This design comes from an exercise in tuning for small area, a short achievable clock period and few clock cycles on the open sky130 flow, not from production work. The RTL was checked by simulation tests, not by an equivalence proof against the original design. Power and IR drop assume default switching activity.

File: design/flow/config.mk
export PLATFORM = sky130hd
export DESIGN_NAME = cpu
export DESIGN_NICKNAME = cpu
export VERILOG_FILES = /design/flow/design.v
export SDC_FILE = /design/flow/constraint.sdc
export NUM_CORES = 8
export LEC_CHECK = 0
export CAP_MARGIN = 20
export CORE_MARGIN = 2
export CORE_UTILIZATION = 40
export SLEW_MARGIN = 20
File: design/flow/constraint.sdc
create_clock -name core_clock -period 10.0 [get_ports {clk_in}]
set_input_delay 2.0000 -clock core_clock [delete_from_list [all_inputs] [get_ports {clk_in}]]
set_output_delay 2.0000 -clock core_clock [all_outputs]
set_load 0.01 [all_outputs]
File: design/flow/design.v
module ALU_LS(
    input wire clk,
    input wire rst,
    input wire rdy,
    input wire LSB_input_valid,
    input wire [5 : 0] LSB_OP_ID,
    input wire [32 - 1 : 0] LSB_inst_pc,
    input wire [32 - 1 : 0] LSB_reg_rs1,
    input wire [32 - 1 : 0] LSB_reg_rs2,
    input wire [32 - 1 : 0] LSB_imm,
    input wire [3 : 0] LSB_ROB_id,
    output reg LSB_enable,                         
    output reg ROB_ouptut_valid,
    output reg [3 : 0] ROB_ROB_id,
    output reg [32 - 1 : 0] ROB_value,
    output reg [32 - 1 : 0] ROB_addr,
    input wire MC_MSB_is_full,                    
    input wire MC_finish_load,                    
    input wire [32 - 1 : 0] MC_value,
    output reg MC_need_load,
    output reg [5 : 0] MC_OP_ID,
    output reg [32 - 1 : 0] MC_load_addr,
    input wire ROB_roll_back_flag
);
wire is_store;
assign is_store = (LSB_OP_ID == 6'd16 || LSB_OP_ID == 6'd17 || LSB_OP_ID == 6'd18) ? 1'b1 : 1'b0;
reg [1 : 0] status;             
reg [32 - 1 : 0] addr;
reg [32 - 1 : 0] value;
reg [5 : 0] OP_ID;
reg [3 : 0] ROB_id;
always @(*) begin
    LSB_enable = (status == 2'b00 && LSB_input_valid == 1'b0) ? 1'b1 : 1'b0;
end
always @(posedge clk) begin
    if(rst == 1'b1) begin
        status <= 2'b00;
        addr <= {32{1'b0}};
        value <= {32{1'b0}};
        OP_ID <= {6{1'b0}};
        ROB_id <= {4{1'b0}};
        ROB_ouptut_valid <=1'b0;
        MC_need_load <= 1'b0;
    end
    else if(rdy == 1'b0) begin
    end
    else if(ROB_roll_back_flag == 1'b0) begin
        if(LSB_input_valid == 1'b1 && status != 2'b00) begin
            $display("eee");
        end
        if(LSB_input_valid == 1'b1) begin          
            if(is_store == 1'b1) begin  
                if(MC_MSB_is_full == 1'b1) begin
                    status <= 2'b10;
                    addr <= LSB_reg_rs1 + LSB_imm;
                    value <= LSB_reg_rs2;
                    OP_ID <= LSB_OP_ID;
                    ROB_id <= LSB_ROB_id;
                    ROB_ouptut_valid <= 1'b0;
                    MC_need_load <= 1'b0;
                end
                else begin
                    status <= 2'b00;
                    ROB_ouptut_valid <= 1'b1;
                    ROB_ROB_id <= LSB_ROB_id;
                    ROB_value <= LSB_reg_rs2;
                    ROB_addr <= LSB_reg_rs1 + LSB_imm;
                    MC_need_load <= 1'b0;
                end
            end
            else begin  
                status <= 2'b01;
                addr <= LSB_reg_rs1 + LSB_imm;
                OP_ID <= LSB_OP_ID;
                ROB_id <= LSB_ROB_id;
                ROB_ouptut_valid <= 1'b0;
                MC_need_load <= 1'b1;
                MC_OP_ID <= LSB_OP_ID;
                MC_load_addr <= LSB_reg_rs1 + LSB_imm;    
            end
        end
        else if(status == 2'b01) begin  
            if(MC_finish_load == 1'b1) begin
                status <= 2'b00;
                ROB_ouptut_valid <= 1'b1;
                ROB_ROB_id <= ROB_id;
                ROB_value <= MC_value;
                ROB_addr <= addr;
                MC_need_load <= 1'b0;
            end
            else begin
                ROB_ouptut_valid <= 1'b0;
                MC_need_load <= 1'b0;
            end
        end
        else if(status == 2'b10) begin  
            if(MC_MSB_is_full == 1'b1) begin
                ROB_ouptut_valid <= 1'b0;
                MC_need_load <= 1'b0;
            end
            else begin
                status <= 2'b00;
                ROB_ouptut_valid <= 1'b1;
                ROB_ROB_id <= ROB_id;
                ROB_value <= value;
                ROB_addr <= addr;
                MC_need_load <= 1'b0;
            end
        end
        else begin  
            ROB_ouptut_valid <= 1'b0;
            MC_need_load <= 1'b0;
        end
    end
    else begin
        status <= 2'b00;
        addr <= {32{1'b0}};
        value <= {32{1'b0}};
        OP_ID <= {6{1'b0}};
        ROB_id <= {4{1'b0}};
        ROB_ouptut_valid <=1'b0;
        MC_need_load <= 1'b0;
    end
end
endmodule
module ALU_RS(
    input wire clk,
    input wire rst,
    input wire rdy,
    input wire RS_input_valid,
    input wire [5 : 0] RS_OP_ID,
    input wire [32 - 1 : 0] RS_inst_pc,
    input wire [32 - 1 : 0] RS_reg_rs1,
    input wire [32 - 1 : 0] RS_reg_rs2,
    input wire [32 - 1 : 0] RS_imm,
    input wire [3 : 0] RS_ROB_id,
    output reg ROB_ouptut_valid,
    output reg [3 : 0] ROB_ROB_id,
    output reg [32 - 1 : 0] ROB_value,
    output reg [32 - 1 : 0] ROB_targeted_pc,  
    output reg ROB_jump_flag,
    input wire ROB_roll_back_flag
);
wire debug_input_valid;
assign debug_input_valid = RS_input_valid;
wire [32 - 1 : 0] debug_reg_rs1;
assign debug_reg_rs1 = RS_reg_rs1;
wire [32 - 1 : 0] debug_signed_reg_rs1;
assign debug_signed_reg_rs1 = $signed(RS_reg_rs1);
wire [32 - 1 : 0] debug_reg_rs2;
assign debug_reg_rs2 = RS_reg_rs2;
wire [32 - 1 : 0] debug_signed_reg_rs2;
assign debug_signed_reg_rs2 = $signed(RS_reg_rs2);
wire [32 - 1 : 0] debug_inst_pc;
assign debug_inst_pc = RS_inst_pc;
always @(posedge clk) begin
    if(rst == 1'b1) begin
        ROB_ouptut_valid <= 1'b0;
    end
    else if(rdy == 1'b0) begin
    end
    else if(ROB_roll_back_flag == 1'b0) begin
        if(RS_input_valid == 1'b1) begin
            ROB_ouptut_valid <= 1'b1;
            ROB_ROB_id <= RS_ROB_id;
            if(RS_OP_ID == 6'd1) begin
                ROB_value <= RS_imm;
                ROB_targeted_pc <= RS_inst_pc + 32'h4;
                ROB_jump_flag <= 1'b0;
            end
            else if(RS_OP_ID == 6'd2) begin
                ROB_value <= RS_inst_pc + RS_imm;
                ROB_targeted_pc <= RS_inst_pc + 32'h4;
                ROB_jump_flag <= 1'b0;
            end
            else if(RS_OP_ID == 6'd3) begin
                ROB_value <= RS_inst_pc + 32'h4;
                ROB_targeted_pc <= RS_inst_pc + RS_imm;
                ROB_jump_flag <= 1'b1;
            end
            else if(RS_OP_ID == 6'd4) begin
                ROB_value <= RS_inst_pc + 32'h4;
                ROB_targeted_pc <= RS_reg_rs1 + RS_imm;
                ROB_jump_flag <= 1'b1;
            end
            else if(RS_OP_ID == 6'd5) begin
                ROB_value <= (RS_reg_rs1 == RS_reg_rs2);
                ROB_targeted_pc <= RS_inst_pc + RS_imm;
                ROB_jump_flag <= (RS_reg_rs1 == RS_reg_rs2) ? 1'b1 : 1'b0;
            end
            else if(RS_OP_ID == 6'd6) begin
                ROB_value <= (RS_reg_rs1 != RS_reg_rs2);
                ROB_targeted_pc <= RS_inst_pc + RS_imm;
                ROB_jump_flag <= (RS_reg_rs1 != RS_reg_rs2) ? 1'b1 : 1'b0;
            end
            else if(RS_OP_ID == 6'd7) begin
                ROB_value <= ($signed(RS_reg_rs1) < $signed(RS_reg_rs2));
                ROB_targeted_pc <= RS_inst_pc + RS_imm;
                ROB_jump_flag <= ($signed(RS_reg_rs1) < $signed(RS_reg_rs2)) ? 1'b1 : 1'b0;
            end
            else if(RS_OP_ID == 6'd8) begin
                ROB_value <= ($signed(RS_reg_rs1) >= $signed(RS_reg_rs2));
                ROB_targeted_pc <= RS_inst_pc + RS_imm;
                ROB_jump_flag <= ($signed(RS_reg_rs1) >= $signed(RS_reg_rs2)) ? 1'b1 : 1'b0;
            end
            else if(RS_OP_ID == 6'd9) begin
                ROB_value <= (RS_reg_rs1 < RS_reg_rs2);
                ROB_targeted_pc <= RS_inst_pc + RS_imm;
                ROB_jump_flag <= (RS_reg_rs1 < RS_reg_rs2) ? 1'b1 : 1'b0;
            end
            else if(RS_OP_ID == 6'd10) begin
                ROB_value <= (RS_reg_rs1 >= RS_reg_rs2);
                ROB_targeted_pc <= RS_inst_pc + RS_imm;
                ROB_jump_flag <= (RS_reg_rs1 >= RS_reg_rs2) ? 1'b1 : 1'b0;
            end
            else if(RS_OP_ID == 6'd19) begin
                ROB_value <= RS_reg_rs1 + RS_reg_rs2;
                ROB_targeted_pc <= RS_inst_pc + 32'h4;
                ROB_jump_flag <= 1'b0;
            end
            else if(RS_OP_ID == 6'd20) begin
                ROB_value <= RS_reg_rs1 - RS_reg_rs2;
                ROB_targeted_pc <= RS_inst_pc + 32'h4;
                ROB_jump_flag <= 1'b0;
            end
            else if(RS_OP_ID == 6'd21) begin
                ROB_value <= RS_reg_rs1 << RS_reg_rs2[4 : 0];
                ROB_targeted_pc <= RS_inst_pc + 32'h4;
                ROB_jump_flag <= 1'b0;
            end
            else if(RS_OP_ID == 6'd22) begin
                ROB_value <= ($signed(RS_reg_rs1) < $signed(RS_reg_rs2));
                ROB_targeted_pc <= RS_inst_pc + 32'h4;
                ROB_jump_flag <= 1'b0;
            end
            else if(RS_OP_ID == 6'd23) begin
                ROB_value <= (RS_reg_rs1 < RS_reg_rs2);
                ROB_targeted_pc <= RS_inst_pc + 32'h4;
                ROB_jump_flag <= 1'b0;
            end
            else if(RS_OP_ID == 6'd24) begin
                ROB_value <= RS_reg_rs1 ^ RS_reg_rs2;
                ROB_targeted_pc <= RS_inst_pc + 32'h4;
                ROB_jump_flag <= 1'b0;
            end
            else if(RS_OP_ID == 6'd25) begin
                ROB_value <= RS_reg_rs1 >> RS_reg_rs2[4 : 0];
                ROB_targeted_pc <= RS_inst_pc + 32'h4;
                ROB_jump_flag <= 1'b0;
            end
            else if(RS_OP_ID == 6'd26) begin
                ROB_value <= $signed(RS_reg_rs1) >>> RS_reg_rs2[4 : 0];
                ROB_targeted_pc <= RS_inst_pc + 32'h4;
                ROB_jump_flag <= 1'b0;
            end
            else if(RS_OP_ID == 6'd27) begin
                ROB_value <= RS_reg_rs1 | RS_reg_rs2;
                ROB_targeted_pc <= RS_inst_pc + 32'h4;
                ROB_jump_flag <= 1'b0;
            end
            else if(RS_OP_ID == 6'd28) begin
                ROB_value <= RS_reg_rs1 & RS_reg_rs2;
                ROB_targeted_pc <= RS_inst_pc + 32'h4;
                ROB_jump_flag <= 1'b0;
            end
            else if(RS_OP_ID == 6'd29) begin
                ROB_value <= RS_reg_rs1 + RS_imm;
                ROB_targeted_pc <= RS_inst_pc + 32'h4;
                ROB_jump_flag <= 1'b0;
            end
            else if(RS_OP_ID == 6'd30) begin
                ROB_value <= ($signed(RS_reg_rs1) < $signed(RS_imm));
                ROB_targeted_pc <= RS_inst_pc + 32'h4;
                ROB_jump_flag <= 1'b0;
            end
            else if(RS_OP_ID == 6'd31) begin
                ROB_value <= (RS_reg_rs1 < RS_imm);
                ROB_targeted_pc <= RS_inst_pc + 32'h4;
                ROB_jump_flag <= 1'b0;
            end
            else if(RS_OP_ID == 6'd32) begin
                ROB_value <= RS_reg_rs1 ^ RS_imm;
                ROB_targeted_pc <= RS_inst_pc + 32'h4;
                ROB_jump_flag <= 1'b0;
            end
            else if(RS_OP_ID == 6'd33) begin
                ROB_value <= RS_reg_rs1 | RS_imm;
                ROB_targeted_pc <= RS_inst_pc + 32'h4;
                ROB_jump_flag <= 1'b0;
            end
            else if(RS_OP_ID == 6'd34) begin
                ROB_value <= RS_reg_rs1 & RS_imm;
                ROB_targeted_pc <= RS_inst_pc + 32'h4;
                ROB_jump_flag <= 1'b0;
            end
            else if(RS_OP_ID == 6'd35) begin
                ROB_value <= RS_reg_rs1 << RS_imm[4 : 0];
                ROB_targeted_pc <= RS_inst_pc + 32'h4;
                ROB_jump_flag <= 1'b0;
            end
            else if(RS_OP_ID == 6'd36) begin
                ROB_value <= RS_reg_rs1 >> RS_imm[4 : 0];
                ROB_targeted_pc <= RS_inst_pc + 32'h4;
                ROB_jump_flag <= 1'b0;
            end
            else if(RS_OP_ID == 6'd37) begin
                ROB_value <= $signed(RS_reg_rs1) >>> RS_imm[4 : 0];
                ROB_targeted_pc <= RS_inst_pc + 32'h4;
                ROB_jump_flag <= 1'b0;
            end
        end
        else begin
            ROB_ouptut_valid <= 1'b0;
        end
    end
    else begin
        ROB_ouptut_valid <= 1'b0;
    end
end
endmodule
module Decoder(
    input wire clk,
    input wire rst,
    input wire rdy,
    input wire ROB_is_full,
    input wire RS_is_full,
    input wire LSB_is_full,
    input wire IQ_input_valid,                     
    input wire [32 - 1 : 0] IQ_inst,
    input wire [32 - 1 : 0] IQ_inst_pc,
    input wire IQ_predicted_to_jump,
    input wire [32 - 1 : 0] IQ_predicted_pc,
    output reg IQ_enable,
    output reg LSB_output_valid,
    output reg [32 - 1 : 0] LSB_inst_pc,
    output reg [5 : 0] LSB_OP_ID,
    output reg [4 : 0] LSB_rd,
    output reg [32 - 1 : 0] LSB_imm,
    output reg RF_rd_valid,                         
    output reg [4 : 0] RF_rd,           
    output reg RF_rs1_valid,
    output reg [4 : 0] RF_rs1,
    output reg RF_rs2_valid,
    output reg [4 : 0] RF_rs2,
    output reg RS_output_valid,
    output reg [32 - 1 : 0] RS_inst_pc,
    output reg [5 : 0] RS_OP_ID,
    output reg [4 : 0] RS_rd,
    output reg [32 - 1 : 0] RS_imm,
    output reg ROB_output_valid,                     
    output reg [32 - 1 : 0] ROB_inst_pc,
    output reg [5 : 0] ROB_OP_ID,
    output reg [4 : 0] ROB_rd,
    output reg ROB_predicted_to_jump,
    output reg [32 - 1 : 0] ROB_predicted_pc,
    input wire ROB_roll_back_flag
);
reg occupied_judger;
always @(*) begin
    IQ_enable = (occupied_judger == 1'b0) ? 1'b1 : 1'b0;
end
wire [6 : 0] opcode;
assign opcode = (occupied_judger == 1'b1) ? saved_inst[6 : 0] : IQ_inst[6 : 0];
wire [2 : 0] funct3;
assign funct3 = (occupied_judger == 1'b1) ? saved_inst[14 : 12] : IQ_inst[14 : 12];
wire [6 : 0] funct7;
assign funct7 = (occupied_judger == 1'b1) ? saved_inst[31 : 25] : IQ_inst[31 : 25];
wire is_LSB;
assign is_LSB = (opcode == 7'b0000011 || opcode == 7'b0100011) ? 1'b1 : 1'b0;
wire global_full;
assign global_full = (ROB_is_full == 1'b1 || (is_LSB == 1'b1 && LSB_is_full == 1'b1) || (is_LSB == 1'b0 && RS_is_full == 1'b1)) ? 1'b1 : 1'b0;
reg [32 - 1 : 0] saved_inst;
reg [32 - 1 : 0] saved_inst_pc;
reg saved_predicted_to_jump;
reg [32 - 1 : 0] saved_predicted_pc;
always @(posedge clk) begin
    if(rst == 1'b1) begin
        occupied_judger <= 1'b0;
        saved_inst <= {32{1'b0}};
        saved_inst_pc <= {32{1'b0}};
        LSB_output_valid <= 1'b0;
        RF_rd_valid <= 1'b0;
        RF_rs1_valid <= 1'b0;
        RF_rs2_valid <= 1'b0;
        RS_output_valid <= 1'b0;
        ROB_output_valid <= 1'b0;
    end
    else if(rdy == 1'b0) begin
    end
    else if(ROB_roll_back_flag == 1'b0) begin
        if(global_full == 1'b1) begin
            if(IQ_input_valid == 1'b1 && occupied_judger != 1'b0) begin
                $display("ccc");
            end
            if(IQ_input_valid == 1'b1) begin  
                occupied_judger <= 1'b1;
                saved_inst <= IQ_inst;
                saved_inst_pc <= IQ_inst_pc;
                saved_predicted_to_jump <= IQ_predicted_to_jump;
                saved_predicted_pc <= IQ_predicted_pc;
                LSB_output_valid <= 1'b0;
                RF_rd_valid <= 1'b0;
                RF_rs1_valid <= 1'b0;
                RF_rs2_valid <= 1'b0;
                RS_output_valid <= 1'b0;
                ROB_output_valid <= 1'b0;
            end
            else begin
                LSB_output_valid <= 1'b0;
                RF_rd_valid <= 1'b0;
                RF_rs1_valid <= 1'b0;
                RF_rs2_valid <= 1'b0;
                RS_output_valid <= 1'b0;
                ROB_output_valid <= 1'b0;
            end
        end
        else begin
            if(IQ_input_valid == 1'b1) begin
                if(occupied_judger == 1'b1) begin
                    saved_inst <= IQ_inst;
                    saved_inst_pc <= IQ_inst_pc;
                    saved_predicted_to_jump <= IQ_predicted_to_jump;
                    saved_predicted_pc <= IQ_predicted_pc;
                    if(opcode == 7'b0110111) begin
                        LSB_output_valid <= 1'b0;
                        RF_rd_valid <= 1'b1;
                        RF_rd <= saved_inst[11 : 7];
                        RF_rs1_valid <= 1'b0;
                        RF_rs2_valid <= 1'b0;
                        RS_output_valid <= 1'b1;
                        RS_inst_pc <= saved_inst_pc;
                        RS_OP_ID <= 6'd1;
                        RS_rd <= saved_inst[11 : 7];
                        RS_imm <= {saved_inst[31 : 12], {12{1'b0}}};
                        ROB_output_valid <= 1'b1;
                        ROB_inst_pc <= saved_inst_pc;
                        ROB_OP_ID <= 6'd1;
                        ROB_rd <= saved_inst[11 : 7];
                        ROB_predicted_to_jump <= 1'b0;
                        ROB_predicted_pc <= saved_inst_pc + 32'h4;
                    end
                    else if(opcode == 7'b0010111) begin
                        LSB_output_valid <= 1'b0;
                        RF_rd_valid <= 1'b1;
                        RF_rd <= saved_inst[11 : 7];
                        RF_rs1_valid <= 1'b0;
                        RF_rs2_valid <= 1'b0;
                        RS_output_valid <= 1'b1;
                        RS_inst_pc <= saved_inst_pc;
                        RS_OP_ID <= 6'd2;
                        RS_rd <= saved_inst[11 : 7];
                        RS_imm <= {saved_inst[31 : 12], {12{1'b0}}};
                        ROB_output_valid <= 1'b1;
                        ROB_inst_pc <= saved_inst_pc;
                        ROB_OP_ID <= 6'd2;
                        ROB_rd <= saved_inst[11 : 7];
                        ROB_predicted_to_jump <= 1'b0;
                        ROB_predicted_pc <= saved_inst_pc + 32'h4;
                    end
                    else if(opcode == 7'b1101111) begin
                        LSB_output_valid <= 1'b0;
                        RF_rd_valid <= 1'b1;
                        RF_rd <= saved_inst[11 : 7];
                        RF_rs1_valid <= 1'b0;
                        RF_rs2_valid <= 1'b0;
                        RS_output_valid <= 1'b1;
                        RS_inst_pc <= saved_inst_pc;
                        RS_OP_ID <= 6'd3;
                        RS_rd <= saved_inst[11 : 7];
                        RS_imm <= {{12{saved_inst[31]}}, saved_inst[19:12], saved_inst[20], saved_inst[30:21], 1'b0};
                        ROB_output_valid <= 1'b1;
                        ROB_inst_pc <= saved_inst_pc;
                        ROB_OP_ID <= 6'd3;
                        ROB_rd <= saved_inst[11 : 7];
                        ROB_predicted_to_jump <= saved_predicted_to_jump;
                        ROB_predicted_pc <= saved_predicted_pc;
                    end
                    else if(opcode == 7'b1100111) begin
                        LSB_output_valid <= 1'b0;
                        RF_rd_valid <= 1'b1;
                        RF_rd <= saved_inst[11 : 7];
                        RF_rs1_valid <= 1'b1;
                        RF_rs1 <= saved_inst[19 : 15];
                        RF_rs2_valid <= 1'b0;
                        RS_output_valid <= 1'b1;
                        RS_inst_pc <= saved_inst_pc;
                        RS_OP_ID <= 6'd4;
                        RS_rd <= saved_inst[11 : 7];
                        RS_imm <= {{20{saved_inst[31]}}, saved_inst[31 : 20]};
                        ROB_output_valid <= 1'b1;
                        ROB_inst_pc <= saved_inst_pc;
                        ROB_OP_ID <= 6'd4;
                        ROB_rd <= saved_inst[11 : 7];
                        ROB_predicted_to_jump <= saved_predicted_to_jump;
                        ROB_predicted_pc <= saved_predicted_pc;
                    end
                    else if(opcode == 7'b1100011) begin
                        LSB_output_valid <= 1'b0;
                        RF_rd_valid <= 1'b0;
                        RF_rs1_valid <= 1'b1;
                        RF_rs1 <= saved_inst[19 : 15];
                        RF_rs2_valid <= 1'b1;
                        RF_rs2 <= saved_inst[24 : 20];
                        RS_output_valid <= 1'b1;
                        RS_inst_pc <= saved_inst_pc;
                        RS_rd <= 5'b00000;
                        RS_imm <= {{20{saved_inst[31]}}, saved_inst[7], saved_inst[30:25], saved_inst[11:8], 1'b0};
                        ROB_output_valid <= 1'b1;
                        ROB_inst_pc <= saved_inst_pc;
                        ROB_rd <= 5'b00000;
                        ROB_predicted_to_jump <= saved_predicted_to_jump;
                        ROB_predicted_pc <= saved_predicted_pc;
                        if(funct3 == 3'b000) begin
                            RS_OP_ID <= 6'd5;
                            ROB_OP_ID <= 6'd5;
                        end
                       else if(funct3 == 3'b001) begin
                            RS_OP_ID <= 6'd6;
                            ROB_OP_ID <= 6'd6;
                        end
                        else if(funct3 == 3'b100) begin
                            RS_OP_ID <= 6'd7;
                            ROB_OP_ID <= 6'd7;
                        end
                        else if(funct3 == 3'b101) begin
                            RS_OP_ID <= 6'd8;
                            ROB_OP_ID <= 6'd8;
                        end
                        else if(funct3 == 3'b110) begin
                            RS_OP_ID <= 6'd9;
                            ROB_OP_ID <= 6'd9;
                        end
                        else if(funct3 == 3'b111) begin
                            RS_OP_ID <= 6'd10;
                            ROB_OP_ID <= 6'd10;
                        end
                    end     
                    else if(opcode == 7'b0000011) begin
                        LSB_output_valid <= 1'b1;
                        LSB_inst_pc <= saved_inst_pc;
                        LSB_rd <= saved_inst[11 : 7];
                        LSB_imm <= {{20{saved_inst[31]}}, saved_inst[31:20]};
                        RF_rd_valid <= 1'b1;
                        RF_rd <= saved_inst[11 : 7];
                        RF_rs1_valid <= 1'b1;
                        RF_rs1 <= saved_inst[19 : 15];
                        RF_rs2_valid <= 1'b0;
                        RS_output_valid <= 1'b0;
                        ROB_output_valid <= 1'b1;
                        ROB_inst_pc <= saved_inst_pc;
                        ROB_rd <= saved_inst[11 : 7];
                        ROB_predicted_to_jump <= 1'b0;
                        ROB_predicted_pc <= saved_inst_pc + 32'h4;
                        if(funct3 == 3'b000) begin
                            LSB_OP_ID <= 6'd11;
                            ROB_OP_ID <= 6'd11;
                        end
                        else if(funct3 == 3'b001) begin
                            LSB_OP_ID <= 6'd12;
                            ROB_OP_ID <= 6'd12;
                        end
                        else if(funct3 == 3'b010) begin
                            LSB_OP_ID <= 6'd13;
                            ROB_OP_ID <= 6'd13;
                        end
                        else if(funct3 == 3'b100) begin
                            LSB_OP_ID <= 6'd14;
                            ROB_OP_ID <= 6'd14;
                        end
                        else if(funct3 == 3'b101) begin
                            LSB_OP_ID <= 6'd15;
                            ROB_OP_ID <= 6'd15;
                        end
                    end
                    else if(opcode == 7'b0100011) begin
                        LSB_output_valid <= 1'b1;
                        LSB_inst_pc <= saved_inst_pc;
                        LSB_rd <= 5'b00000;
                        LSB_imm <= {{20{saved_inst[31]}}, saved_inst[31 : 25], saved_inst[11 : 7]};
                        RF_rd_valid <= 1'b0;
                        RF_rs1_valid <= 1'b1;
                        RF_rs1 <= saved_inst[19 : 15];
                        RF_rs2_valid <= 1'b1;
                        RF_rs2 <= saved_inst[24 : 20];
                        RS_output_valid <= 1'b0;
                        ROB_output_valid <= 1'b1;
                        ROB_inst_pc <= saved_inst_pc;
                        ROB_rd <= 5'b00000;
                        ROB_predicted_to_jump <= 1'b0;
                        ROB_predicted_pc <= saved_inst_pc + 32'h4;
                        if(funct3 == 3'b000) begin
                            LSB_OP_ID <= 6'd16;
                            ROB_OP_ID <= 6'd16;
                        end
                        else if(funct3 == 3'b001) begin
                            LSB_OP_ID <= 6'd17;
                            ROB_OP_ID <= 6'd17;
                        end
                        else if(funct3 == 3'b010) begin
                            LSB_OP_ID <= 6'd18;
                            ROB_OP_ID <= 6'd18;
                       end
                    end
                    else if(opcode == 7'b0110011) begin
                        LSB_output_valid <= 1'b0;
                        RF_rd_valid <= 1'b1;
                        RF_rd <= saved_inst[11 : 7];
                        RF_rs1_valid <= 1'b1;
                        RF_rs1 <= saved_inst[19 : 15];
                        RF_rs2_valid <= 1'b1;
                        RF_rs2 <= saved_inst[24 : 20];
                        RS_output_valid <= 1'b1;
                        RS_inst_pc <= saved_inst_pc;
                        RS_rd <= saved_inst[11 : 7];
                        RS_imm <= {32{1'b0}};
                        ROB_output_valid <= 1'b1;
                        ROB_inst_pc <= saved_inst_pc;
                        ROB_rd <= saved_inst[11 : 7];
                        ROB_predicted_to_jump <= 1'b0;
                        ROB_predicted_pc <= saved_inst_pc + 32'h4;
                        if(funct3 == 3'b000) begin
                            if(funct7 == 7'b0000000) begin
                                RS_OP_ID <= 6'd19;
                                ROB_OP_ID <= 6'd19;
                            end
                            else if(funct7 == 7'b0100000) begin
                                RS_OP_ID <= 6'd20;
                                ROB_OP_ID <= 6'd20;
                            end
                        end
                        else if(funct3 == 3'b001) begin
                            RS_OP_ID <= 6'd21;
                            ROB_OP_ID <= 6'd21;
                        end
                        else if(funct3 == 3'b010) begin
                            RS_OP_ID <= 6'd22;
                            ROB_OP_ID <= 6'd22;
                        end
                        else if(funct3 == 3'b011) begin
                            RS_OP_ID <= 6'd23;
                            ROB_OP_ID <= 6'd23;
                        end
                        else if(funct3 == 3'b100) begin
                            RS_OP_ID <= 6'd24;
                            ROB_OP_ID <= 6'd24;
                        end
                        else if(funct3 == 3'b101) begin
                            if(funct7 == 7'b0000000) begin
                                RS_OP_ID <= 6'd25;
                                ROB_OP_ID <= 6'd25;
                            end
                            else if(funct7 == 7'b0100000) begin
                                RS_OP_ID <= 6'd26;
                                ROB_OP_ID <= 6'd26;
                            end
                        end
                        else if(funct3 == 3'b110) begin
                            RS_OP_ID <= 6'd27;
                            ROB_OP_ID <= 6'd27;
                        end
                        else if(funct3 == 3'b111) begin
                            RS_OP_ID <= 6'd28;
                            ROB_OP_ID <= 6'd28;
                        end
                    end 
                    else if(opcode == 7'b0010011) begin
                        LSB_output_valid <= 1'b0;
                        RF_rd_valid <= 1'b1;
                        RF_rd <= saved_inst[11 : 7];
                        RF_rs1_valid <= 1'b1;
                        RF_rs1 <= saved_inst[19 : 15];
                        RF_rs2_valid <= 1'b0;
                        RS_output_valid <= 1'b1;
                        RS_inst_pc <= saved_inst_pc;
                        RS_rd <= saved_inst[11 : 7];
                        if(funct3 == 3'b001 || funct3 == 3'b101) RS_imm <= {{26{1'b0}}, saved_inst[25 : 20]};
                        else RS_imm <= {{20{saved_inst[31]}}, saved_inst[31 : 20]};
                        ROB_output_valid <= 1'b1;
                        ROB_inst_pc <= saved_inst_pc;
                        ROB_rd <= saved_inst[11 : 7];
                        ROB_predicted_to_jump <= 1'b0;
                        ROB_predicted_pc <= saved_inst_pc + 32'h4;
                        if(funct3 == 3'b000) begin
                            RS_OP_ID <= 6'd29;
                            ROB_OP_ID <= 6'd29;
                        end
                        else if(funct3 == 3'b010) begin
                            RS_OP_ID <= 6'd30;
                            ROB_OP_ID <= 6'd30;
                        end
                        else if(funct3 == 3'b011) begin
                            RS_OP_ID <= 6'd31;
                            ROB_OP_ID <= 6'd31;
                        end
                        else if(funct3 == 3'b100) begin
                            RS_OP_ID <= 6'd32;
                            ROB_OP_ID <= 6'd32;
                        end
                        else if(funct3 == 3'b110) begin
                            RS_OP_ID <= 6'd33;
                            ROB_OP_ID <= 6'd33;
                        end
                        else if(funct3 == 3'b111) begin
                            RS_OP_ID <= 6'd34;
                            ROB_OP_ID <= 6'd34;
                        end
                        else if(funct3 == 3'b001) begin
                            RS_OP_ID <= 6'd35;
                            ROB_OP_ID <= 6'd35;
                        end
                        else if(funct3 == 3'b101) begin
                            if(funct7 == 7'b0000000) begin
                                RS_OP_ID <= 6'd36;
                                ROB_OP_ID <= 6'd36;
                            end
                            else if(funct7 == 7'b0100000) begin
                                RS_OP_ID <= 6'd37;
                                ROB_OP_ID <= 6'd37;
                            end
                        end
                    end
                    else begin
                        LSB_output_valid <= 1'b0;
                        RF_rd_valid <= 1'b0;
                        RF_rs1_valid <= 1'b0;
                        RF_rs2_valid <= 1'b0;
                        RS_output_valid <= 1'b0;
                        ROB_output_valid <= 1'b0;
                    end
                end
                else begin
                    if(opcode == 7'b0110111) begin
                        LSB_output_valid <= 1'b0;
                        RF_rd_valid <= 1'b1;
                        RF_rd <= IQ_inst[11 : 7];
                        RF_rs1_valid <= 1'b0;
                        RF_rs2_valid <= 1'b0;
                        RS_output_valid <= 1'b1;
                        RS_inst_pc <= IQ_inst_pc;
                        RS_OP_ID <= 6'd1;
                        RS_rd <= IQ_inst[11 : 7];
                        RS_imm <= {IQ_inst[31 : 12], {12{1'b0}}};
                        ROB_output_valid <= 1'b1;
                        ROB_inst_pc <= IQ_inst_pc;
                        ROB_OP_ID <= 6'd1;
                        ROB_rd <= IQ_inst[11 : 7];
                        ROB_predicted_to_jump <= 1'b0;
                        ROB_predicted_pc <= IQ_inst_pc + 32'h4;
                    end
                    else if(opcode == 7'b0010111) begin
                        LSB_output_valid <= 1'b0;
                        RF_rd_valid <= 1'b1;
                        RF_rd <= IQ_inst[11 : 7];
                        RF_rs1_valid <= 1'b0;
                        RF_rs2_valid <= 1'b0;
                        RS_output_valid <= 1'b1;
                        RS_inst_pc <= IQ_inst_pc;
                        RS_OP_ID <= 6'd2;
                        RS_rd <= IQ_inst[11 : 7];
                        RS_imm <= {IQ_inst[31 : 12], {12{1'b0}}};
                        ROB_output_valid <= 1'b1;
                        ROB_inst_pc <= IQ_inst_pc;
                        ROB_OP_ID <= 6'd2;
                        ROB_rd <= IQ_inst[11 : 7];
                        ROB_predicted_to_jump <= 1'b0;
                        ROB_predicted_pc <= IQ_inst_pc + 32'h4;
                    end
                    else if(opcode == 7'b1101111) begin
                        LSB_output_valid <= 1'b0;
                        RF_rd_valid <= 1'b1;
                        RF_rd <= IQ_inst[11 : 7];
                        RF_rs1_valid <= 1'b0;
                        RF_rs2_valid <= 1'b0;
                        RS_output_valid <= 1'b1;
                        RS_inst_pc <= IQ_inst_pc;
                        RS_OP_ID <= 6'd3;
                        RS_rd <= IQ_inst[11 : 7];
                        RS_imm <= {{12{IQ_inst[31]}}, IQ_inst[19:12], IQ_inst[20], IQ_inst[30:21], 1'b0};
                        ROB_output_valid <= 1'b1;
                        ROB_inst_pc <= IQ_inst_pc;
                        ROB_OP_ID <= 6'd3;
                        ROB_rd <= IQ_inst[11 : 7];
                        ROB_predicted_to_jump <= IQ_predicted_to_jump;
                        ROB_predicted_pc <= IQ_predicted_pc;
                    end
                    else if(opcode == 7'b1100111) begin
                        LSB_output_valid <= 1'b0;
                        RF_rd_valid <= 1'b1;
                        RF_rd <= IQ_inst[11 : 7];
                        RF_rs1_valid <= 1'b1;
                        RF_rs1 <= IQ_inst[19 : 15];
                        RF_rs2_valid <= 1'b0;
                        RS_output_valid <= 1'b1;
                        RS_inst_pc <= IQ_inst_pc;
                        RS_OP_ID <= 6'd4;
                        RS_rd <= IQ_inst[11 : 7];
                        RS_imm <= {{20{IQ_inst[31]}}, IQ_inst[31 : 20]};
                        ROB_output_valid <= 1'b1;
                        ROB_inst_pc <= IQ_inst_pc;
                        ROB_OP_ID <= 6'd4;
                        ROB_rd <= IQ_inst[11 : 7];
                        ROB_predicted_to_jump <= IQ_predicted_to_jump;
                        ROB_predicted_pc <= IQ_predicted_pc;
                    end
                    else if(opcode == 7'b1100011) begin
                        LSB_output_valid <= 1'b0;
                        RF_rd_valid <= 1'b0;
                        RF_rs1_valid <= 1'b1;
                        RF_rs1 <= IQ_inst[19 : 15];
                        RF_rs2_valid <= 1'b1;
                        RF_rs2 <= IQ_inst[24 : 20];
                        RS_output_valid <= 1'b1;
                        RS_inst_pc <= IQ_inst_pc;
                        RS_rd <= 5'b00000;
                        RS_imm <= {{20{IQ_inst[31]}}, IQ_inst[7], IQ_inst[30:25], IQ_inst[11:8], 1'b0};
                        ROB_output_valid <= 1'b1;
                        ROB_inst_pc <= IQ_inst_pc;
                        ROB_rd <= 5'b00000;
                        ROB_predicted_to_jump <= IQ_predicted_to_jump;
                        ROB_predicted_pc <= IQ_predicted_pc;
                        if(funct3 == 3'b000) begin
                            RS_OP_ID <= 6'd5;
                            ROB_OP_ID <= 6'd5;
                        end
                       else if(funct3 == 3'b001) begin
                            RS_OP_ID <= 6'd6;
                            ROB_OP_ID <= 6'd6;
                        end
                        else if(funct3 == 3'b100) begin
                            RS_OP_ID <= 6'd7;
                            ROB_OP_ID <= 6'd7;
                        end
                        else if(funct3 == 3'b101) begin
                            RS_OP_ID <= 6'd8;
                            ROB_OP_ID <= 6'd8;
                        end
                        else if(funct3 == 3'b110) begin
                            RS_OP_ID <= 6'd9;
                            ROB_OP_ID <= 6'd9;
                        end
                        else if(funct3 == 3'b111) begin
                            RS_OP_ID <= 6'd10;
                            ROB_OP_ID <= 6'd10;
                        end
                    end     
                    else if(opcode == 7'b0000011) begin
                        LSB_output_valid <= 1'b1;
                        LSB_inst_pc <= IQ_inst_pc;
                        LSB_rd <= IQ_inst[11 : 7];
                        LSB_imm <= {{20{IQ_inst[31]}}, IQ_inst[31:20]};
                        RF_rd_valid <= 1'b1;
                        RF_rd <= IQ_inst[11 : 7];
                        RF_rs1_valid <= 1'b1;
                        RF_rs1 <= IQ_inst[19 : 15];
                        RF_rs2_valid <= 1'b0;
                        RS_output_valid <= 1'b0;
                        ROB_output_valid <= 1'b1;
                        ROB_inst_pc <= IQ_inst_pc;
                        ROB_rd <= IQ_inst[11 : 7];
                        ROB_predicted_to_jump <= 1'b0;
                        ROB_predicted_pc <= IQ_inst_pc + 32'h4;
                        if(funct3 == 3'b000) begin
                            LSB_OP_ID <= 6'd11;
                            ROB_OP_ID <= 6'd11;
                        end
                        else if(funct3 == 3'b001) begin
                            LSB_OP_ID <= 6'd12;
                            ROB_OP_ID <= 6'd12;
                        end
                        else if(funct3 == 3'b010) begin
                            LSB_OP_ID <= 6'd13;
                            ROB_OP_ID <= 6'd13;
                        end
                        else if(funct3 == 3'b100) begin
                            LSB_OP_ID <= 6'd14;
                            ROB_OP_ID <= 6'd14;
                        end
                        else if(funct3 == 3'b101) begin
                            LSB_OP_ID <= 6'd15;
                            ROB_OP_ID <= 6'd15;
                        end
                    end
                    else if(opcode == 7'b0100011) begin
                        LSB_output_valid <= 1'b1;
                        LSB_inst_pc <= IQ_inst_pc;
                        LSB_rd <= 5'b00000;
                        LSB_imm <= {{20{IQ_inst[31]}}, IQ_inst[31 : 25], IQ_inst[11 : 7]};
                        RF_rd_valid <= 1'b0;
                        RF_rs1_valid <= 1'b1;
                        RF_rs1 <= IQ_inst[19 : 15];
                        RF_rs2_valid <= 1'b1;
                        RF_rs2 <= IQ_inst[24 : 20];
                        RS_output_valid <= 1'b0;
                        ROB_output_valid <= 1'b1;
                        ROB_inst_pc <= IQ_inst_pc;
                        ROB_rd <= 5'b00000;
                        ROB_predicted_to_jump <= 1'b0;
                        ROB_predicted_pc <= IQ_inst_pc + 32'h4;
                        if(funct3 == 3'b000) begin
                            LSB_OP_ID <= 6'd16;
                            ROB_OP_ID <= 6'd16;
                        end
                        else if(funct3 == 3'b001) begin
                            LSB_OP_ID <= 6'd17;
                            ROB_OP_ID <= 6'd17;
                        end
                        else if(funct3 == 3'b010) begin
                            LSB_OP_ID <= 6'd18;
                            ROB_OP_ID <= 6'd18;
                       end
                    end
                    else if(opcode == 7'b0110011) begin
                        LSB_output_valid <= 1'b0;
                        RF_rd_valid <= 1'b1;
                        RF_rd <= IQ_inst[11 : 7];
                        RF_rs1_valid <= 1'b1;
                        RF_rs1 <= IQ_inst[19 : 15];
                        RF_rs2_valid <= 1'b1;
                        RF_rs2 <= IQ_inst[24 : 20];
                        RS_output_valid <= 1'b1;
                        RS_inst_pc <= IQ_inst_pc;
                        RS_rd <= IQ_inst[11 : 7];
                        RS_imm <= {32{1'b0}};
                        ROB_output_valid <= 1'b1;
                        ROB_inst_pc <= IQ_inst_pc;
                        ROB_rd <= IQ_inst[11 : 7];
                        ROB_predicted_to_jump <= 1'b0;
                        ROB_predicted_pc <= IQ_inst_pc + 32'h4;
                        if(funct3 == 3'b000) begin
                            if(funct7 == 7'b0000000) begin
                                RS_OP_ID <= 6'd19;
                                ROB_OP_ID <= 6'd19;
                            end
                            else if(funct7 == 7'b0100000) begin
                                RS_OP_ID <= 6'd20;
                                ROB_OP_ID <= 6'd20;
                            end
                        end
                        else if(funct3 == 3'b001) begin
                            RS_OP_ID <= 6'd21;
                            ROB_OP_ID <= 6'd21;
                        end
                        else if(funct3 == 3'b010) begin
                            RS_OP_ID <= 6'd22;
                            ROB_OP_ID <= 6'd22;
                        end
                        else if(funct3 == 3'b011) begin
                            RS_OP_ID <= 6'd23;
                            ROB_OP_ID <= 6'd23;
                        end
                        else if(funct3 == 3'b100) begin
                            RS_OP_ID <= 6'd24;
                            ROB_OP_ID <= 6'd24;
                        end
                        else if(funct3 == 3'b101) begin
                            if(funct7 == 7'b0000000) begin
                                RS_OP_ID <= 6'd25;
                                ROB_OP_ID <= 6'd25;
                            end
                            else if(funct7 == 7'b0100000) begin
                                RS_OP_ID <= 6'd26;
                                ROB_OP_ID <= 6'd26;
                            end
                        end
                        else if(funct3 == 3'b110) begin
                            RS_OP_ID <= 6'd27;
                            ROB_OP_ID <= 6'd27;
                        end
                        else if(funct3 == 3'b111) begin
                            RS_OP_ID <= 6'd28;
                            ROB_OP_ID <= 6'd28;
                        end
                    end 
                    else if(opcode == 7'b0010011) begin
                        LSB_output_valid <= 1'b0;
                        RF_rd_valid <= 1'b1;
                        RF_rd <= IQ_inst[11 : 7];
                        RF_rs1_valid <= 1'b1;
                        RF_rs1 <= IQ_inst[19 : 15];
                        RF_rs2_valid <= 1'b0;
                        RS_output_valid <= 1'b1;
                        RS_inst_pc <= IQ_inst_pc;
                        RS_rd <= IQ_inst[11 : 7];
                        if(funct3 == 3'b001 || funct3 == 3'b101) RS_imm <= {{26{1'b0}}, IQ_inst[25 : 20]};
                        else RS_imm <= {{20{IQ_inst[31]}}, IQ_inst[31 : 20]};
                        ROB_output_valid <= 1'b1;
                        ROB_inst_pc <= IQ_inst_pc;
                        ROB_rd <= IQ_inst[11 : 7];
                       ROB_predicted_to_jump <= 1'b0;
                       ROB_predicted_pc <= IQ_inst_pc + 32'h4;
                        if(funct3 == 3'b000) begin
                            RS_OP_ID <= 6'd29;
                            ROB_OP_ID <= 6'd29;
                        end
                        else if(funct3 == 3'b010) begin
                            RS_OP_ID <= 6'd30;
                            ROB_OP_ID <= 6'd30;
                        end
                        else if(funct3 == 3'b011) begin
                            RS_OP_ID <= 6'd31;
                            ROB_OP_ID <= 6'd31;
                        end
                        else if(funct3 == 3'b100) begin
                            RS_OP_ID <= 6'd32;
                            ROB_OP_ID <= 6'd32;
                        end
                        else if(funct3 == 3'b110) begin
                            RS_OP_ID <= 6'd33;
                            ROB_OP_ID <= 6'd33;
                        end
                        else if(funct3 == 3'b111) begin
                            RS_OP_ID <= 6'd34;
                            ROB_OP_ID <= 6'd34;
                        end
                        else if(funct3 == 3'b001) begin
                            RS_OP_ID <= 6'd35;
                            ROB_OP_ID <= 6'd35;
                        end
                       else if(funct3 == 3'b101) begin
                            if(funct7 == 7'b0000000) begin
                                RS_OP_ID <= 6'd36;
                                ROB_OP_ID <= 6'd36;
                            end
                            else if(funct7 == 7'b0100000) begin
                                RS_OP_ID <= 6'd37;
                                ROB_OP_ID <= 6'd37;
                            end
                        end
                    end
                    else begin
                        LSB_output_valid <= 1'b0;
                        RF_rd_valid <= 1'b0;
                        RF_rs1_valid <= 1'b0;
                        RF_rs2_valid <= 1'b0;
                        RS_output_valid <= 1'b0;
                        ROB_output_valid <= 1'b0;
                    end
                end
            end
            else begin
                if(occupied_judger == 1'b1) begin
                    occupied_judger <= 1'b0;
                    if(opcode == 7'b0110111) begin
                        LSB_output_valid <= 1'b0;
                        RF_rd_valid <= 1'b1;
                        RF_rd <= saved_inst[11 : 7];
                        RF_rs1_valid <= 1'b0;
                        RF_rs2_valid <= 1'b0;
                        RS_output_valid <= 1'b1;
                        RS_inst_pc <= saved_inst_pc;
                        RS_OP_ID <= 6'd1;
                        RS_rd <= saved_inst[11 : 7];
                        RS_imm <= {saved_inst[31 : 12], {12{1'b0}}};
                        ROB_output_valid <= 1'b1;
                        ROB_inst_pc <= saved_inst_pc;
                        ROB_OP_ID <= 6'd1;
                        ROB_rd <= saved_inst[11 : 7];
                        ROB_predicted_to_jump <= 1'b0;
                        ROB_predicted_pc <= saved_inst_pc + 32'h4;
                    end
                    else if(opcode == 7'b0010111) begin
                        LSB_output_valid <= 1'b0;
                        RF_rd_valid <= 1'b1;
                        RF_rd <= saved_inst[11 : 7];
                        RF_rs1_valid <= 1'b0;
                        RF_rs2_valid <= 1'b0;
                        RS_output_valid <= 1'b1;
                        RS_inst_pc <= saved_inst_pc;
                        RS_OP_ID <= 6'd2;
                        RS_rd <= saved_inst[11 : 7];
                        RS_imm <= {saved_inst[31 : 12], {12{1'b0}}};
                        ROB_output_valid <= 1'b1;
                        ROB_inst_pc <= saved_inst_pc;
                        ROB_OP_ID <= 6'd2;
                        ROB_rd <= saved_inst[11 : 7];
                        ROB_predicted_to_jump <= 1'b0;
                        ROB_predicted_pc <= saved_inst_pc + 32'h4;
                    end
                    else if(opcode == 7'b1101111) begin
                        LSB_output_valid <= 1'b0;
                        RF_rd_valid <= 1'b1;
                        RF_rd <= saved_inst[11 : 7];
                        RF_rs1_valid <= 1'b0;
                        RF_rs2_valid <= 1'b0;
                        RS_output_valid <= 1'b1;
                        RS_inst_pc <= saved_inst_pc;
                        RS_OP_ID <= 6'd3;
                        RS_rd <= saved_inst[11 : 7];
                        RS_imm <= {{12{saved_inst[31]}}, saved_inst[19:12], saved_inst[20], saved_inst[30:21], 1'b0};
                        ROB_output_valid <= 1'b1;
                        ROB_inst_pc <= saved_inst_pc;
                        ROB_OP_ID <= 6'd3;
                        ROB_rd <= saved_inst[11 : 7];
                        ROB_predicted_to_jump <= saved_predicted_to_jump;
                        ROB_predicted_pc <= saved_predicted_pc;
                    end
                    else if(opcode == 7'b1100111) begin
                        LSB_output_valid <= 1'b0;
                        RF_rd_valid <= 1'b1;
                        RF_rd <= saved_inst[11 : 7];
                        RF_rs1_valid <= 1'b1;
                        RF_rs1 <= saved_inst[19 : 15];
                        RF_rs2_valid <= 1'b0;
                        RS_output_valid <= 1'b1;
                        RS_inst_pc <= saved_inst_pc;
                        RS_OP_ID <= 6'd4;
                        RS_rd <= saved_inst[11 : 7];
                        RS_imm <= {{20{saved_inst[31]}}, saved_inst[31 : 20]};
                        ROB_output_valid <= 1'b1;
                        ROB_inst_pc <= saved_inst_pc;
                        ROB_OP_ID <= 6'd4;
                        ROB_rd <= saved_inst[11 : 7];
                        ROB_predicted_to_jump <= saved_predicted_to_jump;
                        ROB_predicted_pc <= saved_predicted_pc;
                    end
                    else if(opcode == 7'b1100011) begin
                        LSB_output_valid <= 1'b0;
                        RF_rd_valid <= 1'b0;
                        RF_rs1_valid <= 1'b1;
                        RF_rs1 <= saved_inst[19 : 15];
                        RF_rs2_valid <= 1'b1;
                        RF_rs2 <= saved_inst[24 : 20];
                        RS_output_valid <= 1'b1;
                        RS_inst_pc <= saved_inst_pc;
                        RS_rd <= 5'b00000;
                        RS_imm <= {{20{saved_inst[31]}}, saved_inst[7], saved_inst[30:25], saved_inst[11:8], 1'b0};
                        ROB_output_valid <= 1'b1;
                        ROB_inst_pc <= saved_inst_pc;
                        ROB_rd <= 5'b00000;
                        ROB_predicted_to_jump <= saved_predicted_to_jump;
                        ROB_predicted_pc <= saved_predicted_pc;
                        if(funct3 == 3'b000) begin
                            RS_OP_ID <= 6'd5;
                            ROB_OP_ID <= 6'd5;
                        end
                       else if(funct3 == 3'b001) begin
                            RS_OP_ID <= 6'd6;
                            ROB_OP_ID <= 6'd6;
                        end
                        else if(funct3 == 3'b100) begin
                            RS_OP_ID <= 6'd7;
                            ROB_OP_ID <= 6'd7;
                        end
                        else if(funct3 == 3'b101) begin
                            RS_OP_ID <= 6'd8;
                            ROB_OP_ID <= 6'd8;
                        end
                        else if(funct3 == 3'b110) begin
                            RS_OP_ID <= 6'd9;
                            ROB_OP_ID <= 6'd9;
                        end
                        else if(funct3 == 3'b111) begin
                            RS_OP_ID <= 6'd10;
                            ROB_OP_ID <= 6'd10;
                        end
                    end     
                    else if(opcode == 7'b0000011) begin
                        LSB_output_valid <= 1'b1;
                        LSB_inst_pc <= saved_inst_pc;
                        LSB_rd <= saved_inst[11 : 7];
                        LSB_imm <= {{20{saved_inst[31]}}, saved_inst[31:20]};
                        RF_rd_valid <= 1'b1;
                        RF_rd <= saved_inst[11 : 7];
                        RF_rs1_valid <= 1'b1;
                        RF_rs1 <= saved_inst[19 : 15];
                        RF_rs2_valid <= 1'b0;
                        RS_output_valid <= 1'b0;
                        ROB_output_valid <= 1'b1;
                        ROB_inst_pc <= saved_inst_pc;
                        ROB_rd <= saved_inst[11 : 7];
                        ROB_predicted_to_jump <= 1'b0;
                        ROB_predicted_pc <= saved_inst_pc + 32'h4;
                        if(funct3 == 3'b000) begin
                            LSB_OP_ID <= 6'd11;
                            ROB_OP_ID <= 6'd11;
                        end
                        else if(funct3 == 3'b001) begin
                            LSB_OP_ID <= 6'd12;
                            ROB_OP_ID <= 6'd12;
                        end
                        else if(funct3 == 3'b010) begin
                            LSB_OP_ID <= 6'd13;
                            ROB_OP_ID <= 6'd13;
                        end
                        else if(funct3 == 3'b100) begin
                            LSB_OP_ID <= 6'd14;
                            ROB_OP_ID <= 6'd14;
                        end
                        else if(funct3 == 3'b101) begin
                            LSB_OP_ID <= 6'd15;
                            ROB_OP_ID <= 6'd15;
                        end
                    end
                    else if(opcode == 7'b0100011) begin
                        LSB_output_valid <= 1'b1;
                        LSB_inst_pc <= saved_inst_pc;
                        LSB_rd <= 5'b00000;
                        LSB_imm <= {{20{saved_inst[31]}}, saved_inst[31 : 25], saved_inst[11 : 7]};
                        RF_rd_valid <= 1'b0;
                        RF_rs1_valid <= 1'b1;
                        RF_rs1 <= saved_inst[19 : 15];
                        RF_rs2_valid <= 1'b1;
                        RF_rs2 <= saved_inst[24 : 20];
                        RS_output_valid <= 1'b0;
                        ROB_output_valid <= 1'b1;
                        ROB_inst_pc <= saved_inst_pc;
                        ROB_rd <= 5'b00000;
                        ROB_predicted_to_jump <= 1'b0;
                        ROB_predicted_pc <= saved_inst_pc + 32'h4;
                        if(funct3 == 3'b000) begin
                            LSB_OP_ID <= 6'd16;
                            ROB_OP_ID <= 6'd16;
                        end
                        else if(funct3 == 3'b001) begin
                            LSB_OP_ID <= 6'd17;
                            ROB_OP_ID <= 6'd17;
                        end
                        else if(funct3 == 3'b010) begin
                            LSB_OP_ID <= 6'd18;
                            ROB_OP_ID <= 6'd18;
                       end
                    end
                    else if(opcode == 7'b0110011) begin
                        LSB_output_valid <= 1'b0;
                        RF_rd_valid <= 1'b1;
                        RF_rd <= saved_inst[11 : 7];
                        RF_rs1_valid <= 1'b1;
                        RF_rs1 <= saved_inst[19 : 15];
                        RF_rs2_valid <= 1'b1;
                        RF_rs2 <= saved_inst[24 : 20];
                        RS_output_valid <= 1'b1;
                        RS_inst_pc <= saved_inst_pc;
                        RS_rd <= saved_inst[11 : 7];
                        RS_imm <= {32{1'b0}};
                        ROB_output_valid <= 1'b1;
                        ROB_inst_pc <= saved_inst_pc;
                        ROB_rd <= saved_inst[11 : 7];
                        ROB_predicted_to_jump <= 1'b0;
                        ROB_predicted_pc <= saved_inst_pc + 32'h4;
                        if(funct3 == 3'b000) begin
                            if(funct7 == 7'b0000000) begin
                                RS_OP_ID <= 6'd19;
                                ROB_OP_ID <= 6'd19;
                            end
                            else if(funct7 == 7'b0100000) begin
                                RS_OP_ID <= 6'd20;
                                ROB_OP_ID <= 6'd20;
                            end
                        end
                        else if(funct3 == 3'b001) begin
                            RS_OP_ID <= 6'd21;
                            ROB_OP_ID <= 6'd21;
                        end
                        else if(funct3 == 3'b010) begin
                            RS_OP_ID <= 6'd22;
                            ROB_OP_ID <= 6'd22;
                        end
                        else if(funct3 == 3'b011) begin
                            RS_OP_ID <= 6'd23;
                            ROB_OP_ID <= 6'd23;
                        end
                        else if(funct3 == 3'b100) begin
                            RS_OP_ID <= 6'd24;
                            ROB_OP_ID <= 6'd24;
                        end
                        else if(funct3 == 3'b101) begin
                            if(funct7 == 7'b0000000) begin
                                RS_OP_ID <= 6'd25;
                                ROB_OP_ID <= 6'd25;
                            end
                            else if(funct7 == 7'b0100000) begin
                                RS_OP_ID <= 6'd26;
                                ROB_OP_ID <= 6'd26;
                            end
                        end
                        else if(funct3 == 3'b110) begin
                            RS_OP_ID <= 6'd27;
                            ROB_OP_ID <= 6'd27;
                        end
                        else if(funct3 == 3'b111) begin
                            RS_OP_ID <= 6'd28;
                            ROB_OP_ID <= 6'd28;
                        end
                    end 
                    else if(opcode == 7'b0010011) begin
                        LSB_output_valid <= 1'b0;
                        RF_rd_valid <= 1'b1;
                        RF_rd <= saved_inst[11 : 7];
                        RF_rs1_valid <= 1'b1;
                        RF_rs1 <= saved_inst[19 : 15];
                        RF_rs2_valid <= 1'b0;
                        RS_output_valid <= 1'b1;
                        RS_inst_pc <= saved_inst_pc;
                        RS_rd <= saved_inst[11 : 7];
                        if(funct3 == 3'b001 || funct3 == 3'b101) RS_imm <= {{26{1'b0}}, saved_inst[25 : 20]};
                        else RS_imm <= {{20{saved_inst[31]}}, saved_inst[31 : 20]};
                        ROB_output_valid <= 1'b1;
                        ROB_inst_pc <= saved_inst_pc;
                        ROB_rd <= saved_inst[11 : 7];
                        ROB_predicted_to_jump <= 1'b0;
                        ROB_predicted_pc <= saved_inst_pc + 32'h4;
                        if(funct3 == 3'b000) begin
                            RS_OP_ID <= 6'd29;
                            ROB_OP_ID <= 6'd29;
                        end
                        else if(funct3 == 3'b010) begin
                            RS_OP_ID <= 6'd30;
                            ROB_OP_ID <= 6'd30;
                        end
                        else if(funct3 == 3'b011) begin
                            RS_OP_ID <= 6'd31;
                            ROB_OP_ID <= 6'd31;
                        end
                        else if(funct3 == 3'b100) begin
                            RS_OP_ID <= 6'd32;
                            ROB_OP_ID <= 6'd32;
                        end
                        else if(funct3 == 3'b110) begin
                            RS_OP_ID <= 6'd33;
                            ROB_OP_ID <= 6'd33;
                        end
                        else if(funct3 == 3'b111) begin
                            RS_OP_ID <= 6'd34;
                            ROB_OP_ID <= 6'd34;
                        end
                        else if(funct3 == 3'b001) begin
                            RS_OP_ID <= 6'd35;
                            ROB_OP_ID <= 6'd35;
                        end
                       else if(funct3 == 3'b101) begin
                            if(funct7 == 7'b0000000) begin
                                RS_OP_ID <= 6'd36;
                                ROB_OP_ID <= 6'd36;
                            end
                            else if(funct7 == 7'b0100000) begin
                                RS_OP_ID <= 6'd37;
                                ROB_OP_ID <= 6'd37;
                            end
                        end
                    end
                    else begin
                        LSB_output_valid <= 1'b0;
                        RF_rd_valid <= 1'b0;
                        RF_rs1_valid <= 1'b0;
                        RF_rs2_valid <= 1'b0;
                        RS_output_valid <= 1'b0;
                        ROB_output_valid <= 1'b0;
                    end
                end
                else begin
                    LSB_output_valid <= 1'b0;
                    RF_rd_valid <= 1'b0;
                    RF_rs1_valid <= 1'b0;
                    RF_rs2_valid <= 1'b0;
                    RS_output_valid <= 1'b0;
                    ROB_output_valid <= 1'b0;
                end
            end
        end
    end
    else begin  
        occupied_judger <= 1'b0;
        saved_inst <= {32{1'b0}};
        saved_inst_pc <= {32{1'b0}};
        LSB_output_valid <= 1'b0;
        RF_rd_valid <= 1'b0;
        RF_rs1_valid <= 1'b0;
        RF_rs2_valid <= 1'b0;
        RS_output_valid <= 1'b0;
        ROB_output_valid <= 1'b0;
    end
end
endmodule
module InstFetcher(
    input wire clk,
    input wire rst,
    input wire rdy,
    input wire MC_input_valid,
    input wire [32 - 1 : 0] MC_inst,
    output reg MC_need_fetch,                     
    output reg [32 - 1 : 0] MC_fetch_pc,
    input wire PDC_need_jump,
    input wire [32 - 1 : 0] PDC_predicted_imm,
    output reg [32 - 1 : 0] PDC_inst,
    output reg [32 - 1 : 0] PDC_inst_pc,
    input wire IQ_is_full,                           
    output reg IQ_output_valid,
    output reg [32 - 1 : 0] IQ_inst,
    output reg [32 - 1 : 0] IQ_inst_pc,
    output reg IQ_predicted_to_jump,
    output reg [32 - 1 : 0] IQ_predicted_pc,
    input wire ROB_roll_back_flag,
    input wire [32 - 1 : 0] ROB_roll_back_pc
);
reg [32 - 1 : 0] occupied_judger;
reg [25 - 1 : 0] tags[32 - 1 : 0];    
reg [32 - 1 : 0] insts[32 - 1 : 0];
reg [32 - 1 : 0] fetch_pc;
reg status;  
wire hit;
assign hit = (occupied_judger[fetch_pc[6 : 2]] == 1'b1 && tags[fetch_pc[6 : 2]] == fetch_pc[31 : 7]) ? 1'b1 : 1'b0;
always @(*) begin
    PDC_inst = (hit == 1'b1) ? insts[fetch_pc[6 : 2]] : MC_inst;
    PDC_inst_pc = fetch_pc;
end
integer i;
always @(posedge clk) begin
    if(rst == 1'b1) begin
        for(i = 0; i < 32; i = i + 1) begin
            occupied_judger[i] <= 1'b0;
            tags[i] <= {25{1'b0}};
            insts[i] <= {32{1'b0}};
        end
        fetch_pc <= 32'h0;
        status <= 1'b0;
        MC_need_fetch <= 1'b0;
        IQ_output_valid <= 1'b0;
    end
    else if(rdy == 1'b0) begin
    end
    else if(ROB_roll_back_flag == 1'b0) begin
        if(IQ_is_full == 1'b1) begin  
            MC_need_fetch <= 1'b0;
            IQ_output_valid <= 1'b0;
        end
        else begin
            if(status == 1'b0) begin
                if(hit == 1'b1) begin
                    fetch_pc <= (PDC_need_jump == 1'b1) ? (fetch_pc + PDC_predicted_imm) : (fetch_pc + 32'h4);
                    MC_need_fetch <= 1'b0;
                    IQ_output_valid <= 1'b1;
                    IQ_inst <= insts[fetch_pc[6 : 2]];
                    IQ_inst_pc <= fetch_pc;
                    IQ_predicted_to_jump <= PDC_need_jump;
                    IQ_predicted_pc <= (PDC_need_jump == 1'b1) ? (fetch_pc + PDC_predicted_imm) : (fetch_pc + 32'h4);
                end
                else begin
                    status <= 1'b1;
                    MC_need_fetch <= 1'b1;
                    MC_fetch_pc <= fetch_pc;
                    IQ_output_valid <= 1'b0;
                end
            end
            else begin  
                if(MC_input_valid == 1'b1) begin
                    occupied_judger[fetch_pc[6 : 2]] <= 1'b1;
                    tags[fetch_pc[6 : 2]] <= fetch_pc[31 : 7];
                    insts[fetch_pc[6 : 2]] <= MC_inst;
                    fetch_pc <= (PDC_need_jump == 1'b1) ? (fetch_pc + PDC_predicted_imm) : (fetch_pc + 32'h4);
                    status <= 1'b0;
                    MC_need_fetch <= 1'b0;
                    IQ_output_valid <= 1'b1;
                    IQ_inst <= MC_inst;
                    IQ_inst_pc <= fetch_pc;
                    IQ_predicted_to_jump <= PDC_need_jump;
                    IQ_predicted_pc <= (PDC_need_jump == 1'b1) ? (fetch_pc + PDC_predicted_imm) : (fetch_pc + 32'h4);
                end
                else begin
                    MC_need_fetch <= 1'b0;
                    IQ_output_valid <= 1'b0;
                end 
            end
        end
    end
    else begin  
        fetch_pc <= ROB_roll_back_pc;
        status <= 1'b0;
        MC_need_fetch <= 1'b0;
        IQ_output_valid <= 1'b0;
    end
end
endmodule
module InstQueue(
    input wire clk,
    input wire rst,
    input wire rdy,
    input wire ROB_is_full,
    input wire RS_is_full,
    input wire LSB_is_full,
    output reg IF_IQ_is_full,                        
    input wire IF_input_valid,
    input wire [32 - 1 : 0] IF_inst,
    input wire [32 - 1 : 0] IF_inst_pc,
    input wire IF_predicted_to_jump,
    input wire [32 - 1 : 0] IF_predicted_pc,
    input wire ID_ready,
    output reg ID_output_valid,
    output reg [32 - 1 : 0] ID_inst,
    output reg [32 - 1 : 0] ID_inst_pc,
    output reg ID_predicted_to_jump,
    output reg [32 - 1 : 0] ID_predicted_pc,
    input wire ROB_roll_back_flag
);
wire [6 : 0] opcode;
assign opcode = insts[head][6 : 0];
wire is_LSB;
assign is_LSB = (opcode == 7'b0000011 || opcode == 7'b0100011) ? 1'b1 : 1'b0;
wire not_launch_inst;
assign not_launch_inst = (siz == 5'b00000 || ID_ready == 1'b0 || ROB_is_full == 1'b1 || (is_LSB == 1'b0 && RS_is_full == 1'b1) || (is_LSB == 1'b1 && LSB_is_full == 1'b1)) ? 1'b1 : 1'b0;
reg [4 : 0] siz;
reg [3 : 0] head;
reg [3 : 0] tail;
reg [32 - 1 : 0] insts[16 - 1 : 0];
reg [32 - 1 : 0] inst_pcs[16 - 1 : 0];
reg [16 - 1 : 0] predicted_jump_judger;
reg [32 - 1 : 0] predicted_pcs[16 - 1 : 0];
wire [3 : 0] in_queue_pos;
assign in_queue_pos = (tail == 4'b1111) ? 4'b0000 : (tail + 4'b0001);
wire IQ_is_full;
assign IQ_is_full = (siz == 5'b10000 || (siz == 5'b01111 && not_launch_inst == 1'b1));
always @(*) begin
    IF_IQ_is_full = IQ_is_full;
end
always @(posedge clk) begin
    if(rst == 1'b1) begin
        siz <= 5'b00000;
        head <= 4'b0000;
        tail <= 4'b1111;
        ID_output_valid <= 1'b0;
    end
    else if(rdy == 1'b0) begin
    end
    else if(ROB_roll_back_flag == 1'b0) begin
        if(not_launch_inst == 1'b1) begin
            if(IF_input_valid == 1'b1) siz <= siz + 5'b00001;
            else siz <= siz;
        end
        else begin
            if(IF_input_valid == 1'b1) siz <= siz;
            else siz <= siz - 5'b00001;
        end
        if(not_launch_inst == 1'b0) begin
            ID_output_valid <= 1'b1;
            ID_inst <= insts[head];
            ID_inst_pc <= inst_pcs[head];
            ID_predicted_to_jump <= predicted_jump_judger[head];
            ID_predicted_pc <= predicted_pcs[head];
            head <= (head == 4'b1111) ? 4'b0000 : (head + 4'b0001);
        end
        else begin
            ID_output_valid <= 1'b0;
        end
        if(IF_input_valid == 1'b1) begin
            insts[in_queue_pos] <= IF_inst;
            inst_pcs[in_queue_pos] <= IF_inst_pc;
            predicted_jump_judger[in_queue_pos] <= IF_predicted_to_jump;
            predicted_pcs[in_queue_pos] <= IF_predicted_pc;
            tail <= in_queue_pos;
        end
    end
    else begin
        siz <= 5'b00000;
        head <= 4'b0000;
        tail <= 4'b1111;
        ID_output_valid <= 1'b0;
    end
end
endmodule
module LSBuffer(
    input wire clk,
    input wire rst,
    input wire rdy,
    output reg IQ_LSB_is_full,
    input wire ID_input_valid,
    input wire [32 - 1 : 0] ID_inst_pc, 
    input wire [5 : 0] ID_OP_ID,
    input wire [4 : 0] ID_rd,
    input wire [32 - 1 : 0] ID_imm,
    output reg ID_LSB_is_full,
    input wire RF_need_rd_flag,
    input wire RF_rd_valid,
    input wire [3 : 0] RF_rd_ROB_id,
    input wire RF_need_rs1_flag,
    input wire RF_rs1_valid,
    input wire [32 - 1 : 0] RF_reg_rs1,
    input wire [3 : 0] RF_rs1_ROB_id,
    input wire RF_need_rs2_flag,
    input wire RF_rs2_valid,
    input wire [32 - 1 : 0] RF_reg_rs2,
    input wire [3 : 0] RF_rs2_ROB_id,
    input wire [3 : 0] ROB_new_ID,
    input wire ROB_input_valid,
    input wire [4 : 0] ROB_update_ROB_id,
    input wire [32 - 1 : 0] ROB_value,
    input wire ROB_head_store_to_launch,
    input wire [3 : 0] ROB_head_ROB_id,
    input wire ALU_ready,
    output reg ALU_output_valid,
    output reg [5 : 0] ALU_OP_ID,
    output reg [32 - 1 : 0] ALU_inst_pc,
    output reg [32 - 1 : 0] ALU_reg_rs1,
    output reg [32 - 1 : 0] ALU_reg_rs2,
    output reg [32 - 1 : 0] ALU_imm,
    output reg [3 : 0] ALU_ROB_id,
    input wire ROB_roll_back_flag
);
reg [4 : 0] siz;
reg [3 : 0] head;
reg [3 : 0] tail;
reg [3 : 0] ROB_ids[16 - 1 : 0];            
reg [32 - 1 : 0] inst_pcs[16 - 1 : 0];  
reg [5 : 0] OP_IDs[16 - 1 : 0];              
reg [4 : 0] rds[16 - 1 : 0];             
reg [16 - 1 : 0] rs1_valid_judger;
reg [16 - 1 : 0] rs2_valid_judger;              
reg [32 - 1 : 0] reg_rs1s[16 - 1 : 0]; 
reg [32 - 1 : 0] reg_rs2s[16 - 1 : 0];
reg [3 : 0] id1s[16 - 1 : 0];
reg [3 : 0] id2s[16 - 1 : 0];
reg [32 - 1 : 0] imms[16 - 1 : 0];
reg [16 - 1 : 0] waiting_ROB_judger;
wire [16 - 1 : 0] ready_judger;                 
assign ready_judger[0] = ((rs1_valid_judger[0] == 1'b1) && (rs2_valid_judger[0] == 1'b1)) ? 1'b1 : 1'b0;
assign ready_judger[1] = ((rs1_valid_judger[1] == 1'b1) && (rs2_valid_judger[1] == 1'b1)) ? 1'b1 : 1'b0;
assign ready_judger[2] = ((rs1_valid_judger[2] == 1'b1) && (rs2_valid_judger[2] == 1'b1)) ? 1'b1 : 1'b0;
assign ready_judger[3] = ((rs1_valid_judger[3] == 1'b1) && (rs2_valid_judger[3] == 1'b1)) ? 1'b1 : 1'b0;
assign ready_judger[4] = ((rs1_valid_judger[4] == 1'b1) && (rs2_valid_judger[4] == 1'b1)) ? 1'b1 : 1'b0;
assign ready_judger[5] = ((rs1_valid_judger[5] == 1'b1) && (rs2_valid_judger[5] == 1'b1)) ? 1'b1 : 1'b0;
assign ready_judger[6] = ((rs1_valid_judger[6] == 1'b1) && (rs2_valid_judger[6] == 1'b1)) ? 1'b1 : 1'b0;
assign ready_judger[7] = ((rs1_valid_judger[7] == 1'b1) && (rs2_valid_judger[7] == 1'b1)) ? 1'b1 : 1'b0;
assign ready_judger[8] = ((rs1_valid_judger[8] == 1'b1) && (rs2_valid_judger[8] == 1'b1)) ? 1'b1 : 1'b0;
assign ready_judger[9] = ((rs1_valid_judger[9] == 1'b1) && (rs2_valid_judger[9] == 1'b1)) ? 1'b1 : 1'b0;
assign ready_judger[10] = ((rs1_valid_judger[10] == 1'b1) && (rs2_valid_judger[10] == 1'b1)) ? 1'b1 : 1'b0;
assign ready_judger[11] = ((rs1_valid_judger[11] == 1'b1) && (rs2_valid_judger[11] == 1'b1)) ? 1'b1 : 1'b0;
assign ready_judger[12] = ((rs1_valid_judger[12] == 1'b1) && (rs2_valid_judger[12] == 1'b1)) ? 1'b1 : 1'b0;
assign ready_judger[13] = ((rs1_valid_judger[13] == 1'b1) && (rs2_valid_judger[13] == 1'b1)) ? 1'b1 : 1'b0;
assign ready_judger[14] = ((rs1_valid_judger[14] == 1'b1) && (rs2_valid_judger[14] == 1'b1)) ? 1'b1 : 1'b0;
assign ready_judger[15] = ((rs1_valid_judger[15] == 1'b1) && (rs2_valid_judger[15] == 1'b1)) ? 1'b1 : 1'b0;
wire head_is_store;
assign head_is_store = (OP_IDs[head] == 6'd16 || OP_IDs[head] == 6'd17 || OP_IDs[head] == 6'd18) ? 1'b1 : 1'b0;
wire launch_to_ALU_flag;
assign launch_to_ALU_flag = (siz != 5'b00000 && ready_judger[head] == 1'b1 && ALU_ready == 1'b1 && waiting_ROB_judger[head] == 1'b0) ? 1'b1 : 1'b0;
wire launch_out_flag;
assign launch_out_flag = (siz != 5'b00000 && ((ready_judger[head] == 1'b1 && ALU_ready == 1'b1 && head_is_store == 1'b0 && waiting_ROB_judger[head] == 1'b0) 
                      || (head_is_store == 1'b1 && waiting_ROB_judger[head] == 1'b1 && ROB_head_store_to_launch == 1'b1 && ROB_head_ROB_id == ROB_ids[head]))) ? 1'b1 : 1'b0;
wire LSB_is_full;
assign LSB_is_full = (siz == 5'b10000 || (siz == 5'b01111 && launch_out_flag == 1'b0)) ? 1'b1 : 1'b0;
wire LSB_full_warning;
assign LSB_full_warning = (siz == 5'b01111 && (ready_judger[head] == 1'b0 || ALU_ready == 1'b0)) ? 1'b1 : 1'b0;
wire [3 : 0] in_queue_pos;
assign in_queue_pos = (tail == 4'b1111) ? 4'b0000 : (tail + 4'b0001);
always @(*) begin
    IQ_LSB_is_full = LSB_is_full;
    ID_LSB_is_full = LSB_is_full;
end
integer i;
always @(posedge clk) begin
    if(rst == 1'b1) begin
        siz <= 5'b00000;
        head <= 4'b0000;
        tail <= 4'b1111;
        ALU_output_valid <= 1'b0;
    end
    else if(rdy == 1'b0) begin
    end
    else if(ROB_roll_back_flag == 1'b0) begin
        if(ROB_input_valid == 1'b1) begin
            if(siz != 5'b00000) begin
                for(i = 0; i < 16; i = i + 1) begin
                    if(((i - head) & 15) < siz) begin
                        if(rs1_valid_judger[i] == 1'b0 && id1s[i] == ROB_update_ROB_id) begin
                            rs1_valid_judger[i] <= 1'b1;
                            reg_rs1s[i] <= ROB_value;
                        end
                        if(rs2_valid_judger[i] == 1'b0 && id2s[i] == ROB_update_ROB_id) begin
                            rs2_valid_judger[i] <= 1'b1;
                            reg_rs2s[i] <= ROB_value;
                        end
                    end
                end
            end
        end
        if(ID_input_valid == 1'b1) begin
            if(launch_out_flag == 1'b1) siz <= siz;
            else siz <= siz + 5'b00001;
        end
        else begin
            if(launch_out_flag == 1'b1) siz <= siz - 5'b00001;
            else siz <= siz;
        end
        if(ID_input_valid == 1'b1) begin
            ROB_ids[in_queue_pos] <= ROB_new_ID;
            inst_pcs[in_queue_pos] <= ID_inst_pc;
            OP_IDs[in_queue_pos] <= ID_OP_ID;
            rds[in_queue_pos] <= ID_rd;
            if(RF_need_rs1_flag == 1'b1) begin
                if(RF_rs1_valid == 1'b1) begin
                    reg_rs1s[in_queue_pos] <= RF_reg_rs1;
                    rs1_valid_judger[in_queue_pos] <= 1'b1;
                end
                else begin
                    rs1_valid_judger[in_queue_pos] <= 1'b0;
                    id1s[in_queue_pos] <= RF_rs1_ROB_id;
                end
            end
            else begin
                rs1_valid_judger[in_queue_pos] <= 1'b1;
            end
            if(RF_need_rs2_flag == 1'b1) begin
                if(RF_rs2_valid == 1'b1) begin
                    reg_rs2s[in_queue_pos] <= RF_reg_rs2;
                    rs2_valid_judger[in_queue_pos] <= 1'b1;
                end
                else begin
                    rs2_valid_judger[in_queue_pos] <= 1'b0;
                    id2s[in_queue_pos] <= RF_rs2_ROB_id;
                end
            end
            else begin
                rs2_valid_judger[in_queue_pos] <= 1'b1;
            end
            imms[in_queue_pos] <= ID_imm;
            waiting_ROB_judger[in_queue_pos] <= 1'b0;
            tail <= in_queue_pos;
        end
        if(launch_to_ALU_flag == 1'b1) begin
            ALU_output_valid <= 1'b1;
            ALU_OP_ID <= OP_IDs[head];
            ALU_inst_pc <= inst_pcs[head];
            ALU_reg_rs1 <= reg_rs1s[head];
            ALU_reg_rs2 <= reg_rs2s[head];
            ALU_imm <= imms[head];
            ALU_ROB_id <= ROB_ids[head];
            if(head_is_store == 1'b1) waiting_ROB_judger[head] <= 1'b1;
        end
        else begin
            ALU_output_valid <= 1'b0;
        end
        if(launch_out_flag == 1'b1) begin
            head <= (head == 4'b1111) ? 4'b0000 : (head + 4'b0001);
        end
    end
    else begin
        siz <= 5'b00000;
        head <= 4'b0000;
        tail <= 4'b1111;
        ALU_output_valid <= 1'b0;
    end
end
endmodule
module MemController(
    input wire clk,
    input wire rst,
    input wire rdy,
    input wire uart_buffer_is_full,
    output reg is_write,
    output reg [32 - 1 : 0] addr_to_ram,
    input wire [7 : 0] data_in,
    output reg [7 : 0] data_out,
    input wire IF_need_fetch,
    input wire [32 - 1 : 0] IF_fetch_pc,
    output reg IF_output_valid,
    output reg [32 - 1 : 0] IF_inst,
    input wire ALU_LS_need_load,
    input wire [5 : 0] ALU_LS_OP_ID,
    input wire [32 - 1 : 0] ALU_LS_addr,
    output reg ALU_LS_MSB_is_full,
    output reg ALU_LS_output_valid,
    output reg [32 - 1 : 0] ALU_LS_value,
    input wire ROB_input_valid,
    input wire [5 : 0] ROB_OP_ID,
    input wire [32 - 1 : 0] ROB_value,
    input wire [32 - 1 : 0] ROB_addr,
    input wire ROB_roll_back_flag
);
reg [1 : 0] status;  
reg [3 : 0] size_of_MSB;
reg [2 : 0] head_of_MSB;
reg [2 : 0] tail_of_MSB;
reg [32 - 1 : 0] addrs[8 - 1 : 0];
reg [32 - 1 : 0] values[8 - 1 : 0];
reg [5 : 0] OP_IDs[8 - 1 : 0];
wire [2 : 0] in_queue_pos;
assign in_queue_pos = (tail_of_MSB == 3'b111) ? 3'b000 : (tail_of_MSB + 3'b001);
reg [2 : 0] cnt_MSB;
wire [2 : 0] tail_next_next;
assign tail_next_next = (in_queue_pos == 3'b111) ? 3'b000 : (in_queue_pos + 3'b001);
reg [3 : 0] fetch_stage;  
reg [32 - 1 : 0] fetch_addr;
reg [32 - 1 : 0] fetch_inst;
reg [3 : 0] load_stage;  
reg [5 : 0] load_OP_ID;
reg [32 - 1 : 0] load_addr;
reg [32 - 1 : 0] load_value;
reg [3 : 0] store_stage;  
reg [5 : 0] store_OP_ID;
reg [32 - 1 : 0] store_addr;
reg [32 - 1 : 0] store_value;
always @(*) begin
  ALU_LS_MSB_is_full = (size_of_MSB == 4'b1000 || size_of_MSB == 4'b0111) ? 1'b1 : 1'b0;
end
always @(posedge clk) begin
  if(rst == 1'b1) begin
    status <= 2'b00;
    size_of_MSB <= 4'b0000;
    head_of_MSB <= 3'b000;
    tail_of_MSB <= 3'b111;
    cnt_MSB <= 3'b000;
    fetch_stage <= 4'b0000;
    fetch_addr <= 32'h0;
    fetch_inst <= {32{1'b0}};
    load_stage <= 4'b000;
    store_stage <= 4'b000;
    is_write <= 1'b0;
    addr_to_ram <= 32'h0;
    IF_output_valid <= 1'b0;
    ALU_LS_output_valid <= 1'b0;
  end
  else if(rdy == 1'b0) begin
  end
  else if(ROB_roll_back_flag == 1'b0) begin
    if(ROB_input_valid == 1'b1) begin  
      addrs[in_queue_pos] <= ROB_addr;
      values[in_queue_pos] <= ROB_value;
      OP_IDs[in_queue_pos] <= ROB_OP_ID;
      tail_of_MSB <= in_queue_pos;
    end
    if(ALU_LS_need_load == 1'b1) begin
      load_stage <= 4'b0001;
      load_OP_ID <= ALU_LS_OP_ID;
      load_addr <= ALU_LS_addr;
    end
    if(size_of_MSB != 4'b0000 && store_stage == 4'b0000) begin
      head_of_MSB <= (head_of_MSB == 3'b111) ? 3'b000 : (head_of_MSB + 3'b001);
      store_stage <= 4'b0001;
      store_OP_ID <= OP_IDs[head_of_MSB];
      store_addr <= addrs[head_of_MSB];
      store_value <= values[head_of_MSB];
    end
    if(IF_need_fetch == 1'b1) begin
      fetch_stage <= 4'b0001;
      fetch_addr <= IF_fetch_pc;
    end
    if(ROB_input_valid == 1'b1) begin
      if(size_of_MSB != 4'b0000 && store_stage == 4'b0000) size_of_MSB <= size_of_MSB;
      else size_of_MSB <= size_of_MSB + 4'b0001;
    end
    else begin
      if(size_of_MSB != 4'b0000 && store_stage == 4'b0000) size_of_MSB <= size_of_MSB - 4'b0001;
      else size_of_MSB <= size_of_MSB;
    end
    if(status == 2'b00) begin       
      is_write <= 1'b0;
      addr_to_ram <= 32'h0;
      IF_output_valid <= 1'b0;
      ALU_LS_output_valid <= 1'b0;
      if(store_stage == 4'b0001) status <= 2'b11;
      else if(size_of_MSB == 4'b0000) begin
        if(fetch_stage == 4'b0001) status <= 2'b01;
        else if(load_stage == 4'b0001) status <= 2'b10;
        else status <= 2'b00;
      end
      else begin
        status <= 2'b00;
      end
    end
    else if(status == 2'b01) begin  
      ALU_LS_output_valid <= 1'b0; 
      if(fetch_stage == 4'b0000) begin
        is_write <= 1'b0;
        addr_to_ram <= 32'h0;
        IF_output_valid <= 1'b0;
      end
      else if(fetch_stage == 4'b0001) begin  
        is_write <= 1'b0;
        addr_to_ram <= fetch_addr;
        fetch_stage <= 4'b0010;
        IF_output_valid <= 1'b0;
      end
      else if(fetch_stage == 4'b0010) begin  
        is_write <= 1'b0;
        addr_to_ram <= fetch_addr + 32'h1;
        fetch_stage <= 4'b0011;
        IF_output_valid <= 1'b0;
      end
      else if(fetch_stage == 4'b0011) begin  
        is_write <= 1'b0;
        addr_to_ram <= fetch_addr + 32'h2;
        fetch_inst[7 : 0] <= data_in;
        fetch_stage <= 4'b0100;
        IF_output_valid <= 1'b0;
      end
      else if(fetch_stage == 4'b0100) begin  
        is_write <= 1'b0;
        addr_to_ram <= fetch_addr + 32'h3;
        fetch_inst[15 : 8] <= data_in;
        fetch_stage <= 4'b0101;
        IF_output_valid <= 1'b0;
      end
      else if(fetch_stage == 4'b0101) begin  
        is_write <= 1'b0;
        addr_to_ram <= 32'h0;
        fetch_inst[23 : 16] <= data_in;
        fetch_stage <= 4'b0110;
        IF_output_valid <= 1'b0;
      end
      else if(fetch_stage == 4'b0110) begin
        is_write <= 1'b0;
        addr_to_ram <= 32'h0;
        fetch_inst[31: 24] <= data_in;
        fetch_stage <= 4'b0111;
        IF_output_valid <= 1'b0;
      end
      else if(fetch_stage == 4'b0111) begin
        is_write <= 1'b0;
        addr_to_ram <= 32'h0;
        fetch_stage <= 4'b0000;
        IF_output_valid <= 1'b1;
        IF_inst <= fetch_inst;
        if(store_stage == 4'b0001) status <= 2'b11;
        else if(load_stage == 4'b0001) status <= 2'b10;
        else status <= 2'b00;
      end
      else begin
        is_write <= 1'b0;
        addr_to_ram <= 32'h0;
        IF_output_valid <= 1'b0;
      end
    end
    else if(status == 2'b10) begin  
      IF_output_valid <= 1'b0;
      if(load_OP_ID == 6'd11 || load_OP_ID == 6'd14) begin
        if(load_stage == 4'b0000) begin
          is_write <= 1'b0;
          addr_to_ram <= 32'h0;
          ALU_LS_output_valid <= 1'b0;
        end
        else if(load_stage == 4'b0001) begin
          is_write <= 1'b0;
          addr_to_ram <= load_addr;
          load_stage <= 4'b0010;
          ALU_LS_output_valid <= 1'b0;
        end
        else if(load_stage == 4'b0010) begin
          is_write <= 1'b0;
          addr_to_ram <= 32'h0;
          load_stage <= 4'b0011;
          ALU_LS_output_valid <= 1'b0;
        end
        else if(load_stage == 4'b0011) begin
          is_write <= 1'b0;
          addr_to_ram <= 32'h0;
          load_stage <= 4'b0100;
          load_value[7 : 0] <= data_in;
          ALU_LS_output_valid <= 1'b0;
        end
        else if(load_stage == 4'b0100) begin
          is_write <= 1'b0;
          addr_to_ram <= 32'h0;
          load_stage <= 4'b0000;
          ALU_LS_output_valid <= 1'b1;
          ALU_LS_value <= (load_OP_ID == 6'd11) ? {{24{load_value[7]}}, load_value[7 : 0]} : {{24{1'b0}}, load_value[7 : 0]};
          if(store_stage == 4'b0001) status <= 2'b11;
          else if(fetch_stage == 4'b0001) status <= 2'b01;
          else status <= 2'b00;
        end
        else begin
          is_write <= 1'b0;
          addr_to_ram <= 32'h0;
          ALU_LS_output_valid <= 1'b0;
        end
      end
      else if(load_OP_ID == 6'd12 || load_OP_ID == 6'd15) begin
        if(load_stage == 4'b0000) begin
          is_write <= 1'b0;
          addr_to_ram <= 32'h0;
          ALU_LS_output_valid <= 1'b0;
        end
        else if(load_stage == 4'b0001) begin
          is_write <= 1'b0;
          addr_to_ram <= load_addr;
          load_stage <= 4'b0010;
          ALU_LS_output_valid <= 1'b0;
        end
        else if(load_stage == 4'b0010) begin
          is_write <= 1'b0;
          addr_to_ram <= load_addr + 32'h1;
          load_stage <= 4'b0011;
          ALU_LS_output_valid <= 1'b0;
        end
        else if(load_stage == 4'b0011) begin
          is_write <= 1'b0;
          addr_to_ram <= 32'h0;
          load_stage <= 4'b0100;
          load_value[7 : 0] <= data_in;
          ALU_LS_output_valid <= 1'b0;
        end
        else if(load_stage == 4'b0100) begin
          is_write <= 1'b0;
          addr_to_ram <= 32'h0;
          load_stage <= 4'b0101;
          load_value[15 : 8] <= data_in;
          ALU_LS_output_valid <= 1'b0;
        end
        else if(load_stage == 4'b0101) begin
          is_write <= 1'b0;
          addr_to_ram <= 32'h0;
          load_stage <= 4'b0000;
          ALU_LS_output_valid <= 1'b1;
          ALU_LS_value <= (load_OP_ID == 6'd12) ? {{16{load_value[15]}}, load_value[15 : 0]} : {{16{1'b0}}, load_value[15 : 0]};
          if(store_stage == 4'b0001) status <= 2'b11;
          else if(fetch_stage == 4'b0001) status <= 2'b01;
          else status <= 2'b00;
        end
        else begin
          is_write <= 1'b0;
          addr_to_ram <= 32'h0;
          ALU_LS_output_valid <= 1'b0;
        end
      end
      else begin  
        if(load_stage == 4'b0000) begin
          is_write <= 1'b0;
          addr_to_ram <= 32'h0;
          ALU_LS_output_valid <= 1'b0;
        end
        else if(load_stage == 4'b0001) begin
          is_write <= 1'b0;
          addr_to_ram <= load_addr;
          load_stage <= 4'b0010;
          ALU_LS_output_valid <= 1'b0;
        end
        else if(load_stage == 4'b0010) begin
          is_write <= 1'b0;
          addr_to_ram <= load_addr + 32'h1;
          load_stage <= 4'b0011;
          ALU_LS_output_valid <= 1'b0;
        end
        else if(load_stage == 4'b0011) begin
          is_write <= 1'b0;
          addr_to_ram <= load_addr + 32'h2;
          load_stage <= 4'b0100;
          load_value[7 : 0] <= data_in;
          ALU_LS_output_valid <= 1'b0;
        end
        else if(load_stage == 4'b0100) begin
          is_write <= 1'b0;
          addr_to_ram <= load_addr + 32'h3;
          load_stage <= 4'b0101;
          load_value[15 : 8] <= data_in;
          ALU_LS_output_valid <= 1'b0;
        end
        else if(load_stage == 4'b0101) begin
          is_write <= 1'b0;
          addr_to_ram <= 32'h0;
          load_stage <= 4'b0110;
          load_value[23 : 16] <= data_in;
          ALU_LS_output_valid <= 1'b0;
        end
        else if(load_stage == 4'b0110) begin
          is_write <= 1'b0;
          addr_to_ram <= 32'h0;
          load_stage <= 4'b0111;
          load_value[31 : 24] <= data_in;
          ALU_LS_output_valid <= 1'b0;
        end
        else if(load_stage == 4'b0111) begin
          is_write <= 1'b0;
          addr_to_ram <= 32'h0;
          load_stage <= 4'b000;
          ALU_LS_output_valid <= 1'b1;
          ALU_LS_value <= load_value;
          if(store_stage == 4'b0001) status <= 2'b11;
          else if(fetch_stage == 4'b0001) status <= 2'b01;
          else status <= 2'b00;
        end
        else begin
          is_write <= 1'b0;
          addr_to_ram <= 32'h0;
          ALU_LS_output_valid <= 1'b0;
        end
      end
    end
    else begin                      
      IF_output_valid <= 1'b0;
      ALU_LS_output_valid <= 1'b0;
      if(store_OP_ID == 6'd16) begin
        if(store_stage == 4'b0000) begin
          is_write <= 1'b0;
          addr_to_ram <= 32'h0;
        end
        else if(store_stage == 4'b0001) begin
          is_write <= 1'b1;
          addr_to_ram <= store_addr;
          data_out <= store_value[7 : 0];
          store_stage <= 4'b0000;
          if(size_of_MSB == 4'b0000) begin
            if(fetch_stage == 4'b0001) status <= 2'b01;
            else if(load_stage == 4'b0001) status <= 2'b10;
            else status <= 2'b00;
          end
          else status <= 2'b00;
        end
        else begin
          is_write <= 1'b0;
          addr_to_ram <= 32'h0;
        end
      end
      else if(store_OP_ID == 6'd17) begin
        if(store_stage == 4'b0000) begin
          is_write <= 1'b0;
          addr_to_ram <= 32'h0;
        end
        else if(store_stage == 4'b0001) begin
          is_write <= 1'b1;
          addr_to_ram <= store_addr;
          data_out <= store_value[7 : 0];
          store_stage <= 4'b0010;
        end
        else if(store_stage == 4'b0010) begin
          is_write <= 1'b1;
          addr_to_ram <= store_addr + 32'h1;
          data_out <= store_value[15 : 8];
          store_stage <= 4'b0000;
          if(size_of_MSB == 4'b0000) begin
            if(fetch_stage == 4'b0001) status <= 2'b01;
            else if(load_stage == 4'b0001) status <= 2'b10;
            else status <= 2'b00;
          end
          else status <= 2'b00;
        end
        else begin
          is_write <= 1'b0;
          addr_to_ram <= 32'h0;
        end
      end
      else begin
        if(store_stage == 4'b0000) begin
          is_write <= 1'b0;
          addr_to_ram <= 32'h0;
        end
        else if(store_stage == 4'b0001) begin
          is_write <= 1'b1;
          addr_to_ram <= store_addr;
          data_out <= store_value[7 : 0];
          store_stage <= 4'b0010;
        end
        else if(store_stage == 4'b0010) begin
          is_write <= 1'b1;
          addr_to_ram <= store_addr + 32'h1;
          data_out <= store_value[15 : 8];
          store_stage <= 4'b0011;
        end
        else if(store_stage == 4'b0011) begin
          is_write <= 1'b1;
          addr_to_ram <= store_addr + 32'h2;
          data_out <= store_value[23 : 16];
          store_stage <= 4'b0100;
        end
        else if(store_stage == 4'b0100) begin
          is_write <= 1'b1;
          addr_to_ram <= store_addr + 32'h3;
          data_out <= store_value[31 : 24];
          store_stage <= 4'b0000;
          if(size_of_MSB == 4'b0000) begin
            if(fetch_stage == 4'b0001) status <= 2'b01;
            else if(load_stage == 4'b0001) status <= 2'b10;
            else status <= 2'b00;
          end
          else status <= 2'b00;
        end
        else begin
          is_write <= 1'b0;
          addr_to_ram <= 32'h0;
        end
      end
    end
  end
  else begin  
    fetch_stage <= 4'b000;
    load_stage <= 4'b000;
    if(status == 2'b11) begin
      IF_output_valid <= 1'b0;
      ALU_LS_output_valid <= 1'b0;
      if(store_OP_ID == 6'd16) begin
        if(store_stage == 4'b0000) begin
          is_write <= 1'b0;
          addr_to_ram <= 32'h0;
        end
        else if(store_stage == 4'b0001) begin
          is_write <= 1'b1;
          addr_to_ram <= store_addr;
          data_out <= store_value[7 : 0];
          store_stage <= 4'b0000;
          status <= 2'b00;
        end
        else begin
          is_write <= 1'b0;
          addr_to_ram <= 32'h0;
        end
      end
      else if(store_OP_ID == 6'd17) begin
        if(store_stage == 4'b0000) begin
          is_write <= 1'b0;
          addr_to_ram <= 32'h0;
        end
        else if(store_stage == 4'b0001) begin
          is_write <= 1'b1;
          addr_to_ram <= store_addr;
          data_out <= store_value[7 : 0];
          store_stage <= 4'b0010;
        end
        else if(store_stage == 4'b0010) begin
          is_write <= 1'b1;
          addr_to_ram <= store_addr + 32'h1;
          data_out <= store_value[15 : 8];
          store_stage <= 4'b0000;
          status <= 2'b00;
        end
        else begin
          is_write <= 1'b0;
          addr_to_ram <= 32'h0;
        end
      end
      else begin
        if(store_stage == 4'b0000) begin
          is_write <= 1'b0;
          addr_to_ram <= 32'h0;
        end
        else if(store_stage == 4'b0001) begin
          is_write <= 1'b1;
          addr_to_ram <= store_addr;
          data_out <= store_value[7 : 0];
          store_stage <= 4'b0010;
        end
        else if(store_stage == 4'b0010) begin
          is_write <= 1'b1;
          addr_to_ram <= store_addr + 32'h1;
          data_out <= store_value[15 : 8];
          store_stage <= 4'b0011;
        end
        else if(store_stage == 4'b0011) begin
          is_write <= 1'b1;
          addr_to_ram <= store_addr + 32'h2;
          data_out <= store_value[23 : 16];
          store_stage <= 4'b0100;
        end
        else if(store_stage == 4'b0100) begin
          is_write <= 1'b1;
          addr_to_ram <= store_addr + 32'h3;
          data_out <= store_value[31 : 24];
          store_stage <= 4'b0000;
          status <= 2'b00;
        end
        else begin
          is_write <= 1'b0;
          addr_to_ram <= 32'h0;
        end
      end
    end
    else begin
      status <= 2'b00;
      is_write <= 1'b0;
      addr_to_ram <= 32'h0;
      IF_output_valid <= 1'b0;
      ALU_LS_output_valid <= 1'b0;
    end
  end
end
endmodule
module Predictor(
    input wire clk,
    input wire rst,
    input wire rdy,
    input wire [32 - 1 : 0] IF_inst,
    input wire [32 - 1 : 0] IF_inst_pc,
    output reg IF_need_jump,
    output reg [32 - 1 : 0] IF_predicted_imm,
    input wire ROB_input_valid,
    input wire ROB_hit,
    input wire [32 - 1 : 0] ROB_pc
);
reg [1 : 0] pdc[256 - 1 : 0];
always @(*) begin
    if(IF_inst[6 : 0] == 7'b1101111) begin
        IF_need_jump = 1'b1;
        IF_predicted_imm = {{12{IF_inst[31]}}, IF_inst[19 : 12], IF_inst[20], IF_inst[30 : 21], 1'b0};
    end
    else if(IF_inst[6 : 0] == 7'b1100011) begin
        IF_need_jump = pdc[IF_inst_pc[9 : 2]][1];
        IF_predicted_imm = {{20{IF_inst[31]}}, IF_inst[7], IF_inst[30 : 25], IF_inst[11 : 8], 1'b0};
    end
    else begin
        IF_need_jump = 1'b0;
        IF_predicted_imm = {{12{IF_inst[31]}}, IF_inst[19 : 12], IF_inst[20], IF_inst[30 : 21], 1'b0};
    end
end
integer i;
always @(posedge clk) begin
    if(rst == 1'b1) begin
        for(i = 0; i < 256; i = i + 1) begin
            pdc[i] <= 2'b01;
        end
    end
    else if(rdy == 1'b0) begin
    end
    else if(ROB_input_valid == 1'b1) begin
        if(pdc[ROB_pc[9 : 2]] == 2'b00) begin
            pdc[ROB_pc[9 : 2]] <= (ROB_hit == 1'b1) ? 2'b01 : 2'b00;
        end
        else if(pdc[ROB_pc[9 : 2]] == 2'b01) begin
            pdc[ROB_pc[9 : 2]] <= (ROB_hit == 1'b1) ? 2'b10 : 2'b00;
        end
        else if(pdc[ROB_pc[9 : 2]] == 2'b10) begin
            pdc[ROB_pc[9 : 2]] <= (ROB_hit == 1'b1) ? 2'b11 : 2'b01;
        end
        else begin  
            pdc[ROB_pc[9 : 2]] <= (ROB_hit == 1'b1) ? 2'b11 : 2'b10;
        end
    end
    else begin
    end
end
endmodule
module RegFile(
    input wire clk,
    input wire rst,
    input wire rdy,
    input wire ID_rd_valid,
    input wire [4 : 0] ID_rd,
    input wire ID_rs1_valid,
    input wire [4 : 0] ID_rs1,
    input wire ID_rs2_valid,
    input wire [4 : 0] ID_rs2,
    output reg RS_need_rd_flag,
    output reg RS_rd_valid,                      
    output reg [3 : 0] RS_rd_ROB_id,
    output reg RS_need_rs1_flag,
    output reg RS_rs1_valid,                     
    output reg [32 - 1 : 0] RS_reg_rs1, 
    output reg [3 : 0] RS_rs1_ROB_id,
    output reg RS_need_rs2_flag,
    output reg RS_rs2_valid,
    output reg [32 - 1 : 0] RS_reg_rs2,
    output reg [3 : 0] RS_rs2_ROB_id,
    output reg LSB_need_rd_flag,
    output reg LSB_rd_valid,
    output reg [3 : 0] LSB_rd_ROB_id,
    output reg LSB_need_rs1_flag,
    output reg LSB_rs1_valid,
    output reg [32 - 1 : 0] LSB_reg_rs1,
    output reg [3 : 0] LSB_rs1_ROB_id,
    output reg LSB_need_rs2_flag,
    output reg LSB_rs2_valid,
    output reg [32 - 1 : 0] LSB_reg_rs2,
    output reg [3 : 0] LSB_rs2_ROB_id,
    input wire [3 : 0] ROB_rd_ROB_id,
    input wire ROB_input_valid,
    input wire [4 : 0] ROB_rd,
    input wire [3 : 0] ROB_commit_ROB_id,
    input wire [32 - 1 : 0] ROB_value,
    input wire ROB_roll_back_flag
);
reg [32 - 1 : 0] register[32 - 1 : 0];
reg [32 - 1 : 0] invalid_judger;                 
reg [3 : 0] ROB_ids[32 - 1 : 0];
wire commit_release;
assign commit_release = (ROB_input_valid == 1'b1 && invalid_judger[ROB_rd] == 1'b1 && ROB_ids[ROB_rd] == ROB_commit_ROB_id) ? 1'b1 : 1'b0;
function [36 : 0] read_reg;    
    input [4 : 0] idx;
    begin
        if(invalid_judger[idx] == 1'b1 && !(commit_release == 1'b1 && ROB_rd == idx))
            read_reg = {1'b0, ROB_ids[idx], register[idx]};
        else if(commit_release == 1'b1 && ROB_rd == idx)
            read_reg = {1'b1, ROB_ids[idx], ROB_value};
        else
            read_reg = {1'b1, ROB_ids[idx], register[idx]};
    end
endfunction
wire [36 : 0] rd_read, rs1_read, rs2_read;
assign rd_read = read_reg(ID_rd);
assign rs1_read = read_reg(ID_rs1);
assign rs2_read = read_reg(ID_rs2);
always @(*) begin
    RS_need_rd_flag = ID_rd_valid;
    RS_rd_valid = rd_read[32 + 4];
    RS_rd_ROB_id = rd_read[32 + 3 : 32];
    RS_need_rs1_flag = ID_rs1_valid;
    RS_rs1_valid = rs1_read[32 + 4];
    RS_rs1_ROB_id = rs1_read[32 + 3 : 32];
    RS_reg_rs1 = rs1_read[32 - 1 : 0];
    RS_need_rs2_flag = ID_rs2_valid;
    RS_rs2_valid = rs2_read[32 + 4];
    RS_rs2_ROB_id = rs2_read[32 + 3 : 32];
    RS_reg_rs2 = rs2_read[32 - 1 : 0];
    LSB_need_rd_flag = RS_need_rd_flag;
    LSB_rd_valid = RS_rd_valid;
    LSB_rd_ROB_id = RS_rd_ROB_id;
    LSB_need_rs1_flag = RS_need_rs1_flag;
    LSB_rs1_valid = RS_rs1_valid;
    LSB_rs1_ROB_id = RS_rs1_ROB_id;
    LSB_reg_rs1 = RS_reg_rs1;
    LSB_need_rs2_flag = RS_need_rs2_flag;
    LSB_rs2_valid = RS_rs2_valid;
    LSB_rs2_ROB_id = RS_rs2_ROB_id;
    LSB_reg_rs2 = RS_reg_rs2;
end
integer i;
always @(posedge clk) begin
    if(rst == 1'b1) begin
        for(i = 0; i < 32; i = i + 1) begin
            register[i] <= {32{1'b0}};
            invalid_judger[i] <= 1'b0;
            ROB_ids[i] <= {4{1'b0}};
        end
    end
    else if(rdy == 1'b0) begin
    end
    else begin
        if(ROB_input_valid == 1'b1 && ROB_rd != 5'b00000) register[ROB_rd] <= ROB_value;
        if(ROB_roll_back_flag == 1'b1) begin
            for(i = 0; i < 32; i = i + 1) begin
                invalid_judger[i] <= 1'b0;
            end
        end
        else begin
            if(commit_release == 1'b1) invalid_judger[ROB_rd] <= 1'b0;
            if(ID_rd_valid == 1'b1 && ID_rd != 5'b00000) begin
                invalid_judger[ID_rd] <= 1'b1;
                ROB_ids[ID_rd] <= ROB_rd_ROB_id;
            end
        end
    end
end
endmodule
module ReorderBuffer(
    input wire clk,
    input wire rst,
    input wire rdy,
    output reg IQ_ROB_is_full,
    input wire ID_input_valid,            
    input wire [32 - 1 : 0] ID_inst_pc,
    input wire [5 : 0] ID_OP_ID,
    input wire [4 : 0] ID_rd,
    input wire ID_predicted_to_jump,
    input wire [32 - 1 : 0] ID_predicted_pc,
    output reg ID_ROB_is_full,
    output reg [3 : 0] RS_ROB_id,          
    output reg RS_output_valid,
    output reg [4 : 0] RS_update_ROB_id,
    output reg [32 - 1 : 0] RS_value,
    output reg [3 : 0] LSB_ROB_id,          
    output reg LSB_output_valid,
    output reg [4 : 0] LSB_update_ROB_id,
    output reg [32 - 1 : 0] LSB_value,
    output reg LSB_head_store_to_launch,
    output reg [3 : 0] LSB_head_ROB_id,
    input wire ALU_RS_input_valid,
    input wire [3 : 0] ALU_RS_ROB_id,
    input wire [32 - 1 : 0] ALU_RS_value,
    input wire [32 - 1 : 0] ALU_RS_targeted_pc,
    input wire ALU_RS_jump_flag,
    input wire ALU_LS_input_valid,
    input wire [3 : 0] ALU_LS_ROB_id,
    input wire [32 - 1 : 0] ALU_LS_value,
    input wire [32 - 1 : 0] ALU_LS_addr,
    output reg [3 : 0] RF_ROB_id,
    output reg RF_output_valid,
    output reg [4 : 0] RF_rd,
    output reg [32 - 1 : 0] RF_value,
    output reg MC_output_valid,
    output reg [5 : 0] MC_OP_ID,
    output reg [32 - 1 : 0] MC_value,
    output reg [32 - 1 : 0] MC_addr,
    output reg PDC_output_valid,
    output reg PDC_hit,
    output reg [32 - 1 : 0] PDC_inst_pc,
    output reg ALU_LS_roll_back_flag,
    output reg ALU_RS_roll_back_flag,
    output reg ID_roll_back_flag,
    output reg IF_roll_back_flag,
    output reg [32 - 1 : 0] IF_roll_back_pc,
    output reg IQ_roll_back_flag,
    output reg LSB_roll_back_flag,
    output reg MC_roll_back_flag,
    output reg RF_roll_back_flag,
    output reg RS_roll_back_flag
);
reg [4 : 0] siz; 
reg [3 : 0] head;
reg [3 : 0] tail;
reg [16 - 1 : 0] ready_judger;      
reg [5 : 0] OP_IDs[16 - 1 : 0];
reg [32 - 1 : 0] inst_pcs[16 - 1 : 0];
reg [4 : 0] rds[16 - 1 : 0];
reg [32 - 1 : 0] values[16 - 1 : 0];
reg [32 - 1 : 0] addrs[16 - 1 : 0];  
reg [32 - 1 : 0] predicted_pcs[16 - 1 : 0];  
reg [32 - 1 : 0] targeted_pcs[16 -1 : 0];
reg [1 : 0] roll_back_flag;
reg [32 - 1 : 0] roll_back_pc;
wire ROB_is_full;
assign ROB_is_full = (siz == 5'b10000 || (siz == 5'b01111 && ready_judger[head] == 1'b0)) ? 1'b1 : 1'b0;
wire ROB_full_warning;
assign ROB_full_warning = (siz == 5'b01111 && ready_judger[head] == 1'b0) ? 1'b1 : 1'b0;
wire [3 : 0] in_queue_pos;
assign in_queue_pos = (tail == 4'b1111) ? 4'b0000 : (tail + 4'b0001);
wire debug_launch;
assign debug_launch = (siz != 5'b00000 && ready_judger[head] == 1'b1) ? 1'b1 : 1'b0;
wire [5 : 0] debug_launch_OP_ID;
assign debug_launch_OP_ID = OP_IDs[head];
wire [32 - 1 : 0] debug_launch_inst_pc;
assign debug_launch_inst_pc = inst_pcs[head];
wire OP_ID_differentiator0;
assign OP_ID_differentiator0 = (OP_IDs[head] == 6'd0) ? 1'b1 : 1'b0;
wire OP_ID_differentiator1;
assign OP_ID_differentiator1 = (OP_IDs[head] == 6'd1 
                             || OP_IDs[head] == 6'd2) ? 1'b1 : 1'b0;
wire OP_ID_differentiator2;
assign OP_ID_differentiator2 = (OP_IDs[head] == 6'd3 
                             || OP_IDs[head] == 6'd4) ? 1'b1 : 1'b0;
wire OP_ID_differentiator3;
assign OP_ID_differentiator3 = (OP_IDs[head] == 6'd5 
                             || OP_IDs[head] == 6'd6 
                             || OP_IDs[head] == 6'd7 
                             || OP_IDs[head] == 6'd8 
                             || OP_IDs[head] == 6'd9 
                             || OP_IDs[head] == 6'd10) ? 1'b1 : 1'b0;
wire OP_ID_differentiator4;
assign OP_ID_differentiator4 = (OP_IDs[head] == 6'd11 
                             || OP_IDs[head] == 6'd12 
                             || OP_IDs[head] == 6'd13 
                             || OP_IDs[head] == 6'd14 
                             || OP_IDs[head] == 6'd15) ? 1'b1 : 1'b0;
wire OP_ID_differentiator5;
assign OP_ID_differentiator5 = (OP_IDs[head] == 6'd16 
                             || OP_IDs[head] == 6'd17 
                             || OP_IDs[head] == 6'd18) ? 1'b1 : 1'b0;
wire OP_ID_differentiator6;
assign OP_ID_differentiator6 = (OP_IDs[head] == 6'd19 
                             || OP_IDs[head] == 6'd20 
                             || OP_IDs[head] == 6'd21 
                             || OP_IDs[head] == 6'd22 
                             || OP_IDs[head] == 6'd23 
                             || OP_IDs[head] == 6'd24 
                             || OP_IDs[head] == 6'd25 
                             || OP_IDs[head] == 6'd26 
                             || OP_IDs[head] == 6'd27 
                             || OP_IDs[head] == 6'd28) ? 1'b1 : 1'b0;
wire OP_ID_differentiator7;
assign OP_ID_differentiator7 = (OP_IDs[head] == 6'd29 
                             || OP_IDs[head] == 6'd30 
                             || OP_IDs[head] == 6'd31 
                             || OP_IDs[head] == 6'd32 
                             || OP_IDs[head] == 6'd33 
                             || OP_IDs[head] == 6'd34 
                             || OP_IDs[head] == 6'd35 
                             || OP_IDs[head] == 6'd36 
                             || OP_IDs[head] == 6'd37) ? 1'b1 : 1'b0;
wire is_branch;
assign is_branch = (OP_IDs[head] == 6'd3 || OP_IDs[head] == 6'd4 || OP_IDs[head] == 6'd5 || OP_IDs[head] == 6'd6
                  || OP_IDs[head] == 6'd7 || OP_IDs[head] == 6'd8 || OP_IDs[head] == 6'd9 || OP_IDs[head] == 6'd10) ? 1'b1 : 1'b0;
always @(*) begin
    IQ_ROB_is_full = ROB_is_full;
    ID_ROB_is_full = ROB_is_full;
    LSB_head_store_to_launch = (siz != 5'b00000 && ready_judger[head] == 1'b1 && OP_ID_differentiator5 == 1'b1) ? 1'b1 : 1'b0;
    LSB_head_ROB_id = head;
end
integer i;
always @(posedge clk) begin
    if(rst == 1'b1) begin
        roll_back_flag <= 2'b00;
        siz <= 5'b00000;
        head <= 4'b0000;
        tail <= 4'b1111;
        for(i = 0; i < 16; i = i + 1) begin
            ready_judger[i] <= 1'b0;
        end
        RS_output_valid <= 1'b0;
        LSB_output_valid <= 1'b0;
        RF_output_valid <= 1'b0;
        MC_output_valid <= 1'b0;
        PDC_output_valid <= 1'b0;
        ALU_LS_roll_back_flag <= 1'b0;
        ALU_RS_roll_back_flag <= 1'b0;
        ID_roll_back_flag <= 1'b0;
        IF_roll_back_flag <= 1'b0;
        IQ_roll_back_flag <= 1'b0;
        LSB_roll_back_flag <= 1'b0;
        MC_roll_back_flag <= 1'b0;
        RF_roll_back_flag <= 1'b0;
        RS_roll_back_flag <= 1'b0;
    end
    else if(rdy == 1'b0) begin
    end
    else if(roll_back_flag == 2'b00) begin
        if(siz != 5'b00000 && ready_judger[head] == 1'b1) begin
            if(OP_IDs[head] == 6'd3) roll_back_flag <= 2'b00;
            else if(OP_IDs[head] == 6'd4) roll_back_flag <= 2'b01;
            else if(OP_IDs[head] == 6'd5 || OP_IDs[head] == 6'd6 || OP_IDs[head] == 6'd7 || OP_IDs[head] == 6'd8 || OP_IDs[head] == 6'd9 || OP_IDs[head] == 6'd10) begin
                if(targeted_pcs[head] == predicted_pcs[head]) roll_back_flag <= 2'b00;
                else roll_back_flag <= 2'b01;
            end
            else roll_back_flag <= 2'b00;
        end
        else roll_back_flag <= 2'b00;
        roll_back_pc <= targeted_pcs[head];
        ALU_LS_roll_back_flag <= 1'b0;
        ALU_RS_roll_back_flag <= 1'b0;
        ID_roll_back_flag <= 1'b0;
        IF_roll_back_flag <= 1'b0;
        IQ_roll_back_flag <= 1'b0;
        LSB_roll_back_flag <= 1'b0;
        MC_roll_back_flag <= 1'b0;
        RF_roll_back_flag <= 1'b0;
        RS_roll_back_flag <= 1'b0;
        if(ID_input_valid == 1'b1) begin
            if(siz != 5'b00000 && ready_judger[head] == 1'b1) siz <= siz;
            else siz <= siz + 5'b00001;
        end
        else begin
            if(siz != 5'b00000 && ready_judger[head] == 1'b1) siz <= siz - 5'b00001;
            else siz <= siz;
        end
        if(ID_input_valid == 1'b1) begin
            ready_judger[in_queue_pos] <= 1'b0;
            OP_IDs[in_queue_pos] <= ID_OP_ID;
            inst_pcs[in_queue_pos] <= ID_inst_pc;
            rds[in_queue_pos] <= ID_rd;
            if(ID_predicted_to_jump == 1'b1) predicted_pcs[in_queue_pos] <= ID_predicted_pc;
            else predicted_pcs[in_queue_pos] <= ID_inst_pc + 32'h4;
            tail <= in_queue_pos;
        end
        if(siz != 5'b00000 && ready_judger[head] == 1'b1) begin
            head <= (head == 4'b1111) ? 4'b0000 : (head + 4'b0001);
            if(OP_ID_differentiator1 == 1'b1 
            || OP_ID_differentiator2 == 1'b1 
            || OP_ID_differentiator4 == 1'b1 
            || OP_ID_differentiator6 == 1'b1 
            || OP_ID_differentiator7 == 1'b1) begin
                RS_output_valid <= 1'b1;
                RS_update_ROB_id <= head;
                RS_value <= values[head];
                LSB_output_valid <= 1'b1;
                LSB_update_ROB_id <= head;
                LSB_value <= values[head];
                RF_output_valid <= 1'b1;
                RF_rd <= rds[head];
                RF_value <= values[head];
                MC_output_valid <= 1'b0;
            end
            else if(OP_ID_differentiator5 == 1'b1) begin  
                RS_output_valid <= 1'b0;
                LSB_output_valid <= 1'b0;
                RF_output_valid <= 1'b0;
                MC_output_valid <= 1'b1;
                MC_OP_ID <= OP_IDs[head];
                MC_value <= values[head];
                MC_addr <= addrs[head];
            end
            else begin  
                RS_output_valid <= 1'b0;
                LSB_output_valid <= 1'b0;
                RF_output_valid <= 1'b0;
                MC_output_valid <= 1'b0;
            end
            if(is_branch == 1'b1) begin
                PDC_output_valid <= 1'b1;
                PDC_inst_pc <= inst_pcs[head];
                PDC_hit <= (inst_pcs[head] + 32'h4 == targeted_pcs[head]) ? 1'b0 : 1'b1;
            end
            else begin
                PDC_output_valid <= 1'b0;
            end
            if(inst_pcs[head] == 32'h10a4 || inst_pcs[head] == 32'h11dc || inst_pcs[head] == 32'h120c || inst_pcs[head] == 32'h1238) begin
            end
        end
        else begin
            RS_output_valid <= 1'b0;
            LSB_output_valid <= 1'b0;
            RF_output_valid <= 1'b0;
            MC_output_valid <= 1'b0;
            PDC_output_valid <= 1'b0;
        end
        if(ALU_RS_input_valid == 1'b1) begin
            ready_judger[ALU_RS_ROB_id] <= 1'b1;
            values[ALU_RS_ROB_id] <= ALU_RS_value;
            targeted_pcs[ALU_RS_ROB_id] <= (ALU_RS_jump_flag == 1'b1) ? ALU_RS_targeted_pc : (inst_pcs[ALU_RS_ROB_id] + 32'h4);
        end
        if(ALU_LS_input_valid == 1'b1) begin
            ready_judger[ALU_LS_ROB_id] <= 1'b1;
            values[ALU_LS_ROB_id] <= ALU_LS_value;
            addrs[ALU_LS_ROB_id] <= ALU_LS_addr;
        end
    end
    else if(roll_back_flag == 2'b01) begin  
        roll_back_flag <= 2'b10;
        ALU_LS_roll_back_flag <= 1'b1;
        ALU_RS_roll_back_flag <= 1'b1;
        ID_roll_back_flag <= 1'b1;
        IF_roll_back_flag <= 1'b1;
        IF_roll_back_pc <= roll_back_pc;
        IQ_roll_back_flag <= 1'b1;
        LSB_roll_back_flag <= 1'b1;
        MC_roll_back_flag <= 1'b1;
        RF_roll_back_flag <= 1'b1;
        RS_roll_back_flag <= 1'b1;
    end
    else begin
        roll_back_flag <= 2'b00;
        siz <= 5'b00000;
        head <= 4'b0000;
        tail <= 4'b1111;
        for(i = 0; i < 16; i = i + 1) begin
            ready_judger[i] <= 1'b0;
        end
        ALU_LS_roll_back_flag <= 1'b0;
        ALU_RS_roll_back_flag <= 1'b0;
        ID_roll_back_flag <= 1'b0;
        IF_roll_back_flag <= 1'b0;
        IQ_roll_back_flag <= 1'b0;
        LSB_roll_back_flag <= 1'b0;
        MC_roll_back_flag <= 1'b0;
        RF_roll_back_flag <= 1'b0;
        RS_roll_back_flag <= 1'b0;
    end
end
always @(*) begin
    RS_ROB_id = in_queue_pos;
    LSB_ROB_id = in_queue_pos;
    RF_ROB_id = in_queue_pos;
end
endmodule
module RsvStation(
    input wire clk,
    input wire rst,
    input wire rdy,
    output reg IQ_RS_is_full,
    input wire ID_input_valid,
    input wire [32 - 1 : 0] ID_inst_pc,
    input wire [5 : 0] ID_OP_ID,
    input wire [4 : 0] ID_rd,
    input wire [32 - 1 : 0] ID_imm,
    output reg ID_RS_is_full,
    input wire [3 : 0] ROB_new_ID,
    input wire ROB_input_valid,
    input wire [4 : 0] ROB_update_ROB_id,
    input wire [32 - 1 : 0] ROB_value,
    input wire RF_need_rd_flag,
    input wire RF_rd_valid,
    input wire [3 : 0] RF_rd_ROB_id,
    input wire RF_need_rs1_flag,
    input wire RF_rs1_valid,
    input wire [32 - 1 : 0] RF_reg_rs1,
    input wire [3 : 0] RF_rs1_ROB_id,
    input wire RF_need_rs2_flag,
    input wire RF_rs2_valid,
    input wire [32 - 1 : 0] RF_reg_rs2,
    input wire [3 : 0] RF_rs2_ROB_id,
    output reg ALU_output_valid,
    output reg [5 : 0] ALU_OP_ID,
    output reg [32 - 1 : 0] ALU_inst_pc,
    output reg [32 - 1 : 0] ALU_reg_rs1,
    output reg [32 - 1 : 0] ALU_reg_rs2,
    output reg [32 - 1 : 0] ALU_imm,
    output reg [3 : 0] ALU_ROB_id,
    input wire ROB_roll_back_flag
);
reg [4 : 0] siz;
reg [16 - 1 : 0] occupied_judger;               
reg [3 : 0] ROB_ids[16 - 1 : 0];            
reg [32 - 1 : 0] inst_pcs[16 - 1 : 0];  
reg [5 : 0] OP_IDs[16 - 1 : 0];              
reg [4 : 0] rds[16 - 1 : 0];             
reg [16 - 1 : 0] rs1_valid_judger;
reg [16 - 1 : 0] rs2_valid_judger;              
reg [32 - 1 : 0] reg_rs1s[16 - 1 : 0]; 
reg [32 - 1 : 0] reg_rs2s[16 - 1 : 0];
reg [3 : 0] id1s[16 - 1 : 0];
reg [3 : 0] id2s[16 - 1 : 0];
reg [32 - 1 : 0] imms[16 - 1 : 0];
wire [16 - 1 : 0] ready_judger;                 
assign ready_judger[0] = ((rs1_valid_judger[0] == 1'b1) && (rs2_valid_judger[0] == 1'b1)) ? 1'b1 : 1'b0;
assign ready_judger[1] = ((rs1_valid_judger[1] == 1'b1) && (rs2_valid_judger[1] == 1'b1)) ? 1'b1 : 1'b0;
assign ready_judger[2] = ((rs1_valid_judger[2] == 1'b1) && (rs2_valid_judger[2] == 1'b1)) ? 1'b1 : 1'b0;
assign ready_judger[3] = ((rs1_valid_judger[3] == 1'b1) && (rs2_valid_judger[3] == 1'b1)) ? 1'b1 : 1'b0;
assign ready_judger[4] = ((rs1_valid_judger[4] == 1'b1) && (rs2_valid_judger[4] == 1'b1)) ? 1'b1 : 1'b0;
assign ready_judger[5] = ((rs1_valid_judger[5] == 1'b1) && (rs2_valid_judger[5] == 1'b1)) ? 1'b1 : 1'b0;
assign ready_judger[6] = ((rs1_valid_judger[6] == 1'b1) && (rs2_valid_judger[6] == 1'b1)) ? 1'b1 : 1'b0;
assign ready_judger[7] = ((rs1_valid_judger[7] == 1'b1) && (rs2_valid_judger[7] == 1'b1)) ? 1'b1 : 1'b0;
assign ready_judger[8] = ((rs1_valid_judger[8] == 1'b1) && (rs2_valid_judger[8] == 1'b1)) ? 1'b1 : 1'b0;
assign ready_judger[9] = ((rs1_valid_judger[9] == 1'b1) && (rs2_valid_judger[9] == 1'b1)) ? 1'b1 : 1'b0;
assign ready_judger[10] = ((rs1_valid_judger[10] == 1'b1) && (rs2_valid_judger[10] == 1'b1)) ? 1'b1 : 1'b0;
assign ready_judger[11] = ((rs1_valid_judger[11] == 1'b1) && (rs2_valid_judger[11] == 1'b1)) ? 1'b1 : 1'b0;
assign ready_judger[12] = ((rs1_valid_judger[12] == 1'b1) && (rs2_valid_judger[12] == 1'b1)) ? 1'b1 : 1'b0;
assign ready_judger[13] = ((rs1_valid_judger[13] == 1'b1) && (rs2_valid_judger[13] == 1'b1)) ? 1'b1 : 1'b0;
assign ready_judger[14] = ((rs1_valid_judger[14] == 1'b1) && (rs2_valid_judger[14] == 1'b1)) ? 1'b1 : 1'b0;
assign ready_judger[15] = ((rs1_valid_judger[15] == 1'b1) && (rs2_valid_judger[15] == 1'b1)) ? 1'b1 : 1'b0;
wire RS_is_full;
assign RS_is_full = (siz == 5'b10000 || (siz == 5'b01111 && RS_ind_to_ALU == 5'b10000)) ? 1'b1 : 1'b0;
wire [4 : 0] RS_ind_to_ALU;  
assign RS_ind_to_ALU = (occupied_judger[0] == 1'b1 && ready_judger[0] == 1'b1) ? 5'b00000 : 
                       (occupied_judger[1] == 1'b1 && ready_judger[1] == 1'b1) ? 5'b00001 : 
                       (occupied_judger[2] == 1'b1 && ready_judger[2] == 1'b1) ? 5'b00010 : 
                       (occupied_judger[3] == 1'b1 && ready_judger[3] == 1'b1) ? 5'b00011 : 
                       (occupied_judger[4] == 1'b1 && ready_judger[4] == 1'b1) ? 5'b00100 : 
                       (occupied_judger[5] == 1'b1 && ready_judger[5] == 1'b1) ? 5'b00101 : 
                       (occupied_judger[6] == 1'b1 && ready_judger[6] == 1'b1) ? 5'b00110 : 
                       (occupied_judger[7] == 1'b1 && ready_judger[7] == 1'b1) ? 5'b00111 : 
                       (occupied_judger[8] == 1'b1 && ready_judger[8] == 1'b1) ? 5'b01000 : 
                       (occupied_judger[9] == 1'b1 && ready_judger[9] == 1'b1) ? 5'b01001 :             
                       (occupied_judger[10] == 1'b1 && ready_judger[10] == 1'b1) ? 5'b01010 :
                       (occupied_judger[11] == 1'b1 && ready_judger[11] == 1'b1) ? 5'b01011 : 
                       (occupied_judger[12] == 1'b1 && ready_judger[12] == 1'b1) ? 5'b01100 : 
                       (occupied_judger[13] == 1'b1 && ready_judger[13] == 1'b1) ? 5'b01101 : 
                       (occupied_judger[14] == 1'b1 && ready_judger[14] == 1'b1) ? 5'b01110 : 
                       (occupied_judger[15] == 1'b1 && ready_judger[15] == 1'b1) ? 5'b01111 : 5'b10000;
wire [32 - 1 : 0] debug_inst_pc_to_ALU;
assign debug_inst_pc_to_ALU = inst_pcs[RS_ind_to_ALU[3 : 0]];
wire [5 : 0] debug_OP_ID_to_ALU;
assign debug_OP_ID_to_ALU = OP_IDs[RS_ind_to_ALU[3 : 0]];
wire [3 : 0] debug_ind_reg_rs1;
assign debug_ind_reg_rs1 = RS_ind_to_ALU[3 : 0];
wire [32 - 1 : 0] debug_reg_rs1;
assign debug_reg_rs1 = reg_rs1s[RS_ind_to_ALU[3 : 0]];
wire [32 - 1 : 0] debug_ROB_update_reg;
assign debug_ROB_update_reg = (ROB_input_valid != 1'b1) ? {32{1'b0}} : 
                              (occupied_judger[RS_ind_to_ALU[3 : 0]] != 1'b1) ? {{30{1'b0}}, 2'b01} : 
                              (rs1_valid_judger[RS_ind_to_ALU[3 : 0]] != 1'b0 || id1s[RS_ind_to_ALU[3 : 0]] != ROB_update_ROB_id) ? {{30{1'b0}}, 2'b10} : ROB_value;
wire [4 : 0] RS_ind_valid_pos;  
assign RS_ind_valid_pos = (occupied_judger[0] == 1'b0 || ready_judger[0] == 1'b1) ? 5'b00000 : 
                          (occupied_judger[1] == 1'b0 || ready_judger[1] == 1'b1) ? 5'b00001 : 
                          (occupied_judger[2] == 1'b0 || ready_judger[2] == 1'b1) ? 5'b00010 : 
                          (occupied_judger[3] == 1'b0 || ready_judger[3] == 1'b1) ? 5'b00011 : 
                          (occupied_judger[4] == 1'b0 || ready_judger[4] == 1'b1) ? 5'b00100 : 
                          (occupied_judger[5] == 1'b0 || ready_judger[5] == 1'b1) ? 5'b00101 : 
                          (occupied_judger[6] == 1'b0 || ready_judger[6] == 1'b1) ? 5'b00110 : 
                          (occupied_judger[7] == 1'b0 || ready_judger[7] == 1'b1) ? 5'b00111 : 
                          (occupied_judger[8] == 1'b0 || ready_judger[8] == 1'b1) ? 5'b01000 : 
                          (occupied_judger[9] == 1'b0 || ready_judger[9] == 1'b1) ? 5'b01001 :             
                          (occupied_judger[10] == 1'b0 || ready_judger[10] == 1'b1) ? 5'b01010 :
                          (occupied_judger[11] == 1'b0 || ready_judger[11] == 1'b1) ? 5'b01011 : 
                          (occupied_judger[12] == 1'b0 || ready_judger[12] == 1'b1) ? 5'b01100 : 
                          (occupied_judger[13] == 1'b0 || ready_judger[13] == 1'b1) ? 5'b01101 : 
                          (occupied_judger[14] == 1'b0 || ready_judger[14] == 1'b1) ? 5'b01110 : 
                          (occupied_judger[15] == 1'b0 || ready_judger[15] == 1'b1) ? 5'b01111 : 5'b10000;
wire debug_from_ID_rs1_valid;
assign debug_from_ID_rs1_valid = rs1_valid_judger[1];
wire debug_from_ID_rs2_valid;
assign debug_from_ID_rs2_valid = rs2_valid_judger[1];
wire [32 - 1 : 0] debug_from_ID_inst_pc;
assign debug_from_ID_inst_pc = inst_pcs[1];
always @(*) begin
    IQ_RS_is_full = RS_is_full;
    ID_RS_is_full = RS_is_full;
end
integer i;
always @(posedge clk) begin
    if(rst == 1'b1) begin
        siz <= 5'b00000;
        for(i = 0; i < 16; i = i + 1) begin
            occupied_judger[i] <= 1'b0;
        end
        ALU_output_valid <= 1'b0;
    end
    else if(rdy == 1'b0) begin
    end
    else if(ROB_roll_back_flag == 1'b0) begin
        if(ROB_input_valid == 1'b1) begin
            for(i = 0; i < 16; i = i + 1) begin
                if(occupied_judger[i] == 1'b1) begin
                    if(rs1_valid_judger[i] == 1'b0 && id1s[i] == ROB_update_ROB_id) begin
                        rs1_valid_judger[i] <= 1'b1;
                        reg_rs1s[i] <= ROB_value;
                    end
                    if(rs2_valid_judger[i] == 1'b0 && id2s[i] == ROB_update_ROB_id) begin
                        rs2_valid_judger[i] <= 1'b1;
                        reg_rs2s[i] <= ROB_value;
                    end 
                end
            end
        end
        if(ID_input_valid == 1'b1) begin
            if(RS_ind_to_ALU == 5'b10000) siz <= siz + 5'b00001;
            else siz <= siz;
        end
        else begin
            if(RS_ind_to_ALU == 5'b10000) siz <= siz;
            else siz <= siz - 5'b00001;
        end
        if(RS_ind_to_ALU == 5'b10000) begin  
            ALU_output_valid <= 1'b0;
        end
        else begin
            occupied_judger[RS_ind_to_ALU[3 : 0]] <= 1'b0;
            rs1_valid_judger[RS_ind_to_ALU[3 : 0]] <= 1'b0;
            rs2_valid_judger[RS_ind_to_ALU[3 : 0]] <= 1'b0;
            ALU_output_valid <= 1'b1;
            ALU_OP_ID <= OP_IDs[RS_ind_to_ALU[3 : 0]];
            ALU_inst_pc <= inst_pcs[RS_ind_to_ALU[3 : 0]];
            ALU_reg_rs1 <= reg_rs1s[RS_ind_to_ALU[3 : 0]];
            ALU_reg_rs2 <= reg_rs2s[RS_ind_to_ALU[3 : 0]];
            ALU_imm <= imms[RS_ind_to_ALU[3 : 0]];
            ALU_ROB_id <= ROB_ids[RS_ind_to_ALU[3 : 0]];
        end
        if(ID_input_valid == 1'b1) begin
            occupied_judger[RS_ind_valid_pos[3 : 0]] <= 1'b1;
            ROB_ids[RS_ind_valid_pos[3 : 0]] <= ROB_new_ID;
            inst_pcs[RS_ind_valid_pos[3 : 0]] <= ID_inst_pc;
            OP_IDs[RS_ind_valid_pos[3 : 0]] <= ID_OP_ID;
            rds[RS_ind_valid_pos[3 : 0]] <= ID_rd;
            if(RF_need_rs1_flag == 1'b1) begin
                if(RF_rs1_valid == 1'b1) begin
                    reg_rs1s[RS_ind_valid_pos[3 : 0]] <= RF_reg_rs1;
                    rs1_valid_judger[RS_ind_valid_pos[3 : 0]] <= 1'b1;
                end
                else begin
                    rs1_valid_judger[RS_ind_valid_pos[3 : 0]] <= 1'b0;
                    id1s[RS_ind_valid_pos[3 : 0]] <= RF_rs1_ROB_id;
                end
            end
            else begin
                rs1_valid_judger[RS_ind_valid_pos[3 : 0]] <= 1'b1;
            end
            if(RF_need_rs2_flag == 1'b1) begin
                if(RF_rs2_valid == 1'b1) begin
                    reg_rs2s[RS_ind_valid_pos[3 : 0]] <= RF_reg_rs2;
                    rs2_valid_judger[RS_ind_valid_pos[3 : 0]] <= 1'b1;
                end
                else begin
                    rs2_valid_judger[RS_ind_valid_pos[3 : 0]] <= 1'b0;
                    id2s[RS_ind_valid_pos[3 : 0]] <= RF_rs2_ROB_id;
                end
            end
            else begin
                rs2_valid_judger[RS_ind_valid_pos[3 : 0]] <= 1'b1;
            end
            imms[RS_ind_valid_pos[3 : 0]] <= ID_imm;
        end
    end
    else begin
        siz <= 5'b00000;
        for(i = 0; i < 16; i = i + 1) begin
            occupied_judger[i] <= 1'b0;
        end
        ALU_output_valid <= 1'b0;
    end
end
endmodule
module cpu(
  input  wire                 clk_in,			 
  input  wire                 rst_in,			 
	input  wire					        rdy_in,			 
  input  wire [ 7:0]          mem_din,		 
  output wire [ 7:0]          mem_dout,		 
  output wire [31:0]          mem_a,			 
  output wire                 mem_wr,			 
	input  wire                 io_buffer_full,  
	output wire [31:0]			dbgreg_dout		 
);
assign dbgreg_dout = 32'h0;
wire LSB_input_valid_to_ALU_LS;
wire [5 : 0] LSB_OP_ID_to_ALU_LS;
wire [32 - 1 : 0] LSB_inst_pc_to_ALU_LS;
wire [32 - 1 : 0] LSB_reg_rs1_to_ALU_LS;
wire [32 - 1 : 0] LSB_reg_rs2_to_ALU_LS;
wire [32 - 1 : 0] LSB_imm_to_ALU_LS;
wire [3 : 0] LSB_ROB_id_to_ALU_LS;
wire MC_MSB_is_full_to_ALU_LS;                    
wire MC_finish_load_to_ALU_LS;                   
wire [32 - 1 : 0] MC_value_to_ALU_LS;
wire ROB_roll_back_flag_to_ALU_LS;
wire RS_input_valid_to_ALU_RS;
wire [5 : 0] RS_OP_ID_to_ALU_RS;
wire [32 - 1 : 0] RS_inst_pc_to_ALU_RS;
wire [32 - 1 : 0] RS_reg_rs1_to_ALU_RS;
wire [32 - 1 : 0] RS_reg_rs2_to_ALU_RS;
wire [32 - 1 : 0] RS_imm_to_ALU_RS;
wire [3 : 0] RS_ROB_id_to_ALU_RS;
wire ROB_roll_back_flag_to_ALU_RS;
wire ROB_is_full_to_ID;
wire RS_is_full_to_ID;
wire LSB_is_full_to_ID;
wire IQ_input_valid_to_ID;                     
wire [32 - 1 : 0] IQ_inst_to_ID;
wire [32 - 1 : 0] IQ_inst_pc_to_ID;
wire IQ_predicted_to_jump_to_ID;
wire [32 - 1 : 0] IQ_predicted_pc_to_ID;
wire ROB_roll_back_flag_to_ID;
wire MC_input_valid_to_IF;
wire [32 - 1 : 0] MC_inst_to_IF;
wire PDC_need_jump_to_IF;
wire [32 - 1 : 0] PDC_predicted_imm_to_IF;
wire IQ_is_full_to_IF;                           
wire ROB_roll_back_flag_to_IF;
wire [32 - 1 : 0] ROB_roll_back_pc_to_IF;
wire ROB_is_full_to_IQ;
wire RS_is_full_to_IQ;
wire LSB_is_full_to_IQ;
wire IF_input_valid_to_IQ;
wire [32 - 1 : 0] IF_inst_to_IQ;
wire [32 - 1 : 0] IF_inst_pc_to_IQ;
wire IF_predicted_to_jump_to_IQ;
wire [32 - 1 : 0] IF_predicted_pc_to_IQ;
wire ID_ready_to_IQ;
wire ROB_roll_back_flag_to_IQ;
wire ID_input_valid_to_LSB;
wire [32 - 1 : 0] ID_inst_pc_to_LSB;
wire [5 : 0] ID_OP_ID_to_LSB;
wire [4 : 0] ID_rd_to_LSB;
wire [32 - 1 : 0] ID_imm_to_LSB;
wire RF_need_rd_flag_to_LSB;
wire RF_rd_valid_to_LSB;
wire [3 : 0] RF_rd_ROB_id_to_LSB;
wire RF_need_rs1_flag_to_LSB;
wire RF_rs1_valid_to_LSB;
wire [32 - 1 : 0] RF_reg_rs1_to_LSB;
wire [3 : 0] RF_rs1_ROB_id_to_LSB;
wire RF_need_rs2_flag_to_LSB;
wire RF_rs2_valid_to_LSB;
wire [32 - 1 : 0] RF_reg_rs2_to_LSB;
wire [3 : 0] RF_rs2_ROB_id_to_LSB;
wire [3 : 0] ROB_new_ID_to_LSB;
wire ROB_input_valid_to_LSB;
wire [4 : 0] ROB_update_ROB_id_to_LSB;
wire [32 - 1 : 0] ROB_value_to_LSB;
wire ROB_head_store_to_launch_to_LSB;
wire [3 : 0] ROB_head_ROB_id_to_LSB;
wire ALU_ready_to_LSB;
wire ROB_roll_back_flag_to_LSB;
wire IF_need_fetch_to_MC;
wire [32 - 1 : 0] IF_fetch_pc_to_MC;
wire ALU_LS_need_load_to_MC;
wire [5 : 0] ALU_LS_OP_ID_to_MC;
wire [32 - 1 : 0] ALU_LS_addr_to_MC;
wire ROB_input_valid_to_MC;
wire [5 : 0] ROB_OP_ID_to_MC;
wire [32 - 1 : 0] ROB_value_to_MC;
wire [32 - 1 : 0] ROB_addr_to_MC;
wire ROB_roll_back_flag_to_MC;
wire [32 - 1 : 0] IF_inst_to_PDC;
wire [32 - 1 : 0] IF_inst_pc_to_PDC;
wire ROB_input_valid_to_PDC;
wire ROB_hit_to_PDC;
wire [32 - 1 : 0] ROB_pc_to_PDC;
wire ID_rd_valid_to_RF;
wire [4 : 0] ID_rd_to_RF;
wire ID_rs1_valid_to_RF;
wire [4 : 0] ID_rs1_to_RF;
wire ID_rs2_valid_to_RF;
wire [4 : 0] ID_rs2_to_RF;
wire [3 : 0] ROB_rd_ROB_id_to_RF;
wire ROB_input_valid_to_RF;
wire [4 : 0] ROB_rd_to_RF;
wire [32 - 1 : 0] ROB_value_to_RF;
wire ROB_roll_back_flag_to_RF;
wire ID_input_valid_to_ROB;            
wire [32 - 1 : 0] ID_inst_pc_to_ROB; 
wire [5 : 0] ID_OP_ID_to_ROB; 
wire [4 : 0] ID_rd_to_ROB; 
wire ID_predicted_to_jump_to_ROB; 
wire [32 - 1 : 0] ID_predicted_pc_to_ROB; 
wire ALU_RS_input_valid_to_ROB; 
wire [3 : 0] ALU_RS_ROB_id_to_ROB; 
wire [32 - 1 : 0] ALU_RS_value_to_ROB; 
wire [32 - 1 : 0] ALU_RS_targeted_pc_to_ROB; 
wire ALU_RS_jump_flag_to_ROB;
wire ALU_LS_input_valid_to_ROB; 
wire [3 : 0] ALU_LS_ROB_id_to_ROB; 
wire [32 - 1 : 0] ALU_LS_value_to_ROB; 
wire [32 - 1 : 0] ALU_LS_addr_to_ROB; 
wire ID_input_valid_to_RS;
wire [32 - 1 : 0] ID_inst_pc_to_RS;
wire [5 : 0] ID_OP_ID_to_RS;
wire [4 : 0] ID_rd_to_RS;
wire [32 - 1 : 0] ID_imm_to_RS;
wire [3 : 0] ROB_new_ID_to_RS;
wire ROB_input_valid_to_RS;
wire [4 : 0] ROB_update_ROB_id_to_RS;
wire [32 - 1 : 0] ROB_value_to_RS;
wire RF_need_rd_flag_to_RS;
wire RF_rd_valid_to_RS;
wire [3 : 0] RF_rd_ROB_id_to_RS;
wire RF_need_rs1_flag_to_RS;
wire RF_rs1_valid_to_RS;
wire [32 - 1 : 0] RF_reg_rs1_to_RS;
wire [3 : 0] RF_rs1_ROB_id_to_RS;
wire RF_need_rs2_flag_to_RS;
wire RF_rs2_valid_to_RS;
wire [32 - 1 : 0] RF_reg_rs2_to_RS;
wire [3 : 0] RF_rs2_ROB_id_to_RS;
wire ROB_roll_back_flag_to_RS;
ALU_LS cpu_ALU_LS(
  .clk(clk_in),
  .rst(rst_in),
  .rdy(rdy_in),
  .LSB_input_valid(LSB_input_valid_to_ALU_LS),
  .LSB_OP_ID(LSB_OP_ID_to_ALU_LS),
  .LSB_inst_pc(LSB_inst_pc_to_ALU_LS),
  .LSB_reg_rs1(LSB_reg_rs1_to_ALU_LS),
  .LSB_reg_rs2(LSB_reg_rs2_to_ALU_LS),
  .LSB_imm(LSB_imm_to_ALU_LS),
  .LSB_ROB_id(LSB_ROB_id_to_ALU_LS),
  .LSB_enable(ALU_ready_to_LSB),                         
  .ROB_ouptut_valid(ALU_LS_input_valid_to_ROB),
  .ROB_ROB_id(ALU_LS_ROB_id_to_ROB),
  .ROB_value(ALU_LS_value_to_ROB),
  .ROB_addr(ALU_LS_addr_to_ROB),
  .MC_MSB_is_full(MC_MSB_is_full_to_ALU_LS),                    
  .MC_finish_load(MC_finish_load_to_ALU_LS),                    
  .MC_value(MC_value_to_ALU_LS),
  .MC_need_load(ALU_LS_need_load_to_MC),
  .MC_OP_ID(ALU_LS_OP_ID_to_MC),
  .MC_load_addr(ALU_LS_addr_to_MC),
  .ROB_roll_back_flag(ROB_roll_back_flag_to_ALU_LS)
);
ALU_RS cpu_ALU_RS(
  .clk(clk_in),
  .rst(rst_in),
  .rdy(rdy_in),
  .RS_input_valid(RS_input_valid_to_ALU_RS),
  .RS_OP_ID(RS_OP_ID_to_ALU_RS),
  .RS_inst_pc(RS_inst_pc_to_ALU_RS),
  .RS_reg_rs1(RS_reg_rs1_to_ALU_RS),
  .RS_reg_rs2(RS_reg_rs2_to_ALU_RS),
  .RS_imm(RS_imm_to_ALU_RS),
  .RS_ROB_id(RS_ROB_id_to_ALU_RS),
  .ROB_ouptut_valid(ALU_RS_input_valid_to_ROB),
  .ROB_ROB_id(ALU_RS_ROB_id_to_ROB),
  .ROB_value(ALU_RS_value_to_ROB),
  .ROB_targeted_pc(ALU_RS_targeted_pc_to_ROB),  
  .ROB_jump_flag(ALU_RS_jump_flag_to_ROB),
  .ROB_roll_back_flag(ROB_roll_back_flag_to_ALU_RS)
);
Decoder cpu_Decoder(
  .clk(clk_in),
  .rst(rst_in),
  .rdy(rdy_in),
  .ROB_is_full(ROB_is_full_to_ID),
  .RS_is_full(RS_is_full_to_ID),
  .LSB_is_full(LSB_is_full_to_ID),
  .IQ_input_valid(IQ_input_valid_to_ID),                     
  .IQ_inst(IQ_inst_to_ID),
  .IQ_inst_pc(IQ_inst_pc_to_ID),
  .IQ_predicted_to_jump(IQ_predicted_to_jump_to_ID),
  .IQ_predicted_pc(IQ_predicted_pc_to_ID),
  .IQ_enable(ID_ready_to_IQ),
  .LSB_output_valid(ID_input_valid_to_LSB),
  .LSB_inst_pc(ID_inst_pc_to_LSB),
  .LSB_OP_ID(ID_OP_ID_to_LSB),
  .LSB_rd(ID_rd_to_LSB),
  .LSB_imm(ID_imm_to_LSB),
  .RF_rd_valid(ID_rd_valid_to_RF),                       
  .RF_rd(ID_rd_to_RF),           
  .RF_rs1_valid(ID_rs1_valid_to_RF),
  .RF_rs1(ID_rs1_to_RF),
  .RF_rs2_valid(ID_rs2_valid_to_RF),
  .RF_rs2(ID_rs2_to_RF),
  .RS_output_valid(ID_input_valid_to_RS),
  .RS_inst_pc(ID_inst_pc_to_RS),
  .RS_OP_ID(ID_OP_ID_to_RS),
  .RS_rd(ID_rd_to_RS),
  .RS_imm(ID_imm_to_RS),
  .ROB_output_valid(ID_input_valid_to_ROB),                     
  .ROB_inst_pc(ID_inst_pc_to_ROB),
  .ROB_OP_ID(ID_OP_ID_to_ROB),
  .ROB_rd(ID_rd_to_ROB),
  .ROB_predicted_to_jump(ID_predicted_to_jump_to_ROB),
  .ROB_predicted_pc(ID_predicted_pc_to_ROB),
  .ROB_roll_back_flag(ROB_roll_back_flag_to_ID)
);
InstFetcher cpu_InstFetcher(
  .clk(clk_in),
  .rst(rst_in),
  .rdy(rdy_in),
  .MC_input_valid(MC_input_valid_to_IF),
  .MC_inst(MC_inst_to_IF),
  .MC_need_fetch(IF_need_fetch_to_MC),                     
  .MC_fetch_pc(IF_fetch_pc_to_MC),
  .PDC_need_jump(PDC_need_jump_to_IF),
  .PDC_predicted_imm(PDC_predicted_imm_to_IF),
  .PDC_inst(IF_inst_to_PDC),
  .PDC_inst_pc(IF_inst_pc_to_PDC),
  .IQ_is_full(IQ_is_full_to_IF),                           
  .IQ_output_valid(IF_input_valid_to_IQ),
  .IQ_inst(IF_inst_to_IQ),
  .IQ_inst_pc(IF_inst_pc_to_IQ),
  .IQ_predicted_to_jump(IF_predicted_to_jump_to_IQ),
  .IQ_predicted_pc(IF_predicted_pc_to_IQ),
  .ROB_roll_back_flag(ROB_roll_back_flag_to_IF),
  .ROB_roll_back_pc(ROB_roll_back_pc_to_IF)
);
InstQueue cpu_InstQueue(
  .clk(clk_in),
  .rst(rst_in),
  .rdy(rdy_in),
  .ROB_is_full(ROB_is_full_to_IQ),
  .RS_is_full(RS_is_full_to_IQ),
  .LSB_is_full(LSB_is_full_to_IQ),
  .IF_IQ_is_full(IQ_is_full_to_IF),                        
  .IF_input_valid(IF_input_valid_to_IQ),
  .IF_inst(IF_inst_to_IQ),
  .IF_inst_pc(IF_inst_pc_to_IQ),
  .IF_predicted_to_jump(IF_predicted_to_jump_to_IQ),
  .IF_predicted_pc(IF_predicted_pc_to_IQ),
  .ID_ready(ID_ready_to_IQ),
  .ID_output_valid(IQ_input_valid_to_ID),
  .ID_inst(IQ_inst_to_ID),
  .ID_inst_pc(IQ_inst_pc_to_ID),
  .ID_predicted_to_jump(IQ_predicted_to_jump_to_ID),
  .ID_predicted_pc(IQ_predicted_pc_to_ID),
  .ROB_roll_back_flag(ROB_roll_back_flag_to_IQ)
);
LSBuffer cpu_LSBuffer(
  .clk(clk_in),
  .rst(rst_in),
  .rdy(rdy_in),
  .IQ_LSB_is_full(LSB_is_full_to_IQ),
  .ID_input_valid(ID_input_valid_to_LSB),
  .ID_inst_pc(ID_inst_pc_to_LSB), 
  .ID_OP_ID(ID_OP_ID_to_LSB),
  .ID_rd(ID_rd_to_LSB),
  .ID_imm(ID_imm_to_LSB),
  .ID_LSB_is_full(LSB_is_full_to_ID),
  .RF_need_rd_flag(RF_need_rd_flag_to_LSB),
  .RF_rd_valid(RF_rd_valid_to_LSB),
  .RF_rd_ROB_id( RF_rd_ROB_id_to_LSB),
  .RF_need_rs1_flag(RF_need_rs1_flag_to_LSB),
  .RF_rs1_valid(RF_rs1_valid_to_LSB),
  .RF_reg_rs1(RF_reg_rs1_to_LSB),
  .RF_rs1_ROB_id(RF_rs1_ROB_id_to_LSB),
  .RF_need_rs2_flag(RF_need_rs2_flag_to_LSB),
  .RF_rs2_valid(RF_rs2_valid_to_LSB),
  .RF_reg_rs2(RF_reg_rs2_to_LSB),
  .RF_rs2_ROB_id(RF_rs2_ROB_id_to_LSB),
  .ROB_new_ID(ROB_new_ID_to_LSB),
  .ROB_input_valid(ROB_input_valid_to_LSB),
  .ROB_update_ROB_id(ROB_update_ROB_id_to_LSB),
  .ROB_value(ROB_value_to_LSB),
  .ROB_head_store_to_launch(ROB_head_store_to_launch_to_LSB),
  .ROB_head_ROB_id(ROB_head_ROB_id_to_LSB),
  .ALU_ready(ALU_ready_to_LSB),
  .ALU_output_valid(LSB_input_valid_to_ALU_LS),
  .ALU_OP_ID(LSB_OP_ID_to_ALU_LS),
  .ALU_inst_pc(LSB_inst_pc_to_ALU_LS),
  .ALU_reg_rs1(LSB_reg_rs1_to_ALU_LS),
  .ALU_reg_rs2(LSB_reg_rs2_to_ALU_LS),
  .ALU_imm(LSB_imm_to_ALU_LS),
  .ALU_ROB_id(LSB_ROB_id_to_ALU_LS),
  .ROB_roll_back_flag(ROB_roll_back_flag_to_LSB)
);
MemController cpu_MemController(
  .clk(clk_in),
  .rst(rst_in),
  .rdy(rdy_in),
  .uart_buffer_is_full(io_buffer_full),
  .is_write(mem_wr),
  .addr_to_ram(mem_a),
  .data_in(mem_din),
  .data_out(mem_dout),
  .IF_need_fetch(IF_need_fetch_to_MC),
  .IF_fetch_pc(IF_fetch_pc_to_MC),
  .IF_output_valid(MC_input_valid_to_IF),
  .IF_inst(MC_inst_to_IF),
  .ALU_LS_need_load(ALU_LS_need_load_to_MC),
  .ALU_LS_OP_ID(ALU_LS_OP_ID_to_MC),
  .ALU_LS_addr(ALU_LS_addr_to_MC),
  .ALU_LS_MSB_is_full(MC_MSB_is_full_to_ALU_LS),
  .ALU_LS_output_valid(MC_finish_load_to_ALU_LS),
  .ALU_LS_value(MC_value_to_ALU_LS),
  .ROB_input_valid(ROB_input_valid_to_MC),
  .ROB_OP_ID(ROB_OP_ID_to_MC),
  .ROB_value(ROB_value_to_MC),
  .ROB_addr(ROB_addr_to_MC),
  .ROB_roll_back_flag(ROB_roll_back_flag_to_MC)
);
Predictor cpu_Predictor(
  .clk(clk_in),
  .rst(rst_in),
  .rdy(rdy_in),
  .IF_inst(IF_inst_to_PDC),
  .IF_inst_pc(IF_inst_pc_to_PDC),
  .IF_need_jump(PDC_need_jump_to_IF),
  .IF_predicted_imm(PDC_predicted_imm_to_IF),
  .ROB_input_valid(ROB_input_valid_to_PDC),
  .ROB_hit(ROB_hit_to_PDC),
  .ROB_pc(ROB_pc_to_PDC)
);
RegFile cpu_RegFile(
  .clk(clk_in),
  .rst(rst_in),
  .rdy(rdy_in),
  .ID_rd_valid(ID_rd_valid_to_RF),
  .ID_rd(ID_rd_to_RF),
  .ID_rs1_valid(ID_rs1_valid_to_RF),
  .ID_rs1(ID_rs1_to_RF),
  .ID_rs2_valid(ID_rs2_valid_to_RF),
  .ID_rs2(ID_rs2_to_RF),
  .RS_need_rd_flag(RF_need_rd_flag_to_RS),
  .RS_rd_valid(RF_rd_valid_to_RS),                      
  .RS_rd_ROB_id(RF_rd_ROB_id_to_RS),
  .RS_need_rs1_flag(RF_need_rs1_flag_to_RS),
  .RS_rs1_valid(RF_rs1_valid_to_RS),                     
  .RS_reg_rs1(RF_reg_rs1_to_RS), 
  .RS_rs1_ROB_id(RF_rs1_ROB_id_to_RS),
  .RS_need_rs2_flag(RF_need_rs2_flag_to_RS),
  .RS_rs2_valid(RF_rs2_valid_to_RS),
  .RS_reg_rs2(RF_reg_rs2_to_RS),
  .RS_rs2_ROB_id(RF_rs2_ROB_id_to_RS),
  .LSB_need_rd_flag(RF_need_rd_flag_to_LSB),
  .LSB_rd_valid(RF_rd_valid_to_LSB),
  .LSB_rd_ROB_id(RF_rd_ROB_id_to_LSB),
  .LSB_need_rs1_flag(RF_need_rs1_flag_to_LSB),
  .LSB_rs1_valid(RF_rs1_valid_to_LSB),
  .LSB_reg_rs1(RF_reg_rs1_to_LSB),
  .LSB_rs1_ROB_id(RF_rs1_ROB_id_to_LSB),
  .LSB_need_rs2_flag(RF_need_rs2_flag_to_LSB),
  .LSB_rs2_valid(RF_rs2_valid_to_LSB),
  .LSB_reg_rs2(RF_reg_rs2_to_LSB),
  .LSB_rs2_ROB_id(RF_rs2_ROB_id_to_LSB),
  .ROB_rd_ROB_id(ROB_rd_ROB_id_to_RF),
  .ROB_input_valid(ROB_input_valid_to_RF),
  .ROB_rd(ROB_rd_to_RF),
  .ROB_commit_ROB_id(ROB_update_ROB_id_to_RS[3 : 0]),
  .ROB_value(ROB_value_to_RF),
  .ROB_roll_back_flag(ROB_roll_back_flag_to_RF)
);
ReorderBuffer cpu_ReorderBuffer(
  .clk(clk_in),
  .rst(rst_in),
  .rdy(rdy_in),
  .IQ_ROB_is_full(ROB_is_full_to_IQ),
  .ID_input_valid(ID_input_valid_to_ROB),            
  .ID_inst_pc(ID_inst_pc_to_ROB),
  .ID_OP_ID(ID_OP_ID_to_ROB),
  .ID_rd(ID_rd_to_ROB),
  .ID_predicted_to_jump(ID_predicted_to_jump_to_ROB),
  .ID_predicted_pc(ID_predicted_pc_to_ROB),
  .ID_ROB_is_full(ROB_is_full_to_ID),
  .RS_ROB_id(ROB_new_ID_to_RS),          
  .RS_output_valid(ROB_input_valid_to_RS),
  .RS_update_ROB_id(ROB_update_ROB_id_to_RS),
  .RS_value(ROB_value_to_RS),
  .LSB_ROB_id(ROB_new_ID_to_LSB),          
  .LSB_output_valid(ROB_input_valid_to_LSB),
  .LSB_update_ROB_id(ROB_update_ROB_id_to_LSB),
  .LSB_value(ROB_value_to_LSB),
  .LSB_head_store_to_launch(ROB_head_store_to_launch_to_LSB),
  .LSB_head_ROB_id(ROB_head_ROB_id_to_LSB),
  .ALU_RS_input_valid(ALU_RS_input_valid_to_ROB),
  .ALU_RS_ROB_id(ALU_RS_ROB_id_to_ROB),
  .ALU_RS_value(ALU_RS_value_to_ROB),
  .ALU_RS_targeted_pc(ALU_RS_targeted_pc_to_ROB),
  .ALU_RS_jump_flag(ALU_RS_jump_flag_to_ROB),
  .ALU_LS_input_valid(ALU_LS_input_valid_to_ROB),
  .ALU_LS_ROB_id(ALU_LS_ROB_id_to_ROB),
  .ALU_LS_value(ALU_LS_value_to_ROB),
  .ALU_LS_addr(ALU_LS_addr_to_ROB),
  .RF_ROB_id(ROB_rd_ROB_id_to_RF),
  .RF_output_valid(ROB_input_valid_to_RF),
  .RF_rd(ROB_rd_to_RF),
  .RF_value(ROB_value_to_RF),
  .MC_output_valid(ROB_input_valid_to_MC),
  .MC_OP_ID(ROB_OP_ID_to_MC),
  .MC_value(ROB_value_to_MC),
  .MC_addr(ROB_addr_to_MC),
  .PDC_output_valid(ROB_input_valid_to_PDC),
  .PDC_hit(ROB_hit_to_PDC),
  .PDC_inst_pc(ROB_pc_to_PDC),
  .ALU_LS_roll_back_flag(ROB_roll_back_flag_to_ALU_LS),
  .ALU_RS_roll_back_flag(ROB_roll_back_flag_to_ALU_RS),
  .ID_roll_back_flag(ROB_roll_back_flag_to_ID),
  .IF_roll_back_flag(ROB_roll_back_flag_to_IF),
  .IF_roll_back_pc(ROB_roll_back_pc_to_IF),
  .IQ_roll_back_flag(ROB_roll_back_flag_to_IQ),
  .LSB_roll_back_flag(ROB_roll_back_flag_to_LSB),
  .MC_roll_back_flag(ROB_roll_back_flag_to_MC),
  .RF_roll_back_flag(ROB_roll_back_flag_to_RF),
  .RS_roll_back_flag(ROB_roll_back_flag_to_RS)
);
RsvStation cpu_RsvStation(
  .clk(clk_in),
  .rst(rst_in),
  .rdy(rdy_in),
  .IQ_RS_is_full(RS_is_full_to_IQ),
  .ID_input_valid(ID_input_valid_to_RS),
  .ID_inst_pc(ID_inst_pc_to_RS),
  .ID_OP_ID(ID_OP_ID_to_RS),
  .ID_rd(ID_rd_to_RS),
  .ID_imm(ID_imm_to_RS),
  .ID_RS_is_full(RS_is_full_to_ID),
  .ROB_new_ID(ROB_new_ID_to_RS),
  .ROB_input_valid(ROB_input_valid_to_RS),
  .ROB_update_ROB_id(ROB_update_ROB_id_to_RS),
  .ROB_value(ROB_value_to_RS),
  .RF_need_rd_flag(RF_need_rd_flag_to_RS),
  .RF_rd_valid(RF_rd_valid_to_RS),
  .RF_rd_ROB_id(RF_rd_ROB_id_to_RS),
  .RF_need_rs1_flag(RF_need_rs1_flag_to_RS),
  .RF_rs1_valid(RF_rs1_valid_to_RS),
  .RF_reg_rs1(RF_reg_rs1_to_RS),
  .RF_rs1_ROB_id(RF_rs1_ROB_id_to_RS),
  .RF_need_rs2_flag(RF_need_rs2_flag_to_RS),
  .RF_rs2_valid(RF_rs2_valid_to_RS),
  .RF_reg_rs2(RF_reg_rs2_to_RS),
  .RF_rs2_ROB_id(RF_rs2_ROB_id_to_RS),
  .ALU_output_valid(RS_input_valid_to_ALU_RS),
  .ALU_OP_ID(RS_OP_ID_to_ALU_RS),
  .ALU_inst_pc(RS_inst_pc_to_ALU_RS),
  .ALU_reg_rs1(RS_reg_rs1_to_ALU_RS),
  .ALU_reg_rs2(RS_reg_rs2_to_ALU_RS),
  .ALU_imm(RS_imm_to_ALU_RS),
  .ALU_ROB_id(RS_ROB_id_to_ALU_RS),
  .ROB_roll_back_flag(ROB_roll_back_flag_to_RS)
);
endmodule
File: design/flow/run.sh
#!/bin/bash
# synth_recipe.tcl (not shown) runs the flow's synth.tcl, then flattens the netlist and writes it again
# the make line also repeats each setting of config.mk as NAME=value (left out here)
make -C /OpenROAD-flow-scripts/flow DESIGN_CONFIG=/design/flow/config.mk WORK_HOME=/design/flow/orfs CLKGATE_MAP_FILE= SYNTH_SCRIPT=/design/flow/synth_recipe.tcl finish
Figure 1. Clock wires, drivers and flops.
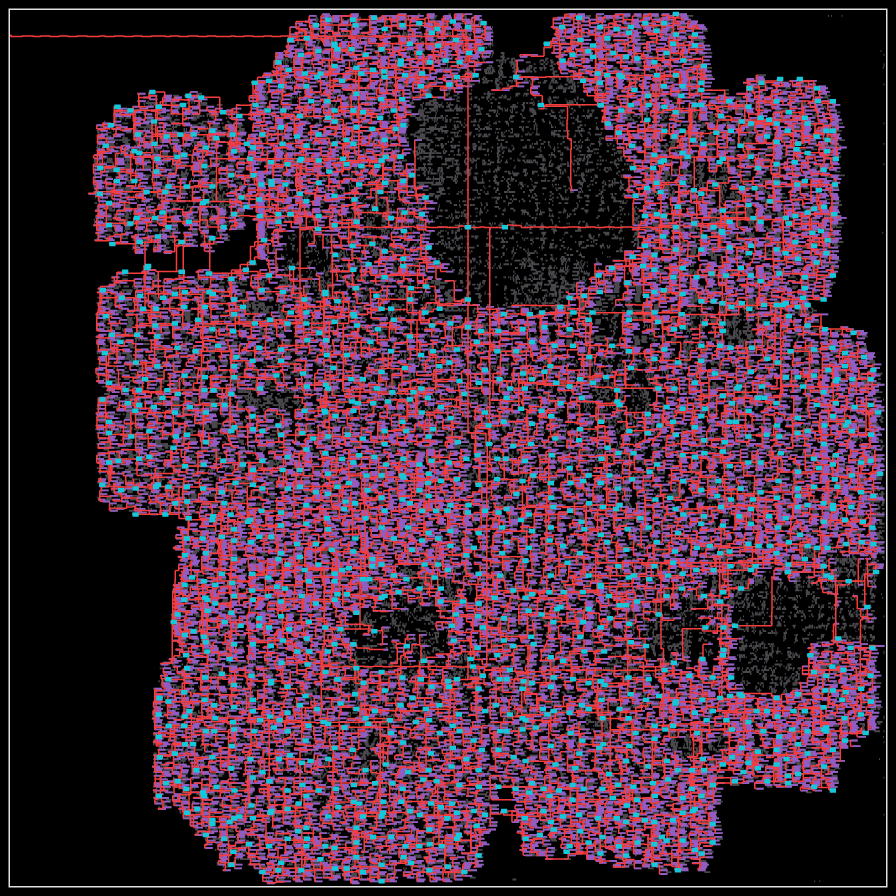
- cyan: cells driving clock nets (count 1,548)
- purple: flip-flops (count 14,303)
- red: clock wires (length 176 mm)
- routed clock nets: 1,549
Worst-Skew Late Latency: 1.40 ns
Clock group: 56,300 uW
clk_skew: 0.124 ns

Figure 2. Clock wiring as the flow saved it.
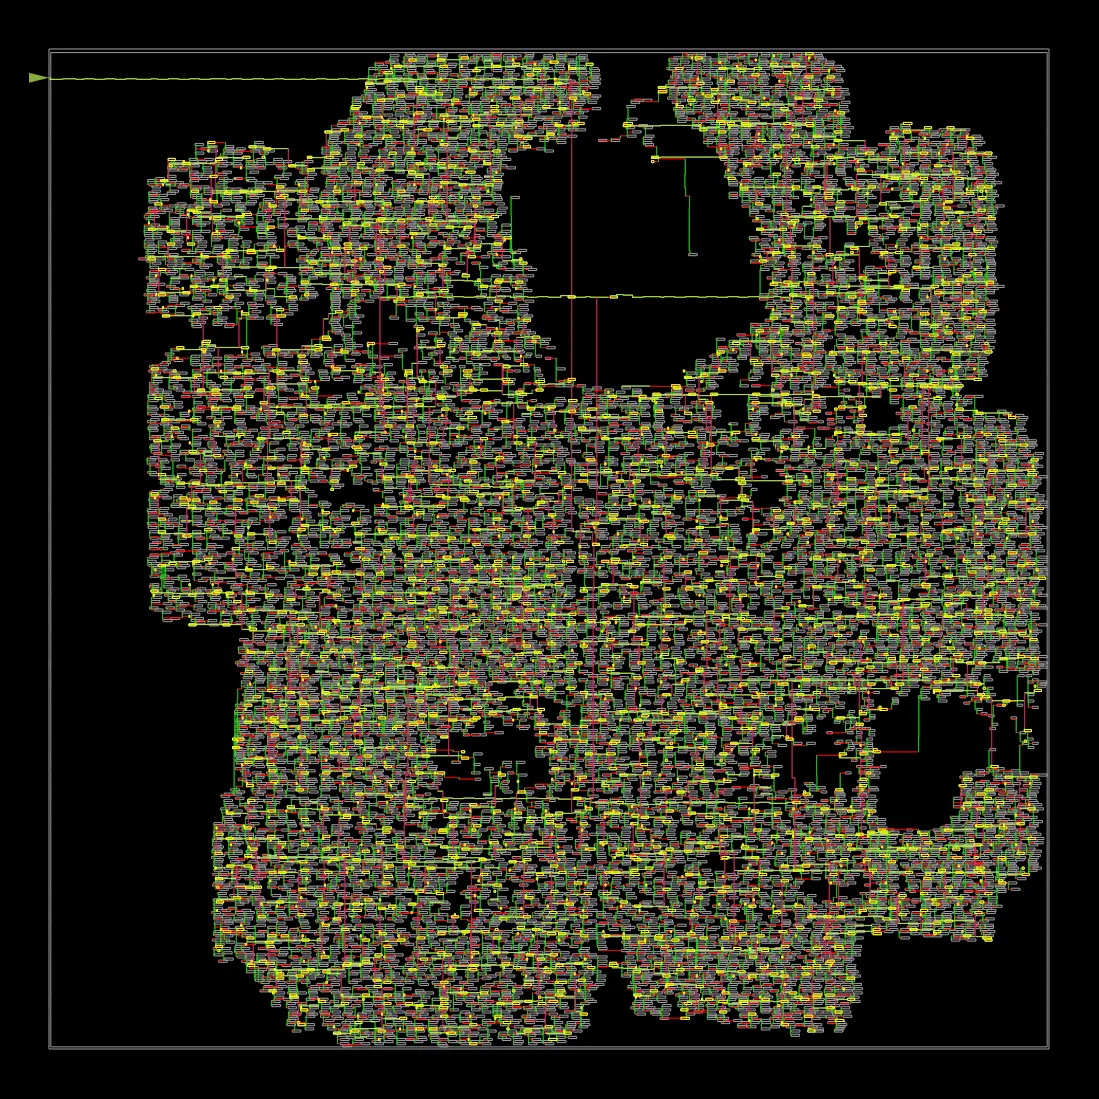
CTS Buf Count: 1,548
clkbuf count: 1,918
number of sequential cells: 14,303
CTS Sinks: 14,303

-- through the flow --
step	cells	area [um^2]
global route	64199	738000
CTS	63796	736000
floorplan	41464	657000
global placement	61055	687000
detailed placement	61065	687000
finish	64412	738000
-- cell type report --
| cell class | count | area, um^2 |
|---|---|---|
| flip-flops and latches | 14303 | 425000 |
| fillers | 140854 | 900000 |
| multi-input cells | 23083 | 221000 |
| repair buffers | 1598 | 13600 |
| diodes | 591 | 1480 |
| clock buffers | 1918 | 41000 |
| inverters | 394 | 1610 |
| well taps | 21712 | 27200 |
| clock inverters | 813 | 7540 |
-- cells in the final DEF, fill, tap and decap left out, types with 257 or more instances in the layout --
cell type,count
edfxtp_1,13811
and2_1,2619
o21ai_0,1165
clkinv_2,257
clkbuf_1,312
nand3_1,972
mux2i_1,765
nor3_1,865
xor2_1,319
mux2_2,2768
clkinv_1,329
inv_1,319
a31oi_1,283
nor2_1,1248
dfxtp_1,420
ha_1,420
diode_2,591
nand2_1,2681
mux4_2,3860
clkbuf_16,1573
buf_4,1425
xnor2_1,419
a21oi_1,1108
-- cell families after synthesis --
family / count (synthesis) / synth area share, %
AOI/OAI and AO/OA: 4774 / 4.59
adders and majority gates: 434 / 0.838
muxes: 7440 / 19.2
xor gates and xnor gates: 743 / 0.990
buffers and inverters: 4078 / 2.45
DFF: 14303 / 64.6
other: 1 / 0.000571
and+or+nand+nor: 9660 / 7.31
-- registers in the layout, indices dropped and copies added, names as in the netlist, 128 cells and up, named ones only --
name and flops:
cpu_MemController.values 256, cpu_RegFile.register 1024, cpu_RegFile.ROB_ids 128, cpu_InstFetcher.tags 800, cpu_InstQueue.predicted_pcs 496, cpu_ReorderBuffer.predicted_pcs 512, cpu_RsvStation.inst_pcs 512, cpu_RsvStation.reg_rs1s 512
cpu_ReorderBuffer.addrs 512, cpu_LSBuffer.reg_rs2s 512, cpu_RsvStation.imms 512, cpu_InstFetcher.insts 1024, cpu_ReorderBuffer.inst_pcs 512, cpu_Predictor.pdc 512, cpu_MemController.addrs 256, cpu_RsvStation.reg_rs2s 512
cpu_LSBuffer.imms 512, cpu_InstQueue.inst_pcs 512, cpu_ReorderBuffer.values 512, cpu_ReorderBuffer.targeted_pcs 512, cpu_InstQueue.insts 512, cpu_LSBuffer.reg_rs1s 512
-- power by group through the flow --
stage,logic (uW),clock network (uW),registers [uW]
final,5620,56300,66600
after global routing,5800,59100,66500
after CTS,5510,56800,66500
after detailed placement,5490,0,67800
after global placement,5420,0,67700
after floorplan,3220,0,67300
-- critical path, cell delays in order (launching register included) --
cell	delay (ns)
dfxtp_4	0.76
buf_12	0.30
buf_4	0.35
mux4_2	0.36
mux2i_1	0.25
o32ai_1	0.17
a211oi_1	0.93
xnor2_1	0.22
nor4_1	0.31
and4_2	0.42
mux2i_4	0.57
mux2i_1	0.16
mux2i_1	0.32
ha_1	0.26
fa_1	0.25
a211oi_1	0.12
o21bai_1	0.22
nand4_1	0.21
a211o_1	0.42
a211o_1	0.39
a21oi_1	0.25
nor3_1	0.12
o41ai_1	0.45
xnor2_1	0.12
or3_1	0.34
and3_1	0.19
xnor2_1	0.13
-- routing by layer --
| metal | up-vias | wire (um) | share of wire, % |
|---|---|---|---|
| li1 | 162116 | - | - |
| met1 | 214208 | 910000 | 37 |
| met2 | 25547 | 1090000 | 45 |
| met3 | 4721 | 287000 | 12 |
| met4 | 98 | 156000 | 6.4 |
| met5 | - | 702 | 0.029 |
-- worst max path at each step --
stage | start | depth (start not counted) | slack (ns) | to
4_1_cts | flip-flop | 25 | 0.98 | cpu_InstFetcher.IQ_predicted_pc[31]
3_3_place_gp | flip-flop | 25 | 0.87 | cpu_InstFetcher.IQ_predicted_pc[31]
3_5_place_dp | flip-flop | 25 | 1.04 | cpu_InstFetcher.IQ_predicted_pc[31]
2_1_floorplan | cpu_RsvStation.rs2_valid_judger[14] | 27 | 0.48 | cpu_InstFetcher.insts[27][0]
5_1_grt | flip-flop | 26 | 0.74 | cpu_InstFetcher.IQ_predicted_pc[31]
6_report | flip-flop | 26 | 1.0 | cpu_InstFetcher.IQ_predicted_pc[31]
==> flow_metrics.tcl <==
set metrics [dict create \
    switching_share_pct 22.1 \
    crit_type "flip-flop to flip-flop" \
    grt.busiest_layer "met2" \
    p_comb_share_pct 4.4 \
    rows 470 \
    wirelength_um 2440000 \
    io_pins 85 \
    power_uw 129000 \
    rrSetupSlack_ns 1.0 \
    r2r-end "cpu_InstFetcher.IQ_predicted_pc[31]" \
    grt_util_met3_pct 7.90 \
    required_ns 11.11 \
    synth_seq_area_share_pct 64.6 \
    antenna_found_initial 322 \
    nets 41373 \
    internal_power_uw 100000 \
    min_path_cells 0 \
    synth-seq-cells 14303 \
    clock.fmax_mhz 111 \
    met1_usage_pct 37.7 \
    dp_hpwl_um 1540000 \
    p_switching_uw 28400 \
    hp-class "flip-flop to flip-flop" \
    met2_usage_pct 43.3 \
    gr-total-overflow 0 \
    synth_common_cells "edfxtp_1, mux4_2, clkbuf_1" \
    min_period_over_period_pct 90.0 \
    p_seq_share_pct 51.8 \
    wl_per_cell_um 37.9 \
    fin_setup_tns_ns 0 \
    hold_viol_final 0 \
    synth_cells 41433 \
    synth_flop_cell "edfxtp_1" \
    worstHoldStart "cpu_MemController.load_value[3]" \
    cts_resized 0 \
    finalCriticalPeriod_ns 9.00 \
    yosysMostFrequentCell "edfxtp_1" \
    vias 406690 \
    worstMarginPinSlew_ns 1.34 \
    cts_buffer_depth 6 \
    syn_to_final_growth_pct 12.3 \
    cp_data_arrival_time_ns 10.11 \
    root_buffer "clkbuf_16" \
    min_to "cpu_MemController.ALU_LS_value[3]" \
    vias_per_cell 6.31 \
    syn-cell-area_um2 657000 \
    firstDrtPassIters 8 \
    cp_max_fo 29 \
    outcome "no timing/DRC/antenna violations" \
    fin_ws_ns 1.00 \
    p_per_area_nw_per_um2 174 \
    worstRegToRegCells 26 \
    start_util_pct 40.1 \
    synth_edf_count 13811 \
    grt_usage_pct 28.7 \
    finalSetupViolCount 0 \
    fp.dieW_um 1290 \
    synth_top_cell_area_share_pct 63.1 \
    grt_pass1_vias 395253 \
    cts.htree.levels 7 \
    cp-start-kind "flip-flop" \
    p_leak_uw 0.240 \
    pwr-share-clk_pct 43.8 \
    postCtsHoldBufs 0 \
    die-area_um2 1650000 \
    synth_cell_types 93 \
    gp_congestion 1.00 \
    yosys-top-cells-area "edfxtp_1, mux4_2, mux2_2, and2_1, clkbuf_1" \
    drc 0 \
    slew_headroom_pct 10.8 \
    place_ws_ns 1.04 \
    end_kind "flip-flop" \
    drive_gt1_share_pct 26.7 \
    clkTransAtPathRegs_ns 0.06 \
    rsz0062_at_grt "no" \
    drtAntennaViolNets 0 \
    cts_tree "built" \
]

## what the ideal ports hide
In the flow no input, the clock included, has a driving cell. The finished layout below was timed again as built, in two steps.
Step 1 (the two cells are an assumption about what drives the block):
set clk [get_ports {clk_in}]
set_driving_cell -lib_cell sky130_fd_sc_hd__clkbuf_16 $clk
set_driving_cell -lib_cell sky130_fd_sc_hd__buf_2 [delete_from_list [all_inputs] $clk]
Step 2 adds t to the input delays and takes it off the output delays; t is the mean of the earliest and latest rising clock arrival at the registers after step 1. Input paths then give back, and output paths get back, about the clock's delay inside the block.
Three values: ideal, step 1, step 2; two values: the first two.
t, ns: 1.554
setup WS [ns]: 1.000 / 1.000 / 1.000
clock arrival spread, ns: 0.154 / 0.154
worst register clock-pin slew, ns: 0.08 / 0.08
After both steps this run still meets setup and hold. For this run, drivers alone change the setup slack by 0.000 ns; drivers and shift together by 0.000 ns.
